Context: an optimization exercise on an open-source flow, tuned for small area and a short achievable clock period. The choices shown serve that exercise and are no tape-out recipe. Only simulation tests tie the RTL to the original design; equivalence was not proved. Not every run is shown, and edits may drop behaviour that the tests do not exercise.

[design/flow/design.v]
`timescale 1ns / 1ps 
module csr_file #(parameter HART_ID = 0, XLEN = 32 )
(
    input               clk_i,
    input               rst_i,
    input               stall_i,
    input [11: 0]       csr_raddr_i,
    output [XLEN-1 : 0] csr_data_o,
    input               csr_we_i,
    input  [11: 0]      csr_waddr_i,
    input  [XLEN-1 : 0] csr_wdata_i,
    input               fetch_valid_i,
    input               ext_irq_i,  
    input               tmr_irq_i,  
    input               sft_irq_i,  
    output              irq_taken_o,
    output [XLEN-1 : 0] pc_handler_o,
    input  [XLEN-1 : 0] nxt_unwb_PC_i,
    input  [XLEN-1 : 0] pc_i,       
    input               sys_jump_i,
    input  [ 1 : 0]     sys_jump_csr_addr_i,
    output              sys_jump_o,
    output [XLEN-1 : 0] sys_jump_csr_data_o,
    output [ 1 : 0]     privilege_level_o,
    input               xcpt_valid_i,
    input  [ 3 : 0]     xcpt_cause_i,
    input  [XLEN-1 : 0] xcpt_tval_i
);
reg  [XLEN-1 : 0] mstatus_r;
reg  [XLEN-1 : 0] mie_r;
reg  [XLEN-1 : 0] mip_r;
reg  [XLEN-1 : 0] mtvec_r;
reg  [XLEN-1 : 0] mscratch_r;
reg  [XLEN-1 : 0] mepc_r;
reg  [XLEN-1 : 0] mcause_r, mcause_d;
reg  [XLEN-1 : 0] mtval_r;   
reg  [XLEN-1 : 0] medeleg_r;   
reg  [XLEN-1 : 0] mideleg_r;   
reg  [63           : 0] mcycle_r;
reg  [63 : 0] minstret_r;
wire [XLEN-1 : 0] mvendorid = 0;   
wire [XLEN-1 : 0] marchid   = 0;
wire [XLEN-1 : 0] mimpid    = 0;
wire [XLEN-1 : 0] mhartid   = HART_ID;
wire [XLEN-1 : 0] sstatus;
wire [XLEN-1 : 0] sip;
wire [XLEN-1 : 0] sie;
reg  [XLEN-1 : 0] satp_r;
reg  [XLEN-1 : 0] stvec_r;
reg  [XLEN-1 : 0] sscratch_r;
reg  [XLEN-1 : 0] sepc_r;
reg  [XLEN-1 : 0] scause_r, scause_d;
reg  [XLEN-1 : 0] stval_r;   
reg  [63           : 0] cycle_r;
reg  [1            : 0] privilege_level_r;
wire [XLEN-1 : 0] mtvec_base;
wire [XLEN-1 : 0] stvec_base;
wire is_mret = (sys_jump_csr_addr_i == 2'b11);
wire is_sret = (sys_jump_csr_addr_i == 2'b01);
wire is_uret = (sys_jump_csr_addr_i == 2'b00);  
reg  [XLEN-1 : 0] csr_data;
reg          trap_to_M;
reg  [ 3: 0] interrupt_cause;
reg          irq_taken;
reg  [31: 0] pc_handler;
always @(posedge clk_i)
begin
    if (rst_i)
    begin
        mstatus_r <= {19'b0, 2'b11, 7'b0, 1'b1, 3'b0}; 
    end
    else if (irq_taken)
        if(trap_to_M)
        begin
            mstatus_r <= {mstatus_r[31:13], privilege_level_r, mstatus_r[10:8], mstatus_r[3], mstatus_r[6:4], 1'b0, mstatus_r[2:0]}; 
        end
        else
        begin
            mstatus_r <= {mstatus_r[31:9], privilege_level_r, mstatus_r[7:6], mstatus_r[1], mstatus_r[4:2], 1'b0, mstatus_r[0]}; 
        end
    else if (sys_jump_i)
    begin
        if(is_mret)
        begin
            mstatus_r <= {mstatus_r[31:8], 1'b1, mstatus_r[6:4], mstatus_r[7], mstatus_r[2:0]}; 
        end
        else if(is_sret)
        begin
            mstatus_r <= {mstatus_r[31:6], 1'b1,mstatus_r[4:2], mstatus_r[5],mstatus_r[0]}; 
        end
    end
    else if (csr_we_i)
    begin
        if(csr_waddr_i == 12'h300)
        begin
            mstatus_r <= csr_wdata_i;
        end
        else if(csr_waddr_i == 12'h100)
        begin
            mstatus_r <= {csr_wdata_i[31], mstatus_r[30:20], csr_wdata_i[19:18], mstatus_r[17], csr_wdata_i[16:13], mstatus_r[12:9], csr_wdata_i[8], mstatus_r[7:6], csr_wdata_i[5:4], mstatus_r[3:2], csr_wdata_i[1:0]};
        end
    end
end
always @(posedge clk_i)
begin
    if (rst_i)
    begin
        mie_r <= 32'b0;
    end
    else if (csr_we_i && csr_waddr_i == 12'h304)
    begin
        mie_r <= csr_wdata_i;
    end
end
always @(posedge clk_i)
begin
    if (rst_i)
    begin
        mip_r <= 32'b0;
    end
    else if (csr_we_i && csr_waddr_i == 12'h304)
    begin
        mip_r <= {22'b0, csr_wdata_i[9:8], 2'b0, csr_wdata_i[5:4], 2'b0, csr_wdata_i[1:0]};
    end
    else
    begin
        mip_r <= {20'b0, ext_irq_i, 3'b0, tmr_irq_i, 3'b0, sft_irq_i, 3'b0} & mie_r;
    end
end
assign mtvec_base = {mtvec_r[XLEN-1 : 2], 2'b00};
always @(posedge clk_i)
begin
    if (rst_i)
    begin
        mtvec_r <= 32'h0;  
    end
    else if (csr_we_i && csr_waddr_i == 12'h305)
    begin
        mtvec_r <= csr_wdata_i;
    end
end
always @(posedge clk_i)
begin
    if (rst_i)
    begin
        mscratch_r <= 32'b0;
    end
    else if (csr_we_i && csr_waddr_i == 12'h340)
    begin
        mscratch_r <= csr_wdata_i;
    end
end
always @(posedge clk_i)
begin
    if (rst_i)
    begin
        mepc_r <= 32'b0;
    end
    else if (irq_taken && trap_to_M)
    begin
        mepc_r <= nxt_unwb_PC_i;
    end
    else if (csr_we_i && csr_waddr_i == 12'h341)
    begin
        mepc_r <= csr_wdata_i;
    end
end
always @(posedge clk_i)
begin
    if (rst_i)
    begin
        mcause_r <= 32'b0;
    end
    else if (irq_taken)
    begin
        mcause_r <= mcause_d;
    end
    else if (csr_we_i && csr_waddr_i == 12'h342)
    begin
        mcause_r <= csr_wdata_i;
    end
end
always @(*)
begin
    mcause_d = mcause_r;
    if(irq_taken && trap_to_M)
    begin
        if(!xcpt_valid_i) mcause_d = {1'b1, 27'b0, interrupt_cause};
        else           mcause_d = {1'b0, 27'b0, xcpt_cause_i};     
    end
end
always @(posedge clk_i)
begin
    if (rst_i)
    begin
        mtval_r <= 32'b0;
    end
    else if(xcpt_valid_i && trap_to_M)
    begin
        if( (xcpt_cause_i >= 'd0  && xcpt_cause_i <= 'd1)  ||
            (xcpt_cause_i >= 'd4  && xcpt_cause_i <= 'd7)  ||
            (xcpt_cause_i >= 'd12 && xcpt_cause_i <= 'd13) ||
            (xcpt_cause_i == 'd15))
        begin
            mtval_r <= xcpt_tval_i;
        end
    end
    else if (csr_we_i && csr_waddr_i == 12'h343)
    begin
        mtval_r <= csr_wdata_i;
    end
end
always @(posedge clk_i)
begin
    if (rst_i)
    begin
        medeleg_r <= 32'b0;
    end
    else if (csr_we_i && csr_waddr_i == 12'h302)
    begin
        medeleg_r <= csr_wdata_i;
    end
end
always @(posedge clk_i)
begin
    if (rst_i)
    begin
        mideleg_r <= 32'b0;
    end
    else if (csr_we_i && csr_waddr_i == 12'h302)
    begin
        mideleg_r <= csr_wdata_i;
    end
end
always @(posedge clk_i)
begin
    if (rst_i)
    begin
        mcycle_r    <= 64'b0;
    end
    else if (csr_we_i &&
                (csr_waddr_i == 12'hB00 ||
                 csr_waddr_i == 12'hC00 ||
                 csr_waddr_i == 12'hC00 ||
                 csr_waddr_i == 12'hB80))
    begin
        case (csr_waddr_i)
            12'hB00 :
                mcycle_r[31 : 0] <= csr_wdata_i;
            12'hB80 :
                mcycle_r[63: 32] <= csr_wdata_i;
            12'hC00 :
                mcycle_r[31 : 0] <= csr_wdata_i;
            12'hC00 :
                mcycle_r[63: 32] <= csr_wdata_i;
        endcase
    end
    else
    begin
        mcycle_r <= mcycle_r + 1;
    end
end
always @(posedge clk_i)
begin
    if (rst_i) begin
        minstret_r <= 64'b0;
    end else if (csr_we_i &&
            (csr_waddr_i == 12'hC02 ||
             csr_waddr_i == 12'hC02 ||
             csr_waddr_i == 12'hB02 ||
             csr_waddr_i == 12'hB82)) begin
        case(csr_waddr_i)
            12'hC02:
                minstret_r <= {minstret_r[63:32], csr_wdata_i};
            12'hB02:
                minstret_r <= {minstret_r[63:32], csr_wdata_i};
            12'hB82:
                minstret_r <= {csr_waddr_i, minstret_r[31:0]};
            12'hC02:
                minstret_r <= {csr_waddr_i, minstret_r[31:0]};
        endcase
    end else if (stall_i) begin
        minstret_r <= minstret_r;
    end else begin
        minstret_r <= minstret_r + fetch_valid_i;
    end
end
assign sstatus = {mstatus_r[31], 11'b0, mstatus_r[19:18], 1'b0, mstatus_r[16:13], 4'b0, mstatus_r[ 8], 2'b0, mstatus_r[ 5: 4], 2'b0, mstatus_r[ 1: 0]};
assign sip = {20'b0, mip_r[9:8], 2'b0, mip_r[5:4], 2'b0, mip_r[1:0]};
assign sie = {20'b0, mie_r[9:8], 2'b0, mie_r[5:4], 2'b0, mie_r[1:0]};
always @(posedge clk_i)
begin
    if (rst_i)
    begin
        satp_r <= 32'b0;
    end
    else if (csr_we_i && csr_waddr_i == 12'h180)
    begin
        satp_r <= csr_wdata_i;
    end
end
assign stvec_base = {stvec_r[XLEN-1 : 2], 2'b00};
always @(posedge clk_i)
begin
    if (rst_i)
    begin
        stvec_r <= 32'h0;  
    end
    else if (csr_we_i && csr_waddr_i == 12'h105)
    begin
        stvec_r <= csr_wdata_i;
    end
end
always @(posedge clk_i)
begin
    if (rst_i)
    begin
        sscratch_r <= 32'b0;
    end
    else if (csr_we_i && csr_waddr_i == 12'h140)
    begin
        sscratch_r <= csr_wdata_i;
    end
end
always @(posedge clk_i)
begin
    if (rst_i)
    begin
        sepc_r <= 32'b0;
    end
    else if (irq_taken && !trap_to_M)
    begin
        sepc_r <= nxt_unwb_PC_i;
    end
    else if (csr_we_i && csr_waddr_i == 12'h141)
    begin
        sepc_r <= csr_wdata_i;
    end
end
always @(posedge clk_i)
begin
    if (rst_i)
    begin
        scause_r <= 32'b0;
    end
    else if (irq_taken)
    begin
        scause_r <= scause_d;
    end
    else if (csr_we_i && csr_waddr_i == 12'h142)
    begin
        scause_r <= csr_wdata_i;
    end
end
always @(*)
begin
    scause_d = scause_r;
    if(irq_taken && !trap_to_M)
    begin
        scause_d = {1'b0, 27'b0, xcpt_cause_i};
    end
end
always @(posedge clk_i)
begin
    if (rst_i)
    begin
        stval_r <= 32'b0;
    end
    else if(xcpt_valid_i && !trap_to_M)
    begin
        if( (xcpt_cause_i >= 'd0  && xcpt_cause_i <= 'd1)  ||
            (xcpt_cause_i >= 'd4  && xcpt_cause_i <= 'd7)  ||
            (xcpt_cause_i >= 'd12 && xcpt_cause_i <= 'd13) ||
            (xcpt_cause_i == 'd15))
        begin
            stval_r <= xcpt_tval_i;
        end
    end
    else if (csr_we_i && csr_waddr_i == 12'h143)
    begin
        stval_r <= csr_wdata_i;
    end
end
always @(posedge clk_i)
begin
    if (rst_i)
    begin
        cycle_r <= 64'b0;
    end
    else
    begin
        cycle_r <= cycle_r + 1;
    end
end
always @( * )
begin
    case (csr_raddr_i)
        12'h300:
            csr_data = mstatus_r;
        12'h304:
            csr_data = mie_r;
        12'h344:
            csr_data = mip_r;
        12'h305:
            csr_data = mtvec_r;
        12'h340:
            csr_data = mscratch_r;
        12'h341:
            csr_data = mepc_r;
        12'h342:
            csr_data = mcause_r;
        12'h343:       
            csr_data = mtval_r;
        12'hB00:
            csr_data = mcycle_r[31 : 0];
        12'hB80:
            csr_data = mcycle_r[63: 32];
        12'hB02:  csr_data = minstret_r[XLEN-1 :0];
        12'hB82: csr_data = minstret_r[63:32];
        12'hC02:  csr_data = minstret_r[XLEN-1 :0];
        12'hC02: csr_data = minstret_r[63:32];
        12'hF11:
            csr_data = mvendorid;
        12'hF12:
            csr_data = marchid;
        12'hF13:
            csr_data = mimpid;
        12'hF14:
            csr_data = mhartid;
        12'h302:
            csr_data = medeleg_r;
        12'h303:
            csr_data = mideleg_r;
        12'h100:
            csr_data = sstatus;
        12'h304:
            csr_data = sie;
        12'h144:
            csr_data = sip;
        12'h180:
            csr_data = satp_r;
        12'h105:
            csr_data = stvec_r;
        12'h140:
            csr_data = sscratch_r;
        12'h141:
            csr_data = sepc_r;
        12'h142:
            csr_data = scause_r;
        12'h143:
            csr_data = stval_r;
        12'hC00:                        
            csr_data = mcycle_r[31 : 0];   
        12'hC00:                       
            csr_data = mcycle_r[63: 32];   
        default :
            csr_data = 0;
    endcase
end
always@(*) begin
    irq_taken         = 0;
    interrupt_cause   = 0; 
    trap_to_M         = 1;
    if(!xcpt_valid_i)
    begin
        case(privilege_level_r)
            2'b11: if(mstatus_r[3])
                    begin
                        if(ext_irq_i & mie_r[11])     
                        begin
                            irq_taken       = 1;
                            trap_to_M       = 1;
                            interrupt_cause = 'd11;
                        end
                        else if(tmr_irq_i & mie_r[7])
                        begin
                            irq_taken      = 1;
                            trap_to_M      = 1;
                            interrupt_cause = 'd7;
                        end
                        else if(sft_irq_i & mie_r[3])
                        begin
                            irq_taken       = 1;
                            trap_to_M       = 1;
                            interrupt_cause = 'd3;
                        end
                        else
                        begin
                            irq_taken = 0;
                            trap_to_M = 1;
                        end
                    end
            2'b01: irq_taken = 0;
            2'b00: irq_taken = 0;
            default: irq_taken = 0;
        endcase
    end
    else
    begin
        irq_taken = 1;
        trap_to_M = (privilege_level_r == 2'b11)?1:~medeleg_r[xcpt_cause_i];
    end
end
always@(*)
begin
    if(trap_to_M)
    begin
        if(mtvec_r[1: 0] == 2'b00 || !mcause_d[31])
        begin
            pc_handler = mtvec_base;
        end
        else
        begin
            pc_handler = mtvec_base + (mcause_d[30: 0] << 2);
        end
    end
    else
    begin
        if(mtvec_r[1: 0] == 2'b00)
        begin
            pc_handler = stvec_base;
        end
        else
        begin
            pc_handler = stvec_base + (scause_d[30: 0] << 2);
        end
    end
end
always @(posedge clk_i)
begin
    if (rst_i)
    begin 
        privilege_level_r <= 2'b11; 
    end
    else
    begin
        if(is_mret)
        begin
            privilege_level_r <= mstatus_r[12:11];  
        end
        else if(is_sret)
        begin
            privilege_level_r <= {1'b0, mstatus_r[8]};  
        end
        else if(irq_taken)
        begin
            privilege_level_r <= (trap_to_M)?2'b11:2'b01;
        end
    end
end
assign csr_data_o = csr_data;
assign sys_jump_o = sys_jump_i;
assign sys_jump_csr_data_o = is_mret ? mepc_r :
                             is_sret ? sepc_r :
                             32'b0;
assign irq_taken_o  = irq_taken;
assign pc_handler_o = pc_handler;
assign privilege_level_o       = privilege_level_r;
endmodule
`timescale 1ns / 1ps
module alu #(parameter XLEN = 32)
(
    input  [XLEN-1 : 0] a_i,
    input  [XLEN-1 : 0] b_i,              
    input  [ 2 : 0]     operation_sel_i,
    input               shift_sel_i,      
    output [XLEN-1 : 0] alu_result_o
);
wire [XLEN-1 : 0] ones;
wire [XLEN-1 : 0] result_add, result_sll, result_slt, result_sltu;
wire [XLEN-1 : 0] result_xor, result_sr, result_or, result_and;
wire operation_add, operation_sll, operation_slt, operation_sltu;
wire operation_xor, operation_sr, operation_or, operation_and;
assign result_add = a_i + b_i;                                     
assign result_sll = a_i << b_i[4:0];                               
assign result_slt = ($signed(a_i) < $signed(b_i)) ? 1 : 0;         
assign result_sltu = (a_i < b_i) ? 1 : 0;                          
assign result_xor = a_i ^ b_i;                                     
assign result_sr = shift_sel_i? ($signed(a_i) >>> b_i[4:0]) : ($signed(a_i) >> b_i[4:0]);  
assign result_or = a_i | b_i;                                      
assign result_and = a_i & b_i;                                     
assign operation_add  = (operation_sel_i == 3'b000);
assign operation_sll  = (operation_sel_i == 3'b001);
assign operation_slt  = (operation_sel_i == 3'b010);
assign operation_sltu = (operation_sel_i == 3'b011);
assign operation_xor  = (operation_sel_i == 3'b100);
assign operation_sr   = (operation_sel_i == 3'b101);
assign operation_or   = (operation_sel_i == 3'b110);
assign operation_and  = (operation_sel_i == 3'b111);
assign alu_result_o =
       (    {XLEN{operation_add }} & result_add  )
       | (  {XLEN{operation_sll }} & result_sll  )
       | (  {XLEN{operation_slt }} & result_slt  )
       | (  {XLEN{operation_sltu}} & result_sltu )
       | (  {XLEN{operation_xor }} & result_xor  )
       | (  {XLEN{operation_sr  }} & result_sr   )
       | (  {XLEN{operation_or  }} & result_or   )
       | (  {XLEN{operation_and }} & result_and  );
endmodule  
`timescale 1ns / 1ps
module bcu#(parameter XLEN = 32)
(
    input  [XLEN-1 : 0] a_i,
    input  [XLEN-1 : 0] b_i,
    input  [ 2 : 0]     operation_sel_i,
    output              compare_result_o
);
wire signed [XLEN-1 : 0] signed_a = a_i;
wire signed [XLEN-1 : 0] signed_b = b_i;
wire result_beq  = (a_i == b_i) ? 1 : 0;
wire result_bne  = (a_i != b_i) ? 1 : 0;
wire result_blt  = (signed_a < signed_b) ? 1 : 0;
wire result_bge  = (signed_a >= signed_b) ? 1 : 0;
wire result_bltu = (a_i < b_i) ? 1 : 0;
wire result_bgeu = (a_i >= b_i) ? 1 : 0;
wire operation_beq = (operation_sel_i == 3'b000);
wire operation_bne = (operation_sel_i == 3'b001);
wire operation_blt = (operation_sel_i == 3'b100);
wire operation_bge = (operation_sel_i == 3'b101);
wire operation_bltu = (operation_sel_i == 3'b110);
wire operation_bgeu = (operation_sel_i == 3'b111);
assign compare_result_o =
       (operation_beq & result_beq )
       | (operation_bne & result_bne )
       | (operation_blt & result_blt )
       | (operation_bge & result_bge )
       | (operation_bltu & result_bltu)
       | (operation_bgeu & result_bgeu);
endmodule  
`timescale 1ns / 1ps 
module bpu #( parameter ENTRY_NUM = 32, parameter XLEN = 32 )
(
    input               clk_i,
    input               rst_i,
    input               stall_i,
    input  [XLEN-1 : 0] pc_i,
    input               is_jal_i,
    input               is_cond_branch_i,
    input  [XLEN-1 : 0] dec_pc_i,
    input               branch_taken_i,
    input               branch_misprediction_i,
    input  [XLEN-1 : 0] branch_target_addr_i,
    output              branch_hit_o,
    output              branch_decision_o,
    output [XLEN-1 : 0] branch_target_addr_o
);
localparam TBL_WIDTH = $clog2(ENTRY_NUM);
reg  [XLEN-1 : 0]      branch_pc_table[ENTRY_NUM-1 : 0];
wire                   we;
wire [XLEN-1 : 0]      predicted_pc;
wire [ENTRY_NUM-1 : 0] addr_hit_PCU;
wire [ENTRY_NUM-1 : 0] addr_hit_DEC;
reg  [TBL_WIDTH-1 : 0] read_addr;
reg  [TBL_WIDTH-1 : 0] write_addr;
reg  [TBL_WIDTH-1 : 0] update_addr;
reg  [1: 0]            branch_likelihood[ENTRY_NUM-1 : 0];
assign we = ~stall_i & (is_cond_branch_i | is_jal_i) & ~(|addr_hit_DEC);
genvar i;
generate
    for (i = 0; i < ENTRY_NUM; i = i + 1)
    begin
        assign addr_hit_PCU[i] = (branch_pc_table[i] == pc_i);
        assign addr_hit_DEC[i] = (branch_pc_table[i] == dec_pc_i);
    end
endgenerate
always @(posedge clk_i)
begin
    if (rst_i)
    begin
        write_addr <= 0;
    end
    else if (stall_i)
    begin
        write_addr <= write_addr;
    end
    else if (we)
    begin
        write_addr <= (write_addr == (ENTRY_NUM - 1)) ? 0 : write_addr + 1;
    end
end
always @(*)
begin
    case (addr_hit_PCU)
        32'h0000_0002: read_addr <= 1 ;
        32'h0000_0004: read_addr <= 2 ;
        32'h0000_0008: read_addr <= 3 ;
        32'h0000_0010: read_addr <= 4 ;
        32'h0000_0020: read_addr <= 5 ;
        32'h0000_0040: read_addr <= 6 ;
        32'h0000_0080: read_addr <= 7 ;
        32'h0000_0100: read_addr <= 8 ;
        32'h0000_0200: read_addr <= 9 ;
        32'h0000_0400: read_addr <= 10;
        32'h0000_0800: read_addr <= 11;
        32'h0000_1000: read_addr <= 12;
        32'h0000_2000: read_addr <= 13;
        32'h0000_4000: read_addr <= 14;
        32'h0000_8000: read_addr <= 15;
        32'h0001_0000: read_addr <= 16;
        32'h0002_0000: read_addr <= 17;
        32'h0004_0000: read_addr <= 18;
        32'h0008_0000: read_addr <= 19;
        32'h0010_0000: read_addr <= 20;
        32'h0020_0000: read_addr <= 21;
        32'h0040_0000: read_addr <= 22;
        32'h0080_0000: read_addr <= 23;
        32'h0100_0000: read_addr <= 24;
        32'h0200_0000: read_addr <= 25;
        32'h0400_0000: read_addr <= 26;
        32'h0800_0000: read_addr <= 27;
        32'h1000_0000: read_addr <= 28;
        32'h2000_0000: read_addr <= 29;
        32'h4000_0000: read_addr <= 30;
        32'h8000_0000: read_addr <= 31;
        default:       read_addr <= 0;   
    endcase
end
always @(*)
begin
    case (addr_hit_DEC)
        32'h0000_0002: update_addr <= 1 ;
        32'h0000_0004: update_addr <= 2 ;
        32'h0000_0008: update_addr <= 3 ;
        32'h0000_0010: update_addr <= 4 ;
        32'h0000_0020: update_addr <= 5 ;
        32'h0000_0040: update_addr <= 6 ;
        32'h0000_0080: update_addr <= 7 ;
        32'h0000_0100: update_addr <= 8 ;
        32'h0000_0200: update_addr <= 9 ;
        32'h0000_0400: update_addr <= 10;
        32'h0000_0800: update_addr <= 11;
        32'h0000_1000: update_addr <= 12;
        32'h0000_2000: update_addr <= 13;
        32'h0000_4000: update_addr <= 14;
        32'h0000_8000: update_addr <= 15;
        32'h0001_0000: update_addr <= 16;
        32'h0002_0000: update_addr <= 17;
        32'h0004_0000: update_addr <= 18;
        32'h0008_0000: update_addr <= 19;
        32'h0010_0000: update_addr <= 20;
        32'h0020_0000: update_addr <= 21;
        32'h0040_0000: update_addr <= 22;
        32'h0080_0000: update_addr <= 23;
        32'h0100_0000: update_addr <= 24;
        32'h0200_0000: update_addr <= 25;
        32'h0400_0000: update_addr <= 26;
        32'h0800_0000: update_addr <= 27;
        32'h1000_0000: update_addr <= 28;
        32'h2000_0000: update_addr <= 29;
        32'h4000_0000: update_addr <= 30;
        32'h8000_0000: update_addr <= 31;
        default:       update_addr <= 0;   
    endcase
end
integer idx;
always @(posedge clk_i)
begin
    if (rst_i)
    begin
        for (idx = 0; idx < ENTRY_NUM; idx = idx + 1)
            branch_pc_table[idx] <= 0;
    end
    else if (stall_i)
    begin
        for (idx = 0; idx < ENTRY_NUM; idx = idx + 1)
            branch_pc_table[idx] <= branch_pc_table[idx];
    end
    else if (we)
    begin
        branch_pc_table[write_addr] <= dec_pc_i;
    end
end
always @(posedge clk_i)
begin
    if (rst_i)
    begin
        for (idx = 0; idx < ENTRY_NUM; idx = idx + 1)
            branch_likelihood[idx] <= 2'b0;
    end
    else if (stall_i)
    begin
        for (idx = 0; idx < ENTRY_NUM; idx = idx + 1)
            branch_likelihood[idx] <= branch_likelihood[idx];
    end
    else
    begin
        if (we)
        begin
            branch_likelihood[write_addr] <= {branch_taken_i, branch_taken_i};
        end
        else if (branch_misprediction_i)
        begin
            case (branch_likelihood[update_addr])
                2'b00:   
                    if (branch_taken_i)
                        branch_likelihood[update_addr] <= 2'b01;
                    else
                        branch_likelihood[update_addr] <= 2'b00;
                2'b01:   
                    if (branch_taken_i)
                        branch_likelihood[update_addr] <= 2'b11;
                    else
                        branch_likelihood[update_addr] <= 2'b00;
                2'b10:   
                    if (branch_taken_i)
                        branch_likelihood[update_addr] <= 2'b11;
                    else
                        branch_likelihood[update_addr] <= 2'b00;
                2'b11:   
                    if (branch_taken_i)
                        branch_likelihood[update_addr] <= 2'b11;
                    else
                        branch_likelihood[update_addr] <= 2'b10;
            endcase
        end
    end
end
distri_ram #(.ENTRY_NUM(ENTRY_NUM), .XLEN(XLEN))
bpu_pc_history(
    .clk_i(clk_i),
    .we_i(we),
    .write_addr_i(write_addr),
    .read_addr_i(read_addr),
    .data_i(branch_target_addr_i),
    .data_o(predicted_pc)
);
assign branch_hit_o = ( | addr_hit_PCU) & ( | pc_i);
assign branch_target_addr_o = {32{( | addr_hit_PCU)}} & predicted_pc;
assign branch_decision_o = ( | branch_likelihood[read_addr][1]) | is_jal_i;
endmodule
`timescale 1ns / 1ps
module distri_ram
#(parameter ENTRY_NUM = 32,
  parameter XLEN = 32,
  parameter AWDTH = $clog2(ENTRY_NUM))
(
    input                clk_i,
    input                we_i,
    input  [AWDTH-1 : 0] read_addr_i,
    input  [AWDTH-1 : 0] write_addr_i,
    input  [XLEN-1 : 0]  data_i,
    output [XLEN-1 : 0]  data_o
);
reg [XLEN-1 : 0] RAM[ENTRY_NUM-1 : 0];
integer i;
assign data_o = RAM[read_addr_i];
always @(posedge clk_i)
begin
    if (we_i)
    begin
        RAM[write_addr_i] <= data_i;
    end
end
endmodule
`timescale 1ns / 1ps
module decode #(parameter XLEN = 32)
(
    input                   clk_i,
    input                   rst_i,
    input                   stall_i,
    input                   flush_i,
    input  [XLEN-1 : 0]     pc_i,
    input  [XLEN-1 : 0]     instruction_i,
    input                   branch_hit_i,
    input                   branch_decision_i,
    input  [XLEN-1 : 0]     csr_data_i,
    input  [ 1 : 0]         privilege_lvl_i,
    input  [XLEN-1 : 0]     rs1_data_i,
    input  [XLEN-1 : 0]     rs2_data_i,
    output [ 4 : 0]         rs1_addr_o,
    output [ 4 : 0]         rs2_addr_o,
    output                  illegal_instr_o,
    output reg [XLEN-1 : 0] imm_o,
    output reg [ 1 : 0]     inputA_sel_o,
    output reg [ 1 : 0]     inputB_sel_o,
    output reg [ 2 : 0]     operation_sel_o,
    output reg              alu_muldiv_sel_o,
    output reg              shift_sel_o,
    output reg              branch_hit_o,
    output reg              branch_decision_o,
    output reg              is_jalr_o,
    output reg              is_fencei_o,
    output reg [XLEN-1 : 0] pc_o,  
    output reg              is_branch_o,
    output reg              is_jal_o,
    output reg              is_csr_instr_o,
    output     [11 : 0]     csr_addr_o,
    output reg [ 4 : 0]     csr_imm_o,
    output reg              regfile_we_o,
    output reg [ 2 : 0]     regfile_input_sel_o,
    output reg              we_o,
    output reg              re_o,
    output reg [ 1 : 0]     dsize_sel_o,   
    output reg              signex_sel_o,  
    output reg              is_amo_o,
    output reg [ 4 : 0]     amo_type_o,
    output reg [ 4 : 0]     rd_addr_o,
    output reg [4 : 0]      rs1_addr2fwd_o,
    output reg [4 : 0]      rs2_addr2fwd_o,
    output reg [XLEN-1 : 0] rs1_data2fwd_o,
    output reg [XLEN-1 : 0] rs2_data2fwd_o,
    output reg [11 : 0]     csr_addr2fwd_o,
    output reg [XLEN-1 : 0] csr_data2fwd_o,
    output reg              sys_jump_o,
    output reg [ 1 : 0]     sys_jump_csr_addr_o,
    input                   fetch_valid_i,
    output reg              fetch_valid_o,
    input                   xcpt_valid_i,
    input  [ 3 : 0]         xcpt_cause_i,
    input  [XLEN-1 : 0]     xcpt_tval_i,
    output reg              xcpt_valid_o,
    output reg [ 3 : 0]     xcpt_cause_o,
    output reg [XLEN-1 : 0] xcpt_tval_o
);
wire [XLEN-1 : 0] imm;
wire [ 4 : 0]     rd_addr;
wire              we;
wire              re;
wire              regfile_we;
reg  [ 1 : 0]     inputA_sel;
reg  [ 1 : 0]     inputB_sel;
reg  [ 2 : 0]     regfile_input_sel;
wire [ 2 : 0]     operation_sel;
wire [ 1 : 0]     dsize_sel;
wire              signex_sel;      
wire              alu_muldiv_sel;  
wire              shift_sel;       
wire [ 4 : 0]     csr_imm;
wire [XLEN-1 : 0] rv32_instr = instruction_i;
wire [ 6 : 0]     opcode = rv32_instr[6: 0];
wire [ 4 : 0]     rv32_shamt = rv32_instr[24: 20];
wire [ 2 : 0]     rv32_funct3 = rv32_instr[14: 12];
wire [ 6 : 0]     rv32_funct7 = rv32_instr[XLEN-1 : 25];
wire [ 4 : 0]     amo_type = rv32_instr[XLEN-1 : 27];
wire [XLEN-1 : 0] immI, immS, immB, immU, immJ;
assign immI = { {21{rv32_instr[31]}}, rv32_instr[30: 25],
                 rv32_instr[24: 21], rv32_instr[20] };
assign immS = { {21{rv32_instr[31]}}, rv32_instr[30: 25], rv32_instr[11: 7] };
assign immB = { {20{rv32_instr[31]}}, rv32_instr[7],
                 rv32_instr[30: 25], rv32_instr[11: 8], 1'b0 };
assign immU = { rv32_instr[31: 12], 12'b0 };
assign immJ = { {12{rv32_instr[31]}}, rv32_instr[19: 12],
                rv32_instr[20], rv32_instr[30: 25], rv32_instr[24: 21], 1'b0 };
wire opcode_4_2_000 = (opcode[4: 2] == 3'b000);
wire opcode_4_2_001 = (opcode[4: 2] == 3'b001);
wire opcode_4_2_010 = (opcode[4: 2] == 3'b010);
wire opcode_4_2_011 = (opcode[4: 2] == 3'b011);
wire opcode_4_2_100 = (opcode[4: 2] == 3'b100);
wire opcode_4_2_101 = (opcode[4: 2] == 3'b101);
wire opcode_4_2_110 = (opcode[4: 2] == 3'b110);
wire opcode_4_2_111 = (opcode[4: 2] == 3'b111);
wire opcode_6_5_00 = (opcode[6: 5] == 2'b00);
wire opcode_6_5_01 = (opcode[6: 5] == 2'b01);
wire opcode_6_5_10 = (opcode[6: 5] == 2'b10);
wire opcode_6_5_11 = (opcode[6: 5] == 2'b11);
wire rv32_funct3_000 = (rv32_funct3 == 3'b000);
wire rv32_funct3_001 = (rv32_funct3 == 3'b001);
wire rv32_funct3_010 = (rv32_funct3 == 3'b010);
wire rv32_funct3_011 = (rv32_funct3 == 3'b011);
wire rv32_funct3_100 = (rv32_funct3 == 3'b100);
wire rv32_funct3_101 = (rv32_funct3 == 3'b101);
wire rv32_funct3_110 = (rv32_funct3 == 3'b110);
wire rv32_funct3_111 = (rv32_funct3 == 3'b111);
wire rv32_funct7_0000000 = (rv32_funct7 == 7'b0000000);
wire rv32_funct7_0100000 = (rv32_funct7 == 7'b0100000);
wire rv32_funct7_0000001 = (rv32_funct7 == 7'b0000001);
wire rv32_funct7_0000101 = (rv32_funct7 == 7'b0000101);
wire rv32_funct7_0001001 = (rv32_funct7 == 7'b0001001);
wire rv32_funct7_0001101 = (rv32_funct7 == 7'b0001101);
wire rv32_funct7_0010101 = (rv32_funct7 == 7'b0010101);
wire rv32_funct7_0100001 = (rv32_funct7 == 7'b0100001);
wire rv32_funct7_0010001 = (rv32_funct7 == 7'b0010001);
wire rv32_funct7_0101101 = (rv32_funct7 == 7'b0101101);
wire rv32_funct7_1111111 = (rv32_funct7 == 7'b1111111);
wire rv32_funct7_0000100 = (rv32_funct7 == 7'b0000100);
wire rv32_funct7_0001000 = (rv32_funct7 == 7'b0001000);
wire rv32_funct7_0001100 = (rv32_funct7 == 7'b0001100);
wire rv32_funct7_0101100 = (rv32_funct7 == 7'b0101100);
wire rv32_funct7_0010000 = (rv32_funct7 == 7'b0010000);
wire rv32_funct7_0010100 = (rv32_funct7 == 7'b0010100);
wire rv32_funct7_1100000 = (rv32_funct7 == 7'b1100000);
wire rv32_funct7_1110000 = (rv32_funct7 == 7'b1110000);
wire rv32_funct7_1010000 = (rv32_funct7 == 7'b1010000);
wire rv32_funct7_1101000 = (rv32_funct7 == 7'b1101000);
wire rv32_funct7_1111000 = (rv32_funct7 == 7'b1111000);
wire rv32_funct7_1010001 = (rv32_funct7 == 7'b1010001);
wire rv32_funct7_1110001 = (rv32_funct7 == 7'b1110001);
wire rv32_funct7_1100001 = (rv32_funct7 == 7'b1100001);
wire rv32_funct7_1101001 = (rv32_funct7 == 7'b1101001);
wire rv32_op = opcode_6_5_01 & opcode_4_2_100;       
wire rv32_op_imm = opcode_6_5_00 & opcode_4_2_100;   
wire rv32_jal = opcode_6_5_11 & opcode_4_2_011;      
wire rv32_jalr = opcode_6_5_11 & opcode_4_2_001;     
wire rv32_load = opcode_6_5_00 & opcode_4_2_000;     
wire rv32_store = opcode_6_5_01 & opcode_4_2_000;    
wire rv32_branch = opcode_6_5_11 & opcode_4_2_000;   
wire rv32_lui = opcode_6_5_01 & opcode_4_2_101;      
wire rv32_auipc = opcode_6_5_00 & opcode_4_2_101;    
wire rv32_miscmem = opcode_6_5_00 & opcode_4_2_011;  
wire rv32_system = opcode_6_5_11 & opcode_4_2_100;   
wire rv32_amo = opcode_6_5_01 & opcode_4_2_011;      
wire rv32m = rv32_op & rv32_funct7_0000001;   
wire rv32_imm_seli = rv32_op_imm | rv32_jalr | rv32_load;
wire rv32_imm_sels = rv32_store;
wire rv32_imm_selb = rv32_branch;
wire rv32_imm_selu = rv32_lui | rv32_auipc;
wire rv32_imm_selj = rv32_jal;
wire rv32_sub = rv32_op & rv32_funct3_000 & rv32_funct7_0100000;
wire rv32_beq = rv32_branch & rv32_funct3_000;
wire rv32_bne = rv32_branch & rv32_funct3_001;
wire rv32_blt = rv32_branch & rv32_funct3_100;
wire rv32_bgt = rv32_branch & rv32_funct3_101;
wire rv32_bltu = rv32_branch & rv32_funct3_110;
wire rv32_bgtu = rv32_branch & rv32_funct3_111;
wire rv32_fence  = rv32_miscmem & rv32_funct3_000;
wire rv32_fencei = rv32_miscmem & rv32_funct3_001;
wire rv32_csrrw = rv32_system & rv32_funct3_001;
wire rv32_csrrs = rv32_system & rv32_funct3_010;
wire rv32_csrrc = rv32_system & rv32_funct3_011;
wire rv32_csrrwi = rv32_system & rv32_funct3_101;
wire rv32_csrrsi = rv32_system & rv32_funct3_110;
wire rv32_csrrci = rv32_system & rv32_funct3_111;
wire rv32_csr = rv32_system & (~rv32_funct3_000);
wire rv32_sys_op = rv32_system & rv32_funct3_000;
wire rv32_ecall = rv32_sys_op & (rv32_instr[31: 20] == 12'b0000_0000_0000);
wire rv32_ebreak = rv32_sys_op & (rv32_instr[31: 20] == 12'b0000_0000_0001);
wire rv32_mret = rv32_sys_op & (rv32_instr[31: 20] == 12'b0011_0000_0010);
wire rv32_sret = rv32_sys_op & (rv32_instr[31: 20] == 12'b0001_0000_0010);
wire rv32_lb = rv32_load & rv32_funct3_000;
wire rv32_lh = rv32_load & rv32_funct3_001;
wire rv32_lw = rv32_load & rv32_funct3_010;
wire rv32_lbu = rv32_load & rv32_funct3_100;
wire rv32_lhu = rv32_load & rv32_funct3_101;
wire rv32_sb = rv32_store & rv32_funct3_000;
wire rv32_sh = rv32_store & rv32_funct3_001;
wire rv32_sw = rv32_store & rv32_funct3_010;
wire         xcpt_valid   = rv32_ecall;
wire [ 3: 0] xcpt_cause = (privilege_lvl_i == 2'b11)?'d11:
                         (privilege_lvl_i == 2'b01)?'d9 :'d8;
wire [31: 0] xcpt_tval  = 0;
assign imm =
       ({32{rv32_imm_seli}} & immI)
       | ({32{rv32_imm_sels}} & immS)
       | ({32{rv32_imm_selb}} & immB)
       | ({32{rv32_imm_selu}} & immU)
       | ({32{rv32_imm_selj}} & immJ)
       ;
assign regfile_we = rv32_lui | rv32_auipc | rv32_load | rv32_op_imm |
                    rv32_op | rv32_csr | rv32_amo | rv32_jal | rv32_jalr;
assign re = rv32_load | rv32_amo;  
assign we = rv32_store | rv32_fencei;
assign rd_addr = rv32_instr[11: 7];
assign rs1_addr_o = rv32_instr[19: 15];
assign rs2_addr_o = rv32_instr[24: 20];
assign dsize_sel = rv32_funct3[1: 0];              
assign signex_sel = rv32_funct3[2];                
assign alu_muldiv_sel = rv32m;                     
assign operation_sel = (rv32_lui | rv32_auipc) ?   
       3'b000 : rv32_funct3;                       
assign shift_sel = rv32_funct7_0100000;            
assign csr_addr_o = rv32_instr[31: 20];
assign csr_imm = rv32_instr[19: 15];
always @(*)
begin
    if (rv32_auipc | rv32_jal | rv32_branch)
        inputA_sel = 1;  
    else if (rv32_lui | rv32_store)
        inputA_sel = 0;  
    else
        inputA_sel = 2;  
end
always @(*)
begin
    if (rv32_sub)
        inputB_sel = 2;  
    else if (rv32_store | rv32_op | rv32_amo)
        inputB_sel = 1;  
    else
        inputB_sel = 0;  
end
always @(*)
begin
    if (rv32_lb | rv32_lbu)
        regfile_input_sel = 0;  
    else if (rv32_lh | rv32_lhu)
        regfile_input_sel = 1;  
    else if (rv32_lw | rv32_amo)
        regfile_input_sel = 2;  
    else if (rv32_jal | rv32_jalr)
        regfile_input_sel = 3;  
    else if (rv32_csr)
        regfile_input_sel = 5;  
    else
        regfile_input_sel = 4;  
end
assign illegal_instr_o =      
         rv32_fence
       | rv32_ebreak;
always @(posedge clk_i)
begin
    if (rst_i || (flush_i && !stall_i))  
    begin
        pc_o <= (flush_i)? pc_i : 0;
        fetch_valid_o <= 0;
        rs1_data2fwd_o <= 0;
        rs2_data2fwd_o <= 0;
        imm_o <= 0;
        inputA_sel_o <= 2;
        inputB_sel_o <= 0;
        operation_sel_o <= 0;
        signex_sel_o <= 0;
        dsize_sel_o <= 0;
        alu_muldiv_sel_o <= 0;
        shift_sel_o <= 0;
        is_branch_o <= 0;
        is_jal_o <= 0;
        is_jalr_o <= 0;
        regfile_we_o <= 1;
        regfile_input_sel_o <= 4;
        we_o <= 0;
        re_o <= 0;
        dsize_sel_o <= 0;
        rd_addr_o <= 0;
        rs1_addr2fwd_o <= 0;
        rs2_addr2fwd_o <= 0;
        is_csr_instr_o <= 0;
        csr_imm_o <= 0;
        branch_hit_o <= 0;
        branch_decision_o <= 0;
        is_fencei_o <= 0;
        amo_type_o <= 0;
        is_amo_o <= 0;
        sys_jump_o <= 0;
        sys_jump_csr_addr_o <= 0;
        xcpt_valid_o <= 0;
        xcpt_cause_o <= 0;
        xcpt_tval_o <= 0;
        csr_data2fwd_o <= 0;
        csr_addr2fwd_o <= 0;
    end
    else if (stall_i)
    begin
        pc_o <= pc_o;
        fetch_valid_o <= fetch_valid_o;
        rs1_data2fwd_o <= rs1_data2fwd_o;
        rs2_data2fwd_o <= rs2_data2fwd_o;
        imm_o <= imm_o;
        inputA_sel_o <= inputA_sel_o;
        inputB_sel_o <= inputB_sel_o;
        operation_sel_o <= operation_sel_o;
        signex_sel_o <= signex_sel_o;
        alu_muldiv_sel_o <= alu_muldiv_sel_o;
        shift_sel_o <= shift_sel_o;
        is_branch_o <= is_branch_o;
        is_jal_o <= is_jal_o;
        is_jalr_o <= is_jalr_o;
        regfile_we_o <= regfile_we_o;
        regfile_input_sel_o <= regfile_input_sel_o;
        we_o <= we_o;
        re_o <= re_o;
        dsize_sel_o <= dsize_sel_o;
        rd_addr_o <= rd_addr_o;
        rs1_addr2fwd_o <= rs1_addr2fwd_o;
        rs2_addr2fwd_o <= rs2_addr2fwd_o;
        is_csr_instr_o <= is_csr_instr_o;
        csr_imm_o <= csr_imm_o;
        branch_hit_o <= branch_hit_o;
        branch_decision_o <= branch_decision_o;
        is_fencei_o <= is_fencei_o;
        amo_type_o <= amo_type_o;
        is_amo_o <= is_amo_o;
        sys_jump_o <= sys_jump_o;
        sys_jump_csr_addr_o <= sys_jump_csr_addr_o;
        xcpt_valid_o <= xcpt_valid_o;
        xcpt_cause_o <= xcpt_cause_o;
        xcpt_tval_o <= xcpt_tval_o;
        csr_data2fwd_o <= csr_data2fwd_o;
        csr_addr2fwd_o <= csr_addr2fwd_o;
    end
    else if (xcpt_valid)
    begin
        pc_o <= pc_i;
        fetch_valid_o <= 1;
        rs1_data2fwd_o <= 0;
        rs2_data2fwd_o <= 0;
        imm_o <= 0;
        inputA_sel_o <= 2;
        inputB_sel_o <= 0;
        operation_sel_o <= 0;
        signex_sel_o <= 0;
        dsize_sel_o <= 0;
        alu_muldiv_sel_o <= 0;
        shift_sel_o <= 0;
        is_branch_o <= 0;
        is_jal_o <= 0;
        is_jalr_o <= 0;
        regfile_we_o <= 1;
        regfile_input_sel_o <= 4;
        we_o <= 0;
        re_o <= 0;
        dsize_sel_o <= 0;
        rd_addr_o <= 0;
        rs1_addr2fwd_o <= 0;
        rs2_addr2fwd_o <= 0;
        is_csr_instr_o <= 0;
        csr_imm_o <= 0;
        branch_hit_o <= 0;
        branch_decision_o <= 0;
        is_fencei_o <= 0;
        amo_type_o <= 0;
        is_amo_o <= 0;
        sys_jump_o <= 0;
        sys_jump_csr_addr_o <= 0;
        xcpt_valid_o <= xcpt_valid;
        xcpt_cause_o <= xcpt_cause;
        xcpt_tval_o <= xcpt_tval;
        csr_data2fwd_o <= 0;
        csr_addr2fwd_o <= 0;
    end
    else
    begin
        pc_o <= pc_i;
        fetch_valid_o <= fetch_valid_i;
        rs1_data2fwd_o <= rs1_data_i;
        rs2_data2fwd_o <= rs2_data_i;
        imm_o <= imm;
        inputA_sel_o <= inputA_sel;
        inputB_sel_o <= inputB_sel;
        operation_sel_o <= operation_sel;
        signex_sel_o <= signex_sel;
        alu_muldiv_sel_o <= alu_muldiv_sel;
        shift_sel_o <= shift_sel;
        is_branch_o <= rv32_branch;
        is_jal_o <= rv32_jal;
        is_jalr_o <= rv32_jalr;
        regfile_we_o <= regfile_we;
        regfile_input_sel_o <= regfile_input_sel;
        we_o <= we;
        re_o <= re;
        dsize_sel_o <= dsize_sel;
        rd_addr_o <= rd_addr;
        rs1_addr2fwd_o <= rs1_addr_o;
        rs2_addr2fwd_o <= rs2_addr_o;
        is_csr_instr_o <= rv32_csr;
        csr_imm_o <= csr_imm;
        branch_hit_o <= branch_hit_i;
        branch_decision_o <= branch_decision_i;
        is_fencei_o <= rv32_fencei;
        amo_type_o <= amo_type;
        is_amo_o <= rv32_amo;
        sys_jump_o <= rv32_mret | rv32_sret;
        sys_jump_csr_addr_o <= ({2{rv32_mret}} & 2'b11) | ({2{rv32_sret}} & 2'b01);
        xcpt_valid_o <= xcpt_valid_i;
        xcpt_cause_o <= xcpt_cause_i;
        xcpt_tval_o <= xcpt_tval_i;
        csr_data2fwd_o <= csr_data_i;
        csr_addr2fwd_o <= csr_addr_o;
    end
end
endmodule
`timescale 1ns / 1ps
module execute #( parameter XLEN = 32 )
(
    input                   clk_i,
    input                   rst_i,
    input                   stall_i,
    input                   flush_i,
    input  [XLEN-1 : 0]     imm_i,
    input  [ 1 : 0]         inputA_sel_i,
    input  [ 1 : 0]         inputB_sel_i,
    input  [ 2 : 0]         operation_sel_i,
    input                   alu_muldiv_sel_i,
    input                   shift_sel_i,
    input                   is_branch_i,
    input                   is_jal_i,
    input                   is_jalr_i,
    input                   branch_hit_i,
    input                   branch_decision_i,
    input                   regfile_we_i,
    input  [ 2 : 0]         regfile_input_sel_i,
    input                   we_i,
    input                   re_i,
    input  [ 1 : 0]         dsize_sel_i,
    input                   signex_sel_i,
    input  [ 4 : 0]         rd_addr_i,
    input                   is_fencei_i,
    input                   is_amo_i,
    input  [4 : 0]          amo_type_i,
    input  [ 4 : 0]         csr_imm_i,
    input                   csr_we_i,
    input  [11 : 0]         csr_we_addr_i,
    input  [XLEN-1 : 0]     rs1_data_i,
    input  [XLEN-1 : 0]     rs2_data_i,
    input  [XLEN-1 : 0]     csr_data_i,
    output [XLEN-1 : 0]     branch_restore_pc_o,     
    output [XLEN-1 : 0]     branch_target_addr_o,    
    output                  branch_taken_o,
    output                  branch_misprediction_o,
    output                  stall_from_exe_o,
    output reg              we_o,
    output reg              re_o,
    output reg              is_fencei_o,
    output reg              is_amo_o,
    output reg [ 4 : 0]     amo_type_o,
    output reg [XLEN-1 : 0] rs2_data_o,
    output reg [XLEN-1 : 0] addr_o,
    output reg [ 1 : 0]     dsize_sel_o,
    output reg [ 2 : 0]     regfile_input_sel_o,
    output reg              regfile_we_o,
    output reg [ 4 : 0]     rd_addr_o,
    output reg [XLEN-1 : 0] p_data_o,
    output reg              csr_we_o,
    output reg [11 : 0]     csr_we_addr_o,
    output reg [XLEN-1 : 0] csr_we_data_o,
    output reg              signex_sel_o,
    input  [XLEN-1 : 0]     pc_i,
    output reg [XLEN-1 : 0] pc_o,
    input                   sys_jump_i,
    input  [ 1 : 0]         sys_jump_csr_addr_i,
    output reg              sys_jump_o,
    output reg [ 1 : 0]     sys_jump_csr_addr_o,
    input                   fetch_valid_i,
    output reg              fetch_valid_o,
    input                   xcpt_valid_i,
    input  [ 3 : 0]         xcpt_cause_i,
    input  [XLEN-1 : 0]     xcpt_tval_i,
    output reg              xcpt_valid_o,
    output reg [ 3 : 0]     xcpt_cause_o,
    output reg [XLEN-1 : 0] xcpt_tval_o
);
reg  [XLEN-1 : 0] inputA, inputB;
wire [XLEN-1 : 0] alu_result;
wire [XLEN-1 : 0] muldiv_result;
wire              compare_result, stall_from_muldiv, muldiv_ready;
wire [XLEN-1 : 0] result;
wire [XLEN-1 : 0] mem_addr;
always @(*)
begin
    case (inputA_sel_i)
        3'd0: inputA = 0;
        3'd1: inputA = pc_i;
        3'd2: inputA = rs1_data_i;
        default: inputA = 0;
    endcase
end
always @(*)
begin
    case (inputB_sel_i)
        3'd0: inputB = imm_i;
        3'd1: inputB = rs2_data_i;
        3'd2: inputB = ~rs2_data_i + 1'b1;
        default: inputB = 0;
    endcase
end
wire [2: 0] alu_operation = (is_branch_i | is_jal_i | is_jalr_i)? 3'b000 : operation_sel_i;
wire [2: 0] muldiv_operation = operation_sel_i;
wire muldiv_req = alu_muldiv_sel_i & !muldiv_ready;
wire [2: 0] branch_operation = operation_sel_i;
alu ALU(
    .a_i(inputA),
    .b_i(inputB),
    .operation_sel_i(alu_operation),
    .shift_sel_i(shift_sel_i),
    .alu_result_o(alu_result)
);
muldiv MulDiv(
    .clk_i(clk_i),
    .rst_i(rst_i),
    .stall_i(stall_i),
    .a_i(inputA),
    .b_i(inputB),
    .req_i(muldiv_req),
    .operation_sel_i(muldiv_operation),
    .muldiv_result_o(muldiv_result),
    .ready_o(muldiv_ready)
);
bcu BCU(
    .a_i(rs1_data_i),
    .b_i(rs2_data_i),
    .operation_sel_i(branch_operation),
    .compare_result_o(compare_result)
);
assign mem_addr = rs1_data_i + imm_i;      
assign branch_target_addr_o = alu_result;  
assign branch_restore_pc_o = pc_i + 'd4;   
assign branch_taken_o = (is_branch_i & compare_result) | is_jal_i | is_jalr_i;
assign branch_misprediction_o = branch_hit_i &
                                    (branch_decision_i ^ branch_taken_o);
assign result = alu_muldiv_sel_i ? muldiv_result : alu_result;
assign stall_from_exe_o = alu_muldiv_sel_i & !muldiv_ready;
wire [XLEN-1 : 0] csr_inputA = csr_data_i;
wire [XLEN-1 : 0] csr_inputB = operation_sel_i[2] ? {27'b0, csr_imm_i} : rs1_data_i;
reg  [XLEN-1 : 0] csr_update_data;
always @(*)
begin
    case (operation_sel_i[1: 0])
        2'b01:
            csr_update_data = csr_inputB;
        2'b10:
            csr_update_data = csr_inputA | csr_inputB;
        2'b11:
            csr_update_data = csr_inputA & ~csr_inputB;
        default:
            csr_update_data = csr_inputA;
    endcase
end
always @(posedge clk_i)
begin
    if (rst_i || (flush_i && !stall_i))  
    begin
        we_o <= 0;
        re_o <= 0;
        rs2_data_o <= 0;
        addr_o <= 0;
        dsize_sel_o <= 0;
        signex_sel_o <= 0;
        regfile_input_sel_o <= 0;
        regfile_we_o <= 0;
        rd_addr_o <= 0;
        is_fencei_o <= 0;
        is_amo_o <= 0;
        amo_type_o <= 0;
        sys_jump_o <= 0;
        sys_jump_csr_addr_o <= 0;
        xcpt_valid_o <= 0;
        xcpt_cause_o <= 0;
        xcpt_tval_o <= 0;
        pc_o <= 0;
        fetch_valid_o <= 0;
        csr_we_o <= 0;
        csr_we_addr_o <= 0;
        csr_we_data_o <= 0;
    end
    else if (stall_i || stall_from_exe_o)
    begin
        we_o <= we_o;
        re_o <= re_o;
        rs2_data_o <= rs2_data_o;
        addr_o <= addr_o;
        dsize_sel_o <= dsize_sel_o;
        signex_sel_o <= signex_sel_o;
        regfile_input_sel_o <= regfile_input_sel_o;
        regfile_we_o <= regfile_we_o;
        rd_addr_o <= rd_addr_o;
        is_fencei_o <= is_fencei_o;
        is_amo_o <= is_amo_o;
        amo_type_o <= amo_type_o;
        sys_jump_o <= sys_jump_o;
        sys_jump_csr_addr_o <= sys_jump_csr_addr_o;
        xcpt_valid_o <= xcpt_valid_o;
        xcpt_cause_o <= xcpt_cause_o;
        xcpt_tval_o <= xcpt_tval_o;
        pc_o <= pc_o;
        fetch_valid_o <= fetch_valid_o;
        csr_we_o <= csr_we_o;
        csr_we_addr_o <= csr_we_addr_o;
        csr_we_data_o <= csr_we_data_o;
    end
    else
    begin
        we_o <= we_i ;
        re_o <= re_i;
        rs2_data_o <= rs2_data_i;
        addr_o  <= mem_addr;
        dsize_sel_o <= dsize_sel_i;
        signex_sel_o <= signex_sel_i;
        regfile_input_sel_o <= regfile_input_sel_i;
        regfile_we_o <= regfile_we_i;
        rd_addr_o <= rd_addr_i;
        is_fencei_o <= is_fencei_i;
        is_amo_o <= is_amo_i;
        amo_type_o <= amo_type_i;
        sys_jump_o <= sys_jump_i;
        sys_jump_csr_addr_o <= sys_jump_csr_addr_i;
        xcpt_valid_o <= xcpt_valid_i;
        xcpt_cause_o <= xcpt_cause_i;
        xcpt_tval_o <= xcpt_tval_i;
        pc_o <= pc_i;
        fetch_valid_o <= fetch_valid_i;
        csr_we_o <= csr_we_i;
        csr_we_addr_o <= csr_we_addr_i;
        csr_we_data_o <= csr_update_data;
    end
end
always @(posedge clk_i)
begin
    if (rst_i || (flush_i && !stall_i))  
    begin
        p_data_o <= 0;   
    end
    else if (stall_i || stall_from_exe_o)
    begin
        p_data_o <= p_data_o;
    end
    else
    begin
        case (regfile_input_sel_i)
            3'b011: p_data_o <= branch_restore_pc_o;
            3'b100: p_data_o <= result;
            3'b101: p_data_o <= csr_data_i;
            default: p_data_o <= 0;
        endcase
    end
end
endmodule
`timescale 1ns / 1ps
module fetch #( parameter XLEN = 32 )
(
    input                   clk_i,
    input                   rst_i,
    input                   stall_i,
    input                   flush_i,
    input  [XLEN-1 : 0]     instruction_i,
    input  [XLEN-1 : 0]     pc_i,
    input                   branch_hit_i,
    input                   branch_decision_i,
    output reg [XLEN-1 : 0] pc_o,
    output reg [XLEN-1 : 0] instruction_o,
    output reg              branch_hit_o,
    output reg              branch_decision_o,
    output reg              fetch_valid_o,  
    output reg              xcpt_valid_o,   
    output reg [ 3 : 0]     xcpt_cause_o,   
    output reg [XLEN-1 : 0] xcpt_tval_o     
);
reg stall_delay;
reg flush_delay;
reg [31: 0] instruction_delay;
always @(posedge clk_i)
begin
    stall_delay <= stall_i;
    flush_delay <= flush_i;
    instruction_delay <= stall_delay ? instruction_delay : instruction_i;
end
always @(*)
begin
    if (rst_i)
        instruction_o = 32'h00000013;
    else if (~fetch_valid_o)
        instruction_o = 32'h00000013;
    else if (stall_delay)
        instruction_o = instruction_delay;
    else if (flush_delay)
        instruction_o = 32'h00000013;
    else
        instruction_o = instruction_i;
end
always @(posedge clk_i)
begin
    if (rst_i)
    begin
        pc_o <= 32'h00000000;
        fetch_valid_o <= 0;
        branch_hit_o <= 0;
        branch_decision_o <= 0;
    end
    else if (stall_i)
    begin
        pc_o <= pc_o;
        fetch_valid_o <= fetch_valid_o;
        branch_hit_o <= branch_hit_o;
        branch_decision_o <= branch_decision_o;
    end
    else if (flush_i)
    begin
        pc_o <= pc_i;
        fetch_valid_o <= 0;
        branch_hit_o <= 0;
        branch_decision_o <= 0;
    end
    else
    begin
        pc_o <= pc_i;
        fetch_valid_o <= 1;  
        branch_hit_o <= branch_hit_i;
        branch_decision_o <= branch_decision_i;
    end
end
always @(posedge clk_i)
begin
    xcpt_valid_o <= 0;
    xcpt_cause_o <= 0;
    xcpt_tval_o <= 0;
end
endmodule
`timescale 1ns / 1ps
module forwarding_unit #( parameter XLEN = 32 )
(
    input  [4: 0]       rs1_addr_i,
    input  [4: 0]       rs2_addr_i,
    input  [11: 0]      csr_addr_i,
    input  [XLEN-1 : 0] rs1_data_i,
    input  [XLEN-1 : 0] rs2_data_i,
    input  [XLEN-1 : 0] csr_data_i,
    input  [4: 0]       exe_rd_addr_i,
    input               exe_regfile_we_i,
    input  [2: 0]       exe_regfile_input_sel_i,
    input  [XLEN-1 : 0] exe_p_data_i,
    input               exe_csr_we_i,
    input  [11: 0]      exe_csr_addr_i,
    input  [XLEN-1 : 0] exe_csr_data_i,
    input  [4: 0]       wbk_rd_addr_i,
    input               wbk_regfile_we_i,
    input  [XLEN-1 : 0] wbk_rd_data_i,
    input               wbk_csr_we_i,
    input  [11: 0]      wbk_csr_addr_i,
    input  [XLEN-1 : 0] wbk_csr_data_i,
    output [XLEN-1 : 0] rs1_o,
    output [XLEN-1 : 0] rs2_o,
    output [XLEN-1 : 0] csr_data_o
);
wire is_rs1_rd_EXE_MEM_same, is_rs2_rd_EXE_MEM_same, is_csr_addr_EXE_MEM_same;
wire is_rs1_rd_MEM_WB_same, is_rs2_rd_MEM_WB_same, is_csr_addr_MEM_WB_same;
wire is_rd_EXE_MEM_not_zero, is_rd_MEM_WB_not_zero;
wire rs1_EXE_MEM_fwd, rs2_EXE_MEM_fwd;
wire rs1_MEM_WB_fwd, rs2_MEM_WB_fwd;
wire [XLEN-1 : 0] correct_rs1_data, correct_rs2_data, correct_csr_data;
wire [XLEN-1 : 0] correct_fwd_src2, csr_EXE_MEM_fwd;
wire [XLEN-1 : 0] correct_fwd_src1, csr_MEM_WB_fwd;
assign is_rs1_rd_EXE_MEM_same = (rs1_addr_i == exe_rd_addr_i);
assign is_rs2_rd_EXE_MEM_same = (rs2_addr_i == exe_rd_addr_i);
assign is_csr_addr_EXE_MEM_same = (csr_addr_i == exe_csr_addr_i);
assign is_rs1_rd_MEM_WB_same = (rs1_addr_i == wbk_rd_addr_i);
assign is_rs2_rd_MEM_WB_same = (rs2_addr_i == wbk_rd_addr_i);
assign is_csr_addr_MEM_WB_same = (csr_addr_i == wbk_csr_addr_i);
assign is_rd_EXE_MEM_not_zero = ( | exe_rd_addr_i);
assign is_rd_MEM_WB_not_zero = ( | wbk_rd_addr_i);
assign rs1_EXE_MEM_fwd = exe_regfile_we_i & is_rs1_rd_EXE_MEM_same & is_rd_EXE_MEM_not_zero;
assign rs2_EXE_MEM_fwd = exe_regfile_we_i & is_rs2_rd_EXE_MEM_same & is_rd_EXE_MEM_not_zero;
assign csr_EXE_MEM_fwd = exe_csr_we_i & is_csr_addr_EXE_MEM_same;
assign rs1_MEM_WB_fwd = wbk_regfile_we_i & is_rs1_rd_MEM_WB_same & is_rd_MEM_WB_not_zero;
assign rs2_MEM_WB_fwd = wbk_regfile_we_i & is_rs2_rd_MEM_WB_same & is_rd_MEM_WB_not_zero;
assign csr_MEM_WB_fwd = wbk_csr_we_i & is_csr_addr_MEM_WB_same;
assign correct_fwd_src2 = wbk_rd_data_i;
assign correct_fwd_src1 = exe_p_data_i;     
assign correct_rs1_data =
       rs1_EXE_MEM_fwd ? correct_fwd_src1
       : rs1_MEM_WB_fwd ? correct_fwd_src2
       : rs1_data_i;
assign correct_rs2_data =
       rs2_EXE_MEM_fwd ? correct_fwd_src1
       : rs2_MEM_WB_fwd ? correct_fwd_src2
       : rs2_data_i;
assign correct_csr_data =
       csr_EXE_MEM_fwd ? exe_csr_data_i
       : csr_MEM_WB_fwd ? wbk_csr_data_i
       : csr_data_i;
assign rs1_o = correct_rs1_data;
assign rs2_o = correct_rs2_data;
assign csr_data_o = correct_csr_data;
endmodule    
`timescale 1ns / 1ps
module memory #( parameter XLEN = 32 )
(
    input  [XLEN-1 : 0]     mem_addr_i,
    input  [1 : 0]          dsize_sel_i,       
    input  [XLEN-1 : 0]     unaligned_data_i,  
    input                   we_i,
    input                   re_i,
    output reg [XLEN-1 : 0] data_o,            
    output reg [ 3 : 0]     byte_sel_o,
    output reg              mem_align_exception_o,
    input  [XLEN-1 : 0]     pc_i,
    output [XLEN-1 : 0]     pc_o,
    input                   sys_jump_i,
    input  [ 1 : 0]         sys_jump_csr_addr_i,
    output                  sys_jump_o,
    output [ 1 : 0]         sys_jump_csr_addr_o,
    input                   fetch_valid_i,
    output                  fetch_valid_o,
    input                   xcpt_valid_i,
    input  [ 3 : 0]         xcpt_cause_i,
    input  [XLEN-1 : 0]     xcpt_tval_i,
    output reg              xcpt_valid_o,
    output reg [ 3 : 0]     xcpt_cause_o,
    output reg [XLEN-1 : 0] xcpt_tval_o
);
assign sys_jump_o = sys_jump_i;
assign sys_jump_csr_addr_o = sys_jump_csr_addr_i;
assign pc_o = pc_i;
assign fetch_valid_o = fetch_valid_i;
always@(*)
begin
    if (mem_align_exception_o && (we_i || re_i))
    begin
        xcpt_valid_o   = 1'b1;
        xcpt_cause_o = (we_i)?'d6:'d4;
        xcpt_tval_o  = mem_addr_i;
    end
    else
    begin
        xcpt_valid_o   = xcpt_valid_i;
        xcpt_cause_o = xcpt_cause_i;
        xcpt_tval_o  = xcpt_tval_i;
    end
end
always @(*)
begin
    case (mem_addr_i[1:0])
        2'b00:
        begin
            case (dsize_sel_i)
                2'b00:
                begin    
                    data_o = {24'b0, unaligned_data_i[7: 0]};
                    byte_sel_o = 4'b0001;
                    mem_align_exception_o = 0;
                end
                2'b01:
                begin    
                    data_o = {16'b0, unaligned_data_i[15: 0]};
                    byte_sel_o = 4'b0011;
                    mem_align_exception_o = 0;
                end
                2'b10:
                begin    
                    data_o = unaligned_data_i;
                    byte_sel_o = 4'b1111;
                    mem_align_exception_o = 0;
                end
                default:
                begin
                    data_o = 0;
                    byte_sel_o = 4'b0000;
                    mem_align_exception_o = 1;
                end
            endcase
        end
        2'b01:
        begin
            case (dsize_sel_i)
                2'b00:
                begin    
                    data_o = {16'b0, unaligned_data_i[7: 0], 8'b0};
                    byte_sel_o = 4'b0010;
                    mem_align_exception_o = 0;
                end
                default:
                begin
                    data_o = 0;
                    byte_sel_o = 4'b0000;
                    mem_align_exception_o = 1;
                end
            endcase
        end
        2'b10:
        begin
            case (dsize_sel_i)
                2'b00:
                begin
                    data_o = {8'b0, unaligned_data_i[7: 0], 16'b0};
                    byte_sel_o = 4'b0100;
                    mem_align_exception_o = 0;
                end
                2'b01:
                begin
                    data_o = {unaligned_data_i[15: 0], 16'b0};
                    byte_sel_o = 4'b1100;
                    mem_align_exception_o = 0;
                end
                default:
                begin
                    data_o = 0;
                    byte_sel_o = 4'b0000;
                    mem_align_exception_o = 1;
                end
            endcase
        end
        2'b11:
        begin
            case (dsize_sel_i)
                2'b00:
                begin
                    data_o = {unaligned_data_i[7: 0], 24'b0};
                    byte_sel_o = 4'b1000;
                    mem_align_exception_o = 0;
                end
                default:
                begin
                    data_o = 0;
                    byte_sel_o = 4'b0000;
                    mem_align_exception_o = 1;
                end
            endcase
        end
        default:
        begin
            data_o = 0;
            byte_sel_o = 4'b0000;
            mem_align_exception_o = 0;
        end
    endcase
end
endmodule
`timescale 1ns / 1ps
module muldiv#(parameter XLEN = 32)
(
    input                   clk_i,
    input                   rst_i,
    input                   stall_i,
    input  [XLEN-1 : 0]     a_i,
    input  [XLEN-1 : 0]     b_i,
    input                   req_i,
    input  [ 2 : 0]         operation_sel_i,
    output reg [XLEN-1 : 0] muldiv_result_o,
    output reg              ready_o
);
function [XLEN-1 : 0] abs;
    input [XLEN-1 : 0] num;
    abs = num[XLEN-1] ? -num : num;
endfunction
wire operation_mul, operation_mulh, operation_mulhsu, operation_mulhu,
     operation_div, operation_divu, operation_rem, operation_remu;
assign operation_mul = (operation_sel_i == 3'b000);
assign operation_mulh = (operation_sel_i == 3'b001);
assign operation_mulhsu = (operation_sel_i == 3'b010);
assign operation_mulhu = (operation_sel_i == 3'b011);
assign operation_div = (operation_sel_i == 3'b100);
assign operation_divu = (operation_sel_i == 3'b101);
assign operation_rem = (operation_sel_i == 3'b110);
assign operation_remu = (operation_sel_i == 3'b111);
wire is_divider, is_a_zero, is_b_zero,
     is_a_neg, is_b_neg, signed_adjust, mul_overflow;
assign is_divider = operation_sel_i[2];
assign is_a_zero = (a_i == 32'b0);
assign is_b_zero = (b_i == 32'b0);
assign is_a_neg  = a_i[31] & (operation_mulh | operation_mulhsu | operation_div | operation_rem);
assign is_b_neg  = b_i[31] & (operation_mulh | operation_div | operation_rem);
assign signed_adjust = is_a_neg ^ is_b_neg;
assign mul_overflow   = (is_a_neg & (a_i[30: 0] == 31'b0));
wire [XLEN-1 : 0] op_a, op_b;
assign op_a = ( | is_a_neg)? abs(a_i) : a_i;
assign op_b = ( | is_b_neg)? abs(b_i) : b_i;
wire              is_calc_done;
reg  [XLEN-1 : 0] reg32;
reg  [XLEN*2 : 0] result;        
reg  [ 5 : 0]     cnt;
reg  [XLEN*2-1 : 0] fast_result, mul0, mul1;
reg  [ 1 : 0]       fast_mul_counter;
assign is_calc_done = !(operation_mul | operation_mulh | operation_mulhsu |
                        operation_mulhu)? ~|cnt : & fast_mul_counter;
wire [XLEN-1 : 0] mull, mulh, quotient, remainder;
assign mull = result[31 : 0];
assign mulh = result[63 : 32];
assign quotient = result[31 : 0];
assign remainder = result[64 : 33];
localparam S_IDLE        = 3'b000,
           S_CALC        = 3'b001,
           S_SIGN_ADJUST = 3'b010,
           S_DONE        = 3'b011,
           S_STALL       = 3'b100;
reg [2 : 0] S, S_nxt;
always @(posedge clk_i)
begin
    if (rst_i)
        S <= S_IDLE;
    else
        S <= S_nxt;
end
always @(*)
begin
    case (S)
        S_IDLE:
            S_nxt = (req_i)? (is_a_zero | is_b_zero)? S_DONE : S_CALC : S_IDLE;
        S_CALC:
            S_nxt = (is_calc_done)? S_SIGN_ADJUST : S_CALC;
        S_SIGN_ADJUST:
            S_nxt = S_DONE;
        S_DONE:
            S_nxt = (stall_i)? S_STALL : S_IDLE;
        S_STALL:
            S_nxt = (stall_i)? S_STALL : S_IDLE;
        default:
            S_nxt = S_IDLE;
    endcase
end
wire mul_add = result[0];
wire div_sub = (result[63: 32] >= reg32);
wire [32 : 0] adder_opa, adder_opb;
assign adder_opa = is_divider ? -reg32 : reg32;
assign adder_opb = result[63: 32];
wire [32 : 0] adder_tmp = adder_opa + adder_opb;
wire [64 : 0] result_tmp = {adder_tmp, result[31: 0]};
always @(posedge clk_i)
begin
    if (rst_i || ((S == S_IDLE) & req_i)) begin
        fast_result <= 32'b0;
        fast_mul_counter <= 2'b0; 
    end
    else begin
        mul0 <= op_a * op_b;
        mul1 <= mul0;
        fast_result <= mul1;
        fast_mul_counter <= (& fast_mul_counter)? fast_mul_counter : fast_mul_counter + 1;
    end
end
always @(posedge clk_i)
begin
    if ( (S == S_IDLE) & req_i)
    begin
        if (is_divider)
        begin                        
            if (is_b_zero)
            begin                    
                result[64: 33] <= a_i;
                result[32]  <= 1'b0;
                result[31: 0] <= {32{1'b1}};
            end
            else
            begin
                cnt <= 'd32;
                reg32 <= op_b;
                result <= {1'b0, 32'b0, op_a};   
            end
        end
        else
        begin                        
            if (is_a_zero | is_b_zero)
            begin
                result <= 65'b0;
            end
            else
            begin
                cnt <= 'd31;
                reg32 <= op_a;
                result <= {1'b0, 32'b0, op_b};   
            end
        end
    end
    else if (S == S_CALC)
    begin
        cnt <= cnt - 'd1;
        if (is_divider)
        begin
            result <= (div_sub)? {result_tmp[63 : 0], 1'b1} : {result[63 : 0], 1'b0};
        end
        else
        begin
            result <= (mul_add)? {1'b0, result_tmp[64 : 1]} : {1'b0, result[64 : 1]};
        end
    end
    else if (S == S_SIGN_ADJUST)
    begin
        if (is_divider)
        begin
            result[64: 33] <= (is_a_neg)? -remainder : remainder;
            result[31: 0] <= (signed_adjust)? -quotient : quotient;
        end
        else
        begin
            result <= (operation_mulh | operation_mulhu)? (signed_adjust)? -fast_result : fast_result
                    : (operation_mulhsu)? (is_a_neg)? -fast_result : fast_result : fast_result;
        end
    end
end
always @(posedge clk_i)
begin
    if (S == S_DONE || S == S_STALL)
        ready_o <= 1;
    else
        ready_o <= 0;
end
always @(posedge clk_i)
begin
    if (S == S_DONE)
        muldiv_result_o <= ( {32{operation_mul}} & mull)
                      | ( {32{operation_mulh | operation_mulhsu | operation_mulhu}} & mulh)
                      | ( {32{operation_div | operation_divu}} & quotient)
                      | ( {32{operation_rem | operation_remu}} & remainder)
                      ;
    else
        muldiv_result_o <= muldiv_result_o;
end
endmodule
`timescale 1ns / 1ps
module pipeline_control(
    input [4: 0] rs1_addr_i,
    input [4: 0] rs2_addr_i,
    input [4: 0] rd_addr_i,
    input        illegal_instr_i,
    input        is_load_instr_i,
    input        branch_hit_i,
    input        branch_taken_i,
    input        branch_misprediction_i,
    input        is_fencei_i,
    input        sys_jump_i,
    output       flush2fet_o,
    output       flush2dec_o,
    output       flush2exe_o,
    output       flush2wbk_o,
    output       stall_from_hazard_o
);
wire is_rs1_rd_same;
wire is_rs2_rd_same;
wire is_load_use;
wire branch_flush;
assign is_rs1_rd_same = (rs1_addr_i == rd_addr_i);
assign is_rs2_rd_same = (rs2_addr_i == rd_addr_i);
assign is_load_use = (is_rs1_rd_same | is_rs2_rd_same) & is_load_instr_i;
    assign branch_flush = (branch_taken_i & !branch_hit_i) |
                           branch_misprediction_i;
assign flush2fet_o = branch_flush | sys_jump_i | is_fencei_i;
assign flush2dec_o = branch_flush | is_load_use | illegal_instr_i | is_fencei_i;
assign flush2exe_o = is_fencei_i | sys_jump_i;
assign flush2wbk_o = sys_jump_i;
assign stall_from_hazard_o = is_load_use;
endmodule
`timescale 1ns / 1ps 
module program_counter #( parameter XLEN = 32 )
(
    input               clk_i,
    input               rst_i,
    input  [XLEN-1 : 0] init_pc_addr_i,
    input               irq_taken_i,
    input  [XLEN-1 : 0] PC_handler_i,
    input               stall_i,
    input               bpu_branch_hit_i,
    input               bpu_branch_decision_i,
    input  [XLEN-1 : 0] bpu_branch_target_addr_i,
    input               sys_jump_i,
    input  [XLEN-1 : 0] sys_jump_data_i,
    input               dec_branch_hit_i,
    input               dec_branch_decision_i,
    input  [XLEN-1 : 0] dec_pc_i,
    input               exe_branch_misprediction_i,
    input               exe_branch_taken_i,
    input  [XLEN-1 : 0] exe_branch_target_addr_i,
    input  [XLEN-1 : 0] exe_branch_restore_addr_i,   
    input               is_fencei_i,
    output [XLEN-1 : 0] pc_o
);
reg  [XLEN-1 : 0] pc_r;
wire              rv32 = 1;
wire [ 2 : 0]     pc_offset = rv32 ? 4 : 2;
wire [XLEN-1 : 0] pc_increment;
assign pc_increment = pc_r + pc_offset;
always @(posedge clk_i)
begin
    if (rst_i)
        pc_r <= init_pc_addr_i;
    else if (irq_taken_i)
        pc_r <= PC_handler_i;
    else if (stall_i)
        pc_r <= pc_r;
    else
    if (is_fencei_i)
        pc_r <= dec_pc_i;
    else
    if (exe_branch_taken_i & !dec_branch_hit_i)
        pc_r <= exe_branch_target_addr_i;
    else if (exe_branch_misprediction_i)
        pc_r <= dec_branch_decision_i ? exe_branch_restore_addr_i : exe_branch_target_addr_i;
    else if (sys_jump_i)
        pc_r <= sys_jump_data_i;
    else if (bpu_branch_hit_i & bpu_branch_decision_i)
        pc_r <= bpu_branch_target_addr_i;
    else
        pc_r <= pc_increment;
end
assign pc_o = pc_r;
endmodule    
`timescale 1ns / 1ps
module reg_file #(
    parameter NUM_REGS = 32,
    parameter XLEN = 32,
    parameter NRLEN = $clog2(NUM_REGS) )
(
    input                clk_i,
    input                rst_i,
    input  [NRLEN-1 : 0] rs1_addr_i,
    input  [NRLEN-1 : 0] rs2_addr_i,
    input                regfile_we_i,
    input  [NRLEN-1 : 0] rd_addr_i,
    input  [XLEN-1 : 0]  rd_data_i,
    output [XLEN-1 : 0]  rs1_data_o,
    output [XLEN-1 : 0]  rs2_data_o
);
wire we = regfile_we_i & ( | rd_addr_i);  
reg [XLEN-1 : 0] rf [0 : NUM_REGS-1];
assign rs1_data_o = (we & (rs1_addr_i == rd_addr_i)) ? rd_data_i : rf[rs1_addr_i];
assign rs2_data_o = (we & (rs2_addr_i == rd_addr_i)) ? rd_data_i : rf[rs2_addr_i];
integer i;
always @(posedge clk_i)
begin
    if (rst_i)
    begin
        rf[0 ] <= 32'b0;
        rf[1 ] <= 32'b0;  
        rf[2 ] <= 32'b0;  
        rf[3 ] <= 32'b0;  
        rf[4 ] <= 32'b0;  
        rf[5 ] <= 32'b0;  
        rf[6 ] <= 32'b0;  
        rf[7 ] <= 32'b0;  
        rf[8 ] <= 32'b0;  
        rf[9 ] <= 32'b0;  
        rf[10] <= 32'b0;  
        rf[11] <= 32'b0;  
        rf[12] <= 32'b0;  
        rf[13] <= 32'b0;  
        rf[14] <= 32'b0;  
        rf[15] <= 32'b0;  
        rf[16] <= 32'b0;  
        rf[17] <= 32'b0;  
        rf[18] <= 32'b0;  
        rf[19] <= 32'b0;  
        rf[20] <= 32'b0;  
        rf[21] <= 32'b0;  
        rf[22] <= 32'b0;  
        rf[23] <= 32'b0;  
        rf[24] <= 32'b0;  
        rf[25] <= 32'b0;  
        rf[26] <= 32'b0;  
        rf[27] <= 32'b0;  
        rf[28] <= 32'b0;  
        rf[29] <= 32'b0;  
        rf[30] <= 32'b0;  
        rf[31] <= 32'b0;  
    end
    else
    begin
        if (we)
        begin
            rf[rd_addr_i] <= rd_data_i;
        end
    end
end
endmodule
`timescale 1ns / 1ps
module writeback #( parameter XLEN = 32 )
(
    input               clk_i,
    input               rst_i,
    input               stall_i,
    input               flush_i,
    input               regfile_we_i,
    input  [ 4 : 0]     rd_addr_i,
    input  [ 2 : 0]     regfile_input_sel_i,
    input               signex_sel_i,
    input  [ 1 : 0]     addr_alignment_i,
    input  [XLEN-1 : 0] p_data_i,
    input               csr_we_i,
    input  [11: 0]      csr_we_addr_i,
    input  [XLEN-1 : 0] csr_we_data_i,
    input  [XLEN-1 : 0] m_data_i,
    output              rd_we_o,
    output [ 4 : 0]     rd_addr_o,
    output [XLEN-1 : 0] rd_data_o,
    input  [XLEN-1 : 0] pc_i,
    output [XLEN-1 : 0] pc_o,
    input               sys_jump_i,
    input  [ 1 : 0]     sys_jump_csr_addr_i,
    output              sys_jump_o,
    output [ 1 : 0]     sys_jump_csr_addr_o,
    input               fetch_valid_i,
    output              fetch_valid_o,
    output              csr_we_o,
    output [11 : 0]     csr_we_addr_o,
    output [XLEN-1 : 0] csr_we_data_o,
    input               xcpt_valid_i,
    input  [ 3 : 0]     xcpt_cause_i,
    input  [XLEN-1 : 0] xcpt_tval_i,
    output              xcpt_valid_o,
    output [ 3 : 0]     xcpt_cause_o,
    output [XLEN-1 : 0] xcpt_tval_o
);
reg [ 2 : 0]            regfile_input_sel_r;
reg                     regfile_we_r;
reg [ 4 : 0]            rd_addr_r;
reg                     signex_sel_r;
reg [ 1 : 0]            addr_alignment_r;
reg [XLEN-1 : 0]        p_data_r, data_r;
reg [XLEN-1 : 0]        aligned_data, rd_data;
reg                     xcpt_valid_r;
reg [ 3 : 0]            xcpt_cause_r;
reg [XLEN-1 : 0]        xcpt_tval_r;
reg                     sys_jump_r;
reg [ 1 : 0]            sys_jump_csr_addr_r;
reg [XLEN-1 : 0]        pc_r;
reg                     fetch_valid_r;
reg                     csr_we_r;
reg [XLEN-1 : 0]        csr_we_addr_r;
reg [XLEN-1 : 0]        csr_we_data_r;
always @(posedge clk_i)
begin
    if (rst_i || (flush_i && !stall_i))  
    begin
        regfile_we_r <= 0;
        rd_addr_r <= 0;
        regfile_input_sel_r <= 4;
        signex_sel_r <= 0;
        addr_alignment_r <= 0;
        p_data_r <= 0;
        csr_we_r <= 0;
        csr_we_addr_r <= 0;
        csr_we_data_r <= 0;
        sys_jump_r <= 0;
        sys_jump_csr_addr_r <= 0;
        xcpt_valid_r <= 0;
        xcpt_cause_r <= 0;
        xcpt_tval_r <= 0;
        pc_r <= 0;
        fetch_valid_r <= 0;
    end
    else if (stall_i)
    begin
        regfile_we_r <= regfile_we_r;
        rd_addr_r <= rd_addr_r;
        regfile_input_sel_r <= regfile_input_sel_r;
        signex_sel_r <= signex_sel_r;
        addr_alignment_r <= addr_alignment_r;
        p_data_r <= p_data_r;
        csr_we_r <= csr_we_r;
        csr_we_addr_r <= csr_we_addr_r;
        csr_we_data_r <= csr_we_data_r;
        sys_jump_r <= sys_jump_r;
        sys_jump_csr_addr_r <= sys_jump_csr_addr_r;
        xcpt_valid_r <= xcpt_valid_r;
        xcpt_cause_r <= xcpt_cause_r;
        xcpt_tval_r <= xcpt_tval_r;
        pc_r <= pc_r;
        fetch_valid_r <= fetch_valid_r;
    end
    else if (xcpt_valid_i)
    begin
        regfile_we_r <= 0;
        rd_addr_r <= 0;
        regfile_input_sel_r <= 4;
        signex_sel_r <= 0;
        addr_alignment_r <= 0;
        p_data_r <= 0;
        csr_we_r <= 0;
        csr_we_addr_r <= 0;
        csr_we_data_r <= 0;
        sys_jump_r <= 0;
        sys_jump_csr_addr_r <= 0;
        xcpt_valid_r <= xcpt_valid_i;
        xcpt_cause_r <= xcpt_cause_i;
        xcpt_tval_r <= xcpt_tval_i;
        pc_r <= pc_i;
        fetch_valid_r <= 1;
    end
    else
    begin
        regfile_we_r <= regfile_we_i;
        rd_addr_r <= rd_addr_i;
        regfile_input_sel_r <= regfile_input_sel_i;
        signex_sel_r <= signex_sel_i;
        addr_alignment_r <= addr_alignment_i;
        p_data_r <= p_data_i;
        csr_we_r <= csr_we_i;
        csr_we_addr_r <= csr_we_addr_i;
        csr_we_data_r <= csr_we_data_i;
        sys_jump_r <= sys_jump_i;
        sys_jump_csr_addr_r <= sys_jump_csr_addr_i;
        xcpt_valid_r <= xcpt_valid_i;
        xcpt_cause_r <= xcpt_cause_i;
        xcpt_tval_r <= xcpt_tval_i;
        pc_r <= pc_i;
        fetch_valid_r <= fetch_valid_i;
    end
end
always @(posedge clk_i)
begin
    if (rst_i)
        data_r <= 32'b0;
    else if (stall_i)
        data_r <= data_r;
    else if (xcpt_valid_i)
        data_r <= 32'b0;
    else
        data_r <= m_data_i;
end
always @(*)
begin
    case (addr_alignment_r)
        2'b00: aligned_data = data_r;
        2'b01: aligned_data = {data_r[ 7: 0], data_r[31: 8]};
        2'b10: aligned_data = {data_r[15: 0], data_r[31: 16]};
        2'b11: aligned_data = {data_r[23: 0], data_r[31: 24]};
        default: aligned_data = data_r;
    endcase
end
always @(*)
begin
    case (regfile_input_sel_r)
        3'b000: rd_data = signex_sel_r ?
                          {24'b0, aligned_data[7 : 0]} :
                          {{24{aligned_data[7]}}, aligned_data[7 : 0]};    
        3'b001: rd_data = signex_sel_r ?
                          {16'b0, aligned_data[15 : 0]} :
                          {{16{aligned_data[15]}}, aligned_data[15 : 0]};  
        3'b010: rd_data = aligned_data;                                    
        default: rd_data = p_data_r;                                       
    endcase
end
assign rd_we_o = regfile_we_r;
assign rd_addr_o = rd_addr_r;
assign rd_data_o = rd_data;
assign sys_jump_o = sys_jump_r;
assign sys_jump_csr_addr_o = sys_jump_csr_addr_r;
assign csr_we_o = csr_we_r;
assign csr_we_addr_o = csr_we_addr_r;
assign csr_we_data_o = csr_we_data_r;
assign xcpt_valid_o = xcpt_valid_r;
assign xcpt_cause_o = xcpt_cause_r;
assign xcpt_tval_o = xcpt_tval_r;
assign pc_o = pc_r;
assign fetch_valid_o = fetch_valid_r;
endmodule
`timescale 1ns / 1ps
module core_top #(
    parameter HART_ID       = 0,
    parameter XLEN          = 32,
    parameter BPU_ENTRY_NUM = 32
)
(
    input                 clk_i,
    input                 rst_i,
    input                 stall_i,
    input  [XLEN-1 : 0]   init_pc_addr_i,
    input  [XLEN-1 : 0]   code_i,
    input                 code_ready_i,
    output [XLEN-1 : 0]   code_addr_o,
    output                code_req_o,
    input  [XLEN-1 : 0]   data_i,
    input                 data_ready_i,
    output [XLEN-1 : 0]   data_o,
    output [XLEN-1 : 0]   data_addr_o,
    output                data_rw_o,       
    output [XLEN/8-1 : 0] data_byte_enable_o,
    output                data_req_o,
    output                data_is_amo_o,
    output [ 4: 0]        data_amo_type_o,
    output                cache_flush_o,
    input                 ext_irq_i,
    input                 tmr_irq_i,
    input                 sft_irq_i
);
wire [XLEN-1 : 0] fet_instr2dec, fet_pc2dec;
wire              fet_branch_hit, fet_branch_decision;
wire              fet_valid2dec;
wire              fet_xcpt_valid2dec;
wire [ 3 : 0]     fet_xcpt_cause2dec;
wire [XLEN-1 : 0] fet_xcpt_tval2dec;
wire [XLEN-1 : 0] dec_pc;
wire [ 4 : 0]     dec_rs1_addr, dec_rs2_addr, dec_rd_addr, dec_csr_imm;
wire              dec_we, dec_re;
wire              dec_is_branch, dec_is_jal, dec_is_jalr;
wire              dec_branch_hit, dec_branch_decision;
wire              dec_illegal_instr;
wire [ 4 : 0]     dec_rs1_addr2fwd, dec_rs2_addr2fwd;
wire [XLEN-1 : 0] dec_rs1_data2fwd, dec_rs2_data2fwd;
wire [11: 0]      dec_csr_addr2fwd;
wire [XLEN-1 : 0] dec_csr_data2fwd;
wire [11 : 0]     dec_csr_addr2csr;
wire              dec_is_csr_instr;
wire [XLEN-1 : 0] dec_imm2exe;
wire [ 1 : 0]     dec_inA_sel2exe, dec_inB_sel2exe, dec_dsize_sel2exe;
wire [ 2 : 0]     dec_regfile_sel2exe, dec_operation_sel2exe;
wire              dec_regfile_we2exe, dec_signex_sel2exe;
wire              dec_alu_muldiv_sel2exe, dec_shift_sel2exe;
wire              dec_is_fencei2exe;
wire              dec_is_amo2exe;
wire [ 4 : 0]     dec_amo_type2exe;
wire              dec_fetch_valid2exe;
wire              dec_sys_jump2exe;
wire [ 1 : 0]     dec_sys_jump_csr_addr2exe;
wire              dec_xcpt_valid2exe;
wire [ 3 : 0]     dec_xcpt_cause2exe;
wire [XLEN-1 : 0] dec_xcpt_tval2exe;
wire              exe_branch_taken;
wire [XLEN-1 : 0] exe_branch_restore_pc, exe_branch_target_addr;
wire              exe_we, exe_re;
wire              exe_regfile_we2wbk;
wire [ 1 : 0]     exe_dsize_sel2mem;
wire              exe_signex_sel2wbk;
wire [XLEN-1 : 0] exe_rs2_data2mem, exe_addr2mem, exe_p_data;
wire [ 4 : 0]     exe_rd_addr2wbk;
wire [ 2 : 0]     exe_regfile_input_sel2wbk;
wire              exe_branch_misprediction;
wire              exe_is_fencei;
wire              exe_is_amo2mem;
wire [ 4 : 0]     exe_amo_type2mem;
wire              exe_csr_we;
wire [11 : 0]     exe_csr_addr;
wire [31 : 0]     exe_csr_data;
wire              exe_fetch_valid2mem;
wire              exe_sys_jump2mem;
wire [ 1 : 0]     exe_sys_jump_csr_addr2mem;
wire              exe_xcpt_valid2mem;
wire [ 3 : 0]     exe_xcpt_cause2mem;
wire [XLEN-1 : 0] exe_xcpt_tval2mem;
wire [XLEN-1 : 0] exe_pc2mem;
wire [XLEN-1 : 0] mem_dataout;
wire [ 3 : 0]     mem_byte_sel;
wire              mem_align_exception;
wire              mem_fetch_valid2wbk;
wire              mem_sys_jump2wbk;
wire [ 1 : 0]     mem_sys_jump_csr_addr2wbk;
wire              mem_xcpt_valid2wbk;
wire [ 3 : 0]     mem_xcpt_cause2wbk;
wire [XLEN-1 : 0] mem_xcpt_tval2wbk;
wire [XLEN-1 : 0] mem_pc2wbk;
wire [XLEN-1 : 0] wbk_rd_data;
wire              wbk_rd_we;
wire [ 4 : 0]     wbk_rd_addr;
wire              wbk_csr_we;
wire [11 : 0]     wbk_csr_addr;
wire [XLEN-1 : 0] wbk_csr_data;
wire              wbk_fetch_valid2csr;
wire              wbk_sys_jump2csr;
wire [ 1 : 0]     wbk_sys_jump_csr_addr2csr;
wire              wbk_xcpt_valid2csr;
wire [ 3 : 0]     wbk_xcpt_cause2csr;
wire [XLEN-1 : 0] wbk_xcpt_tval2csr;
wire [XLEN-1 : 0] wbk_pc2csr;
wire plc_flush2fet, plc_flush2dec, plc_flush2exe, plc_flush2wbk;
wire [XLEN-1 : 0] pcu_pc;
wire [XLEN-1 : 0] fwd_rs1, fwd_rs2;
wire [XLEN-1 : 0] fwd_csr_data2exe;
wire [XLEN-1 : 0] rfu_rs1_data2dec, rfu_rs2_data2dec;
wire              csr_irq_taken;
reg               csr_irq_taken_r;
wire [XLEN-1 : 0] csr_pc_handler;
wire [XLEN-1 : 0] csr_data2dec;
wire              csr_sys_jump;
wire [XLEN-1 : 0] csr_sys_jump_data;
wire              bpu_branch_hit, bpu_branch_decision;
wire [XLEN-1 : 0] bpu_branch_target_addr;
wire              irq_taken;
reg  [XLEN-1 : 0] nxt_unwb_PC;
wire [ 1 : 0]     privilege_level;
assign code_addr_o = pcu_pc;
assign data_addr_o = exe_addr2mem;
assign data_rw_o = exe_we;
assign data_o = mem_dataout;
assign data_byte_enable_o = mem_byte_sel;
assign cache_flush_o = exe_is_fencei;
assign data_is_amo_o = exe_is_amo2mem;
assign data_amo_type_o = exe_amo_type2mem;
localparam i_NEXT = 0, i_WAIT = 1;
localparam d_IDLE = 0, d_WAIT = 1, d_STALL = 2;
reg iS, iS_nxt;
reg [1:0] dS, dS_nxt;
wire stall_from_hazard;  
wire stall_from_exe;     
wire stall_for_instr_fetch, stall_for_data_fetch;
wire stall_pipeline;
assign stall_for_instr_fetch = (!code_ready_i);
assign stall_for_data_fetch = (dS_nxt == d_WAIT) && (! exe_is_fencei);
assign stall_pipeline = stall_for_instr_fetch | stall_for_data_fetch | stall_from_exe;
assign irq_taken = csr_irq_taken | csr_irq_taken_r;
always @(posedge clk_i)
begin
    if (rst_i)
        csr_irq_taken_r <= 0;
    else if (stall_for_instr_fetch | stall_for_data_fetch | stall_from_exe)
        csr_irq_taken_r <= csr_irq_taken_r | csr_irq_taken;
    else
        csr_irq_taken_r <= 0;
end
always@(*) begin
    if (!wbk_xcpt_valid2csr) begin
        if (mem_fetch_valid2wbk)
            nxt_unwb_PC = mem_pc2wbk;
        else if (exe_fetch_valid2mem)
            nxt_unwb_PC = exe_pc2mem;
        else if (dec_fetch_valid2exe)
            nxt_unwb_PC = dec_pc;
        else if(fet_valid2dec)
            nxt_unwb_PC = fet_pc2dec;
        else
            nxt_unwb_PC = pcu_pc;
    end else begin
        nxt_unwb_PC = wbk_pc2csr;
    end
end
always @(posedge clk_i)
begin
    if (rst_i)
        iS <= i_NEXT;
    else
        iS <= iS_nxt;
end
always @(*)
begin
    case (iS)
        i_NEXT:  
            if (code_ready_i)
                iS_nxt = i_NEXT;
            else
                iS_nxt = i_WAIT;
        i_WAIT:
            if (code_ready_i)
                iS_nxt = i_NEXT;  
            else
                iS_nxt = i_WAIT;
    endcase
end
always @(posedge clk_i)
begin
    if (rst_i)
        dS <= d_IDLE;
    else
        dS <= dS_nxt;
end
always @(*)
begin
    case (dS)
        d_IDLE:
            if ((exe_re || exe_we) && !mem_align_exception)
                dS_nxt = d_WAIT;
            else
                dS_nxt = d_IDLE;
        d_WAIT:
            if (data_ready_i)
                if (stall_for_instr_fetch || stall_from_exe)
                    dS_nxt = d_STALL;
                else
                    dS_nxt = d_IDLE;
            else
                dS_nxt = d_WAIT;
        d_STALL:
            if (stall_for_instr_fetch || stall_from_exe)
                dS_nxt = d_STALL;
            else
                dS_nxt = d_IDLE;
        default:
            dS_nxt = d_IDLE;
    endcase
end
assign code_req_o = (iS == i_NEXT);
assign data_req_o = (dS == d_IDLE) && (exe_re || exe_we);
reg  [XLEN-1 : 0] data_read_reg;
wire [XLEN-1 : 0] data_read2wbk;
always @(posedge clk_i) begin
    if (rst_i)
        data_read_reg <= 0;
    else if (data_ready_i)
        data_read_reg <= data_i;
end
assign data_read2wbk = (dS == d_STALL) ? data_read_reg : data_i;
pipeline_control Pipeline_Control(
    .rs1_addr_i(dec_rs1_addr),
    .rs2_addr_i(dec_rs2_addr),
    .rd_addr_i(dec_rd_addr),
    .illegal_instr_i(dec_illegal_instr),
    .is_load_instr_i(dec_re),
    .branch_hit_i(dec_branch_hit),
    .branch_taken_i(exe_branch_taken),
    .branch_misprediction_i(exe_branch_misprediction),
    .is_fencei_i(exe_is_fencei),
    .sys_jump_i(csr_sys_jump),
    .flush2fet_o(plc_flush2fet),
    .flush2dec_o(plc_flush2dec),
    .flush2exe_o(plc_flush2exe),
    .flush2wbk_o(plc_flush2wbk),
    .stall_from_hazard_o(stall_from_hazard)
);
forwarding_unit Forwarding_Unit(
    .rs1_addr_i(dec_rs1_addr2fwd),
    .rs2_addr_i(dec_rs2_addr2fwd),
    .csr_addr_i(dec_csr_addr2fwd),
    .rs1_data_i(dec_rs1_data2fwd),
    .rs2_data_i(dec_rs2_data2fwd),
    .csr_data_i(dec_csr_data2fwd),
    .exe_regfile_we_i(exe_regfile_we2wbk),
    .exe_rd_addr_i(exe_rd_addr2wbk),
    .exe_regfile_input_sel_i(exe_regfile_input_sel2wbk),
    .exe_p_data_i(exe_p_data),
    .exe_csr_we_i(exe_csr_we),
    .exe_csr_addr_i(exe_csr_addr),
    .exe_csr_data_i(exe_csr_data),
    .wbk_regfile_we_i(wbk_rd_we),
    .wbk_rd_addr_i(wbk_rd_addr),
    .wbk_rd_data_i(wbk_rd_data),
    .wbk_csr_we_i(wbk_csr_we),
    .wbk_csr_addr_i(wbk_csr_addr),
    .wbk_csr_data_i(wbk_csr_data),
    .rs1_o(fwd_rs1),
    .rs2_o(fwd_rs2),
    .csr_data_o(fwd_csr_data2exe)
);
bpu #(.ENTRY_NUM(BPU_ENTRY_NUM), .XLEN(XLEN))
Branch_Prediction_Unit(
    .clk_i(clk_i),
    .rst_i(rst_i),
    .stall_i(stall_pipeline),
    .pc_i(pcu_pc),
    .is_jal_i(dec_is_jal),
    .is_cond_branch_i(dec_is_branch),
    .dec_pc_i(dec_pc),
    .branch_taken_i(exe_branch_taken),
    .branch_misprediction_i(exe_branch_misprediction),
    .branch_target_addr_i(exe_branch_target_addr),
    .branch_hit_o(bpu_branch_hit),
    .branch_decision_o(bpu_branch_decision),
    .branch_target_addr_o(bpu_branch_target_addr)
);
reg_file Register_File(
    .clk_i(clk_i),
    .rst_i(rst_i),
    .rs1_addr_i(dec_rs1_addr),
    .rs2_addr_i(dec_rs2_addr),
    .regfile_we_i(wbk_rd_we),
    .rd_addr_i(wbk_rd_addr),
    .rd_data_i(wbk_rd_data),
    .rs1_data_o(rfu_rs1_data2dec),
    .rs2_data_o(rfu_rs2_data2dec)
);
program_counter Program_Counter(
    .clk_i(clk_i),
    .rst_i(rst_i),
    .init_pc_addr_i(init_pc_addr_i),
    .irq_taken_i(csr_irq_taken),
    .PC_handler_i(csr_pc_handler),
    .stall_i(stall_pipeline || (stall_from_hazard && !irq_taken)),
    .bpu_branch_hit_i(bpu_branch_hit),
    .bpu_branch_decision_i(bpu_branch_decision),
    .bpu_branch_target_addr_i(bpu_branch_target_addr),
    .sys_jump_i(csr_sys_jump),
    .sys_jump_data_i(csr_sys_jump_data),
    .dec_branch_hit_i(dec_branch_hit),
    .dec_branch_decision_i(dec_branch_decision),
    .dec_pc_i(dec_pc),
    .exe_branch_misprediction_i(exe_branch_misprediction),
    .exe_branch_taken_i(exe_branch_taken),
    .exe_branch_target_addr_i(exe_branch_target_addr),
    .exe_branch_restore_addr_i(exe_branch_restore_pc),
    .is_fencei_i(exe_is_fencei),
    .pc_o(pcu_pc)
);
fetch Fetch(
    .clk_i(clk_i),
    .rst_i(rst_i),
    .stall_i(stall_pipeline || (stall_from_hazard && !irq_taken)),
    .flush_i(plc_flush2fet || csr_irq_taken),
    .branch_hit_i(bpu_branch_hit),
    .branch_decision_i(bpu_branch_decision),
    .instruction_i(code_i),
    .pc_i(pcu_pc),
    .pc_o(fet_pc2dec),
    .instruction_o(fet_instr2dec),
    .branch_hit_o(fet_branch_hit),
    .branch_decision_o(fet_branch_decision),
    .fetch_valid_o(fet_valid2dec),    
    .xcpt_valid_o(fet_xcpt_valid2dec),  
    .xcpt_cause_o(fet_xcpt_cause2dec),  
    .xcpt_tval_o(fet_xcpt_tval2dec)     
);
decode Decode(
    .clk_i(clk_i),
    .rst_i(rst_i),
    .stall_i(stall_pipeline),
    .flush_i(plc_flush2dec || csr_irq_taken),
    .instruction_i(fet_instr2dec),
    .branch_hit_i(fet_branch_hit),
    .branch_decision_i(fet_branch_decision),
    .csr_data_i(csr_data2dec),
    .privilege_lvl_i(privilege_level),
    .rs1_data_i(rfu_rs1_data2dec),
    .rs2_data_i(rfu_rs2_data2dec),
    .rs1_addr_o(dec_rs1_addr),
    .rs2_addr_o(dec_rs2_addr),
    .illegal_instr_o(dec_illegal_instr),
    .imm_o(dec_imm2exe),
    .inputA_sel_o(dec_inA_sel2exe),
    .inputB_sel_o(dec_inB_sel2exe),
    .operation_sel_o(dec_operation_sel2exe),
    .alu_muldiv_sel_o(dec_alu_muldiv_sel2exe),
    .shift_sel_o(dec_shift_sel2exe),
    .branch_hit_o(dec_branch_hit),  
    .branch_decision_o(dec_branch_decision),
    .is_jalr_o(dec_is_jalr),
    .is_fencei_o(dec_is_fencei2exe),
    .is_branch_o(dec_is_branch),
    .is_jal_o(dec_is_jal),
    .is_csr_instr_o(dec_is_csr_instr),
    .csr_addr_o(dec_csr_addr2csr),
    .csr_imm_o(dec_csr_imm),   
    .regfile_we_o(dec_regfile_we2exe),
    .regfile_input_sel_o(dec_regfile_sel2exe),
    .we_o(dec_we),
    .re_o(dec_re),    
    .dsize_sel_o(dec_dsize_sel2exe),
    .signex_sel_o(dec_signex_sel2exe),
    .is_amo_o(dec_is_amo2exe),
    .amo_type_o(dec_amo_type2exe),
    .rd_addr_o(dec_rd_addr),
    .rs1_addr2fwd_o(dec_rs1_addr2fwd),
    .rs2_addr2fwd_o(dec_rs2_addr2fwd),
    .rs1_data2fwd_o(dec_rs1_data2fwd),
    .rs2_data2fwd_o(dec_rs2_data2fwd),
    .csr_addr2fwd_o(dec_csr_addr2fwd),  
    .csr_data2fwd_o(dec_csr_data2fwd),
    .pc_i(fet_pc2dec),
    .pc_o(dec_pc),
    .sys_jump_o(dec_sys_jump2exe),
    .sys_jump_csr_addr_o(dec_sys_jump_csr_addr2exe),
    .fetch_valid_i(fet_valid2dec),
    .fetch_valid_o(dec_fetch_valid2exe),
    .xcpt_valid_i(fet_xcpt_valid2dec),
    .xcpt_cause_i(fet_xcpt_cause2dec),
    .xcpt_tval_i(fet_xcpt_tval2dec),
    .xcpt_valid_o(dec_xcpt_valid2exe),
    .xcpt_cause_o(dec_xcpt_cause2exe),
    .xcpt_tval_o(dec_xcpt_tval2exe)
);
execute Execute(
    .clk_i(clk_i),
    .rst_i(rst_i),
    .stall_i(stall_for_instr_fetch | stall_for_data_fetch),
    .flush_i(plc_flush2exe || irq_taken),
    .imm_i(dec_imm2exe),
    .inputA_sel_i(dec_inA_sel2exe),
    .inputB_sel_i(dec_inB_sel2exe),
    .operation_sel_i(dec_operation_sel2exe),
    .alu_muldiv_sel_i(dec_alu_muldiv_sel2exe),
    .shift_sel_i(dec_shift_sel2exe),
    .is_branch_i(dec_is_branch),
    .is_jal_i(dec_is_jal),
    .is_jalr_i(dec_is_jalr),
    .is_fencei_i(dec_is_fencei2exe),
    .branch_hit_i(dec_branch_hit),
    .branch_decision_i(dec_branch_decision),
    .regfile_we_i(dec_regfile_we2exe),
    .regfile_input_sel_i(dec_regfile_sel2exe),
    .we_i(dec_we),
    .re_i(dec_re),
    .dsize_sel_i(dec_dsize_sel2exe),
    .signex_sel_i(dec_signex_sel2exe),
    .rd_addr_i(dec_rd_addr),
    .is_amo_i(dec_is_amo2exe),
    .amo_type_i(dec_amo_type2exe),
    .csr_imm_i(dec_csr_imm),
    .csr_we_i(dec_is_csr_instr),
    .csr_we_addr_i(dec_csr_addr2fwd),
    .rs1_data_i(fwd_rs1),
    .rs2_data_i(fwd_rs2),
    .csr_data_i(fwd_csr_data2exe),
    .branch_taken_o(exe_branch_taken),
    .branch_misprediction_o(exe_branch_misprediction),
    .branch_target_addr_o(exe_branch_target_addr),      
    .branch_restore_pc_o(exe_branch_restore_pc),        
    .stall_from_exe_o(stall_from_exe),
    .we_o(exe_we),
    .re_o(exe_re),
    .is_fencei_o(exe_is_fencei),
    .is_amo_o(exe_is_amo2mem),
    .amo_type_o(exe_amo_type2mem),
    .rs2_data_o(exe_rs2_data2mem),
    .addr_o(exe_addr2mem),
    .dsize_sel_o(exe_dsize_sel2mem),
    .regfile_we_o(exe_regfile_we2wbk),
    .regfile_input_sel_o(exe_regfile_input_sel2wbk),
    .rd_addr_o(exe_rd_addr2wbk),
    .p_data_o(exe_p_data),
    .csr_we_o(exe_csr_we),
    .csr_we_addr_o(exe_csr_addr),
    .csr_we_data_o(exe_csr_data),
    .signex_sel_o(exe_signex_sel2wbk),
    .pc_i(dec_pc),
    .pc_o(exe_pc2mem),
    .sys_jump_i(dec_sys_jump2exe),
    .sys_jump_csr_addr_i(dec_sys_jump_csr_addr2exe),
    .sys_jump_o(exe_sys_jump2mem),
    .sys_jump_csr_addr_o(exe_sys_jump_csr_addr2mem),
    .fetch_valid_i(dec_fetch_valid2exe),
    .fetch_valid_o(exe_fetch_valid2mem),
    .xcpt_valid_i(dec_xcpt_valid2exe),
    .xcpt_cause_i(dec_xcpt_cause2exe),
    .xcpt_tval_i(dec_xcpt_tval2exe),
    .xcpt_valid_o(exe_xcpt_valid2mem),
    .xcpt_cause_o(exe_xcpt_cause2mem),
    .xcpt_tval_o(exe_xcpt_tval2mem)
);
memory Memory(
    .mem_addr_i(exe_addr2mem),
    .unaligned_data_i(exe_rs2_data2mem),       
    .dsize_sel_i(exe_dsize_sel2mem),
    .we_i(exe_we),
    .re_i(exe_re),
    .data_o(mem_dataout),                      
    .byte_sel_o(mem_byte_sel),
    .mem_align_exception_o(mem_align_exception),
    .pc_i(exe_pc2mem),
    .pc_o(mem_pc2wbk),
    .sys_jump_i(exe_sys_jump2mem),
    .sys_jump_csr_addr_i(exe_sys_jump_csr_addr2mem),
    .sys_jump_o(mem_sys_jump2wbk),
    .sys_jump_csr_addr_o(mem_sys_jump_csr_addr2wbk),
    .fetch_valid_i(exe_fetch_valid2mem),
    .fetch_valid_o(mem_fetch_valid2wbk),
    .xcpt_valid_i(exe_xcpt_valid2mem),
    .xcpt_cause_i(exe_xcpt_cause2mem),
    .xcpt_tval_i(exe_xcpt_tval2mem),
    .xcpt_valid_o(mem_xcpt_valid2wbk),
    .xcpt_cause_o(mem_xcpt_cause2wbk),
    .xcpt_tval_o(mem_xcpt_tval2wbk)
);
writeback Writeback(
    .clk_i(clk_i),
    .rst_i(rst_i),
    .stall_i(stall_pipeline),
    .flush_i(plc_flush2wbk || irq_taken),
    .regfile_we_i(exe_regfile_we2wbk),
    .rd_addr_i(exe_rd_addr2wbk),
    .regfile_input_sel_i(exe_regfile_input_sel2wbk),
    .signex_sel_i(exe_signex_sel2wbk),
    .addr_alignment_i(exe_addr2mem[1: 0]),
    .p_data_i(exe_p_data),
    .csr_we_i(exe_csr_we),
    .csr_we_addr_i(exe_csr_addr),
    .csr_we_data_i(exe_csr_data),
    .m_data_i(data_read2wbk),
    .rd_we_o(wbk_rd_we),
    .rd_addr_o(wbk_rd_addr),
    .rd_data_o(wbk_rd_data),
    .pc_i(mem_pc2wbk),
    .pc_o(wbk_pc2csr),
    .sys_jump_i(mem_sys_jump2wbk),
    .sys_jump_csr_addr_i(mem_sys_jump_csr_addr2wbk),
    .sys_jump_o(wbk_sys_jump2csr),
    .sys_jump_csr_addr_o(wbk_sys_jump_csr_addr2csr),
    .fetch_valid_i(mem_fetch_valid2wbk),
    .fetch_valid_o(wbk_fetch_valid2csr),
    .csr_we_o(wbk_csr_we),
    .csr_we_addr_o(wbk_csr_addr),
    .csr_we_data_o(wbk_csr_data),
    .xcpt_valid_i(mem_xcpt_valid2wbk),
    .xcpt_cause_i(mem_xcpt_cause2wbk),
    .xcpt_tval_i(mem_xcpt_tval2wbk),
    .xcpt_valid_o(wbk_xcpt_valid2csr),
    .xcpt_cause_o(wbk_xcpt_cause2csr),
    .xcpt_tval_o(wbk_xcpt_tval2csr)
);
csr_file #( .HART_ID(HART_ID) )
CSR(
    .clk_i(clk_i),
    .rst_i(rst_i),
    .stall_i(stall_pipeline),
    .csr_raddr_i(dec_csr_addr2csr),
    .csr_data_o(csr_data2dec),
    .csr_we_i(wbk_csr_we),
    .csr_waddr_i(wbk_csr_addr),
    .csr_wdata_i(wbk_csr_data),
    .fetch_valid_i(wbk_fetch_valid2csr),
    .ext_irq_i(ext_irq_i),
    .tmr_irq_i(tmr_irq_i),
    .sft_irq_i(sft_irq_i),
    .irq_taken_o(csr_irq_taken),
    .pc_handler_o(csr_pc_handler),
    .nxt_unwb_PC_i(nxt_unwb_PC),
    .pc_i(wbk_pc2csr),
    .sys_jump_i(wbk_sys_jump2csr),
    .sys_jump_csr_addr_i(wbk_sys_jump_csr_addr2csr),
    .sys_jump_csr_data_o(csr_sys_jump_data),
    .sys_jump_o(csr_sys_jump),
    .privilege_level_o(privilege_level),
    .xcpt_valid_i(wbk_xcpt_valid2csr),
    .xcpt_cause_i(wbk_xcpt_cause2csr),
    .xcpt_tval_i(wbk_xcpt_tval2csr)
);
endmodule
[design/flow/run.sh]
#!/bin/bash
# synth_recipe.tcl (not shown) runs the flow's synth.tcl, then flattens the netlist and writes it again
# the make line also repeats each setting of config.mk as NAME=value (left out here)
make -C /OpenROAD-flow-scripts/flow DESIGN_CONFIG=/design/flow/config.mk WORK_HOME=/design/flow/orfs CLKGATE_MAP_FILE= SYNTH_SCRIPT=/design/flow/synth_recipe.tcl finish
[design/flow/config.mk]
export PLATFORM = sky130hd
export DESIGN_NAME = core_top
export DESIGN_NICKNAME = core_top
export VERILOG_FILES = /design/flow/design.v
export SDC_FILE = /design/flow/constraint.sdc
export NUM_CORES = 8
export LEC_CHECK = 0
export CAP_MARGIN = 20
export CORE_MARGIN = 2
export CORE_UTILIZATION = 40
export SLEW_MARGIN = 20
[design/flow/constraint.sdc]
create_clock -name core_clock -period 16.0 [get_ports {clk_i}]
set_input_delay 3.2000 -clock core_clock [delete_from_list [all_inputs] [get_ports {clk_i}]]
set_output_delay 3.2000 -clock core_clock [all_outputs]
set_load 0.01 [all_outputs]
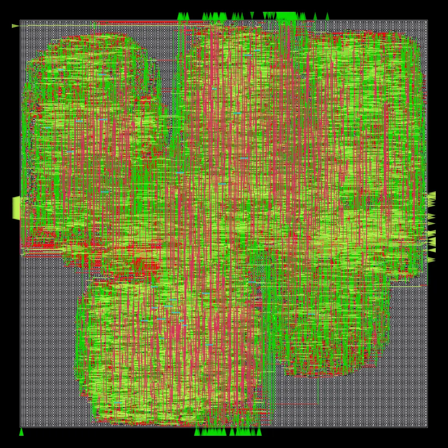
(run_1/final_routing.png)
detailed-route wire length: 1,370,000 µm
met3 routed WL: 164,000 µm
total track usage: 35.6%
average routed wire per standard cell: 34.0 µm
via count of the routed design: 255,000

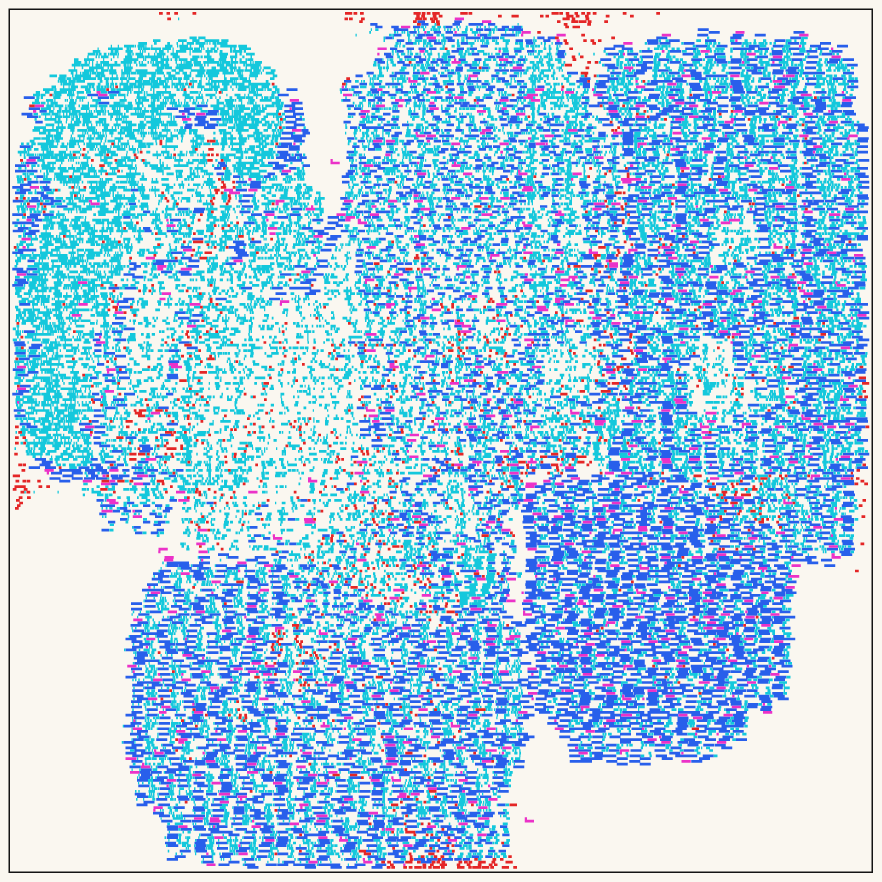
(run_1/cell_classes.png)
(1 px per µm)
class	colour	cells	share of their area
all other logic	cyan	23,262	49%
flip-flops	blue	4,798	41%
clock drivers and dummy loads	magenta	1,021	5.8%
other buffers and delay cells	red	1,362	3.7%
post-route core utilization: 44.8%
cell area after layout: 329,000 µm²

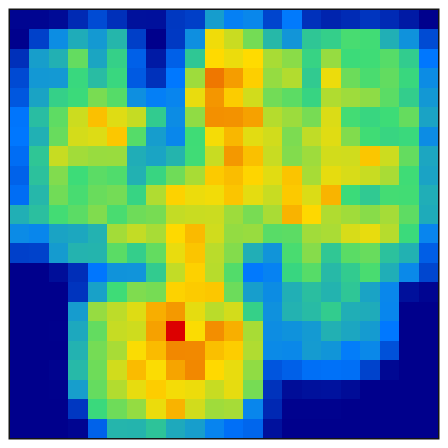
(run_1/wire_density.png)
The die is cut into 22 by 22 equal tiles; dark blue is low, red is high, scaled to the fullest tile. Values are wire area over tile area, all layers added.
emptiest ninth of the die	bottom right
tiles over half the peak	46%
nearly empty tiles	13%
mean over tiles	0.33
fullest tile	0.77
densest ninth of the die	middle

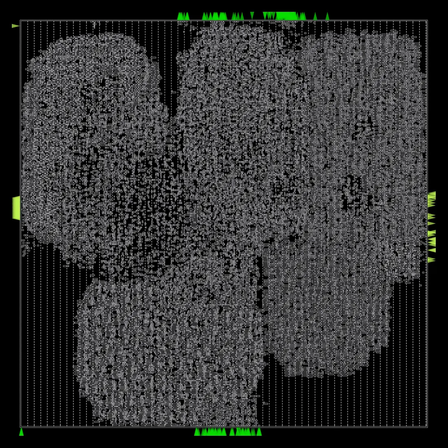
(run_1/final_placement.png)
standard cell core area: 734,000 µm²
sequential cells: 4,798
row count: 315
tap cells: 9,827
proportion of cell area occupied by registers: 39.8%

==> flow_results.org, run 1 <==
** Critical path
- Capturing point of the worst reg2reg path :: Execute.MulDiv.mul0[61]
- Setup crit start kind :: flop
- The number of cells on the worst reg-to-reg path is 48.
- The worst setup path is captured at a flop.
- The critical path contains buffers and inverters numbering 9 combined.
- The worst setup path is of the flop to flop kind.
- Peak per-stage delay on the critical path :: 0.73 ns
- In this run the number of cells on the critical path is 48.
- Along the worst path, the maximum fanout reaches 34.
- Grouping stages by cell kind, the critical path spends the most delay in adder cells.
- Slowest cell on the critical path :: sky130_fd_sc_hd__xnor2_2
- Reg-to-reg setup timing slack :: 0.39 ns
- STA puts the critical path data arrival time at 16.47 ns.
- FF-to-FF Start :: Writeback.addr_alignment_r[0]
- CP required :: 16.86 ns

** Clock tree
- TritonCTS Buffers :: 561
- CTS placed an instance of sky130_fd_sc_hd__clkbuf_16 at the clock tree root.
- Register clock-pin slew on the reported worst setup and hold paths :: 0.06 ns
- The clock passes through at most 4 buffers.
- TritonCTS built the clock tree.
- Clock tree synthesis found a total of 4,798 sinks.
- Hold repair after CTS inserted 0 buffers.
- Clock latency reported for the late side of the worst-skew pair :: 1.21 ns
- H-Tree Depth :: 6

** Cells and area
- Most area-hungry cell class in the final design :: multi-input combinational cells
- Multi-input combinational cell count :: 22,000
- Non-clk bufs :: 1,362
- Layout-stage area growth over the synthesis result :: 11.9%
- Share of cells above drive strength 1 :: 9.00%
- Number of nets at the end of the flow :: 31,600
- Clock buffers in the final layout number 763.
- Total area of sequential cells :: 131,000 µm²
- In the layout the commonest cells are 3,736 x sky130_fd_sc_hd__nand2_1, 3,492 x sky130_fd_sc_hd__edfxtp_1, 2,837 x sky130_fd_sc_hd__nor2_1, 1,749 x sky130_fd_sc_hd__xor2_1, 1,569 x sky130_fd_sc_hd__a21oi_1.
- Of all the cell area in the finished design, the clock network holds 5.56%.
- Most common library cell in the layout ignoring fill and taps :: sky130_fd_sc_hd__nand2_1
- Antenna diode count :: 49
- Final-layout non-clock buffer area share :: 3.52%
- The non-clock inverters instantiated in the layout total 1,246.
- Multi-input gates account for 45.9% of the area.
- Top Registers :: Branch_Prediction_Unit.bpu_pc_history.RAM x1024, Branch_Prediction_Unit.branch_pc_table x1024, Register_File.rf x1024
- Number of filler instances in the final layout :: 69,500
- In the final layout, the multi-input gates occupy 151,000 µm².

** Timing
- In the post-route analysis, the smallest setup slack over all paths is 0.393 ns.
- Slew Viols, Final :: 0
- Rel. slew slack :: 9.79%
- The worst path needs 15.61 ns of the cycle, external delays included.
- Setup repair after global routing left no endpoint under its margin.
- Post-route clock skew :: 0.117 ns
- Period Utilization, post-route :: 97.5%
- Setup violations remaining at the end of the flow were counted as 0.
- Setup total negative slack on the finished layout was measured at 0 ns.
- Worst Max-Slew Pin Slew :: 1.35 ns
- Based on the critical path, the design can be clocked at up to 64.1 MHz.
- The final count of hold timing violations came to 0.

** Status
- The flow ran to the end and the layout has no timing, DRC or antenna violations.

** Placed design
- The wire-length estimate of the detail-placed layout is 907,000 µm.
- The congestion estimate from routability-driven global placement came to 1.04.
- Post-detailed-placement cell area :: 310,000 µm²
- Before CTS, the worst setup slack after placement is 0.748 ns.
- During placement, the flow inserted port buffers numbering 210.

** Die
- Initial cell density of the core :: 40.1%
- In this run the count of I/O pins placed on the die edge is 214.
- Die Width :: 862 µm
- The die covers 742,000 µm².
- From bottom edge to top edge, the die measures 862 µm.

** Routing
- In the routed design, unresolved DRC markers number 0.
- The count of nets left with antenna violations once routing finished came out at 0.
- The first detailed-routing pass took 11 iterations.
- Number of design-rule violations left by the first detailed-router iteration :: 37,800
- Routed vias/inst :: 6.33

** Yosys
- The synthesized design spends more area on one cell type than any other, namely sky130_fd_sc_hd__edfxtp_1.
- In the synthesized netlist, the number of instances is 30,600.
- For this run, the number of Yosys warnings is 12.
- By count the netlist is led by 3,790 x sky130_fd_sc_hd__nand2_1, 3,492 x sky130_fd_sc_hd__edfxtp_1, 2,932 x sky130_fd_sc_hd__nor2_1.
- The cell area that synthesis handed to floorplanning was 294,000 µm².
- Main synth FF type :: sky130_fd_sc_hd__edfxtp_1
- Sequential-to-total area share from yosys stat :: 44.5%
- Synth top area cells :: sky130_fd_sc_hd__edfxtp_1 36%, sky130_fd_sc_hd__dfxtp_1 8.9%, sky130_fd_sc_hd__fa_1 6.1%
- Yosys mapped a number of flops with a built-in enable equal to 3,492.
- Count of unique library cells instantiated by Yosys :: 107
- Mean area per synthesized cell :: 9.61 µm²
- Most common cell in the netlist :: sky130_fd_sc_hd__nand2_1
- In this run the biggest area consumer among cell types represents 35.6% of the synthesized area.
- Counting flops and latches in the post-synthesis netlist gives 4,798.
- Share of synthesized flip-flops with an asynchronous set or reset :: 0%

** GRT
- Wire length of the first global-routing pass :: 1,890,000 µm
- The initial antenna violation count came to 106.
- Remaining global-route overflow :: 0
- The via count of the first global-routing pass was 243,000.
- Maximum number of pins on one net before global-route repair :: 179

** Hold path
- Cell depth of the worst hold path :: 2
- Worst Hold Class :: flop to flop
- Min-Delay Endpoint :: Writeback.csr_we_data_r[16]
- The startpoint identified for the worst hold timing path is Execute.csr_we_data_o[16].

** Job
- Across the run, the number of max-cap violations was 0.
-- run 1: cells by family (layout without fill, tap and decap cells) --
logic type,count (synthesis),after routing,synth area share [%]
XOR/XNOR,2696,2696,8.03
other,1,81,0.00127
multiplexers,1052,1052,3.83
AND/OR/NAND/NOR,11000,11000,17.1
buffers and inverters,3827,3629,4.98
adder cells (fa/ha/maj),1477,1477,8.58
flip-flops,4798,4798,44.5
AO/OA/AOI/OAI,5805,5805,13.0
-- run 1: worst max-delay path by stage --
stage / endpoint / slack [ns] / startpoint
final: Execute.MulDiv.mul0[61] / 0.39 / Writeback.addr_alignment_r[0]
after global routing: Execute.MulDiv.mul0[61] / 0.004 / Writeback.addr_alignment_r[1]
after CTS: Execute.MulDiv.mul0[61] / 0.61 / Decode.rs2_addr2fwd_o[0]
after detailed placement: Execute.MulDiv.mul0[61] / 0.75 / Decode.rs2_addr2fwd_o[1]
after global placement: Execute.MulDiv.mul0[61] / 0.57 / Decode.rs2_addr2fwd_o[1]
after floorplan: Execute.MulDiv.mul0[61] / 2.10 / Writeback.regfile_input_sel_r[0]
-- run 1: worst reg2reg max path, delay by kind of cell (launching register included) --
family                   cells  cell delay [ns]
adder cells (fa/ha/maj)      9             4.53
XOR/XNOR                     2             0.80
AO/OA/AOI/OAI               15             3.17
buffers and inverters        9             2.05
multiplexers                 2             0.83
AND/OR/NAND/NOR             11             3.59
flip-flops                   1             0.35
-- run 1: metal layers --
| metal | vias up | track usage [%] | wire length [µm] |
|---|---|---|---|
| met5 | - | 0 | 359 |
| met4 | 58 | 26.5 | 129000 |
| met3 | 4483 | 8.95 | 164000 |
| met2 | 17600 | 52.7 | 576000 |
| met1 | 126000 | 45.1 | 503000 |
| li1 | 107000 | - | - |
-- run 1: metrics by stage --
step                std cells  utilization, %  hold WS (ns)
floorplan               30600               -         0.400
global placement        39200            42.3         0.401
detailed placement      39200            42.3         0.405
CTS                     40300            44.8         0.411
global route            40300            44.8         0.420
finish                  40300            44.8         0.385
-- run 1: timing repair --
action / CTS / global route
setup endpoints to repair: 0 / 3
resized for setup: 0 / 5
setup buffers: 0 / 3
==> run 2, diff against run 1 <==
--- a/design/flow/design.v
+++ b/design/flow/design.v
@@ -627,16 +627,20 @@
        | (operation_bltu & result_bltu)
        | (operation_bgeu & result_bgeu);
 endmodule  
-`timescale 1ns / 1ps 
+`timescale 1ns / 1ps
 module bpu #( parameter ENTRY_NUM = 32, parameter XLEN = 32 )
 (
     input               clk_i,
     input               rst_i,
     input               stall_i,
     input  [XLEN-1 : 0] pc_i,
+    input  [XLEN-1 : 0] fet_pc_i,
+    input               fet_stall_i,
+    input               dec_flush_i,
     input               is_jal_i,
     input               is_cond_branch_i,
     input  [XLEN-1 : 0] dec_pc_i,
+    input               dec_imm_sign_i,
     input               branch_taken_i,
     input               branch_misprediction_i,
     input  [XLEN-1 : 0] branch_target_addr_i,
@@ -645,188 +649,113 @@
     output [XLEN-1 : 0] branch_target_addr_o
 );
 localparam TBL_WIDTH = $clog2(ENTRY_NUM);
-reg  [XLEN-1 : 0]      branch_pc_table[ENTRY_NUM-1 : 0];
-wire                   we;
-wire [XLEN-1 : 0]      predicted_pc;
-wire [ENTRY_NUM-1 : 0] addr_hit_PCU;
-wire [ENTRY_NUM-1 : 0] addr_hit_DEC;
-reg  [TBL_WIDTH-1 : 0] read_addr;
+reg  [XLEN-1 : 0]      tag[ENTRY_NUM-1 : 0];
+reg  [ENTRY_NUM-1 : 0] valid;
+reg  [21 : 0]          target[ENTRY_NUM-1 : 0];
+reg  [1 : 0]           likelihood[ENTRY_NUM-1 : 0];
 reg  [TBL_WIDTH-1 : 0] write_addr;
-reg  [TBL_WIDTH-1 : 0] update_addr;
-reg  [1: 0]            branch_likelihood[ENTRY_NUM-1 : 0];
-assign we = ~stall_i & (is_cond_branch_i | is_jal_i) & ~(|addr_hit_DEC);
+reg  [ENTRY_NUM-1 : 0] fet_hit;    
+reg  [ENTRY_NUM-1 : 0] dec_hit;    
+wire pc_zero     = ~|pc_i;
+wire fet_pc_zero = ~|fet_pc_i;
+wire dec_eq_pc   = (dec_pc_i == pc_i);
+wire dec_eq_fet  = (dec_pc_i == fet_pc_i);
+wire we = ~stall_i & (is_cond_branch_i | is_jal_i) & ~(|dec_hit);
+wire [ENTRY_NUM-1 : 0] pc_hit;      
+wire [ENTRY_NUM-1 : 0] pc_vhit;     
+wire [ENTRY_NUM-1 : 0] wsel;
 genvar i;
 generate
     for (i = 0; i < ENTRY_NUM; i = i + 1)
-    begin
-        assign addr_hit_PCU[i] = (branch_pc_table[i] == pc_i);
-        assign addr_hit_DEC[i] = (branch_pc_table[i] == dec_pc_i);
+    begin : g_entry
+        wire eq = (tag[i] == pc_i);
+        assign pc_vhit[i] = valid[i] & eq;
+        assign pc_hit[i]  = valid[i] ? eq : pc_zero;
+        assign wsel[i]    = we & (write_addr == i);
     end
 endgenerate
+wire [ENTRY_NUM-1 : 0] fet_hit_held = (fet_hit & ~wsel) | (wsel & {ENTRY_NUM{dec_eq_fet}});
+wire [ENTRY_NUM-1 : 0] fet_hit_new  = (pc_hit  & ~wsel) | (wsel & {ENTRY_NUM{dec_eq_pc}});
 always @(posedge clk_i)
 begin
     if (rst_i)
-    begin
-        write_addr <= 0;
-    end
-    else if (stall_i)
-    begin
-        write_addr <= write_addr;
-    end
-    else if (we)
-    begin
-        write_addr <= (write_addr == (ENTRY_NUM - 1)) ? 0 : write_addr + 1;
-    end
-end
-always @(*)
-begin
-    case (addr_hit_PCU)
-        32'h0000_0002: read_addr <= 1 ;
-        32'h0000_0004: read_addr <= 2 ;
-        32'h0000_0008: read_addr <= 3 ;
-        32'h0000_0010: read_addr <= 4 ;
-        32'h0000_0020: read_addr <= 5 ;
-        32'h0000_0040: read_addr <= 6 ;
-        32'h0000_0080: read_addr <= 7 ;
-        32'h0000_0100: read_addr <= 8 ;
-        32'h0000_0200: read_addr <= 9 ;
-        32'h0000_0400: read_addr <= 10;
-        32'h0000_0800: read_addr <= 11;
-        32'h0000_1000: read_addr <= 12;
-        32'h0000_2000: read_addr <= 13;
-        32'h0000_4000: read_addr <= 14;
-        32'h0000_8000: read_addr <= 15;
-        32'h0001_0000: read_addr <= 16;
-        32'h0002_0000: read_addr <= 17;
-        32'h0004_0000: read_addr <= 18;
-        32'h0008_0000: read_addr <= 19;
-        32'h0010_0000: read_addr <= 20;
-        32'h0020_0000: read_addr <= 21;
-        32'h0040_0000: read_addr <= 22;
-        32'h0080_0000: read_addr <= 23;
-        32'h0100_0000: read_addr <= 24;
-        32'h0200_0000: read_addr <= 25;
-        32'h0400_0000: read_addr <= 26;
-        32'h0800_0000: read_addr <= 27;
-        32'h1000_0000: read_addr <= 28;
-        32'h2000_0000: read_addr <= 29;
-        32'h4000_0000: read_addr <= 30;
-        32'h8000_0000: read_addr <= 31;
-        default:       read_addr <= 0;   
-    endcase
+        fet_hit <= {ENTRY_NUM{1'b1}};
+    else if (fet_stall_i)
+        fet_hit <= fet_hit_held;
+    else
+        fet_hit <= fet_hit_new;
 end
-always @(*)
+always @(posedge clk_i)
 begin
-    case (addr_hit_DEC)
-        32'h0000_0002: update_addr <= 1 ;
-        32'h0000_0004: update_addr <= 2 ;
-        32'h0000_0008: update_addr <= 3 ;
-        32'h0000_0010: update_addr <= 4 ;
-        32'h0000_0020: update_addr <= 5 ;
-        32'h0000_0040: update_addr <= 6 ;
-        32'h0000_0080: update_addr <= 7 ;
-        32'h0000_0100: update_addr <= 8 ;
-        32'h0000_0200: update_addr <= 9 ;
-        32'h0000_0400: update_addr <= 10;
-        32'h0000_0800: update_addr <= 11;
-        32'h0000_1000: update_addr <= 12;
-        32'h0000_2000: update_addr <= 13;
-        32'h0000_4000: update_addr <= 14;
-        32'h0000_8000: update_addr <= 15;
-        32'h0001_0000: update_addr <= 16;
-        32'h0002_0000: update_addr <= 17;
-        32'h0004_0000: update_addr <= 18;
-        32'h0008_0000: update_addr <= 19;
-        32'h0010_0000: update_addr <= 20;
-        32'h0020_0000: update_addr <= 21;
-        32'h0040_0000: update_addr <= 22;
-        32'h0080_0000: update_addr <= 23;
-        32'h0100_0000: update_addr <= 24;
-        32'h0200_0000: update_addr <= 25;
-        32'h0400_0000: update_addr <= 26;
-        32'h0800_0000: update_addr <= 27;
-        32'h1000_0000: update_addr <= 28;
-        32'h2000_0000: update_addr <= 29;
-        32'h4000_0000: update_addr <= 30;
-        32'h8000_0000: update_addr <= 31;
-        default:       update_addr <= 0;   
-    endcase
+    if (rst_i)
+        dec_hit <= {ENTRY_NUM{~dec_flush_i | fet_pc_zero}};
+    else if (dec_flush_i && !stall_i)
+        dec_hit <= fet_hit_held;
+    else if (stall_i)
+        dec_hit <= dec_hit;
+    else
+        dec_hit <= fet_hit_held;
 end
-integer idx;
 always @(posedge clk_i)
 begin
     if (rst_i)
-    begin
-        for (idx = 0; idx < ENTRY_NUM; idx = idx + 1)
-            branch_pc_table[idx] <= 0;
-    end
-    else if (stall_i)
-    begin
-        for (idx = 0; idx < ENTRY_NUM; idx = idx + 1)
-            branch_pc_table[idx] <= branch_pc_table[idx];
-    end
+        write_addr <= 0;
     else if (we)
-    begin
-        branch_pc_table[write_addr] <= dec_pc_i;
-    end
+        write_addr <= write_addr + 1;
 end
+wire [21 : 0] target_entry = {dec_imm_sign_i,
+                              branch_target_addr_i[21] ^ dec_pc_i[21] ^ dec_imm_sign_i,
+                              branch_target_addr_i[20 : 1]};
+wire no_dec_hit = ~|dec_hit;
+wire upd = ~stall_i & ~we & branch_misprediction_i;
+integer idx;
 always @(posedge clk_i)
 begin
     if (rst_i)
-    begin
-        for (idx = 0; idx < ENTRY_NUM; idx = idx + 1)
-            branch_likelihood[idx] <= 2'b0;
-    end
-    else if (stall_i)
-    begin
-        for (idx = 0; idx < ENTRY_NUM; idx = idx + 1)
-            branch_likelihood[idx] <= branch_likelihood[idx];
-    end
+        valid <= 0;
     else
-    begin
-        if (we)
-        begin
-            branch_likelihood[write_addr] <= {branch_taken_i, branch_taken_i};
-        end
-        else if (branch_misprediction_i)
+        valid <= valid | wsel;
+end
+always @(posedge clk_i)
+begin
+    for (idx = 0; idx < ENTRY_NUM; idx = idx + 1)
+        if (wsel[idx])
         begin
-            case (branch_likelihood[update_addr])
-                2'b00:   
-                    if (branch_taken_i)
-                        branch_likelihood[update_addr] <= 2'b01;
-                    else
-                        branch_likelihood[update_addr] <= 2'b00;
-                2'b01:   
-                    if (branch_taken_i)
-                        branch_likelihood[update_addr] <= 2'b11;
-                    else
-                        branch_likelihood[update_addr] <= 2'b00;
-                2'b10:   
-                    if (branch_taken_i)
-                        branch_likelihood[update_addr] <= 2'b11;
-                    else
-                        branch_likelihood[update_addr] <= 2'b00;
-                2'b11:   
-                    if (branch_taken_i)
-                        branch_likelihood[update_addr] <= 2'b11;
-                    else
-                        branch_likelihood[update_addr] <= 2'b10;
-            endcase
+            tag[idx] <= dec_pc_i;
+            target[idx] <= target_entry;
         end
+end
+always @(posedge clk_i)
+begin
+    for (idx = 0; idx < ENTRY_NUM; idx = idx + 1)
+    begin
+        if (rst_i)
+            likelihood[idx] <= 2'b0;
+        else if (wsel[idx])
+            likelihood[idx] <= {branch_taken_i, branch_taken_i};
+        else if (upd & (dec_hit[idx] | ((idx == 0) & no_dec_hit)))
+            likelihood[idx] <= branch_taken_i ? {|likelihood[idx], 1'b1}
+                                              : {&likelihood[idx], 1'b0};
     end
 end
-distri_ram #(.ENTRY_NUM(ENTRY_NUM), .XLEN(XLEN))
-bpu_pc_history(
-    .clk_i(clk_i),
-    .we_i(we),
-    .write_addr_i(write_addr),
-    .read_addr_i(read_addr),
-    .data_i(branch_target_addr_i),
-    .data_o(predicted_pc)
-);
-assign branch_hit_o = ( | addr_hit_PCU) & ( | pc_i);
-assign branch_target_addr_o = {32{( | addr_hit_PCU)}} & predicted_pc;
-assign branch_decision_o = ( | branch_likelihood[read_addr][1]) | is_jal_i;
+reg [21 : 0] rd_target;
+reg          rd_taken;
+always @(*)
+begin
+    rd_target = 0;
+    rd_taken = 0;
+    for (idx = 0; idx < ENTRY_NUM; idx = idx + 1)
+    begin
+        rd_target = rd_target | ({22{pc_vhit[idx]}} & target[idx]);
+        rd_taken  = rd_taken  | (pc_vhit[idx] & likelihood[idx][1]);
+    end
+end
+wire [10 : 0] pc_hi     = pc_i[31 : 21];
+wire [10 : 0] target_hi = (rd_target[20] == rd_target[21]) ? pc_hi :
+                          rd_target[20] ? pc_hi + 11'd1 : pc_hi - 11'd1;
+assign branch_hit_o = (| pc_vhit) & ~pc_zero;
+assign branch_target_addr_o = {target_hi, rd_target[19 : 0], pc_i[0]};
+assign branch_decision_o = rd_taken | is_jal_i;
 endmodule
 `timescale 1ns / 1ps
 module distri_ram
@@ -1805,45 +1734,26 @@
     output reg [XLEN-1 : 0] muldiv_result_o,
     output reg              ready_o
 );
-function [XLEN-1 : 0] abs;
-    input [XLEN-1 : 0] num;
-    abs = num[XLEN-1] ? -num : num;
-endfunction
-wire operation_mul, operation_mulh, operation_mulhsu, operation_mulhu,
-     operation_div, operation_divu, operation_rem, operation_remu;
-assign operation_mul = (operation_sel_i == 3'b000);
-assign operation_mulh = (operation_sel_i == 3'b001);
-assign operation_mulhsu = (operation_sel_i == 3'b010);
-assign operation_mulhu = (operation_sel_i == 3'b011);
-assign operation_div = (operation_sel_i == 3'b100);
-assign operation_divu = (operation_sel_i == 3'b101);
-assign operation_rem = (operation_sel_i == 3'b110);
-assign operation_remu = (operation_sel_i == 3'b111);
-wire is_divider, is_a_zero, is_b_zero,
-     is_a_neg, is_b_neg, signed_adjust, mul_overflow;
-assign is_divider = operation_sel_i[2];
-assign is_a_zero = (a_i == 32'b0);
-assign is_b_zero = (b_i == 32'b0);
-assign is_a_neg  = a_i[31] & (operation_mulh | operation_mulhsu | operation_div | operation_rem);
-assign is_b_neg  = b_i[31] & (operation_mulh | operation_div | operation_rem);
-assign signed_adjust = is_a_neg ^ is_b_neg;
-assign mul_overflow   = (is_a_neg & (a_i[30: 0] == 31'b0));
-wire [XLEN-1 : 0] op_a, op_b;
-assign op_a = ( | is_a_neg)? abs(a_i) : a_i;
-assign op_b = ( | is_b_neg)? abs(b_i) : b_i;
-wire              is_calc_done;
+wire operation_mul    = (operation_sel_i == 3'b000);
+wire operation_mulh   = (operation_sel_i == 3'b001);
+wire operation_mulhsu = (operation_sel_i == 3'b010);
+wire operation_mulhu  = (operation_sel_i == 3'b011);
+wire operation_div    = (operation_sel_i == 3'b100);
+wire operation_rem    = (operation_sel_i == 3'b110);
+wire is_divider = operation_sel_i[2];
+wire is_a_zero  = (a_i == 32'b0);
+wire is_b_zero  = (b_i == 32'b0);
+wire is_a_neg   = a_i[31] & (operation_mulh | operation_mulhsu | operation_div | operation_rem);
+wire is_b_neg   = b_i[31] & (operation_mulh | operation_div | operation_rem);
+wire signed_adjust = is_a_neg ^ is_b_neg;
+wire [XLEN-1 : 0] op_a = is_a_neg ? -a_i : a_i;
+wire [XLEN-1 : 0] op_b = is_b_neg ? -b_i : b_i;
 reg  [XLEN-1 : 0] reg32;
 reg  [XLEN*2 : 0] result;        
 reg  [ 5 : 0]     cnt;
-reg  [XLEN*2-1 : 0] fast_result, mul0, mul1;
-reg  [ 1 : 0]       fast_mul_counter;
-assign is_calc_done = !(operation_mul | operation_mulh | operation_mulhsu |
-                        operation_mulhu)? ~|cnt : & fast_mul_counter;
-wire [XLEN-1 : 0] mull, mulh, quotient, remainder;
-assign mull = result[31 : 0];
-assign mulh = result[63 : 32];
-assign quotient = result[31 : 0];
-assign remainder = result[64 : 33];
+reg  [ 1 : 0]     fast_mul_counter;
+reg               neg_r;
+wire is_calc_done = is_divider ? ~|cnt : &fast_mul_counter;
 localparam S_IDLE        = 3'b000,
            S_CALC        = 3'b001,
            S_SIGN_ADJUST = 3'b010,
@@ -1874,83 +1784,50 @@
             S_nxt = S_IDLE;
     endcase
 end
-wire mul_add = result[0];
-wire div_sub = (result[63: 32] >= reg32);
-wire [32 : 0] adder_opa, adder_opb;
-assign adder_opa = is_divider ? -reg32 : reg32;
-assign adder_opb = result[63: 32];
-wire [32 : 0] adder_tmp = adder_opa + adder_opb;
-wire [64 : 0] result_tmp = {adder_tmp, result[31: 0]};
-always @(posedge clk_i)
-begin
-    if (rst_i || ((S == S_IDLE) & req_i)) begin
-        fast_result <= 32'b0;
-        fast_mul_counter <= 2'b0; 
-    end
-    else begin
-        mul0 <= op_a * op_b;
-        mul1 <= mul0;
-        fast_result <= mul1;
+wire start = (S == S_IDLE) & req_i;
+always @(posedge clk_i)
+begin
+    if (rst_i || start)
+        fast_mul_counter <= 2'b0;
+    else
         fast_mul_counter <= (& fast_mul_counter)? fast_mul_counter : fast_mul_counter + 1;
-    end
 end
+wire [32 : 0] div_diff = {1'b0, result[63: 32]} - {1'b0, reg32};
+wire          div_sub  = ~div_diff[32];
+wire [42 : 0] mul_acc = result[64: 33] + reg32 * result[10: 0];
+wire mul_load = (S == S_CALC) & ~is_divider & (fast_mul_counter == 2'b01);
+wire mul_step = ~is_divider & (((S == S_CALC) & fast_mul_counter[1]) | (S == S_SIGN_ADJUST));
 always @(posedge clk_i)
 begin
-    if ( (S == S_IDLE) & req_i)
-    begin
-        if (is_divider)
-        begin                        
-            if (is_b_zero)
-            begin                    
-                result[64: 33] <= a_i;
-                result[32]  <= 1'b0;
-                result[31: 0] <= {32{1'b1}};
-            end
-            else
-            begin
-                cnt <= 'd32;
-                reg32 <= op_b;
-                result <= {1'b0, 32'b0, op_a};   
-            end
-        end
+    if (start)
+    begin
+        cnt <= 'd32;
+        reg32 <= op_b;
+        neg_r <= 1'b0;
+        if (is_b_zero)
+            result <= is_divider ? {a_i, 1'b0, {32{1'b1}}} : 65'b0;
         else
-        begin                        
-            if (is_a_zero | is_b_zero)
-            begin
-                result <= 65'b0;
-            end
-            else
-            begin
-                cnt <= 'd31;
-                reg32 <= op_a;
-                result <= {1'b0, 32'b0, op_b};   
-            end
-        end
+            result <= {33'b0, op_a};
+    end
+    else if (mul_load)
+    begin
+        reg32 <= op_b;
+        result <= {33'b0, op_a};
+    end
+    else if (mul_step)
+    begin
+        result <= {mul_acc, result[32: 11]};
+        if (S == S_SIGN_ADJUST)
+            neg_r <= (operation_mulhsu) ? is_a_neg : signed_adjust & ~operation_mul;
     end
     else if (S == S_CALC)
     begin
         cnt <= cnt - 'd1;
-        if (is_divider)
-        begin
-            result <= (div_sub)? {result_tmp[63 : 0], 1'b1} : {result[63 : 0], 1'b0};
-        end
-        else
-        begin
-            result <= (mul_add)? {1'b0, result_tmp[64 : 1]} : {1'b0, result[64 : 1]};
-        end
+        result <= (div_sub)? {div_diff[31 : 0], result[31 : 0], 1'b1} : {result[63 : 0], 1'b0};
     end
     else if (S == S_SIGN_ADJUST)
     begin
-        if (is_divider)
-        begin
-            result[64: 33] <= (is_a_neg)? -remainder : remainder;
-            result[31: 0] <= (signed_adjust)? -quotient : quotient;
-        end
-        else
-        begin
-            result <= (operation_mulh | operation_mulhu)? (signed_adjust)? -fast_result : fast_result
-                    : (operation_mulhsu)? (is_a_neg)? -fast_result : fast_result : fast_result;
-        end
+        neg_r <= (operation_rem | operation_sel_i == 3'b111) ? is_a_neg : signed_adjust;
     end
 end
 always @(posedge clk_i)
@@ -1960,16 +1837,14 @@
     else
         ready_o <= 0;
 end
+wire [XLEN-1 : 0] sel_result =
+       (operation_sel_i[2:1] == 2'b11) ? result[64: 33] :
+       (operation_sel_i[2] | operation_mul) ? result[31: 0] : result[63: 32];
+wire neg_cin = neg_r & (operation_sel_i[2] | (result[31: 0] == 32'b0));
 always @(posedge clk_i)
 begin
     if (S == S_DONE)
-        muldiv_result_o <= ( {32{operation_mul}} & mull)
-                      | ( {32{operation_mulh | operation_mulhsu | operation_mulhu}} & mulh)
-                      | ( {32{operation_div | operation_divu}} & quotient)
-                      | ( {32{operation_rem | operation_remu}} & remainder)
-                      ;
-    else
-        muldiv_result_o <= muldiv_result_o;
+        muldiv_result_o <= (sel_result ^ {XLEN{neg_r}}) + neg_cin;
 end
 endmodule
 `timescale 1ns / 1ps
@@ -2076,55 +1951,34 @@
     output [XLEN-1 : 0]  rs2_data_o
 );
 wire we = regfile_we_i & ( | rd_addr_i);  
-reg [XLEN-1 : 0] rf [0 : NUM_REGS-1];
-assign rs1_data_o = (we & (rs1_addr_i == rd_addr_i)) ? rd_data_i : rf[rs1_addr_i];
-assign rs2_data_o = (we & (rs2_addr_i == rd_addr_i)) ? rd_data_i : rf[rs2_addr_i];
+reg [XLEN-1 : 0]     rf [1 : NUM_REGS-1];
+reg [NUM_REGS-1 : 1] valid;
 integer i;
 always @(posedge clk_i)
 begin
     if (rst_i)
+        valid <= 0;
+    else if (we)
+        valid[rd_addr_i] <= 1'b1;
+end
+always @(posedge clk_i)
+begin
+    if (we)
+        rf[rd_addr_i] <= rd_data_i;
+end
+reg [XLEN-1 : 0] rs1_rf, rs2_rf;
+always @(*)
+begin
+    rs1_rf = 0;
+    rs2_rf = 0;
+    for (i = 1; i < NUM_REGS; i = i + 1)
     begin
-        rf[0 ] <= 32'b0;
-        rf[1 ] <= 32'b0;  
-        rf[2 ] <= 32'b0;  
-        rf[3 ] <= 32'b0;  
-        rf[4 ] <= 32'b0;  
-        rf[5 ] <= 32'b0;  
-        rf[6 ] <= 32'b0;  
-        rf[7 ] <= 32'b0;  
-        rf[8 ] <= 32'b0;  
-        rf[9 ] <= 32'b0;  
-        rf[10] <= 32'b0;  
-        rf[11] <= 32'b0;  
-        rf[12] <= 32'b0;  
-        rf[13] <= 32'b0;  
-        rf[14] <= 32'b0;  
-        rf[15] <= 32'b0;  
-        rf[16] <= 32'b0;  
-        rf[17] <= 32'b0;  
-        rf[18] <= 32'b0;  
-        rf[19] <= 32'b0;  
-        rf[20] <= 32'b0;  
-        rf[21] <= 32'b0;  
-        rf[22] <= 32'b0;  
-        rf[23] <= 32'b0;  
-        rf[24] <= 32'b0;  
-        rf[25] <= 32'b0;  
-        rf[26] <= 32'b0;  
-        rf[27] <= 32'b0;  
-        rf[28] <= 32'b0;  
-        rf[29] <= 32'b0;  
-        rf[30] <= 32'b0;  
-        rf[31] <= 32'b0;  
-    end
-    else
-    begin
-        if (we)
-        begin
-            rf[rd_addr_i] <= rd_data_i;
-        end
+        rs1_rf = rs1_rf | ({XLEN{valid[i] & (rs1_addr_i == i)}} & rf[i]);
+        rs2_rf = rs2_rf | ({XLEN{valid[i] & (rs2_addr_i == i)}} & rf[i]);
     end
 end
+assign rs1_data_o = (we & (rs1_addr_i == rd_addr_i)) ? rd_data_i : rs1_rf;
+assign rs2_data_o = (we & (rs2_addr_i == rd_addr_i)) ? rd_data_i : rs2_rf;
 endmodule
 `timescale 1ns / 1ps
 module writeback #( parameter XLEN = 32 )
@@ -2164,12 +2018,9 @@
     output [ 3 : 0]     xcpt_cause_o,
     output [XLEN-1 : 0] xcpt_tval_o
 );
-reg [ 2 : 0]            regfile_input_sel_r;
 reg                     regfile_we_r;
 reg [ 4 : 0]            rd_addr_r;
-reg                     signex_sel_r;
-reg [ 1 : 0]            addr_alignment_r;
-reg [XLEN-1 : 0]        p_data_r, data_r;
+reg [XLEN-1 : 0]        rd_data_r;
 reg [XLEN-1 : 0]        aligned_data, rd_data;
 reg                     xcpt_valid_r;
 reg [ 3 : 0]            xcpt_cause_r;
@@ -2179,18 +2030,38 @@
 reg [XLEN-1 : 0]        pc_r;
 reg                     fetch_valid_r;
 reg                     csr_we_r;
-reg [XLEN-1 : 0]        csr_we_addr_r;
+reg [11 : 0]            csr_we_addr_r;
 reg [XLEN-1 : 0]        csr_we_data_r;
+always @(*)
+begin
+    case (addr_alignment_i)
+        2'b00: aligned_data = m_data_i;
+        2'b01: aligned_data = {m_data_i[ 7: 0], m_data_i[31: 8]};
+        2'b10: aligned_data = {m_data_i[15: 0], m_data_i[31: 16]};
+        2'b11: aligned_data = {m_data_i[23: 0], m_data_i[31: 24]};
+        default: aligned_data = m_data_i;
+    endcase
+end
+always @(*)
+begin
+    case (regfile_input_sel_i)
+        3'b000: rd_data = signex_sel_i ?
+                          {24'b0, aligned_data[7 : 0]} :
+                          {{24{aligned_data[7]}}, aligned_data[7 : 0]};    
+        3'b001: rd_data = signex_sel_i ?
+                          {16'b0, aligned_data[15 : 0]} :
+                          {{16{aligned_data[15]}}, aligned_data[15 : 0]};  
+        3'b010: rd_data = aligned_data;                                    
+        default: rd_data = p_data_i;                                       
+    endcase
+end
 always @(posedge clk_i)
 begin
     if (rst_i || (flush_i && !stall_i))  
     begin
         regfile_we_r <= 0;
         rd_addr_r <= 0;
-        regfile_input_sel_r <= 4;
-        signex_sel_r <= 0;
-        addr_alignment_r <= 0;
-        p_data_r <= 0;
+        rd_data_r <= 0;
         csr_we_r <= 0;
         csr_we_addr_r <= 0;
         csr_we_data_r <= 0;
@@ -2206,10 +2077,7 @@
     begin
         regfile_we_r <= regfile_we_r;
         rd_addr_r <= rd_addr_r;
-        regfile_input_sel_r <= regfile_input_sel_r;
-        signex_sel_r <= signex_sel_r;
-        addr_alignment_r <= addr_alignment_r;
-        p_data_r <= p_data_r;
+        rd_data_r <= rd_data_r;
         csr_we_r <= csr_we_r;
         csr_we_addr_r <= csr_we_addr_r;
         csr_we_data_r <= csr_we_data_r;
@@ -2225,10 +2093,7 @@
     begin
         regfile_we_r <= 0;
         rd_addr_r <= 0;
-        regfile_input_sel_r <= 4;
-        signex_sel_r <= 0;
-        addr_alignment_r <= 0;
-        p_data_r <= 0;
+        rd_data_r <= 0;
         csr_we_r <= 0;
         csr_we_addr_r <= 0;
         csr_we_data_r <= 0;
@@ -2244,10 +2109,7 @@
     begin
         regfile_we_r <= regfile_we_i;
         rd_addr_r <= rd_addr_i;
-        regfile_input_sel_r <= regfile_input_sel_i;
-        signex_sel_r <= signex_sel_i;
-        addr_alignment_r <= addr_alignment_i;
-        p_data_r <= p_data_i;
+        rd_data_r <= rd_data;
         csr_we_r <= csr_we_i;
         csr_we_addr_r <= csr_we_addr_i;
         csr_we_data_r <= csr_we_data_i;
@@ -2260,43 +2122,9 @@
         fetch_valid_r <= fetch_valid_i;
     end
 end
-always @(posedge clk_i)
-begin
-    if (rst_i)
-        data_r <= 32'b0;
-    else if (stall_i)
-        data_r <= data_r;
-    else if (xcpt_valid_i)
-        data_r <= 32'b0;
-    else
-        data_r <= m_data_i;
-end
-always @(*)
-begin
-    case (addr_alignment_r)
-        2'b00: aligned_data = data_r;
-        2'b01: aligned_data = {data_r[ 7: 0], data_r[31: 8]};
-        2'b10: aligned_data = {data_r[15: 0], data_r[31: 16]};
-        2'b11: aligned_data = {data_r[23: 0], data_r[31: 24]};
-        default: aligned_data = data_r;
-    endcase
-end
-always @(*)
-begin
-    case (regfile_input_sel_r)
-        3'b000: rd_data = signex_sel_r ?
-                          {24'b0, aligned_data[7 : 0]} :
-                          {{24{aligned_data[7]}}, aligned_data[7 : 0]};    
-        3'b001: rd_data = signex_sel_r ?
-                          {16'b0, aligned_data[15 : 0]} :
-                          {{16{aligned_data[15]}}, aligned_data[15 : 0]};  
-        3'b010: rd_data = aligned_data;                                    
-        default: rd_data = p_data_r;                                       
-    endcase
-end
 assign rd_we_o = regfile_we_r;
 assign rd_addr_o = rd_addr_r;
-assign rd_data_o = rd_data;
+assign rd_data_o = rd_data_r;
 assign sys_jump_o = sys_jump_r;
 assign sys_jump_csr_addr_o = sys_jump_csr_addr_r;
 assign csr_we_o = csr_we_r;
@@ -2588,6 +2416,10 @@
     .rst_i(rst_i),
     .stall_i(stall_pipeline),
     .pc_i(pcu_pc),
+    .fet_pc_i(fet_pc2dec),
+    .fet_stall_i(stall_pipeline || (stall_from_hazard && !irq_taken)),
+    .dec_flush_i(plc_flush2dec || csr_irq_taken),
+    .dec_imm_sign_i(dec_imm2exe[XLEN-1]),
     .is_jal_i(dec_is_jal),
     .is_cond_branch_i(dec_is_branch),
     .dec_pc_i(dec_pc),
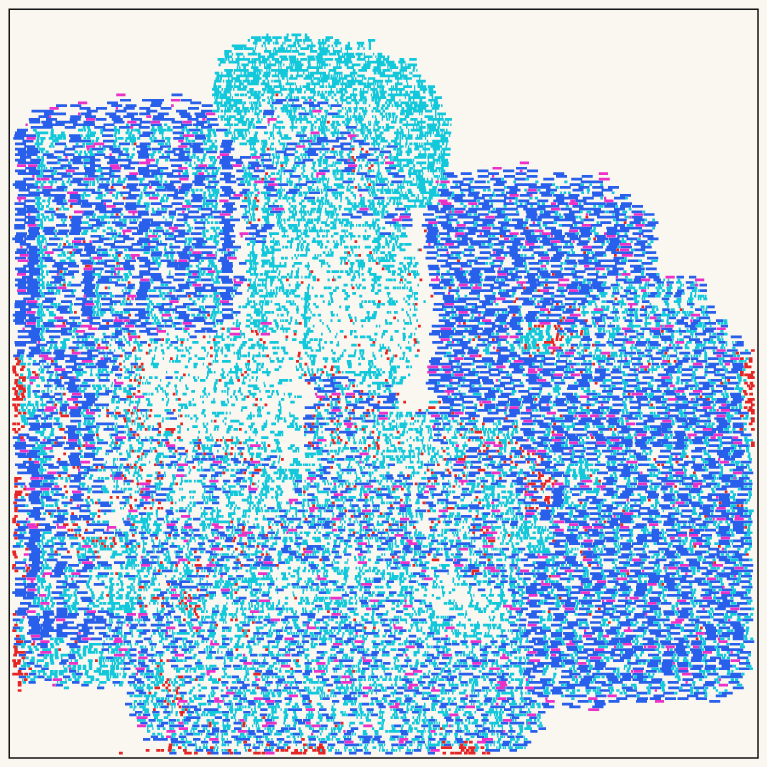
(run_2/cell_classes.png)
(1 px per µm)
class	colour	cells	share of their area
clock drivers and dummy loads	magenta	838	6.3%
all other logic	cyan	14,878	42%
other buffers and delay cells	red	965	3.3%
flip-flops	blue	4,344	49%
standard cell core area: 549,000 µm²
post-route core utilization: 45.2%
cell area after layout: 248,000 µm²
proportion of cell area occupied by registers: 47.0%

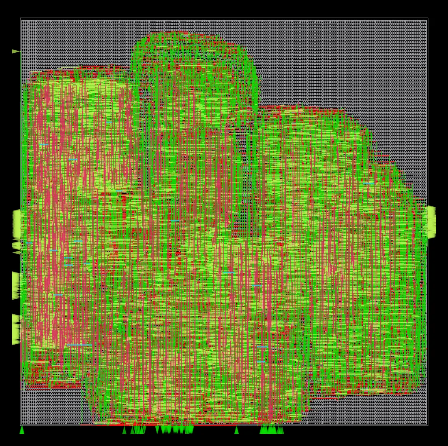
(run_2/final_routing.png)
top routing layer in use: met5
via count of the routed design: 190,000

==> flow_results.org, run 2 <==
** Cells and area
- The commonest non-fill, non-tap cell in the layout is sky130_fd_sc_hd__edfxtp_1 (was sky130_fd_sc_hd__nand2_1).
- Leading cell types in the layout, fill and taps excluded: 2,975 x sky130_fd_sc_hd__edfxtp_1, 2,215 x sky130_fd_sc_hd__nand2_1, 1,359 x sky130_fd_sc_hd__nor2_1, 1,352 x sky130_fd_sc_hd__dfxtp_1, 1,285 x sky130_fd_sc_hd__a21oi_1 (was 3,736 x sky130_fd_sc_hd__nand2_1, 3,492 x sky130_fd_sc_hd__edfxtp_1, 2,837 x sky130_fd_sc_hd__nor2_1, 1,749 x sky130_fd_sc_hd__xor2_1, 1,569 x sky130_fd_sc_hd__a21oi_1).
- Top Registers :: Branch_Prediction_Unit.tag x1024, Register_File.rf x992, Branch_Prediction_Unit.target x704 (was Branch_Prediction_Unit.bpu_pc_history.RAM x1024, Branch_Prediction_Unit.branch_pc_table x1024, Register_File.rf x1024)
- The fraction of layout instances using a drive strength above 1 was 8.88% (was 9.00%).
- The register with the most flip-flops in the layout has 1,024 of them.
- Ranked by flip-flop count, first place goes to Branch_Prediction_Unit.tag.
- The post-synthesis to final-layout area growth came to 12.4% (was 11.9%).
- Number of nets at the end of the flow :: 21,400 (was 31,600)

** Routing
- The remaining routing DRC violations is 0 (unchanged).
- Final antenna-violating net count :: 0 (unchanged)
- Initial DRT Pass Iterations :: 10 (was 11)
- Number of design-rule violations left by the first detailed-router iteration :: 33,000 (was 37,800)
- The ratio of routed vias to standard cells was 6.72 (was 6.33).

** Status
- Status: complete, no violations (unchanged).

** Timing
- Count of final setup violators :: 0 (unchanged)
- The maximum clock frequency was 95.6 MHz (was 64.1 MHz).
- Unrepaired setup endpoints after global routing :: no (unchanged)
- The headroom to the max-slew limit is 7.35% (was 9.79%).
- Slew Viols, Final :: 0 (unchanged)
- Period Utilization, post-route :: 65.4% (was 97.5%)
- The worst-margin pin slew was 1.39 ns (was 1.35 ns).
- Aggregate negative setup slack :: 0 ns (unchanged)
- The final setup skew is 0.110 ns (was 0.117 ns).
- Crit path time final :: 10.46 ns (was 15.61 ns)
- The final count of hold timing violations is 0 (unchanged).

** Yosys
- Synth top area cells :: sky130_fd_sc_hd__edfxtp_1 40%, sky130_fd_sc_hd__dfxtp_1 12%, sky130_fd_sc_hd__xnor2_1 4.3% (was sky130_fd_sc_hd__edfxtp_1 36%, sky130_fd_sc_hd__dfxtp_1 8.9%, sky130_fd_sc_hd__fa_1 6.1%)
- Most frequent cells after synthesis: 2,975 x sky130_fd_sc_hd__edfxtp_1, 2,223 x sky130_fd_sc_hd__nand2_1, 1,441 x sky130_fd_sc_hd__nor2_1 (was 3,790 x sky130_fd_sc_hd__nand2_1, 3,492 x sky130_fd_sc_hd__edfxtp_1, 2,932 x sky130_fd_sc_hd__nor2_1).
- Count of synthesis-stage warnings from yosys :: 14 (was 12)
- Most common cell in the netlist :: sky130_fd_sc_hd__edfxtp_1 (was sky130_fd_sc_hd__nand2_1)
- Count of unique library cells instantiated by Yosys :: 104 (was 107)
- Cell count after synthesis :: 20,900 (was 30,600)
- The average footprint of a synthesized cell is 10.6 µm² (was 9.61 µm²).
- The area share of the largest cell type after synthesis came to 40.4% (was 35.6%).
- Cell area after technology mapping :: 221,000 µm² (was 294,000 µm²)
- The commonest register cell after synthesis was sky130_fd_sc_hd__edfxtp_1 (unchanged).
- Sequential-to-total area share from yosys stat :: 52.8% (was 44.5%)
- Number of flops mapped to enable cells by yosys :: 2,975 (was 3,492)
- The number of storage elements in the synthesis netlist came to 4,344 (was 4,798).
- The async set-or-reset flop fraction in the synthesized netlist was 0% (unchanged).
- Post-synthesis cell type with the largest combined area :: sky130_fd_sc_hd__edfxtp_1 (unchanged)

** Clock tree
- The TritonCTS buffer count came to 443 (was 561).
- The insertion delay of the later-clocked pin in the worst-skew pair came to 1.17 ns (was 1.21 ns).
- Register clock-pin slew on the reported worst setup and hold paths :: 0.06 ns (about the same)
- The CTS H-tree depth was 5 (was 6).
- The number of sinks driven by the clock tree is 4,344 (was 4,798).
- The number of buffers added to fix hold violations after cts came to 0 (unchanged).
- The clock tree from TritonCTS is yes (unchanged).
- Setup repair bufs after CTS :: 0 (unchanged)
- Resized cells post-CTS :: 0 (unchanged)
- CTS root buf :: sky130_fd_sc_hd__clkbuf_16 (unchanged)
- CTS max path bufs :: 4 (unchanged)

** Critical path
- Worst Path Max Fanout :: 15 (was 34)
- The type of element launching the critical path is a flop (unchanged).
- CP required :: 16.88 ns (was 16.86 ns)
- The critical path's largest stage delay came to 0.92 ns (was 0.73 ns).
- The endpoint kind of the worst setup timing path was a flop (unchanged).
- Dominant cell type by count on the critical path :: sky130_fd_sc_hd__ha_1
- Slowest cell on the critical path :: sky130_fd_sc_hd__a221oi_1 (was sky130_fd_sc_hd__xnor2_2)
- The class of the most critical setup path is flop to flop (unchanged).
- The arrival time at the worst endpoint is 11.34 ns (was 16.47 ns).

** GRT
- The via count of the first global-routing pass came to 176,000 (was 243,000).
- The initial antenna violation count is 70 (was 106).
- Maximum number of pins on one net before global-route repair :: 205 (was 179)
- The leftover overflow at the end of global routing was 0 (unchanged).
- The wire length of the first global-routing pass is 1,440,000 µm (was 1,890,000 µm).

** Die
- Initial cell density of the core :: 40.2% (was 40.1%)
- The height of the chip was 747 µm (was 862 µm).
- The overall die area came to 558,000 µm² (was 742,000 µm²).
- Number of I/O pins :: 214 (unchanged)
- The die width was 747 µm (was 862 µm).

** Placed design
- The number of input and output port buffers inserted came to 210 (unchanged).
- DPL Wire Length :: 686,000 µm (was 907,000 µm)
- The last weighted congestion value of the routability-driven placer was 1.03 (was 1.04).

** Hold path
- The class of the tightest hold or removal check was flop to flop (unchanged).

** Job
- The number of violations of the max-capacitance limit came to 0 (unchanged).
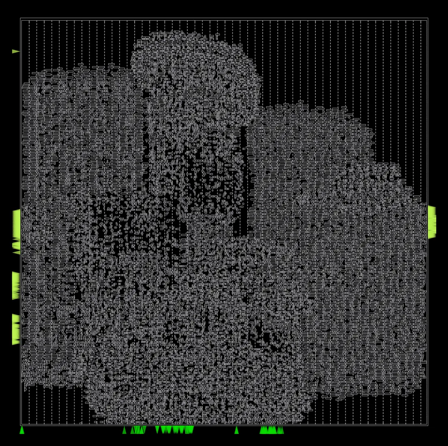
(run_2/final_placement.png)
sequential cells: 4,344
tap cells: 7,261
number of filler instances in the final layout: 51,300
row count: 272

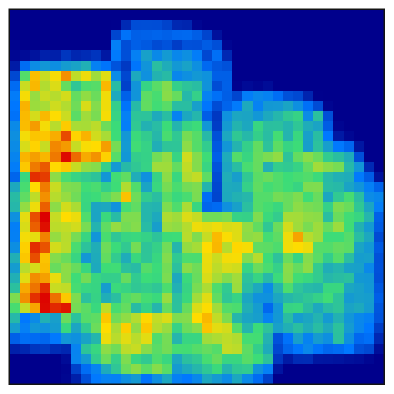
(run_2/wire_density.png)
(0.5 px per µm) The die is cut into 37 by 37 equal tiles; dark blue is low, red is high, scaled to the fullest tile. Values are wire area over tile area, all layers added.
densest ninth of the die	left middle
tiles over half the peak	35%
fullest tile	0.90
nearly empty tiles	18%
total track usage: 36.4%
detailed-route wire length: 1,060,000 µm
average routed wire per standard cell: 37.4 µm

==> run 2: final timing paths <==
path                          start  slack, ns                  endpoint  depth (start not counted)
min reg2reg     Decode.signex_sel_o       0.45       Decode.signex_sel_o                          2
min             Decode.signex_sel_o       0.45       Decode.signex_sel_o                          2
max reg2reg  Writeback.rd_addr_r[0]       5.54  Program_Counter.pc_r[31]                         29
max          Writeback.rd_addr_r[0]       5.54  Program_Counter.pc_r[31]                         29
==> run 2: final cells by class <==
class / instances / area, µm²
inverter: 583 / 2190
multi-input combinational: 14300 / 97100
clock buffer: 595 / 12300
antenna: 49 / 123
sequential: 4344 / 117000
timing repair buffer: 965 / 7970
fill: 51300 / 301000
tap: 7261 / 9080
clock inverter: 243 / 2830
==> run 2: through the flow <==
stage	hold slack, ns	cell area (µm²)	std cells	setup slack (ns)
after global placement	0.432	233000	27400	6.12
after CTS	0.455	248000	28300	6.07
after global routing	0.469	248000	28300	5.47
after detailed placement	0.444	233000	27400	6.07
final	0.453	248000	28300	5.54
after floorplan	0.419	221000	20900	7.88
==> run 2: worst max-delay path: cells and delay by family, from the launching register on <==
family                     cells  cell delay (ns)
AOI/OAI and AO/OA             12             4.80
and+or+nand+nor                9             2.65
adders and majority gates      3             1.40
buffers and inverters          3             0.75
DFF                            1             0.31
xor gates and xnor gates       2             0.26
==> run 2: cell families (layout without fill, tap and decap cells) <==
kind of cell	Yosys count	after routing	share of synthesized area (%)
AO/OA/AOI/OAI	5431	5431	16.9
XOR/XNOR	1532	1532	6.07
adder cells (fa/ha/maj)	689	689	4.95
buffers and inverters	2221	2386	3.84
flip-flops	4344	4344	52.8
multiplexers	542	542	2.50
other	0	49	0
AND/OR/NAND/NOR	6101	6101	12.9
==> run 2: metal layers <==
layer / wire [µm] / up-vias / track usage, %
li1: - / 77300 / -
met1: 380000 / 94100 / 45.9
met2: 446000 / 15000 / 53.7
met3: 134000 / 4028 / 9.58
met4: 99800 / 36 / 27.1
met5: 268 / - / 0.0595
==> run 3, diff against run 2 <==
==> design/flow/flow/run.sh (new file) <==
#!/bin/bash
# Standard ORFS layout (standard.sh, standard synthesis unchanged) with
# repair_timing asked to leave a larger setup margin.
set -o pipefail
bash standard.sh SETUP_SLACK_MARGIN=9 finish > standard_finish.log 2>&1
==> design/flow/standard.sh (new file) <==
#!/bin/bash
# synth_recipe.tcl (not shown) runs the flow's synth.tcl, then flattens the netlist and writes it again
# the make line also repeats each setting of config.mk as NAME=value (left out here)
make -C /OpenROAD-flow-scripts/flow DESIGN_CONFIG=/design/flow/config.mk WORK_HOME=/design/flow/orfs CLKGATE_MAP_FILE= SYNTH_SCRIPT=/design/flow/synth_recipe.tcl "${@:-finish}"
removed: design/flow/run.sh
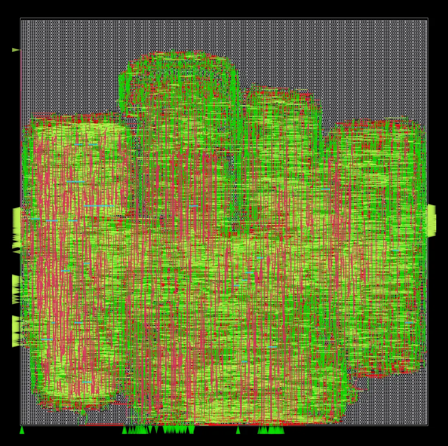
(run_3/final_routing.png)
average routed wire per standard cell: 36.9 µm
met3 routed WL: 147,000 µm
via count of the routed design: 192,000

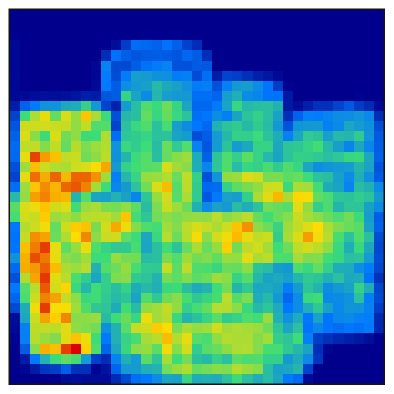
(run_3/wire_density.png)
(0.5 px per µm) The die is cut into 37 by 37 equal tiles; dark blue is low, red is high, scaled to the fullest tile. Values are wire area over tile area, all layers added.
nearly empty tiles	20%
densest ninth of the die	left middle
mean over tiles	0.34
detailed-route wire length: 1,050,000 µm
total track usage: 35.8%

==> flow_results.org, run 3 <==
** Timing
- Fmax :: 140 MHz (was 95.6 MHz)
- Final Worst Setup Slack :: 8.87 ns (was 5.54 ns)
- Aggregate negative setup slack :: 0 ns (unchanged)
- Total count of hold-check failures in the final report :: 0 (unchanged)
- The post-route worst hold slack is 0.453 ns (about the same).
- The ratio of final minimum period to clock period came to 44.6% (was 65.4%).
- The max-slew violation total from the final report is 0 (unchanged).
- Unrepaired setup endpoints after global routing: yes (was no).

** Clock tree
- The TritonCTS buffer count is 446 (was 443).
- CTS tree :: yes (unchanged)
- The clock-pin slew of the registers on the worst-case setup and hold paths was 0.07 ns (was 0.06 ns).
- Count of clock tree sinks :: 4,344 (unchanged)
- The insertion delay of the later-clocked pin in the worst-skew pair is 1.13 ns (was 1.17 ns).
- H-Tree Depth :: 5 (unchanged)
- CTS root buf :: sky130_fd_sc_hd__clkbuf_16 (unchanged)

** Critical path
- Critical path capture point type :: flop (unchanged)
- CP required :: 16.80 ns (was 16.88 ns)
- The type of element launching the critical path was a flop (unchanged).
- The cell seen most often among critical-path stages is sky130_fd_sc_hd__ha_4 (was sky130_fd_sc_hd__ha_1).
- Count of buffering cells on the critical path with inverters included :: 3 (unchanged)
- The class of the most critical setup path is flop to flop (unchanged).
- The arrival time at the worst endpoint came to 7.93 ns (was 11.34 ns).
- Largest delay contributor family on the critical path :: compound AO/OA/AOI/OAI gates (unchanged)

** Yosys
- Cell area after technology mapping :: 221,000 µm² (unchanged)
- The async set-or-reset flop fraction in the synthesized netlist was 0% (unchanged).
- Post-synthesis cell type with the largest combined area :: sky130_fd_sc_hd__edfxtp_1 (unchanged)
- The xor-xnor portion of the synthesized cell area is 6.07% (unchanged).
- Synth top area cells: sky130_fd_sc_hd__edfxtp_1 40%, sky130_fd_sc_hd__dfxtp_1 12%, sky130_fd_sc_hd__xnor2_1 4.3% (unchanged).
- Most frequent cells after synthesis :: 2,975 x sky130_fd_sc_hd__edfxtp_1, 2,223 x sky130_fd_sc_hd__nand2_1, 1,441 x sky130_fd_sc_hd__nor2_1 (unchanged)
- Count of unique library cells instantiated by Yosys :: 104 (unchanged)
- The area share of the largest cell type after synthesis is 40.4% (unchanged).
- The number of flops mapped to enable cells by yosys came to 2,975 (unchanged).
- The area share of fa/ha/maj cells after synthesis was 4.95% (unchanged).
- Number of synthesized register bits :: 4,344 (unchanged)
- Sequential-to-total area share from yosys stat :: 52.8% (unchanged)
- Complex-gate fraction of the synthesized area :: 16.9% (unchanged)
- The number of cells produced by synthesis came to 20,900 (unchanged).
- The number of warnings reported in the yosys synthesis log came to 14 (unchanged).
- The combinational family with the most area after synthesis was compound AO/OA/AOI/OAI gates (unchanged).
- Proportion of synthesized area in mux cells :: 2.50% (unchanged)
- The dominant cell by count in the synthesized netlist is sky130_fd_sc_hd__edfxtp_1 (unchanged).

** Routing
- The number of iterations in the first detailed-routing pass came to 12 (was 10).
- Final antenna-violating net count :: 0 (unchanged)
- The ratio of routed vias to standard cells came to 6.74 (was 6.72).
- Number of DRC violations after detailed routing :: 0 (unchanged)
- The starting DRC count in detailed routing came to 34,700 (was 33,000).

** Die
- The die width is 747 µm (unchanged).
- The number of core rows came to 272 (unchanged).
- The height of the chip was 747 µm (unchanged).
- The overall die area is 558,000 µm² (unchanged).
- Initial cell density of the core :: 40.2% (unchanged)
- Number of I/O pins :: 214 (unchanged)

** Job
- The number of violations of the max-capacitance limit is 0 (unchanged).

** GRT
- The wire length of the first global-routing pass was 1,420,000 µm (was 1,440,000 µm).
- Remaining global-route overflow :: 0 (unchanged)
- Via count of the first global-routing pass :: 176,000 (about the same)
- Maximum number of pins on one net before global-route repair :: 116 (was 205)
- The initial antenna violation count came to 64 (was 70).

** Placed design
- The number of input and output port buffers inserted is 210 (unchanged).
- Post-place setup slack :: 6.23 ns (was 6.07 ns)
- The post-place instance area came to 233,000 µm² (about the same).
- Placer's final routability congestion estimate :: 1.04 (was 1.03)
- The detailed placer's ending HPWL came to 666,000 µm (was 686,000 µm).

** Hold path
- Worst Hold Class :: flop to flop (unchanged)

** Cells and area
- The number of flip-flops under the largest register name was 1,024 (unchanged).
- Share of cells above drive strength 1 :: 10.3% (was 8.88%)
- The commonest non-fill, non-tap cell in the layout is sky130_fd_sc_hd__edfxtp_1 (unchanged).
- The largest register by flop count is Branch_Prediction_Unit.tag (unchanged).
- Area of the multi-input gates :: 98,600 µm² (was 97,100 µm²)
- The number of nets in the finished design is 21,600 (was 21,400).
- Number of filler instances in the final layout :: 50,900 (was 51,300)
- Leading cell types in the layout, fill and taps excluded :: 2,975 x sky130_fd_sc_hd__edfxtp_1, 2,212 x sky130_fd_sc_hd__nand2_1, 1,354 x sky130_fd_sc_hd__nor2_1, 1,342 x sky130_fd_sc_hd__dfxtp_1, 1,275 x sky130_fd_sc_hd__a21oi_1 (was 2,975 x sky130_fd_sc_hd__edfxtp_1, 2,215 x sky130_fd_sc_hd__nand2_1, 1,359 x sky130_fd_sc_hd__nor2_1, 1,352 x sky130_fd_sc_hd__dfxtp_1, 1,285 x sky130_fd_sc_hd__a21oi_1)
- The post-synthesis to final-layout area growth was 13.8% (was 12.4%).
- Total area of sequential cells :: 117,000 µm² (about the same)
- Top Registers: Branch_Prediction_Unit.tag x1024, Register_File.rf x992, Branch_Prediction_Unit.target x704 (unchanged).

** Status
- Status :: complete, no violations (unchanged)
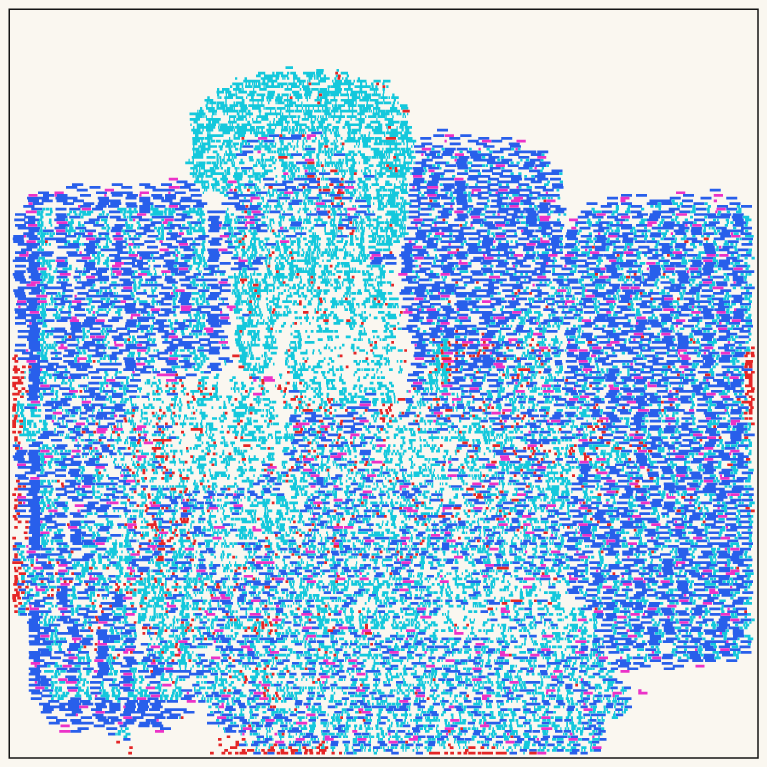
(run_3/cell_classes.png)
(1 px per µm)
class	colour	cells	share of their area
flip-flops	blue	4,344	48%
all other logic	cyan	14,887	42%
clock drivers and dummy loads	magenta	844	6.2%
other buffers and delay cells	red	1,089	3.9%
post-route core utilization: 45.8%
proportion of cell area occupied by registers: 46.5%
cell area after layout: 251,000 µm²

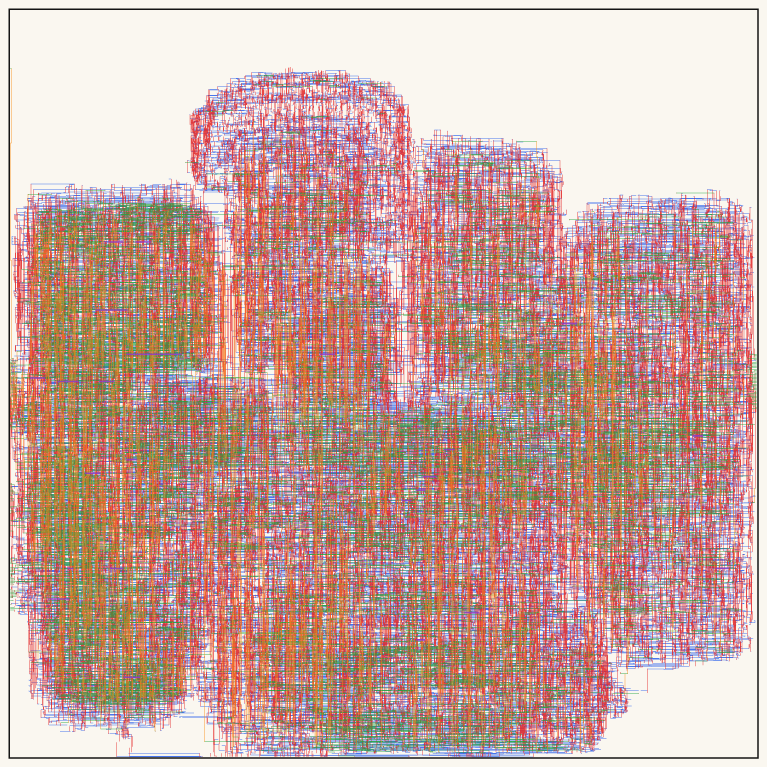
(run_3/metal_stack.png)
(1 px per µm)
layer	colour	wire length
met1	blue	374 mm
met2	red	435 mm
met4	orange	93.8 mm
met5	purple	337 µm
met3	green	147 mm

-- run 3: cell type report --
class | count | area share (%)
Sequential cell | 4344 | 46.5
Multi-Input combinational cell | 14300 | 39.2
Clock buffer | 614 | 5.07
Timing Repair Buffer | 1089 | 3.78
Tap cell | 7261 | 3.61
Clock inverter | 230 | 0.892
Inverter | 583 | 0.891
Antenna cell | 40 | 0.0398
Timing Repair inverter | 2 | 0.00597
-- run 3: per-layer routing --
| layer | track usage (%) | wire, µm |
|---|---|---|
| met3 | 10.7 | 147000 |
| met1 | 45.5 | 374000 |
| met4 | 25.0 | 93800 |
| met5 | 0.0595 | 337 |
| met2 | 52.3 | 435000 |
-- run 3: cells by family after synthesis --
group	Yosys count
simple gates	6101
compound gates	5431
flops	4344
buf+inv	2221
xor+xnor	1532
fa+ha+maj	689
mux	542
-- run 3: what timing repair did --
item / in CTS / in global routing
gates cloned: 13 / 8
gates resized for setup: 292 / 147
buffers inserted: 72 / 87
pin swaps: 43 / 71
setup endpoints to repair: 1102 / 471
-- run 3: tightest hold or removal path: stages (launching register included) --
cell                      delay (ns)
sky130_fd_sc_hd__dfxtp_1        0.31
sky130_fd_sc_hd__nand2_1        0.05
sky130_fd_sc_hd__a21oi_1        0.05
-- run 3: per-stage QoR --
step | std cells | utilization (%)
after global placement | 27400 | 42.3
after global routing | 28400 | 45.7
after CTS | 28300 | 45.5
after detailed placement | 27400 | 42.4
final | 28500 | 45.8
after floorplan | 20900 | -
-- run 3: final timing paths --
path                                          to  slack [ns]  cells after the start                          start
setup / recovery         Program_Counter.pc_r[0]        8.87                     22         Writeback.rd_addr_r[0]
hold / removal    Execute.sys_jump_csr_addr_o[0]        0.45                      2  Decode.sys_jump_csr_addr_o[0]
setup reg to reg         Program_Counter.pc_r[0]        8.87                     22         Writeback.rd_addr_r[0]
hold reg to reg   Execute.sys_jump_csr_addr_o[0]        0.45                      2  Decode.sys_jump_csr_addr_o[0]
==> run 4, diff against run 3 <==
--- a/design/flow/design.v
+++ b/design/flow/design.v
@@ -562,40 +562,35 @@
 (
     input  [XLEN-1 : 0] a_i,
     input  [XLEN-1 : 0] b_i,              
+    input               sub_i,            
     input  [ 2 : 0]     operation_sel_i,
     input               shift_sel_i,      
     output [XLEN-1 : 0] alu_result_o
 );
-wire [XLEN-1 : 0] ones;
-wire [XLEN-1 : 0] result_add, result_sll, result_slt, result_sltu;
-wire [XLEN-1 : 0] result_xor, result_sr, result_or, result_and;
-wire operation_add, operation_sll, operation_slt, operation_sltu;
-wire operation_xor, operation_sr, operation_or, operation_and;
-assign result_add = a_i + b_i;                                     
-assign result_sll = a_i << b_i[4:0];                               
-assign result_slt = ($signed(a_i) < $signed(b_i)) ? 1 : 0;         
-assign result_sltu = (a_i < b_i) ? 1 : 0;                          
-assign result_xor = a_i ^ b_i;                                     
-assign result_sr = shift_sel_i? ($signed(a_i) >>> b_i[4:0]) : ($signed(a_i) >> b_i[4:0]);  
-assign result_or = a_i | b_i;                                      
-assign result_and = a_i & b_i;                                     
-assign operation_add  = (operation_sel_i == 3'b000);
-assign operation_sll  = (operation_sel_i == 3'b001);
-assign operation_slt  = (operation_sel_i == 3'b010);
-assign operation_sltu = (operation_sel_i == 3'b011);
-assign operation_xor  = (operation_sel_i == 3'b100);
-assign operation_sr   = (operation_sel_i == 3'b101);
-assign operation_or   = (operation_sel_i == 3'b110);
-assign operation_and  = (operation_sel_i == 3'b111);
+wire operation_add  = (operation_sel_i == 3'b000);
+wire operation_sll  = (operation_sel_i == 3'b001);
+wire operation_slt  = (operation_sel_i == 3'b010);
+wire operation_sltu = (operation_sel_i == 3'b011);
+wire operation_xor  = (operation_sel_i == 3'b100);
+wire operation_sr   = (operation_sel_i == 3'b101);
+wire operation_or   = (operation_sel_i == 3'b110);
+wire operation_and  = (operation_sel_i == 3'b111);
+wire              sub_mode = sub_i | operation_slt | operation_sltu;
+wire [XLEN : 0]   sum = {1'b0, a_i} + {1'b0, b_i ^ {XLEN{sub_mode}}} + sub_mode;
+wire              ltu = ~sum[XLEN];
+wire              lt  = (a_i[XLEN-1] ^ b_i[XLEN-1]) ? a_i[XLEN-1] : ltu;
+wire [XLEN-1 : 0] result_add = sum[XLEN-1 : 0];
+wire [XLEN-1 : 0] result_sll = a_i << b_i[4:0];
+wire [XLEN-1 : 0] result_sr  = shift_sel_i? ($signed(a_i) >>> b_i[4:0]) : ($signed(a_i) >> b_i[4:0]);
 assign alu_result_o =
        (    {XLEN{operation_add }} & result_add  )
        | (  {XLEN{operation_sll }} & result_sll  )
-       | (  {XLEN{operation_slt }} & result_slt  )
-       | (  {XLEN{operation_sltu}} & result_sltu )
-       | (  {XLEN{operation_xor }} & result_xor  )
+       | (  {{(XLEN-1){1'b0}}, operation_slt  & lt } )
+       | (  {{(XLEN-1){1'b0}}, operation_sltu & ltu} )
+       | (  {XLEN{operation_xor }} & (a_i ^ b_i) )
        | (  {XLEN{operation_sr  }} & result_sr   )
-       | (  {XLEN{operation_or  }} & result_or   )
-       | (  {XLEN{operation_and }} & result_and  );
+       | (  {XLEN{operation_or  }} & (a_i | b_i) )
+       | (  {XLEN{operation_and }} & (a_i & b_i) );
 endmodule  
 `timescale 1ns / 1ps
 module bcu#(parameter XLEN = 32)
@@ -605,27 +600,24 @@
     input  [ 2 : 0]     operation_sel_i,
     output              compare_result_o
 );
-wire signed [XLEN-1 : 0] signed_a = a_i;
-wire signed [XLEN-1 : 0] signed_b = b_i;
-wire result_beq  = (a_i == b_i) ? 1 : 0;
-wire result_bne  = (a_i != b_i) ? 1 : 0;
-wire result_blt  = (signed_a < signed_b) ? 1 : 0;
-wire result_bge  = (signed_a >= signed_b) ? 1 : 0;
-wire result_bltu = (a_i < b_i) ? 1 : 0;
-wire result_bgeu = (a_i >= b_i) ? 1 : 0;
-wire operation_beq = (operation_sel_i == 3'b000);
-wire operation_bne = (operation_sel_i == 3'b001);
-wire operation_blt = (operation_sel_i == 3'b100);
-wire operation_bge = (operation_sel_i == 3'b101);
-wire operation_bltu = (operation_sel_i == 3'b110);
-wire operation_bgeu = (operation_sel_i == 3'b111);
-assign compare_result_o =
-       (operation_beq & result_beq )
-       | (operation_bne & result_bne )
-       | (operation_blt & result_blt )
-       | (operation_bge & result_bge )
-       | (operation_bltu & result_bltu)
-       | (operation_bgeu & result_bgeu);
+wire [XLEN : 0] diff = {1'b0, a_i} - {1'b0, b_i};
+wire eq  = (a_i == b_i);
+wire ltu = diff[XLEN];
+wire lt  = (a_i[XLEN-1] ^ b_i[XLEN-1]) ? a_i[XLEN-1] : ltu;
+reg r;
+always @(*)
+begin
+    case (operation_sel_i)
+        3'b000:  r = eq;
+        3'b001:  r = ~eq;
+        3'b100:  r = lt;
+        3'b101:  r = ~lt;
+        3'b110:  r = ltu;
+        3'b111:  r = ~ltu;
+        default: r = 1'b0;
+    endcase
+end
+assign compare_result_o = r;
 endmodule  
 `timescale 1ns / 1ps
 module bpu #( parameter ENTRY_NUM = 32, parameter XLEN = 32 )
@@ -1277,7 +1269,7 @@
     case (inputB_sel_i)
         3'd0: inputB = imm_i;
         3'd1: inputB = rs2_data_i;
-        3'd2: inputB = ~rs2_data_i + 1'b1;
+        3'd2: inputB = rs2_data_i;       
         default: inputB = 0;
     endcase
 end
@@ -1288,6 +1280,7 @@
 alu ALU(
     .a_i(inputA),
     .b_i(inputB),
+    .sub_i(inputB_sel_i == 2'd2),
     .operation_sel_i(alu_operation),
     .shift_sel_i(shift_sel_i),
     .alu_result_o(alu_result)
@@ -1310,7 +1303,8 @@
     .compare_result_o(compare_result)
 );
 assign mem_addr = rs1_data_i + imm_i;      
-assign branch_target_addr_o = alu_result;  
+wire [XLEN-1 : 0] pc_imm = pc_i + imm_i;
+assign branch_target_addr_o = is_jalr_i ? mem_addr : pc_imm;
 assign branch_restore_pc_o = pc_i + 'd4;   
 assign branch_taken_o = (is_branch_i & compare_result) | is_jal_i | is_jalr_i;
 assign branch_misprediction_o = branch_hit_i &
==> design/flow/flow/run.sh (replaced) <==
#!/bin/bash
# Standard ORFS layout (standard.sh, standard synthesis unchanged) with
# repair_timing asked to leave a larger setup margin.
set -o pipefail
bash standard.sh SETUP_SLACK_MARGIN=11 TNS_END_PERCENT=5 finish > standard_finish.log 2>&1
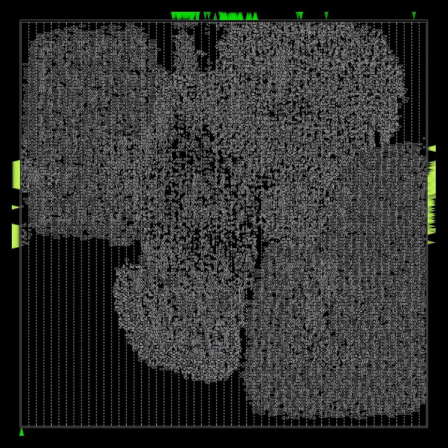
(run_4/final_placement.png)
tap cells: 7,287
proportion of cell area occupied by registers: 44.7%
post-route core utilization: 47.2%
number of filler instances in the final layout: 50,200

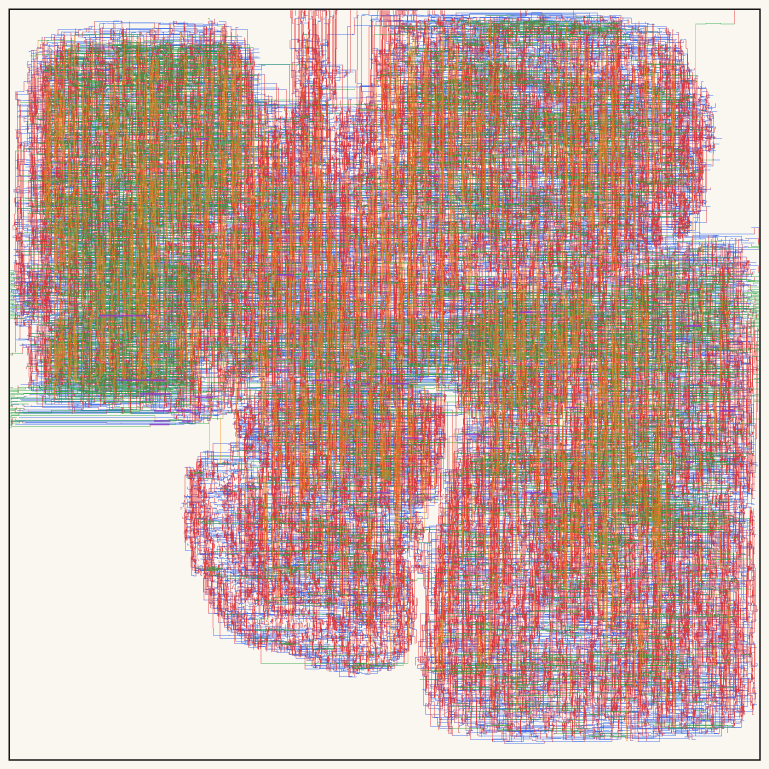
(run_4/metal_stack.png)
(1 px per µm)
layer	colour	wire length
met2	red	453 mm
met5	purple	443 µm
met4	orange	96.5 mm
met3	green	168 mm
met1	blue	384 mm
average routed wire per standard cell: 38.1 µm
total track usage: 37.1%
via count of the routed design: 196,000

==> flow_results.org, run 4 <==
** Critical path
- Capturing point of the worst reg2reg path :: Program_Counter.pc_r[28] (was Program_Counter.pc_r[0])
- Critical path capture point type :: flop (unchanged)
- The critical path's largest stage delay was 0.39 ns (was 0.52 ns).
- Reg-to-reg setup timing slack :: 9.21 ns (was 8.87 ns)
- The endpoint required time on the critical path was 16.83 ns (was 16.80 ns).
- The worst reg2reg path depth is 24 (was 22).
- The slowest cell on the critical path was sky130_fd_sc_hd__fa_2 (was sky130_fd_sc_hd__or4b_4).
- The timing endpoint of the critical path is Program_Counter.pc_r[28] (was Program_Counter.pc_r[0]).
- Worst Path Max Fanout :: 5 (was 10)
- Data arrival at the endpoint of the critical path :: 7.70 ns (was 7.93 ns)
- The class of the most critical setup path is primary input to flop (was flop to flop).
- The launching point of the worst reg2reg path is Writeback.xcpt_cause_r[0] (was Writeback.rd_addr_r[0]).

** Yosys
- Main synth FF type :: sky130_fd_sc_hd__edfxtp_1 (unchanged)
- Cell area after technology mapping :: 222,000 µm² (was 221,000 µm²)
- The dominant cell by count in the synthesized netlist is sky130_fd_sc_hd__edfxtp_1 (unchanged).
- The average footprint of a synthesized cell is 10.7 µm² (was 10.6 µm²).
- Count of synthesis-stage warnings from yosys :: 15 (was 14)
- Number of flops mapped to enable cells by yosys :: 2,975 (unchanged)
- Cell count after synthesis :: 20,800 (was 20,900)
- The number of storage elements in the synthesis netlist came to 4,344 (unchanged).
- Synth top area cells :: sky130_fd_sc_hd__edfxtp_1 40%, sky130_fd_sc_hd__dfxtp_1 12%, sky130_fd_sc_hd__xnor2_1 3.9% (was sky130_fd_sc_hd__edfxtp_1 40%, sky130_fd_sc_hd__dfxtp_1 12%, sky130_fd_sc_hd__xnor2_1 4.3%)
- Top-area cell type share of the netlist area :: 40.2% (was 40.4%)
- Post-synthesis cell type with the largest combined area :: sky130_fd_sc_hd__edfxtp_1 (unchanged)
- Most frequent cells after synthesis :: 2,975 x sky130_fd_sc_hd__edfxtp_1, 2,314 x sky130_fd_sc_hd__nand2_1, 1,399 x sky130_fd_sc_hd__a21oi_1 (was 2,975 x sky130_fd_sc_hd__edfxtp_1, 2,223 x sky130_fd_sc_hd__nand2_1, 1,441 x sky130_fd_sc_hd__nor2_1)

** Job
- Number of max-cap violations :: 2 (was 0)

** GRT
- Wire length of the first global-routing pass :: 1,470,000 µm (was 1,420,000 µm)
- Antenna violations before repair :: 111 (was 64)
- Via count of the first global-routing pass :: 179,000 (was 176,000)
- The leftover overflow at the end of global routing came to 0 (unchanged).
- Met2 track demand over resource :: 53.9% (was 52.3%)
- Met3 global-route usage :: 13.6% (was 10.7%)
- The maximum number of pins on one net before global-route repair was 189 (was 116).

** Cells and area
- Number of nets at the end of the flow :: 22,000 (was 21,600)
- Layout-stage area growth over the synthesis result :: 17.5% (was 13.8%)
- Top Registers :: Branch_Prediction_Unit.tag x1024, Register_File.rf x992, Branch_Prediction_Unit.target x704 (unchanged)
- The final cell count without fillers was 28,900 (was 28,500).
- The commonest non-fill, non-tap cell in the layout is sky130_fd_sc_hd__edfxtp_1 (unchanged).
- Number of flip-flops under the largest register name :: 1,024 (unchanged)
- The fraction of layout instances using a drive strength above 1 is 14.4% (was 10.3%).

** Routing
- The number of nets with antenna violations after detailed routing came to 0 (unchanged).
- The ratio of routed vias to standard cells came to 6.77 (was 6.74).
- The number of iterations in the first detailed-routing pass is 8 (was 12).

** Die
- The count of boundary I/O pins was 214 (unchanged).
- Die footprint :: 562,000 µm² (was 558,000 µm²)
- Die Width :: 749 µm (was 747 µm)
- Vertical die dimension :: 749 µm (was 747 µm)

** Clock tree
- The insertion delay of the later-clocked pin in the worst-skew pair came to 1.14 ns (was 1.13 ns).
- CTS tree :: yes (unchanged)
- The clock-pin slew of the registers on the worst-case setup and hold paths is 0.06 ns (was 0.07 ns).
- Count of clock tree sinks :: 4,344 (unchanged)
- CTS root buf :: sky130_fd_sc_hd__clkbuf_16 (unchanged)
- CTS max path bufs :: 4 (unchanged)

** Timing
- The shortest clock period the worst path allows after layout was 6.87 ns (was 7.13 ns).
- Worst Max-Slew Pin Slew :: 1.70 ns (was 1.31 ns)
- The max-slew violation total from the final report is 6 (was 0).
- Period Utilization, post-route :: 42.9% (was 44.6%)
- Unrepaired setup endpoints after global routing :: yes (unchanged)
- Aggregate negative setup slack :: 0 ns (unchanged)
- The number of endpoints failing setup at the final stage is 0 (unchanged).
- The final setup skew came to 0.136 ns (was 0.0691 ns).
- The worst-case setup margin in the final layout was 9.13 ns (was 8.87 ns).

** Hold path
- The start point of the worst hold path was Decode.sys_jump_csr_addr_o[0] (unchanged).
- Cell depth of the worst hold path :: 2 (unchanged)
- The worst-case hold path end point was Decode.sys_jump_csr_addr_o[0] (was Execute.sys_jump_csr_addr_o[0]).

** Placed design
- The number of input and output port buffers inserted came to 210 (unchanged).
- DPL Wire Length :: 682,000 µm (was 666,000 µm)
- The last weighted congestion value of the routability-driven placer is 1.05 (was 1.04).
- Post-detailed-placement cell area :: 234,000 µm² (was 233,000 µm²)

** Status
- Status :: failed layout checks (was complete, no violations)
- Layout check failures :: max-capacitance violations, max-slew violations
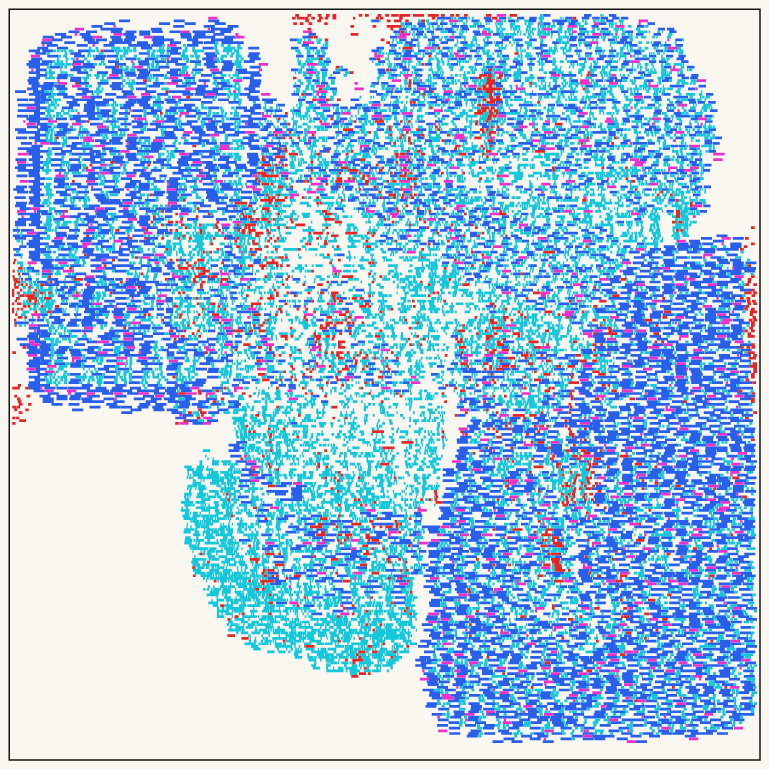
(run_4/cell_classes.png)
(1 px per µm)
class	colour	cells	share of their area
clock drivers and dummy loads	magenta	854	6.0%
flip-flops	blue	4,344	46%
all other logic	cyan	14,909	42%
other buffers and delay cells	red	1,463	5.8%
standard cell core area: 553,000 µm²
row count: 273
cell area after layout: 261,000 µm²

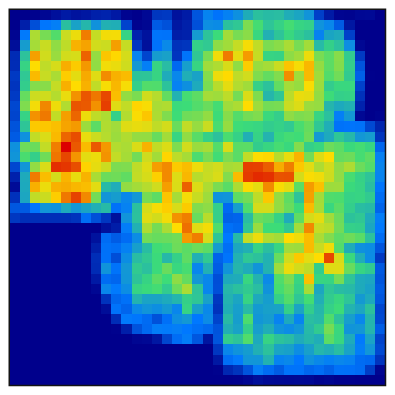
(run_4/wire_density.png)
(0.5 px per µm) The die is cut into 37 by 37 equal tiles; dark blue is low, red is high, scaled to the fullest tile. Values are wire area over tile area, all layers added.
nearly empty tiles	18%
mean over tiles	0.36
emptiest ninth of the die	bottom left
fullest tile	0.90
tiles over half the peak	40%
detailed-route wire length: 1,100,000 µm

run 4: cell types whose count changed in the layout (fill, tap and decap cells not counted), moves of 78 or more:
cell                      before   now
sky130_fd_sc_hd__xor2_1      450   583
sky130_fd_sc_hd__nor2_1     1354  1205
sky130_fd_sc_hd__xnor2_1    1078   987
sky130_fd_sc_hd__nand3_1     492   396
sky130_fd_sc_hd__o21ai_0     712   470
sky130_fd_sc_hd__o21ai_2      10    97
sky130_fd_sc_hd__buf_4       776   892
sky130_fd_sc_hd__o21ai_1      27   112
sky130_fd_sc_hd__a31oi_1     153    75
sky130_fd_sc_hd__buf_6        49   164
run 4: cell type report:
| cell class | count | area (µm²) |
|---|---|---|
| Timing Repair inverter | 2 | 20.0 |
| Clock inverter | 247 | 2490 |
| Sequential cell | 4344 | 117000 |
| Clock buffer | 607 | 12700 |
| Tap cell | 7287 | 9120 |
| Multi-Input combinational cell | 14300 | 103000 |
| Inverter | 632 | 2470 |
| Timing Repair Buffer | 1463 | 14700 |
| Antenna cell | 68 | 170 |
| Fill cell | 50200 | 292000 |
run 4: routing by layer:
| layer | share of wire, % | up-vias |
|---|---|---|
| met3 | 15 | 4535 |
| met2 | 41 | 16800 |
| met5 | 0.040 | - |
| met1 | 35 | 96200 |
| met4 | 8.8 | 56 |
| li1 | - | 78300 |
run 4: repair_timing:
item	CTS	global route
resized for setup	794	892
pin swaps	204	247
gates cloned	46	25
buffers inserted	296	227
hold endpoints to repair	0	0
endpoints found under the setup margin	3855	3286
run 4: cell families (layout without fill, tap and decap cells):
family / after synthesis / after routing / share of synthesized area [%]
adders and majority gates: 723 / 723 / 5.11
DFF: 4344 / 4344 / 52.5
AOI/OAI and AO/OA: 5438 / 5443 / 16.9
muxes: 610 / 611 / 2.80
buffers and inverters: 2235 / 2951 / 4.08
other: 0 / 68 / 0
and+or+nand+nor: 5882 / 5900 / 12.2
xor gates and xnor gates: 1597 / 1598 / 6.30
run 4: critical path, delay by kind of cell:
family                   cells  cell delay, ns
adder cells (fa/ha/maj)      2            0.60
AO/OA/AOI/OAI               12            2.60
AND/OR/NAND/NOR              5            0.75
XOR/XNOR                     1            0.22
buffers and inverters        2            0.32
==> run 5, diff against run 4 <==
--- a/design/flow/design.v
+++ b/design/flow/design.v
@@ -791,6 +791,7 @@
     output [ 4 : 0]         rs1_addr_o,
     output [ 4 : 0]         rs2_addr_o,
     output                  illegal_instr_o,
+    output                  xcpt_valid_dec_o,
     output reg [XLEN-1 : 0] imm_o,
     output reg [ 1 : 0]     inputA_sel_o,
     output reg [ 1 : 0]     inputB_sel_o,
@@ -956,6 +957,7 @@
 wire rv32_sh = rv32_store & rv32_funct3_001;
 wire rv32_sw = rv32_store & rv32_funct3_010;
 wire         xcpt_valid   = rv32_ecall;
+assign xcpt_valid_dec_o = xcpt_valid;
 wire [ 3: 0] xcpt_cause = (privilege_lvl_i == 2'b11)?'d11:
                          (privilege_lvl_i == 2'b01)?'d9 :'d8;
 wire [31: 0] xcpt_tval  = 0;
@@ -1509,6 +1511,20 @@
 `timescale 1ns / 1ps
 module forwarding_unit #( parameter XLEN = 32 )
 (
+    input               clk_i,
+    input               rst_i,
+    input               dec_stall_i,       
+    input               dec_flush_i,
+    input               dec_xcpt_i,        
+    input  [4: 0]       dec_rs1_nxt_i,     
+    input  [4: 0]       dec_rs2_nxt_i,
+    input               dec_regfile_we_i,  
+    input  [4: 0]       dec_rd_addr_i,
+    input               exe_stall_i,       
+    input               exe_sfe_i,         
+    input               exe_flush_i,
+    input               wbk_flush_i,
+    input               mem_xcpt_i,        
     input  [4: 0]       rs1_addr_i,
     input  [4: 0]       rs2_addr_i,
     input  [11: 0]      csr_addr_i,
@@ -1548,11 +1564,29 @@
 assign is_csr_addr_MEM_WB_same = (csr_addr_i == wbk_csr_addr_i);
 assign is_rd_EXE_MEM_not_zero = ( | exe_rd_addr_i);
 assign is_rd_MEM_WB_not_zero = ( | wbk_rd_addr_i);
-assign rs1_EXE_MEM_fwd = exe_regfile_we_i & is_rs1_rd_EXE_MEM_same & is_rd_EXE_MEM_not_zero;
-assign rs2_EXE_MEM_fwd = exe_regfile_we_i & is_rs2_rd_EXE_MEM_same & is_rd_EXE_MEM_not_zero;
+wire       dec_clr = rst_i | (dec_flush_i & ~dec_stall_i);
+wire [4:0] rs1_n = dec_clr ? 5'd0 : dec_stall_i ? rs1_addr_i : dec_xcpt_i ? 5'd0 : dec_rs1_nxt_i;
+wire [4:0] rs2_n = dec_clr ? 5'd0 : dec_stall_i ? rs2_addr_i : dec_xcpt_i ? 5'd0 : dec_rs2_nxt_i;
+wire       exe_clr = rst_i | (exe_flush_i & ~exe_stall_i);
+wire       exe_hold = exe_stall_i | exe_sfe_i;
+wire [4:0] exe_rd_n = exe_clr ? 5'd0 : exe_hold ? exe_rd_addr_i : dec_rd_addr_i;
+wire       exe_we_n = exe_clr ? 1'b0 : exe_hold ? exe_regfile_we_i : dec_regfile_we_i;
+wire       wbk_clr = rst_i | (wbk_flush_i & ~dec_stall_i);
+wire [4:0] wbk_rd_n = wbk_clr ? 5'd0 : dec_stall_i ? wbk_rd_addr_i : mem_xcpt_i ? 5'd0 : exe_rd_addr_i;
+wire       wbk_we_n = wbk_clr ? 1'b0 : dec_stall_i ? wbk_regfile_we_i : mem_xcpt_i ? 1'b0 : exe_regfile_we_i;
+reg rs1_EXE_MEM_fwd_r, rs2_EXE_MEM_fwd_r, rs1_MEM_WB_fwd_r, rs2_MEM_WB_fwd_r;
+always @(posedge clk_i)
+begin
+    rs1_EXE_MEM_fwd_r <= exe_we_n & (rs1_n == exe_rd_n) & (|exe_rd_n);
+    rs2_EXE_MEM_fwd_r <= exe_we_n & (rs2_n == exe_rd_n) & (|exe_rd_n);
+    rs1_MEM_WB_fwd_r  <= wbk_we_n & (rs1_n == wbk_rd_n) & (|wbk_rd_n);
+    rs2_MEM_WB_fwd_r  <= wbk_we_n & (rs2_n == wbk_rd_n) & (|wbk_rd_n);
+end
+assign rs1_EXE_MEM_fwd = rs1_EXE_MEM_fwd_r;
+assign rs2_EXE_MEM_fwd = rs2_EXE_MEM_fwd_r;
+assign rs1_MEM_WB_fwd  = rs1_MEM_WB_fwd_r;
+assign rs2_MEM_WB_fwd  = rs2_MEM_WB_fwd_r;
 assign csr_EXE_MEM_fwd = exe_csr_we_i & is_csr_addr_EXE_MEM_same;
-assign rs1_MEM_WB_fwd = wbk_regfile_we_i & is_rs1_rd_MEM_WB_same & is_rd_MEM_WB_not_zero;
-assign rs2_MEM_WB_fwd = wbk_regfile_we_i & is_rs2_rd_MEM_WB_same & is_rd_MEM_WB_not_zero;
 assign csr_MEM_WB_fwd = wbk_csr_we_i & is_csr_addr_MEM_WB_same;
 assign correct_fwd_src2 = wbk_rd_data_i;
 assign correct_fwd_src1 = exe_p_data_i;     
@@ -1747,6 +1781,8 @@
 reg  [ 5 : 0]     cnt;
 reg  [ 1 : 0]     fast_mul_counter;
 reg               neg_r;
+reg  [XLEN-1 : 0] mul_hc;          
+reg               mul_ci;          
 wire is_calc_done = is_divider ? ~|cnt : &fast_mul_counter;
 localparam S_IDLE        = 3'b000,
            S_CALC        = 3'b001,
@@ -1788,7 +1824,36 @@
 end
 wire [32 : 0] div_diff = {1'b0, result[63: 32]} - {1'b0, reg32};
 wire          div_sub  = ~div_diff[32];
-wire [42 : 0] mul_acc = result[64: 33] + reg32 * result[10: 0];
+function [85 : 0] csa;     
+    input [42 : 0] x, y, z;
+    begin
+        csa[42 : 0]  = x ^ y ^ z;
+        csa[85 : 43] = {(x[41 : 0] & y[41 : 0]) | (x[41 : 0] & z[41 : 0]) | (y[41 : 0] & z[41 : 0]), 1'b0};
+    end
+endfunction
+wire [42 : 0] pp [0 : 10];
+genvar gi;
+generate
+    for (gi = 0; gi < 11; gi = gi + 1)
+    begin : g_pp
+        assign pp[gi] = {11'b0, reg32 & {XLEN{result[gi]}}} << gi;
+    end
+endgenerate
+wire [85 : 0] l1a = csa(pp[0], pp[1], pp[2]);
+wire [85 : 0] l1b = csa(pp[3], pp[4], pp[5]);
+wire [85 : 0] l1c = csa(pp[6], pp[7], pp[8]);
+wire [85 : 0] l1d = csa(pp[9], pp[10], {11'b0, result[64: 33]});
+wire [42 : 0] hc  = {11'b0, mul_hc};
+wire [85 : 0] l2a = csa(l1a[42:0], l1a[85:43], l1b[42:0]);
+wire [85 : 0] l2b = csa(l1b[85:43], l1c[42:0], l1c[85:43]);
+wire [85 : 0] l2c = csa(l1d[42:0], l1d[85:43], hc);
+wire [85 : 0] l3a = csa(l2a[42:0], l2a[85:43], l2b[42:0]);
+wire [85 : 0] l3b = csa(l2b[85:43], l2c[42:0], l2c[85:43]);
+wire [85 : 0] l4a = csa(l3a[42:0], l3a[85:43], l3b[42:0]);
+wire [85 : 0] l5a = csa(l4a[42:0], {l4a[85:44], mul_ci}, l3b[85:43]);
+wire [42 : 0] ms  = l5a[42:0];
+wire [42 : 0] mc  = l5a[85:43];
+wire [11 : 0] mlo = {1'b0, ms[10:0]} + {1'b0, mc[10:0]};
 wire mul_load = (S == S_CALC) & ~is_divider & (fast_mul_counter == 2'b01);
 wire mul_step = ~is_divider & (((S == S_CALC) & fast_mul_counter[1]) | (S == S_SIGN_ADJUST));
 always @(posedge clk_i)
@@ -1798,6 +1863,8 @@
         cnt <= 'd32;
         reg32 <= op_b;
         neg_r <= 1'b0;
+        mul_hc <= 0;
+        mul_ci <= 1'b0;
         if (is_b_zero)
             result <= is_divider ? {a_i, 1'b0, {32{1'b1}}} : 65'b0;
         else
@@ -1806,11 +1873,15 @@
     else if (mul_load)
     begin
         reg32 <= op_b;
+        mul_hc <= 0;
+        mul_ci <= 1'b0;
         result <= {33'b0, op_a};
     end
     else if (mul_step)
     begin
-        result <= {mul_acc, result[32: 11]};
+        result <= {ms[42: 11], mlo[10: 0], result[32: 11]};
+        mul_hc <= mc[42: 11];
+        mul_ci <= mlo[11];
         if (S == S_SIGN_ADJUST)
             neg_r <= (operation_mulhsu) ? is_a_neg : signed_adjust & ~operation_mul;
     end
@@ -1831,9 +1902,10 @@
     else
         ready_o <= 0;
 end
+wire [XLEN-1 : 0] res_hi = result[64: 33] + mul_hc + mul_ci;
 wire [XLEN-1 : 0] sel_result =
-       (operation_sel_i[2:1] == 2'b11) ? result[64: 33] :
-       (operation_sel_i[2] | operation_mul) ? result[31: 0] : result[63: 32];
+       (operation_sel_i[2:1] == 2'b11) ? res_hi :
+       (operation_sel_i[2] | operation_mul) ? result[31: 0] : {res_hi[30: 0], result[32]};
 wire neg_cin = neg_r & (operation_sel_i[2] | (result[31: 0] == 32'b0));
 always @(posedge clk_i)
 begin
@@ -2171,6 +2243,7 @@
 wire              dec_is_branch, dec_is_jal, dec_is_jalr;
 wire              dec_branch_hit, dec_branch_decision;
 wire              dec_illegal_instr;
+wire              dec_xcpt_valid;
 wire [ 4 : 0]     dec_rs1_addr2fwd, dec_rs2_addr2fwd;
 wire [XLEN-1 : 0] dec_rs1_data2fwd, dec_rs2_data2fwd;
 wire [11: 0]      dec_csr_addr2fwd;
@@ -2381,6 +2454,20 @@
     .stall_from_hazard_o(stall_from_hazard)
 );
 forwarding_unit Forwarding_Unit(
+    .clk_i(clk_i),
+    .rst_i(rst_i),
+    .dec_stall_i(stall_pipeline),
+    .dec_flush_i(plc_flush2dec || csr_irq_taken),
+    .dec_xcpt_i(dec_xcpt_valid),
+    .dec_rs1_nxt_i(dec_rs1_addr),
+    .dec_rs2_nxt_i(dec_rs2_addr),
+    .dec_regfile_we_i(dec_regfile_we2exe),
+    .dec_rd_addr_i(dec_rd_addr),
+    .exe_stall_i(stall_for_instr_fetch | stall_for_data_fetch),
+    .exe_sfe_i(stall_from_exe),
+    .exe_flush_i(plc_flush2exe || irq_taken),
+    .wbk_flush_i(plc_flush2wbk || irq_taken),
+    .mem_xcpt_i(mem_xcpt_valid2wbk),
     .rs1_addr_i(dec_rs1_addr2fwd),
     .rs2_addr_i(dec_rs2_addr2fwd),
     .csr_addr_i(dec_csr_addr2fwd),
@@ -2490,6 +2577,7 @@
     .rs1_addr_o(dec_rs1_addr),
     .rs2_addr_o(dec_rs2_addr),
     .illegal_instr_o(dec_illegal_instr),
+    .xcpt_valid_dec_o(dec_xcpt_valid),
     .imm_o(dec_imm2exe),
     .inputA_sel_o(dec_inA_sel2exe),
     .inputB_sel_o(dec_inB_sel2exe),
==> design/flow/flow/run.sh (replaced) <==
#!/bin/bash
# Standard ORFS layout (standard.sh, with the standard synthesis
# unchanged), with repair_timing asked to leave a larger setup margin
# (fixing the worst 5% of endpoints) and smaller clock-tree buffers.
set -o pipefail
bash standard.sh SETUP_SLACK_MARGIN=10 TNS_END_PERCENT=5 CTS_BUF_LIST=sky130_fd_sc_hd__clkbuf_8 finish > standard_finish.log 2>&1
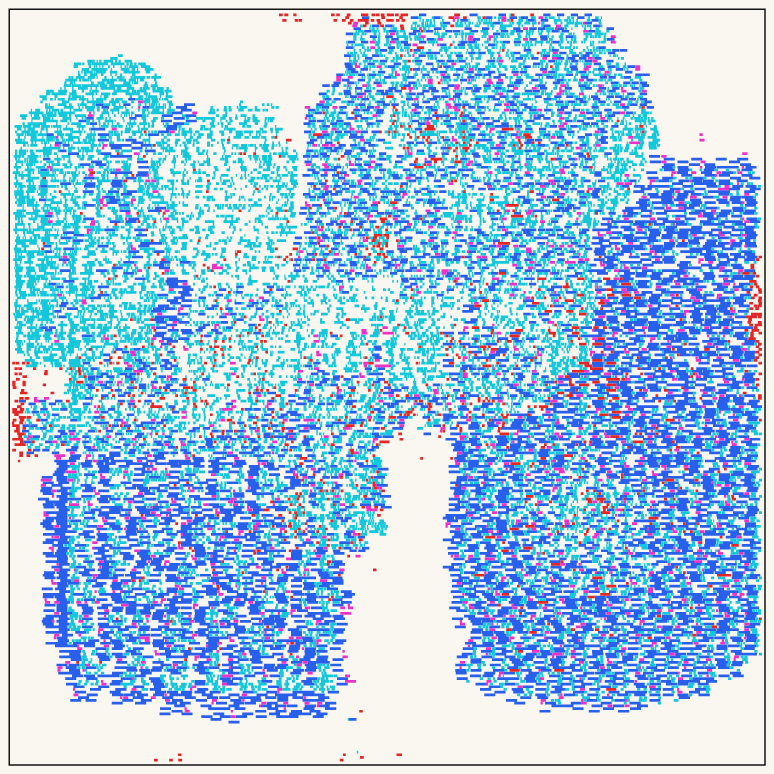
(run_5/cell_classes.png)
(1 px per µm)
class	colour	cells	share of their area
flip-flops	blue	4,391	48%
all other logic	cyan	15,207	42%
other buffers and delay cells	red	1,087	4.3%
clock drivers and dummy loads	magenta	1,340	5.7%
post-route core utilization: 45.7%
cell area after layout: 256,000 µm²
proportion of cell area occupied by registers: 45.9%
row count: 275
standard cell core area: 561,000 µm²

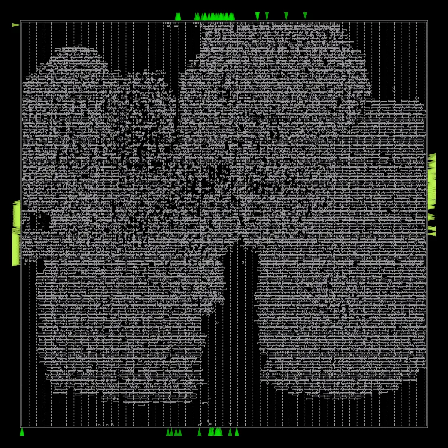
(run_5/final_placement.png)
tap cells: 7,479
post-layout instance count excluding filler cells: 29,600
number of filler instances in the final layout: 52,500
sequential cells: 4,391

==> flow_results.org, run 5 <==
** Status
- Status :: complete, no violations (was failed layout checks)

** Timing
- The max-slew violation total from the final report is 0 (was 6).
- Post-route clock skew :: 0.169 ns (was 0.136 ns)
- Crit path time final :: 6.31 ns (was 6.87 ns)
- Count of final setup violators :: 0 (unchanged)
- Worst Hold Margin :: 0.434 ns (was 0.449 ns)
- Final Worst Setup Slack :: 9.69 ns (was 9.13 ns)
- Total count of hold-check failures in the final report :: 0 (unchanged)
- Unrepaired setup endpoints after global routing: yes (unchanged).
- The headroom to the max-slew limit is 12.8% (was -14.1%).
- The ratio of final minimum period to clock period came to 39.4% (was 42.9%).
- The worst-margin pin slew is 1.31 ns (was 1.70 ns).
- The setup TNS after final layout is 0 ns (unchanged).
- The maximum clock frequency is 158 MHz (was 146 MHz).

** Cells and area
- Total area of sequential cells :: 118,000 µm² (was 117,000 µm²)
- The number of nets in the finished design came to 22,300 (was 22,000).
- Number of flip-flops under the largest register name :: 1,024 (unchanged)
- The area used by multi-input combinational logic came to 101,000 µm² (was 103,000 µm²).
- The fraction of layout instances using a drive strength above 1 came to 11.5% (was 14.4%).
- Top Registers :: Branch_Prediction_Unit.tag x1024, Register_File.rf x992, Branch_Prediction_Unit.target x704 (unchanged)
- Layout-stage area growth over the synthesis result :: 13.8% (was 17.5%)
- Leading cell types in the layout, fill and taps excluded: 2,975 x sky130_fd_sc_hd__edfxtp_1, 1,999 x sky130_fd_sc_hd__nand2_1, 1,407 x sky130_fd_sc_hd__a21oi_1, 1,383 x sky130_fd_sc_hd__dfxtp_1, 1,355 x sky130_fd_sc_hd__nor2_1 (was 2,975 x sky130_fd_sc_hd__edfxtp_1, 2,273 x sky130_fd_sc_hd__nand2_1, 1,332 x sky130_fd_sc_hd__dfxtp_1, 1,291 x sky130_fd_sc_hd__a21oi_1, 1,205 x sky130_fd_sc_hd__nor2_1).
- Register with the most flip-flops :: Branch_Prediction_Unit.tag (unchanged)
- The commonest non-fill, non-tap cell in the layout was sky130_fd_sc_hd__edfxtp_1 (unchanged).

** Clock tree
- Register clock-pin slew on the reported worst setup and hold paths :: 0.07 ns (was 0.06 ns)
- Clock latency reported for the late side of the worst-skew pair :: 1.45 ns (was 1.14 ns)
- CTS root buf :: sky130_fd_sc_hd__clkbuf_8 (was sky130_fd_sc_hd__clkbuf_16)
- The maximum buffer depth of the clock tree was 4 (unchanged).
- The number of sinks driven by the clock tree came to 4,391 (was 4,344).
- TritonCTS Buffers :: 735 (was 459)
- The clock tree from TritonCTS is yes (unchanged).
- H-Tree Depth :: 6 (was 5)

** Placed design
- Number of input and output port buffers inserted :: 210 (unchanged)
- Post-detailed-placement cell area :: 237,000 µm² (was 234,000 µm²)
- The cell count after placement was 28,000 (was 27,400).
- Post-place setup slack :: 6.71 ns (was 6.19 ns)
- The last weighted congestion value of the routability-driven placer was 1.04 (was 1.05).
- DPL Wire Length :: 685,000 µm (was 682,000 µm)

** Yosys
- The summed instance area of the synthesized netlist came to 225,000 µm² (was 222,000 µm²).
- The area share of the largest cell type after synthesis was 39.7% (was 40.2%).
- Synth top area cells :: sky130_fd_sc_hd__edfxtp_1 40%, sky130_fd_sc_hd__dfxtp_1 13%, sky130_fd_sc_hd__xnor2_1 3.5% (was sky130_fd_sc_hd__edfxtp_1 40%, sky130_fd_sc_hd__dfxtp_1 12%, sky130_fd_sc_hd__xnor2_1 3.9%)
- The number of flops mapped to enable cells by yosys is 2,975 (unchanged).
- Most frequent cells after synthesis :: 2,975 x sky130_fd_sc_hd__edfxtp_1, 2,021 x sky130_fd_sc_hd__nand2_1, 1,464 x sky130_fd_sc_hd__nor2_1 (was 2,975 x sky130_fd_sc_hd__edfxtp_1, 2,314 x sky130_fd_sc_hd__nand2_1, 1,399 x sky130_fd_sc_hd__a21oi_1)
- Sequential-to-total area share from yosys stat :: 52.3% (was 52.5%)
- The number of storage elements in the synthesis netlist was 4,391 (was 4,344).
- Mean area per synthesized cell :: 10.6 µm² (was 10.7 µm²)
- Cell count after synthesis :: 21,200 (was 20,800)
- The dominant cell by count in the synthesized netlist is sky130_fd_sc_hd__edfxtp_1 (unchanged).
- Count of synthesis-stage warnings from yosys :: 16 (was 15)
- Main synth FF type :: sky130_fd_sc_hd__edfxtp_1 (unchanged)
- Count of unique library cells instantiated by Yosys :: 112 (was 122)
- Share of synthesized flip-flops with an asynchronous set or reset :: 0% (unchanged)
- The most area-hungry cell type in the Yosys netlist is sky130_fd_sc_hd__edfxtp_1 (unchanged).

** Job
- The number of violations of the max-capacitance limit is 0 (was 2).

** Critical path
- The arrival time at the worst endpoint is 3.11 ns (was 7.70 ns).
- Slowest cell on the critical path :: sky130_fd_sc_hd__clkdlybuf4s50_1 (was sky130_fd_sc_hd__fa_2)
- The endpoint kind of the worst setup timing path was an output port (was flop).
- The type of element launching the critical path was a flop (was primary input).
- Classification of the worst setup path :: flop to output port (was primary input to flop)
- Count of buffering cells on the critical path with inverters included :: 2 (unchanged)
- The peak fanout along the critical path is 8 (was 5).
- Cell breakdown of the critical path :: inv_2, ha_2, and2_4, a22o_1, clkdlybuf4s50_1 (was buf_12, nand2_4, and3_4, nor3_4, or2_4, nor2_4, a31oi_4, ha_4, fa_2, a211oi_4, o21ai_2, a31oi_4, o21ai_4, a22o_4, a221o_1, o31a_1, a311oi_4, buf_4, xor2_4, a311oi_4, a21oi_2, o21ai_1)
- The critical path's largest stage delay is 0.57 ns (was 0.39 ns).
- The cell type group with the largest total delay on the critical path is buffers and inverters (was compound AO/OA/AOI/OAI gates).
- CP required :: 12.80 ns (was 16.83 ns)

** GRT
- The leftover overflow at the end of global routing came to 0 (unchanged).
- Via count of the first global-routing pass :: 181,000 (was 179,000)
- Maximum number of pins on one net before global-route repair :: 197 (was 189)
- The wire length of the first global-routing pass was 1,480,000 µm (was 1,470,000 µm).
- Antenna violations before repair :: 144 (was 111)

** Routing
- Top routing layer in use :: met5 (unchanged)
- Routed metal-1 wirelength :: 393,000 µm (was 384,000 µm)
- Met3 routed WL :: 169,000 µm (was 168,000 µm)
- The remaining routing DRC violations came to 0 (unchanged).
- Routed vias/inst :: 6.67 (was 6.77)
- Number of design-rule violations left by the first detailed-router iteration :: 34,500 (was 35,300)
- The number of iterations in the first detailed-routing pass came to 13 (was 8).
- Final antenna-violating net count :: 0 (unchanged)

** Die
- Vertical die dimension :: 754 µm (was 749 µm)
- Number of I/O pins :: 214 (unchanged)
- The overall die area came to 569,000 µm² (was 562,000 µm²).
- Die Width :: 754 µm (was 749 µm)
- The effective utilization at floorplan is 40.1% (was 40.2%).

** Hold path
- The class of the tightest hold or removal check is flop to flop (unchanged).
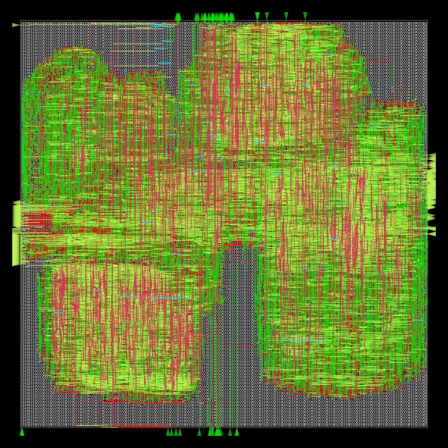
(run_5/final_routing.png)
average routed wire per standard cell: 37.4 µm
total track usage: 36.8%
met2 wire len: 446,000 µm
detailed-route wire length: 1,110,000 µm

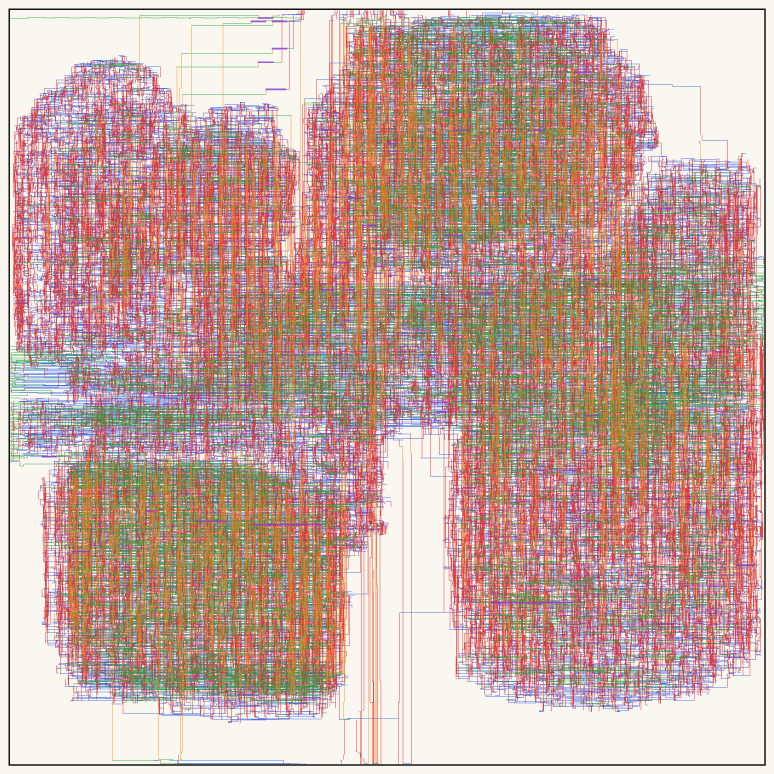
(run_5/metal_stack.png)
(1 px per µm)
layer	colour	wire length
met1	blue	393 mm
met5	purple	634 µm
met3	green	169 mm
met4	orange	98.0 mm
met2	red	446 mm
via count of the routed design: 197,000

## run 5: logic make-up after synthesis
family / Yosys count / share of synthesized area [%]
AO/OA/AOI/OAI: 5582 / 17.0
XOR/XNOR: 1573 / 6.12
adder cells (fa/ha/maj): 772 / 5.45
buffers and inverters: 2342 / 4.07
flip-flops: 4391 / 52.3
multiplexers: 577 / 2.61
AND/OR/NAND/NOR: 5962 / 12.5
## run 5: cell type report
cell class | instances | area share (%)
Antenna cell | 73 | 0.0713
Clock buffer | 808 | 4.34
Clock inverter | 532 | 1.17
Inverter | 731 | 1.09
Multi-Input combinational cell | 14500 | 39.6
Sequential cell | 4391 | 45.9
Tap cell | 7479 | 3.65
Timing Repair Buffer | 1087 | 4.17
Timing Repair inverter | 1 | 0.00195
## run 5: per-layer routing
metal	vias to the layer above	track usage [%]
met1	96800	46.7
met4	78	25.6
li1	79200	-
met3	4333	13.4
met5	-	0.185
met2	16900	52.1
## run 5: worst min-delay path, cell delays in order, from the launching register on
cell and delay [ns]:
sky130_fd_sc_hd__dfxtp_1 0.32, sky130_fd_sc_hd__nand2_1 0.06, sky130_fd_sc_hd__a21oi_1 0.06
## run 5: repair_timing
item,in CTS,in global routing
gates resized for setup,468,244
hold buffers,0,0
setup buffers,61,84
endpoints found under the setup margin,839,879
cloned,15,21
pin swaps,61,68
## run 5: worst paths after layout
check | slack (ns) | from | cells after the start | end
setup / recovery | 9.69 | Execute.dsize_sel_o[0] | 5 | data_o[24]
hold / removal | 0.43 | Decode.dsize_sel_o[1] | 2 | Execute.dsize_sel_o[1]
setup reg to reg | 9.80 | Forwarding_Unit.rs1_MEM_WB_fwd_r | 18 | Program_Counter.pc_r[20]
hold reg to reg | 0.43 | Decode.dsize_sel_o[1] | 2 | Execute.dsize_sel_o[1]
==> run 6, diff against run 5 <==
==> design/flow/flow/run.sh (replaced) <==
#!/bin/bash
# Standard ORFS layout (standard.sh, with the standard synthesis
# unchanged), with repair_timing asked to leave a larger setup margin
# (fixing the worst 5% of endpoints, without gate cloning) and larger
# clock-tree sink clusters.
set -o pipefail
bash standard.sh SETUP_SLACK_MARGIN=10 TNS_END_PERCENT=5 SKIP_GATE_CLONING=1 \
    CTS_CLUSTER_SIZE=24 CTS_CLUSTER_DIAMETER=80 finish > standard_finish.log 2>&1
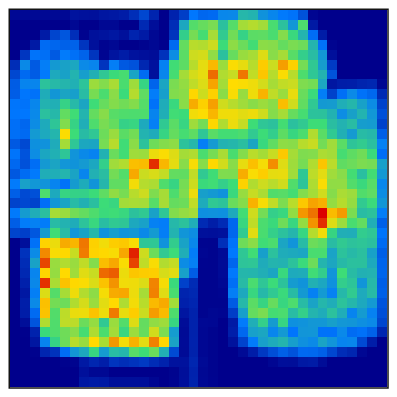
(run_6/wire_density.png)
(0.5 px per µm) The die is cut into 38 by 38 equal tiles; dark blue is low, red is high, scaled to the fullest tile. Values are wire area over tile area, all layers added.
densest ninth of the die	right middle
tiles over half the peak	37%
fullest tile	0.93
average routed wire per standard cell: 38.2 µm
total track usage: 36.5%
via count of the routed design: 193,000
detailed-route wire length: 1,090,000 µm

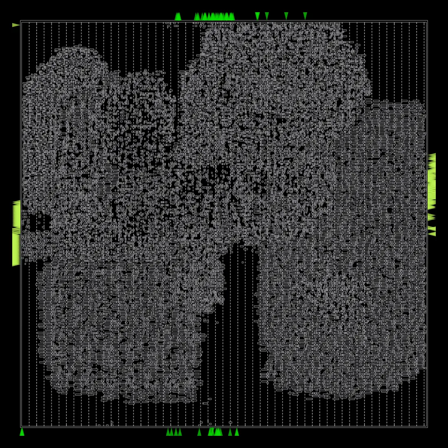
(run_6/final_placement.png)
proportion of cell area occupied by registers: 46.9%
number of filler instances in the final layout: 52,400
post-route core utilization: 44.8%
post-layout instance count excluding filler cells: 28,700

==> flow_results.org, run 6 <==
** Yosys
- The summed instance area of the synthesized netlist came to 225,000 µm² (unchanged).
- Number of synthesized register bits :: 4,391 (unchanged)
- Sequential-to-total area share from yosys stat :: 52.3% (unchanged)
- Post-synthesis cell type with the largest combined area :: sky130_fd_sc_hd__edfxtp_1 (unchanged)
- The number of cells produced by synthesis was 21,200 (unchanged).
- Mean area per synthesized cell :: 10.6 µm² (unchanged)
- The async set-or-reset flop fraction in the synthesized netlist is 0% (unchanged).
- Most frequent cells after synthesis :: 2,975 x sky130_fd_sc_hd__edfxtp_1, 2,021 x sky130_fd_sc_hd__nand2_1, 1,464 x sky130_fd_sc_hd__nor2_1 (unchanged)
- The count of distinct cell types in the synthesized netlist is 112 (unchanged).
- The area share of the largest cell type after synthesis is 39.7% (unchanged).
- Synth top area cells: sky130_fd_sc_hd__edfxtp_1 40%, sky130_fd_sc_hd__dfxtp_1 13%, sky130_fd_sc_hd__xnor2_1 3.5% (unchanged).
- The dominant cell by count in the synthesized netlist is sky130_fd_sc_hd__edfxtp_1 (unchanged).
- Main synth FF type :: sky130_fd_sc_hd__edfxtp_1 (unchanged)
- The number of flops mapped to enable cells by yosys was 2,975 (unchanged).
- The number of warnings reported in the yosys synthesis log came to 16 (unchanged).

** Die
- Die footprint :: 569,000 µm² (unchanged)
- The count of boundary I/O pins is 214 (unchanged).
- The core area was 561,000 µm² (unchanged).
- The height of the chip was 754 µm (unchanged).
- Row count :: 275 (unchanged)
- The die width came to 754 µm (unchanged).
- Initial cell density of the core :: 40.1% (unchanged)

** Timing
- The final setup skew came to 0.146 ns (was 0.169 ns).
- Slew Viols, Final :: 0 (unchanged)
- Crit path time final :: 6.42 ns (was 6.31 ns)
- Total count of hold-check failures in the final report :: 0 (unchanged)
- Worst Max-Slew Pin Slew :: 1.28 ns (was 1.31 ns)
- Count of final setup violators :: 0 (unchanged)
- Fmax :: 156 MHz (was 158 MHz)
- Period Utilization, post-route :: 40.1% (was 39.4%)
- The setup TNS after final layout is 0 ns (unchanged).
- Unrepaired setup endpoints after global routing :: yes (unchanged)
- The headroom to the max-slew limit came to 14.1% (was 12.8%).

** Critical path
- Cell breakdown of the critical path: buf_6, nand2_4, nand3_4, and2_4, or2_4, nor2_4, a31oi_4, ha_4, a21o_1, a21o_1, nand2_2, a211o_1, and3b_2, o311a_4, o211ai_1, buf_4, nand2_4, a311oi_4, a21oi_2, o31ai_4, o22ai_2 (was inv_2, ha_2, and2_4, a22o_1, clkdlybuf4s50_1).
- Setup crit start kind :: primary input (was flop)
- Count of buffering cells on the critical path with inverters included :: 2 (unchanged)
- Worst Path Max Fanout :: 4 (was 8)
- The slowest cell on the critical path is sky130_fd_sc_hd__a311oi_4 (was sky130_fd_sc_hd__clkdlybuf4s50_1).
- Peak per-stage delay on the critical path :: 0.40 ns (was 0.57 ns)
- Classification of the worst setup path :: primary input to flop (was flop to output port)
- CP required :: 16.78 ns (was 12.80 ns)
- Critical path capture point type :: flop (was output port)
- Largest delay contributor family on the critical path :: compound AO/OA/AOI/OAI gates (was buffers and inverters)
- The arrival time at the worst endpoint was 7.20 ns (was 3.11 ns).

** Routing
- Initial DRT Pass Iterations :: 13 (unchanged)
- Number of design-rule violations left by the first detailed-router iteration :: 34,900 (was 34,500)
- The remaining routing DRC violations is 0 (unchanged).
- The ratio of routed vias to standard cells was 6.75 (was 6.67).
- The number of nets with antenna violations after detailed routing is 0 (unchanged).

** GRT
- Maximum number of pins on one net before global-route repair :: 197 (unchanged)
- The wire length of the first global-routing pass is 1,470,000 µm (was 1,480,000 µm).
- The leftover overflow at the end of global routing was 0 (unchanged).
- Antenna violations before repair :: 129 (was 144)
- The via count of the first global-routing pass is 177,000 (was 181,000).

** Status
- Status :: complete, no violations (unchanged)

** Clock tree
- The CTS H-tree depth is 5 (was 6).
- CTS root buf :: sky130_fd_sc_hd__clkbuf_16 (was sky130_fd_sc_hd__clkbuf_8)
- CTS tree :: yes (unchanged)
- The number of buffers added to fix hold violations after cts was 0 (unchanged).
- The number of sinks driven by the clock tree is 4,391 (unchanged).
- Register clock-pin slew on the reported worst setup and hold paths :: 0.11 ns (was 0.07 ns)
- TritonCTS Buffers :: 265 (was 735)
- Clock latency reported for the late side of the worst-skew pair :: 1.09 ns (was 1.45 ns)
- The maximum buffer depth of the clock tree came to 4 (unchanged).

** Cells and area
- Leading cell types in the layout, fill and taps excluded: 2,975 x sky130_fd_sc_hd__edfxtp_1, 1,996 x sky130_fd_sc_hd__nand2_1, 1,404 x sky130_fd_sc_hd__a21oi_1, 1,383 x sky130_fd_sc_hd__dfxtp_1, 1,353 x sky130_fd_sc_hd__nor2_1 (was 2,975 x sky130_fd_sc_hd__edfxtp_1, 1,999 x sky130_fd_sc_hd__nand2_1, 1,407 x sky130_fd_sc_hd__a21oi_1, 1,383 x sky130_fd_sc_hd__dfxtp_1, 1,355 x sky130_fd_sc_hd__nor2_1).
- The number of nets in the finished design was 21,800 (was 22,300).
- Top Registers :: Branch_Prediction_Unit.tag x1024, Register_File.rf x992, Branch_Prediction_Unit.target x704 (unchanged)
- The number of flip-flops under the largest register name is 1,024 (unchanged).
- Register with the most flip-flops :: Branch_Prediction_Unit.tag (unchanged)
- The post-synthesis to final-layout area growth came to 11.6% (was 13.8%).
- The fraction of layout instances using a drive strength above 1 came to 9.47% (was 11.5%).
- Most common library cell in the layout ignoring fill and taps :: sky130_fd_sc_hd__edfxtp_1 (unchanged)

** Job
- The number of violations of the max-capacitance limit came to 0 (unchanged).

** Placed design
- The last weighted congestion value of the routability-driven placer is 1.04 (unchanged).
- DPL Wire Length :: 685,000 µm (unchanged)
- Number of input and output port buffers inserted :: 210 (unchanged)

** Hold path
- The class of the tightest hold or removal check is flop to flop (unchanged).
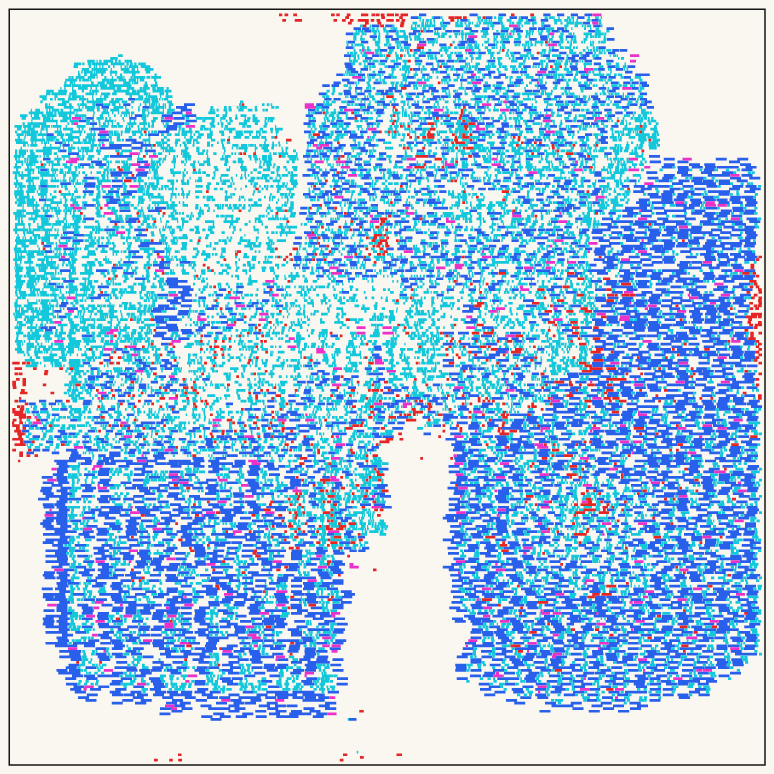
(run_6/cell_classes.png)
(1 px per µm)
class	colour	cells	share of their area
other buffers and delay cells	red	1,106	4.6%
clock drivers and dummy loads	magenta	443	3.6%
all other logic	cyan	15,197	43%
flip-flops	blue	4,391	49%
cell area after layout: 251,000 µm²

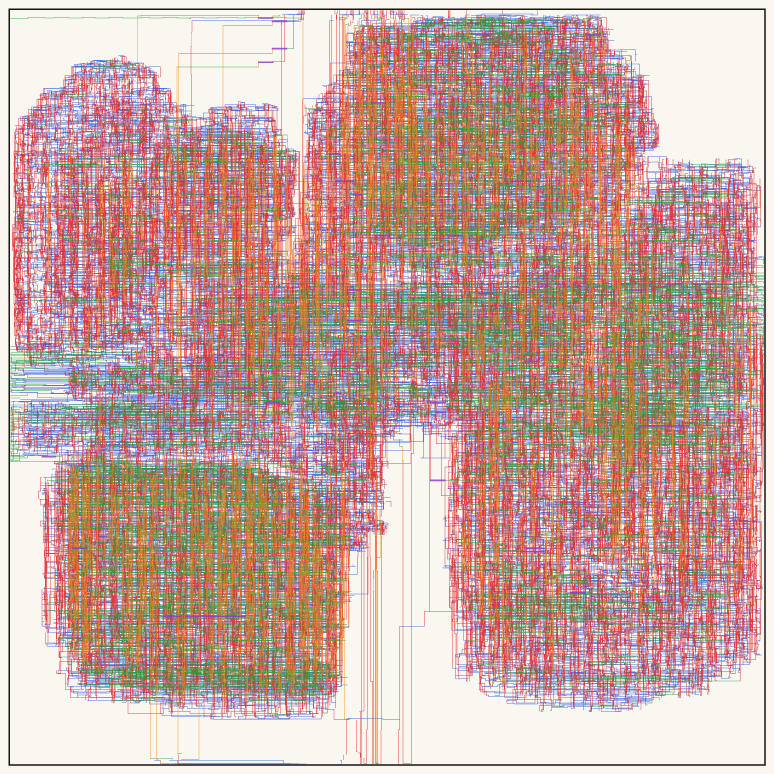
(run_6/metal_stack.png)
(1 px per µm)
layer	colour	wire length
met5	purple	526 µm
met4	orange	95.2 mm
met3	green	163 mm
met1	blue	391 mm
met2	red	444 mm

run 6: path summary, 6_finish.rpt:
check / from / end / slack [ns] / cells after the start
worst max-delay path: tmr_irq_i / Program_Counter.pc_r[30] / 9.58 / 21
worst min-delay path: Decode.dsize_sel_o[1] / Execute.dsize_sel_o[1] / 0.42 / 2
worst max register to register: Forwarding_Unit.rs1_MEM_WB_fwd_r / Program_Counter.pc_r[20] / 9.67 / 18
worst min register to register: Decode.dsize_sel_o[1] / Execute.dsize_sel_o[1] / 0.42 / 2
run 6: cell families after synthesis:
family	share of synthesized area [%]
buffers and inverters	4.07
flip-flops	52.3
multiplexers	2.61
XOR/XNOR	6.12
adder cells (fa/ha/maj)	5.45
AO/OA/AOI/OAI	17.0
AND/OR/NAND/NOR	12.5
run 6: per-layer routing:
layer | up-vias | global-route usage, % | routed length [µm]
met3 | 4036 | 12.3 | 163000
li1 | 77900 | - | -
met1 | 95400 | 46.8 | 391000
met4 | 68 | 24.3 | 95200
met5 | - | 0 | 526
met2 | 16100 | 52.3 | 444000
run 6: worst min-delay path: stages (launching register included):
cell	delay (ns)
sky130_fd_sc_hd__dfxtp_1	0.33
sky130_fd_sc_hd__nand2_1	0.06
sky130_fd_sc_hd__a21oi_1	0.05
run 6: timing repair:
action / CTS / global route
setup endpoints to repair: 1530 / 1282
resized for setup: 532 / 230
pin swaps: 78 / 82
buffers inserted: 87 / 109
run 6: final cells by class:
| class | count | area, µm² | area share [%] |
|---|---|---|---|
| Multi-Input combinational cell | 14500 | 101000 | 40.4 |
| Sequential cell | 4391 | 118000 | 46.9 |
| Clock inverter | 119 | 1590 | 0.631 |
| Antenna cell | 59 | 148 | 0.0588 |
| Tap cell | 7479 | 9360 | 3.72 |
| Timing Repair Buffer | 1106 | 11100 | 4.41 |
| Inverter | 731 | 2790 | 1.11 |
| Clock buffer | 324 | 7070 | 2.81 |
run 6: per-stage QoR:
stage               cells  setup slack, ns  util (%)  hold slack, ns  instance area (µm²)
floorplan           21200             9.23         -           0.431               226000
global placement    28000             6.71      42.3           0.437               237000
detailed placement  28000             6.71      42.3           0.445               237000
CTS                 28500             9.74      44.4           0.436               249000
global route        28600             9.52      44.8           0.474               251000
finish              28700             9.58      44.8           0.419               251000
==> run 7: too many edits to list; what changed since run 6 <==
design/flow/design.v: 2779 -> 2740 lines; modules unchanged: 8
  csr_file: edited, 558 -> 567 lines
  decode: edited, 407 -> 404 lines
  execute: edited, 246 -> 280 lines
  fetch: edited, 79 -> 87 lines
  memory: edited, 142 -> 49 lines
  muldiv: edited, 163 -> 161 lines
  pipeline_control: edited, 32 -> 33 lines
  core_top: edited, 574 -> 581 lines
==> module fetch as of run 7 <==
module fetch #( parameter XLEN = 32 )
(
    input                   clk_i,
    input                   rst_i,
    input                   stall_i,
    input                   flush_i,
    input  [ 4 : 0]         dec_rd_i,
    output                  rs_match_o,     
    input  [XLEN-1 : 0]     instruction_i,
    input  [XLEN-1 : 0]     pc_i,
    input                   branch_hit_i,
    input                   branch_decision_i,
    output reg [XLEN-1 : 0] pc_o,
    output reg [XLEN-1 : 0] instruction_o,
    output reg              branch_hit_o,
    output reg              branch_decision_o,
    output reg              fetch_valid_o,  
    output reg              xcpt_valid_o,   
    output reg [ 3 : 0]     xcpt_cause_o,   
    output reg [XLEN-1 : 0] xcpt_tval_o     
);
reg stall_delay;
reg flush_delay;
reg [31: 0] instruction_delay;
always @(posedge clk_i)
begin
    stall_delay <= stall_i;
    flush_delay <= flush_i;
    instruction_delay <= stall_delay ? instruction_delay : instruction_i;
end
always @(*)
begin
    if (rst_i)
        instruction_o = 32'h00000013;
    else if (~fetch_valid_o)
        instruction_o = 32'h00000013;
    else if (stall_delay)
        instruction_o = instruction_delay;
    else if (flush_delay)
        instruction_o = 32'h00000013;
    else
        instruction_o = instruction_i;
end
wire match_nop   = (dec_rd_i == 5'd0);
wire match_delay = (instruction_delay[19: 15] == dec_rd_i) | (instruction_delay[24: 20] == dec_rd_i);
wire match_code  = (instruction_i[19: 15] == dec_rd_i) | (instruction_i[24: 20] == dec_rd_i);
assign rs_match_o = (rst_i | ~fetch_valid_o) ? match_nop :
                    stall_delay ? match_delay :
                    flush_delay ? match_nop : match_code;
always @(posedge clk_i)
begin
    if (rst_i)
    begin
        pc_o <= 32'h00000000;
        fetch_valid_o <= 0;
        branch_hit_o <= 0;
        branch_decision_o <= 0;
    end
    else if (stall_i)
    begin
        pc_o <= pc_o;
        fetch_valid_o <= fetch_valid_o;
        branch_hit_o <= branch_hit_o;
        branch_decision_o <= branch_decision_o;
    end
    else if (flush_i)
    begin
        pc_o <= pc_i;
        fetch_valid_o <= 0;
        branch_hit_o <= 0;
        branch_decision_o <= 0;
    end
    else
    begin
        pc_o <= pc_i;
        fetch_valid_o <= 1;  
        branch_hit_o <= branch_hit_i;
        branch_decision_o <= branch_decision_i;
    end
end
always @(posedge clk_i)
begin
    xcpt_valid_o <= 0;
    xcpt_cause_o <= 0;
    xcpt_tval_o <= 0;
end
endmodule
==> module memory as of run 7 <==
module memory #( parameter XLEN = 32 )
(
    input  [XLEN-1 : 0]     mem_addr_i,
    input  [XLEN-1 : 0]     st_data_i,
    input  [ 3 : 0]         byte_sel_i,
    input                   misalign_i,
    input                   we_i,
    input                   re_i,
    output [XLEN-1 : 0]     data_o,            
    output [ 3 : 0]         byte_sel_o,
    output                  mem_align_exception_o,
    input  [XLEN-1 : 0]     pc_i,
    output [XLEN-1 : 0]     pc_o,
    input                   sys_jump_i,
    input  [ 1 : 0]         sys_jump_csr_addr_i,
    output                  sys_jump_o,
    output [ 1 : 0]         sys_jump_csr_addr_o,
    input                   fetch_valid_i,
    output                  fetch_valid_o,
    input                   xcpt_valid_i,
    input  [ 3 : 0]         xcpt_cause_i,
    input  [XLEN-1 : 0]     xcpt_tval_i,
    output reg              xcpt_valid_o,
    output reg [ 3 : 0]     xcpt_cause_o,
    output reg [XLEN-1 : 0] xcpt_tval_o
);
assign sys_jump_o = sys_jump_i;
assign sys_jump_csr_addr_o = sys_jump_csr_addr_i;
assign pc_o = pc_i;
assign fetch_valid_o = fetch_valid_i;
assign data_o = st_data_i;
assign byte_sel_o = byte_sel_i;
assign mem_align_exception_o = misalign_i;
always@(*)
begin
    if (mem_align_exception_o && (we_i || re_i))
    begin
        xcpt_valid_o   = 1'b1;
        xcpt_cause_o = (we_i)?'d6:'d4;
        xcpt_tval_o  = mem_addr_i;
    end
    else
    begin
        xcpt_valid_o   = xcpt_valid_i;
        xcpt_cause_o = xcpt_cause_i;
        xcpt_tval_o  = xcpt_tval_i;
    end
end
endmodule
==> module pipeline_control as of run 7 <==
module pipeline_control(
    input [4: 0] rs1_addr_i,
    input [4: 0] rs2_addr_i,
    input        rs_match_i,    
    input [4: 0] rd_addr_i,
    input        illegal_instr_i,
    input        is_load_instr_i,
    input        branch_hit_i,
    input        branch_taken_i,
    input        branch_misprediction_i,
    input        is_fencei_i,
    input        sys_jump_i,
    output       flush2fet_o,
    output       flush2dec_o,
    output       flush2exe_o,
    output       flush2wbk_o,
    output       stall_from_hazard_o
);
wire is_rs1_rd_same;
wire is_rs2_rd_same;
wire is_load_use;
wire branch_flush;
assign is_rs1_rd_same = (rs1_addr_i == rd_addr_i);
assign is_rs2_rd_same = (rs2_addr_i == rd_addr_i);
assign is_load_use = rs_match_i & is_load_instr_i;
    assign branch_flush = (branch_taken_i & !branch_hit_i) |
                           branch_misprediction_i;
assign flush2fet_o = branch_flush | sys_jump_i | is_fencei_i;
assign flush2dec_o = branch_flush | is_load_use | illegal_instr_i | is_fencei_i;
assign flush2exe_o = is_fencei_i | sys_jump_i;
assign flush2wbk_o = sys_jump_i;
assign stall_from_hazard_o = is_load_use;
endmodule
==> design/flow/flow/run.sh (replaced) <==
#!/bin/bash
# Standard ORFS layout (standard.sh, with the standard synthesis
# unchanged), with repair_timing asked to leave a larger setup margin
# (fixing the worst 5% of endpoints, without gate cloning), larger clock-tree
# sink clusters without dummy loads, denser placement, and buf_4 port buffers.
set -o pipefail
bash standard.sh SETUP_SLACK_MARGIN=11 TNS_END_PERCENT=5 SKIP_GATE_CLONING=1 PLACE_DENSITY=0.7 \
    "CTS_ARGS=-sink_clustering_enable -repair_clock_nets -sink_clustering_size 24 -sink_clustering_max_diameter 80 -dont_use_dummy_load" \
    "BUFFER_PORTS_ARGS=-buffer_cell sky130_fd_sc_hd__buf_4" \
    finish > standard_finish.log 2>&1
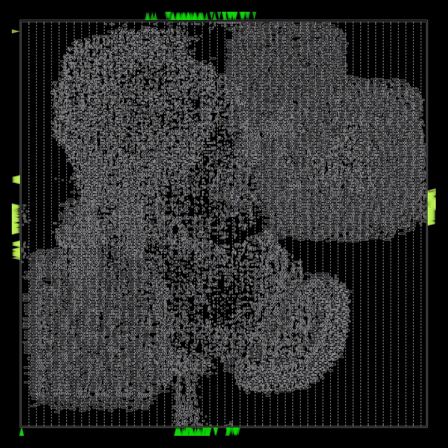
(run_7/final_placement.png)
proportion of cell area occupied by registers: 46.3%
row count: 272
number of filler instances in the final layout: 49,700

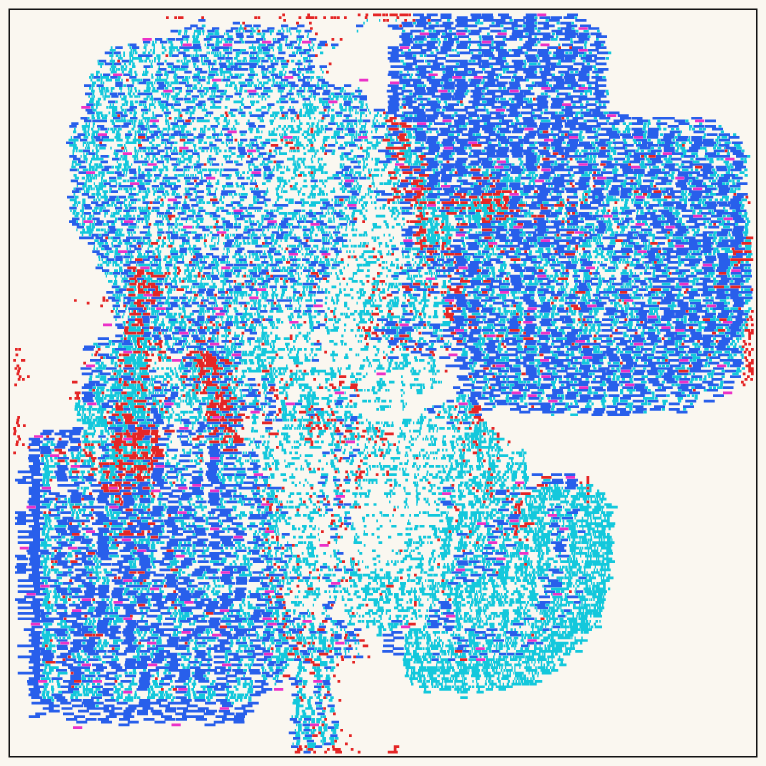
(run_7/cell_classes.png)
(1 px per µm)
class	colour	cells	share of their area
all other logic	cyan	14,770	42%
other buffers and delay cells	red	1,554	7.1%
cells driving clock nets	magenta	245	2.5%
flip-flops	blue	4,360	48%
post-route core utilization: 46.0%
standard cell core area: 549,000 µm²
cell area after layout: 252,000 µm²

==> flow_results.org, run 7 <==
** Status
- Status: complete, no violations (unchanged).

** Cells and area
- The fraction of layout instances using a drive strength above 1 came to 13.8% (was 9.47%).
- Leading cell types in the layout, fill and taps excluded :: 2,946 x sky130_fd_sc_hd__edfxtp_1, 1,980 x sky130_fd_sc_hd__nand2_1, 1,368 x sky130_fd_sc_hd__a21oi_1, 1,367 x sky130_fd_sc_hd__dfxtp_1, 1,359 x sky130_fd_sc_hd__nor2_1 (was 2,975 x sky130_fd_sc_hd__edfxtp_1, 1,996 x sky130_fd_sc_hd__nand2_1, 1,404 x sky130_fd_sc_hd__a21oi_1, 1,383 x sky130_fd_sc_hd__dfxtp_1, 1,353 x sky130_fd_sc_hd__nor2_1)
- The commonest non-fill, non-tap cell in the layout is sky130_fd_sc_hd__edfxtp_1 (unchanged).
- The largest register by flop count is Branch_Prediction_Unit.tag (unchanged).
- The final cell count without fillers was 28,300 (was 28,700).

** Clock tree
- Count of clock tree sinks :: 4,360 (was 4,391)
- The TritonCTS buffer count came to 245 (was 265).
- The clock-pin slew of the registers on the worst-case setup and hold paths was 0.11 ns (about the same).
- CTS max path bufs :: 4 (unchanged)
- CTS root buf :: sky130_fd_sc_hd__clkbuf_16 (unchanged)
- The CTS H-tree depth came to 4 (was 5).
- Clock latency reported for the late side of the worst-skew pair :: 1.10 ns (was 1.09 ns)

** Die
- Vertical die dimension :: 746 µm (was 754 µm)
- Die Width :: 746 µm (was 754 µm)
- The effective utilization at floorplan came to 40.2% (was 40.1%).

** GRT
- Maximum number of pins on one net before global-route repair :: 200 (was 197)
- Via count of the first global-routing pass :: 178,000 (was 177,000)
- The initial antenna violation count was 117 (was 129).

** Yosys
- The summed instance area of the synthesized netlist came to 220,000 µm² (was 225,000 µm²).
- Synth top area cells: sky130_fd_sc_hd__edfxtp_1 40%, sky130_fd_sc_hd__dfxtp_1 13%, sky130_fd_sc_hd__xnor2_1 5.0% (was sky130_fd_sc_hd__edfxtp_1 40%, sky130_fd_sc_hd__dfxtp_1 13%, sky130_fd_sc_hd__xnor2_1 3.5%).
- The number of warnings reported in the yosys synthesis log came to 16 (unchanged).
- The average footprint of a synthesized cell is 10.6 µm² (about the same).
- The number of cells produced by synthesis came to 20,700 (was 21,200).
- The most area-hungry cell type in the Yosys netlist was sky130_fd_sc_hd__edfxtp_1 (unchanged).
- The count of distinct cell types in the synthesized netlist was 115 (was 112).
- Share of synthesized flip-flops with an asynchronous set or reset :: 0% (unchanged)
- The number of storage elements in the synthesis netlist is 4,360 (was 4,391).
- Top-area cell type share of the netlist area :: 40.2% (was 39.7%)
- Most frequent cells after synthesis: 2,946 x sky130_fd_sc_hd__edfxtp_1, 2,003 x sky130_fd_sc_hd__nand2_1, 1,505 x sky130_fd_sc_hd__nor2_1 (was 2,975 x sky130_fd_sc_hd__edfxtp_1, 2,021 x sky130_fd_sc_hd__nand2_1, 1,464 x sky130_fd_sc_hd__nor2_1).
- Sequential-to-total area share from yosys stat :: 53.0% (was 52.3%)

** Timing
- Rel. slew slack :: 13.8% (was 14.1%)
- Fmax :: 178 MHz (was 156 MHz)
- Total count of hold-check failures in the final report :: 0 (unchanged)
- The worst-margin pin slew is 1.28 ns (about the same).
- Unrepaired setup endpoints after global routing: yes (unchanged).
- The final setup skew came to 0.271 ns (was 0.146 ns).
- Aggregate negative setup slack :: 0 ns (unchanged)
- Period Utilization, post-route :: 35.1% (was 40.1%)
- The shortest clock period the worst path allows after layout came to 5.62 ns (was 6.42 ns).
- Slew Viols, Final :: 0 (unchanged)

** Routing
- Initial DRT Pass Iterations :: 13 (unchanged)
- The remaining routing DRC violations came to 0 (unchanged).
- The starting DRC count in detailed routing came to 40,200 (was 34,900).
- Final antenna-violating net count :: 0 (unchanged)
- Average routed wire per standard cell :: 39.1 µm (was 38.2 µm)
- Routed vias/inst :: 7.03 (was 6.75)

** Hold path
- The worst-case hold path end point is Branch_Prediction_Unit.likelihood[12][1] (was Execute.dsize_sel_o[1]).
- The class of the tightest hold or removal check is flop to flop (unchanged).
- Cell depth of the worst hold path :: 2 (unchanged)
- The start point of the worst hold path was Branch_Prediction_Unit.likelihood[12][0] (was Decode.dsize_sel_o[1]).

** Critical path
- The worst reg2reg path depth is 11 (was 18).
- The reg2reg setup slack came to 10.58 ns (was 9.67 ns).
- Peak per-stage delay on the critical path :: 0.62 ns (was 0.40 ns)
- Critical path capture point type :: flop (unchanged)
- The reg-to-reg critical path endpoint is CSR.mepc_r[15] (was Program_Counter.pc_r[20]).
- Cell breakdown of the critical path :: buf_16, nand2b_4, buf_4, buf_4, buf_12, nor2_4, nand2_1, nor2_2, and3_4, buf_12, a222oi_1, a21oi_2, a21oi_1, nor2_1 (was buf_6, nand2_4, nand3_4, and2_4, or2_4, nor2_4, a31oi_4, ha_4, a21o_1, a21o_1, nand2_2, a211o_1, and3b_2, o311a_4, o211ai_1, buf_4, nand2_4, a311oi_4, a21oi_2, o31ai_4, o22ai_2)
- Data arrival at the endpoint of the critical path :: 6.58 ns (was 7.20 ns)
- FF-to-FF Start :: Writeback.xcpt_cause_r[0] (was Forwarding_Unit.rs1_MEM_WB_fwd_r)
- The slowest cell on the critical path was sky130_fd_sc_hd__and3_4 (was sky130_fd_sc_hd__a311oi_4).
- Classification of the worst setup path :: primary input to flop (unchanged)
- The type of element launching the critical path is a primary input (unchanged).

** Placed design
- Placer's final routability congestion estimate :: 1.03 (was 1.04)
- The worst setup timing slack at the placement stage came to 7.37 ns (was 6.71 ns).
- The number of input and output port buffers inserted came to 210 (unchanged).

** Job
- Number of max-cap violations :: 0 (unchanged)
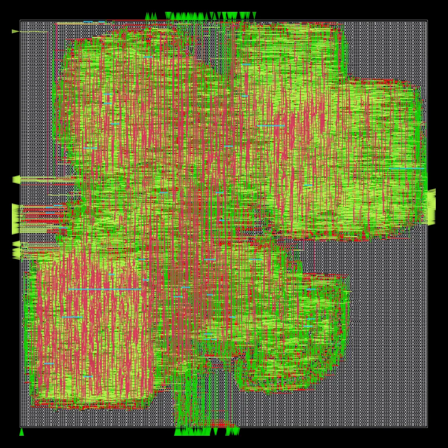
(run_7/final_routing.png)
routed metal-1 wirelength: 371,000 µm
via count of the routed design: 199,000
met2 wire len: 438,000 µm

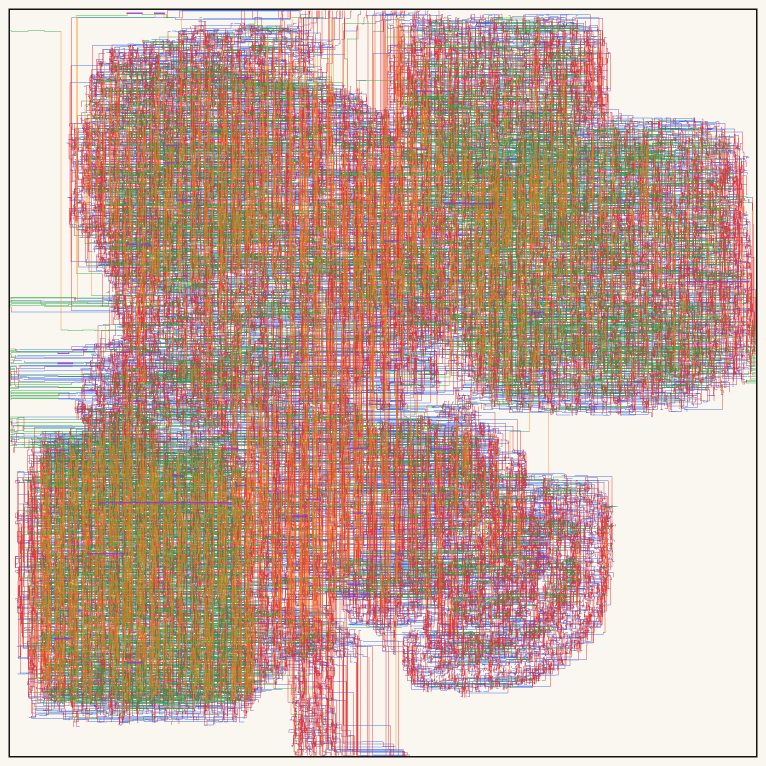
(run_7/metal_stack.png)
(1 px per µm)
layer	colour	wire length
met4	orange	113 mm
met3	green	184 mm
met5	purple	720 µm
met2	red	438 mm
met1	blue	371 mm
total track usage: 37.4%
detailed-route wire length: 1,110,000 µm

run 7: how the worst max path moves through the flow:
stage / endpoint / depth (start not counted)
finish: Decode.rs1_data2fwd_o[11] / 14
global route: Decode.csr_data2fwd_o[7] / 19
detailed placement: Forwarding_Unit.rs2_EXE_MEM_fwd_r / 12
floorplan: Branch_Prediction_Unit.dec_hit[0] / 11
CTS: code_addr_o[25] / 4
global placement: Forwarding_Unit.rs2_EXE_MEM_fwd_r / 12
run 7: layout make-up:
class                           instances  area, µm²  area share, %
Tap cell                             7261       9080           3.60
Inverter                              637       2440          0.969
Sequential cell                      4360     117000           46.3
Antenna cell                          107        268          0.106
Multi-Input combinational cell      14100     100000           39.7
Timing Repair Buffer                 1554      17300           6.85
Clock buffer                          245       6130           2.43
run 7: cells by family after synthesis:
kind of cell | synth area share [%]
AND/OR/NAND/NOR | 12.6
AO/OA/AOI/OAI | 16.6
flip-flops | 53.0
buffers and inverters | 3.99
XOR/XNOR | 6.33
multiplexers | 3.19
adder cells (fa/ha/maj) | 4.29
run 7: per-layer routing:
metal  vias up  track usage (%)  wire, µm
li1      77300                -         -
met1     96400             45.8    371000
met2     19600             52.3    438000
met3      5628             15.7    184000
met4        80             27.8    113000
met5         -            0.463       719
run 7: critical path, delay by kind of cell:
| family | cells | cell delay [ns] |
|---|---|---|
| AND/OR/NAND/NOR | 6 | 1.51 |
| buffers and inverters | 5 | 0.88 |
| AO/OA/AOI/OAI | 3 | 0.84 |
run 7: repair_timing:
action | CTS | global route
hold buffers | 0 | 0
pin swaps | 183 | 155
setup buffers | 463 | 236
resized for setup | 1005 | 514
setup endpoints to repair | 3135 | 2122
run 7: through the flow:
stage                     area [µm²]  hold slack [ns]
final                         252000            0.373
after global routing          252000            0.405
after CTS                     247000            0.366
after detailed placement      231000            0.443
after global placement        231000            0.437
after floorplan               221000            0.406
==> run 8, diff against run 7 <==
==> design/flow/flow/run.sh (replaced) <==
#!/bin/bash
# Standard ORFS layout (standard.sh, with the standard synthesis
# unchanged), with repair_timing asked to leave a larger setup margin
# (fixing the worst 5% of endpoints, without gate cloning), larger clock-tree
# sink clusters without dummy loads, denser placement, and buf_4 port buffers.
set -o pipefail
bash standard.sh SETUP_SLACK_MARGIN=11.5 TNS_END_PERCENT=5 SKIP_GATE_CLONING=1 PLACE_DENSITY=0.7 \
    "CTS_ARGS=-sink_clustering_enable -repair_clock_nets -sink_clustering_size 24 -sink_clustering_max_diameter 80 -dont_use_dummy_load" \
    "BUFFER_PORTS_ARGS=-buffer_cell sky130_fd_sc_hd__buf_4" \
    finish > standard_finish.log 2>&1
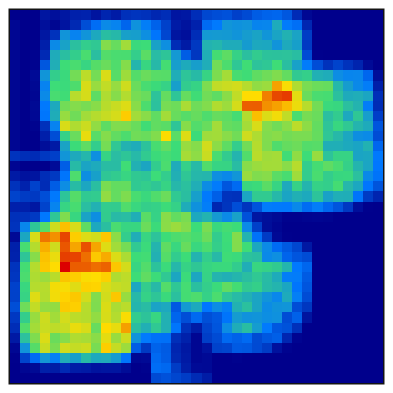
(run_8/wire_density.png)
(0.5 px per µm) The die is cut into 37 by 37 equal tiles; dark blue is low, red is high, scaled to the fullest tile. Values are wire area over tile area, all layers added.
fullest tile	1.1
nearly empty tiles	20%
tiles over half the peak	31%
detailed-route wire length: 1,120,000 µm
average routed wire per standard cell: 39.3 µm
via count of the routed design: 201,000

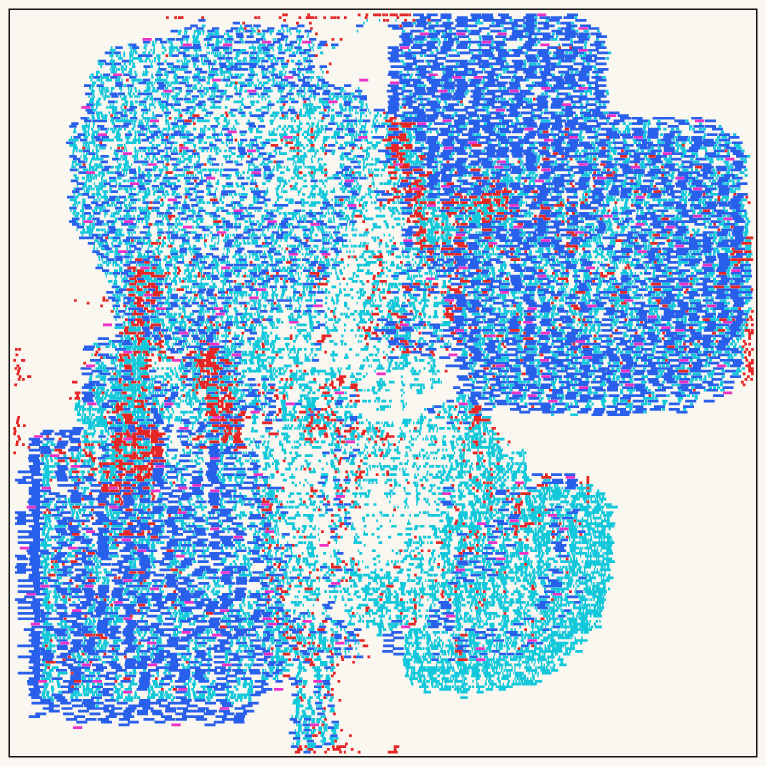
(run_8/cell_classes.png)
(1 px per µm)
class	colour	cells	share of their area
flip-flops	blue	4,360	47%
other buffers and delay cells	red	1,826	8.2%
cells driving clock nets	magenta	245	2.5%
all other logic	cyan	14,770	42%
post-route core utilization: 46.8%
cell area after layout: 257,000 µm²

==> flow_results.org, run 8 <==
** Status
- Status: complete, no violations (unchanged).

** Clock tree
- TritonCTS Buffers :: 245 (unchanged)
- Hold buffers post-CTS :: 0 (unchanged)
- The root buffer cell is sky130_fd_sc_hd__clkbuf_16 (unchanged).
- H-Tree Depth :: 4 (unchanged)
- The insertion delay of the later-clocked pin in the worst-skew pair is 1.10 ns (about the same).
- Register clock-pin slew on the reported worst setup and hold paths :: 0.11 ns (about the same)

** Timing
- Period Utilization, post-route :: 35.2% (was 35.1%)
- The number of endpoints failing setup at the final stage came to 0 (unchanged).
- Rel. slew slack :: 13.5% (was 13.8%)
- Unrepaired setup endpoints after global routing: yes (unchanged).
- The setup TNS after final layout came to 0 ns (unchanged).

** Critical path
- Cell breakdown of the critical path: buf_16, nand2b_4, buf_12, a21oi_4, buf_6, buf_6, and3_4, nand2_4, or4_4, nor2_4, buf_12, a222oi_1, nand4_1, o21ai_2, a21oi_2 (was buf_16, nand2b_4, buf_4, buf_4, buf_12, nor2_4, nand2_1, nor2_2, and3_4, buf_12, a222oi_1, a21oi_2, a21oi_1, nor2_1).
- The endpoint kind of the worst setup timing path was a flop (unchanged).
- Peak per-stage delay on the critical path :: 0.89 ns (was 0.62 ns)
- Count of buffering cells on the critical path with inverters included :: 5 (unchanged)
- The cell type group with the largest total delay on the critical path is compound AO/OA/AOI/OAI gates (was simple AND/OR/NAND/NOR gates).
- FF-to-FF Start :: Forwarding_Unit.rs1_MEM_WB_fwd_r (was Writeback.xcpt_cause_r[0])
- The type of element launching the critical path is a primary input (unchanged).
- The peak fanout along the critical path is 33 (was 17).
- The reg2reg setup slack was 10.49 ns (was 10.58 ns).
- CP required :: 16.86 ns (was 16.96 ns)

** Cells and area
- The fraction of layout instances using a drive strength above 1 came to 15.9% (was 13.8%).
- The post-synthesis to final-layout area growth came to 16.7% (was 14.5%).
- Leading cell types in the layout, fill and taps excluded: 2,946 x sky130_fd_sc_hd__edfxtp_1, 1,973 x sky130_fd_sc_hd__nand2_1, 1,364 x sky130_fd_sc_hd__dfxtp_1, 1,346 x sky130_fd_sc_hd__nor2_1, 1,330 x sky130_fd_sc_hd__a21oi_1 (was 2,946 x sky130_fd_sc_hd__edfxtp_1, 1,980 x sky130_fd_sc_hd__nand2_1, 1,368 x sky130_fd_sc_hd__a21oi_1, 1,367 x sky130_fd_sc_hd__dfxtp_1, 1,359 x sky130_fd_sc_hd__nor2_1).
- The number of nets in the finished design came to 21,900 (was 21,600).
- Top Registers: Branch_Prediction_Unit.tag x1024, Register_File.rf x992, Branch_Prediction_Unit.target x704 (unchanged).
- The number of flip-flops under the largest register name is 1,024 (unchanged).

** GRT
- The met2 track utilization from global routing came to 52.4% (was 52.3%).
- Met3 global-route usage :: 15.7% (about the same)

** Routing
- The starting DRC count in detailed routing is 40,200 (about the same).
- Number of DRC violations after detailed routing :: 0 (unchanged)
- Final antenna-violating net count :: 0 (unchanged)

** Placed design
- The last weighted congestion value of the routability-driven placer was 1.03 (unchanged).
- Number of input and output port buffers inserted :: 210 (unchanged)
- The detailed placer's ending HPWL was 661,000 µm (unchanged).
- Post-detailed-placement cell area :: 231,000 µm² (unchanged)

** Yosys
- Synth top area cells: sky130_fd_sc_hd__edfxtp_1 40%, sky130_fd_sc_hd__dfxtp_1 13%, sky130_fd_sc_hd__xnor2_1 5.0% (unchanged).
- Number of synthesized register bits :: 4,360 (unchanged)
- Share of synthesized flip-flops with an asynchronous set or reset :: 0% (unchanged)
- Cell area after technology mapping :: 220,000 µm² (unchanged)
- Count of unique library cells instantiated by Yosys :: 115 (unchanged)
- Most frequent cells after synthesis: 2,946 x sky130_fd_sc_hd__edfxtp_1, 2,003 x sky130_fd_sc_hd__nand2_1, 1,505 x sky130_fd_sc_hd__nor2_1 (unchanged).
- The number of cells produced by synthesis was 20,700 (unchanged).
- Sequential-to-total area share from yosys stat :: 53.0% (unchanged)

** Die
- Die Width :: 746 µm (unchanged)
- Row count :: 272 (unchanged)
- The effective utilization at floorplan was 40.2% (unchanged).

** Hold path
- Worst Hold Class :: flop to flop (unchanged)

** Job
- Number of max-cap violations :: 0 (unchanged)
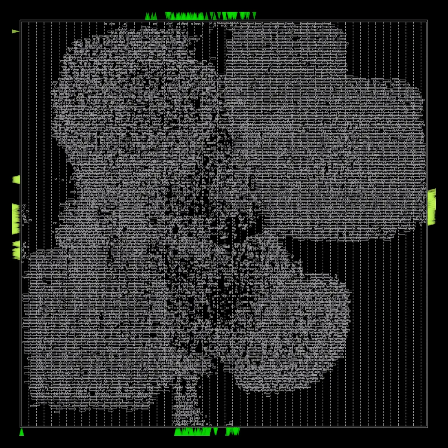
(run_8/final_placement.png)
number of filler instances in the final layout: 49,200
proportion of cell area occupied by registers: 45.5%
tap cells: 7,261
sequential cells: 4,360
post-layout instance count excluding filler cells: 28,600

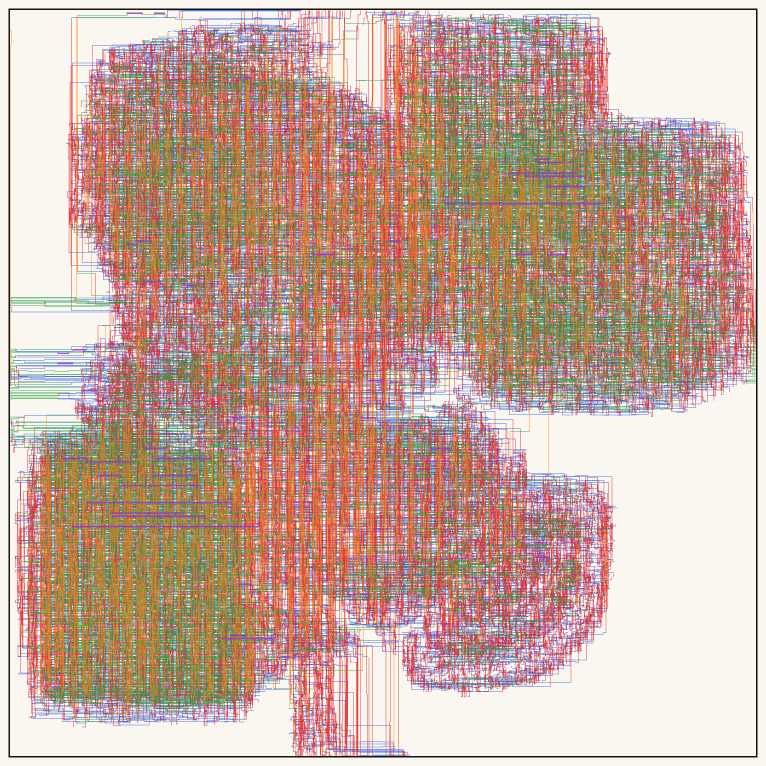
(run_8/metal_stack.png)
(1 px per µm)
layer	colour	wire length
met4	orange	118 mm
met5	purple	1,580 µm
met2	red	442 mm
met1	blue	374 mm
met3	green	190 mm
total track usage: 37.4%

run 8: path summary, 6_finish.rpt:
path | cells after the start | to
hold reg to reg | 2 | Branch_Prediction_Unit.likelihood[12][1]
setup / recovery | 15 | Decode.csr_data2fwd_o[18]
setup reg to reg | 20 | Program_Counter.pc_r[10]
hold / removal | 2 | Branch_Prediction_Unit.likelihood[12][1]
run 8: layer usage:
metal	share of wire [%]	vias to the layer above
met3	17	5649
met5	0.14	-
met1	33	97400
met4	10	97
met2	39	19800
li1	-	77900
run 8: area by class of cell:
cell class              instances  area, µm²
clock buffers                 245       6130
inverters                     637       2460
repair buffers               1826      20300
well taps                    7261       9080
flip-flops and latches       4360     117000
fillers                     49200     292000
diodes                        126        315
multi-input cells           14100     102000
run 8: metrics by stage:
step | utilization, % | worst slack, ns | hold WS [ns] | cells
after floorplan | - | 9.63 | 0.406 | 20700
after CTS | 45.1 | 10.67 | 0.366 | 28000
after global placement | 42.1 | 7.35 | 0.437 | 27200
after global routing | 46.8 | 10.48 | 0.394 | 28500
final | 46.8 | 10.37 | 0.364 | 28600
after detailed placement | 42.1 | 7.37 | 0.443 | 27200
run 8: cell families after synthesis:
logic type | synth area share [%]
flops | 53.0
simple gates | 12.6
buf+inv | 3.99
compound gates | 16.6
fa+ha+maj | 4.29
xor+xnor | 6.33
mux | 3.19
run 8: worst reg2reg max path: cells and delay by family, from the launching register on:
kind            cells  cell delay [ns]
simple gates        1             0.16
fa+ha+maj           2             0.66
flops               1             0.36
buf+inv             5             0.87
xor+xnor            1             0.88
compound gates      9             1.61
mux                 2             0.80
run 8: timing repair:
| action | in CTS | in global routing |
|---|---|---|
| buffers inserted | 489 | 483 |
| pin swaps | 209 | 308 |
| endpoints found under the setup margin | 3821 | 3563 |
| resized for setup | 1060 | 896 |

## afterwards: timing with drivers on the ports
The flow's constraints put no driver on any port. The routed layouts listed below were extracted and timed again, unchanged, in two steps. Step 1: set_driving_cell puts a clkbuf_16 on clk_i and a buf_2 on each other input, an assumption about the parent block. Step 2, shift: input delay + t, output delay - t, t = (earliest + latest rising clock arrival at the registers) / 2. This alone moves slack from input paths to output paths. Three values: ideal ports, drivers, drivers and shift; two values: the first two.
| run | shift t [ns] | slack for setup (ns) | hold slack, ns | clock arrival spread, ns |
|---|---|---|---|---|
| run 1 | 1.300 | 0.393 / 0.393 / 0.393 | 0.385 / 0.385 / 0.385 | 0.121 / 0.121 |
| run 2 | 1.210 | 5.540 / 5.539 / 5.539 | 0.453 / 0.453 / 0.453 | 0.117 / 0.117 |
| run 3 | 1.227 | 8.870 / 8.870 / 7.771 | 0.453 / 0.453 / 0.453 | 0.073 / 0.074 |
| run 4 | 1.222 | 9.130 / 9.211 / 7.992 | 0.449 / 0.449 / 0.449 | 0.137 / 0.136 |
| run 5 | 1.490 | 9.690 / 9.561 / 8.233 | 0.434 / 0.434 / 0.434 | 0.178 / 0.177 |
| run 6 | 1.137 | 9.585 / 9.408 / 8.271 | 0.419 / 0.419 / 0.419 | 0.166 / 0.165 |
| run 7 | 1.120 | 10.380 / 10.451 / 9.331 | 0.373 / 0.373 / 0.373 | 0.326 / 0.326 |
| run 8 | 1.120 | 10.374 / 10.415 / 9.296 | 0.364 / 0.364 / 0.364 | 0.330 / 0.330 |
Clock arrivals are far apart in run 7 and run 8, so t is only a midpoint there and step 2 fits no single register. The setup slack of run 5, which loses most, moves by -0.129 ns with the drivers and by -1.457 ns with both steps.
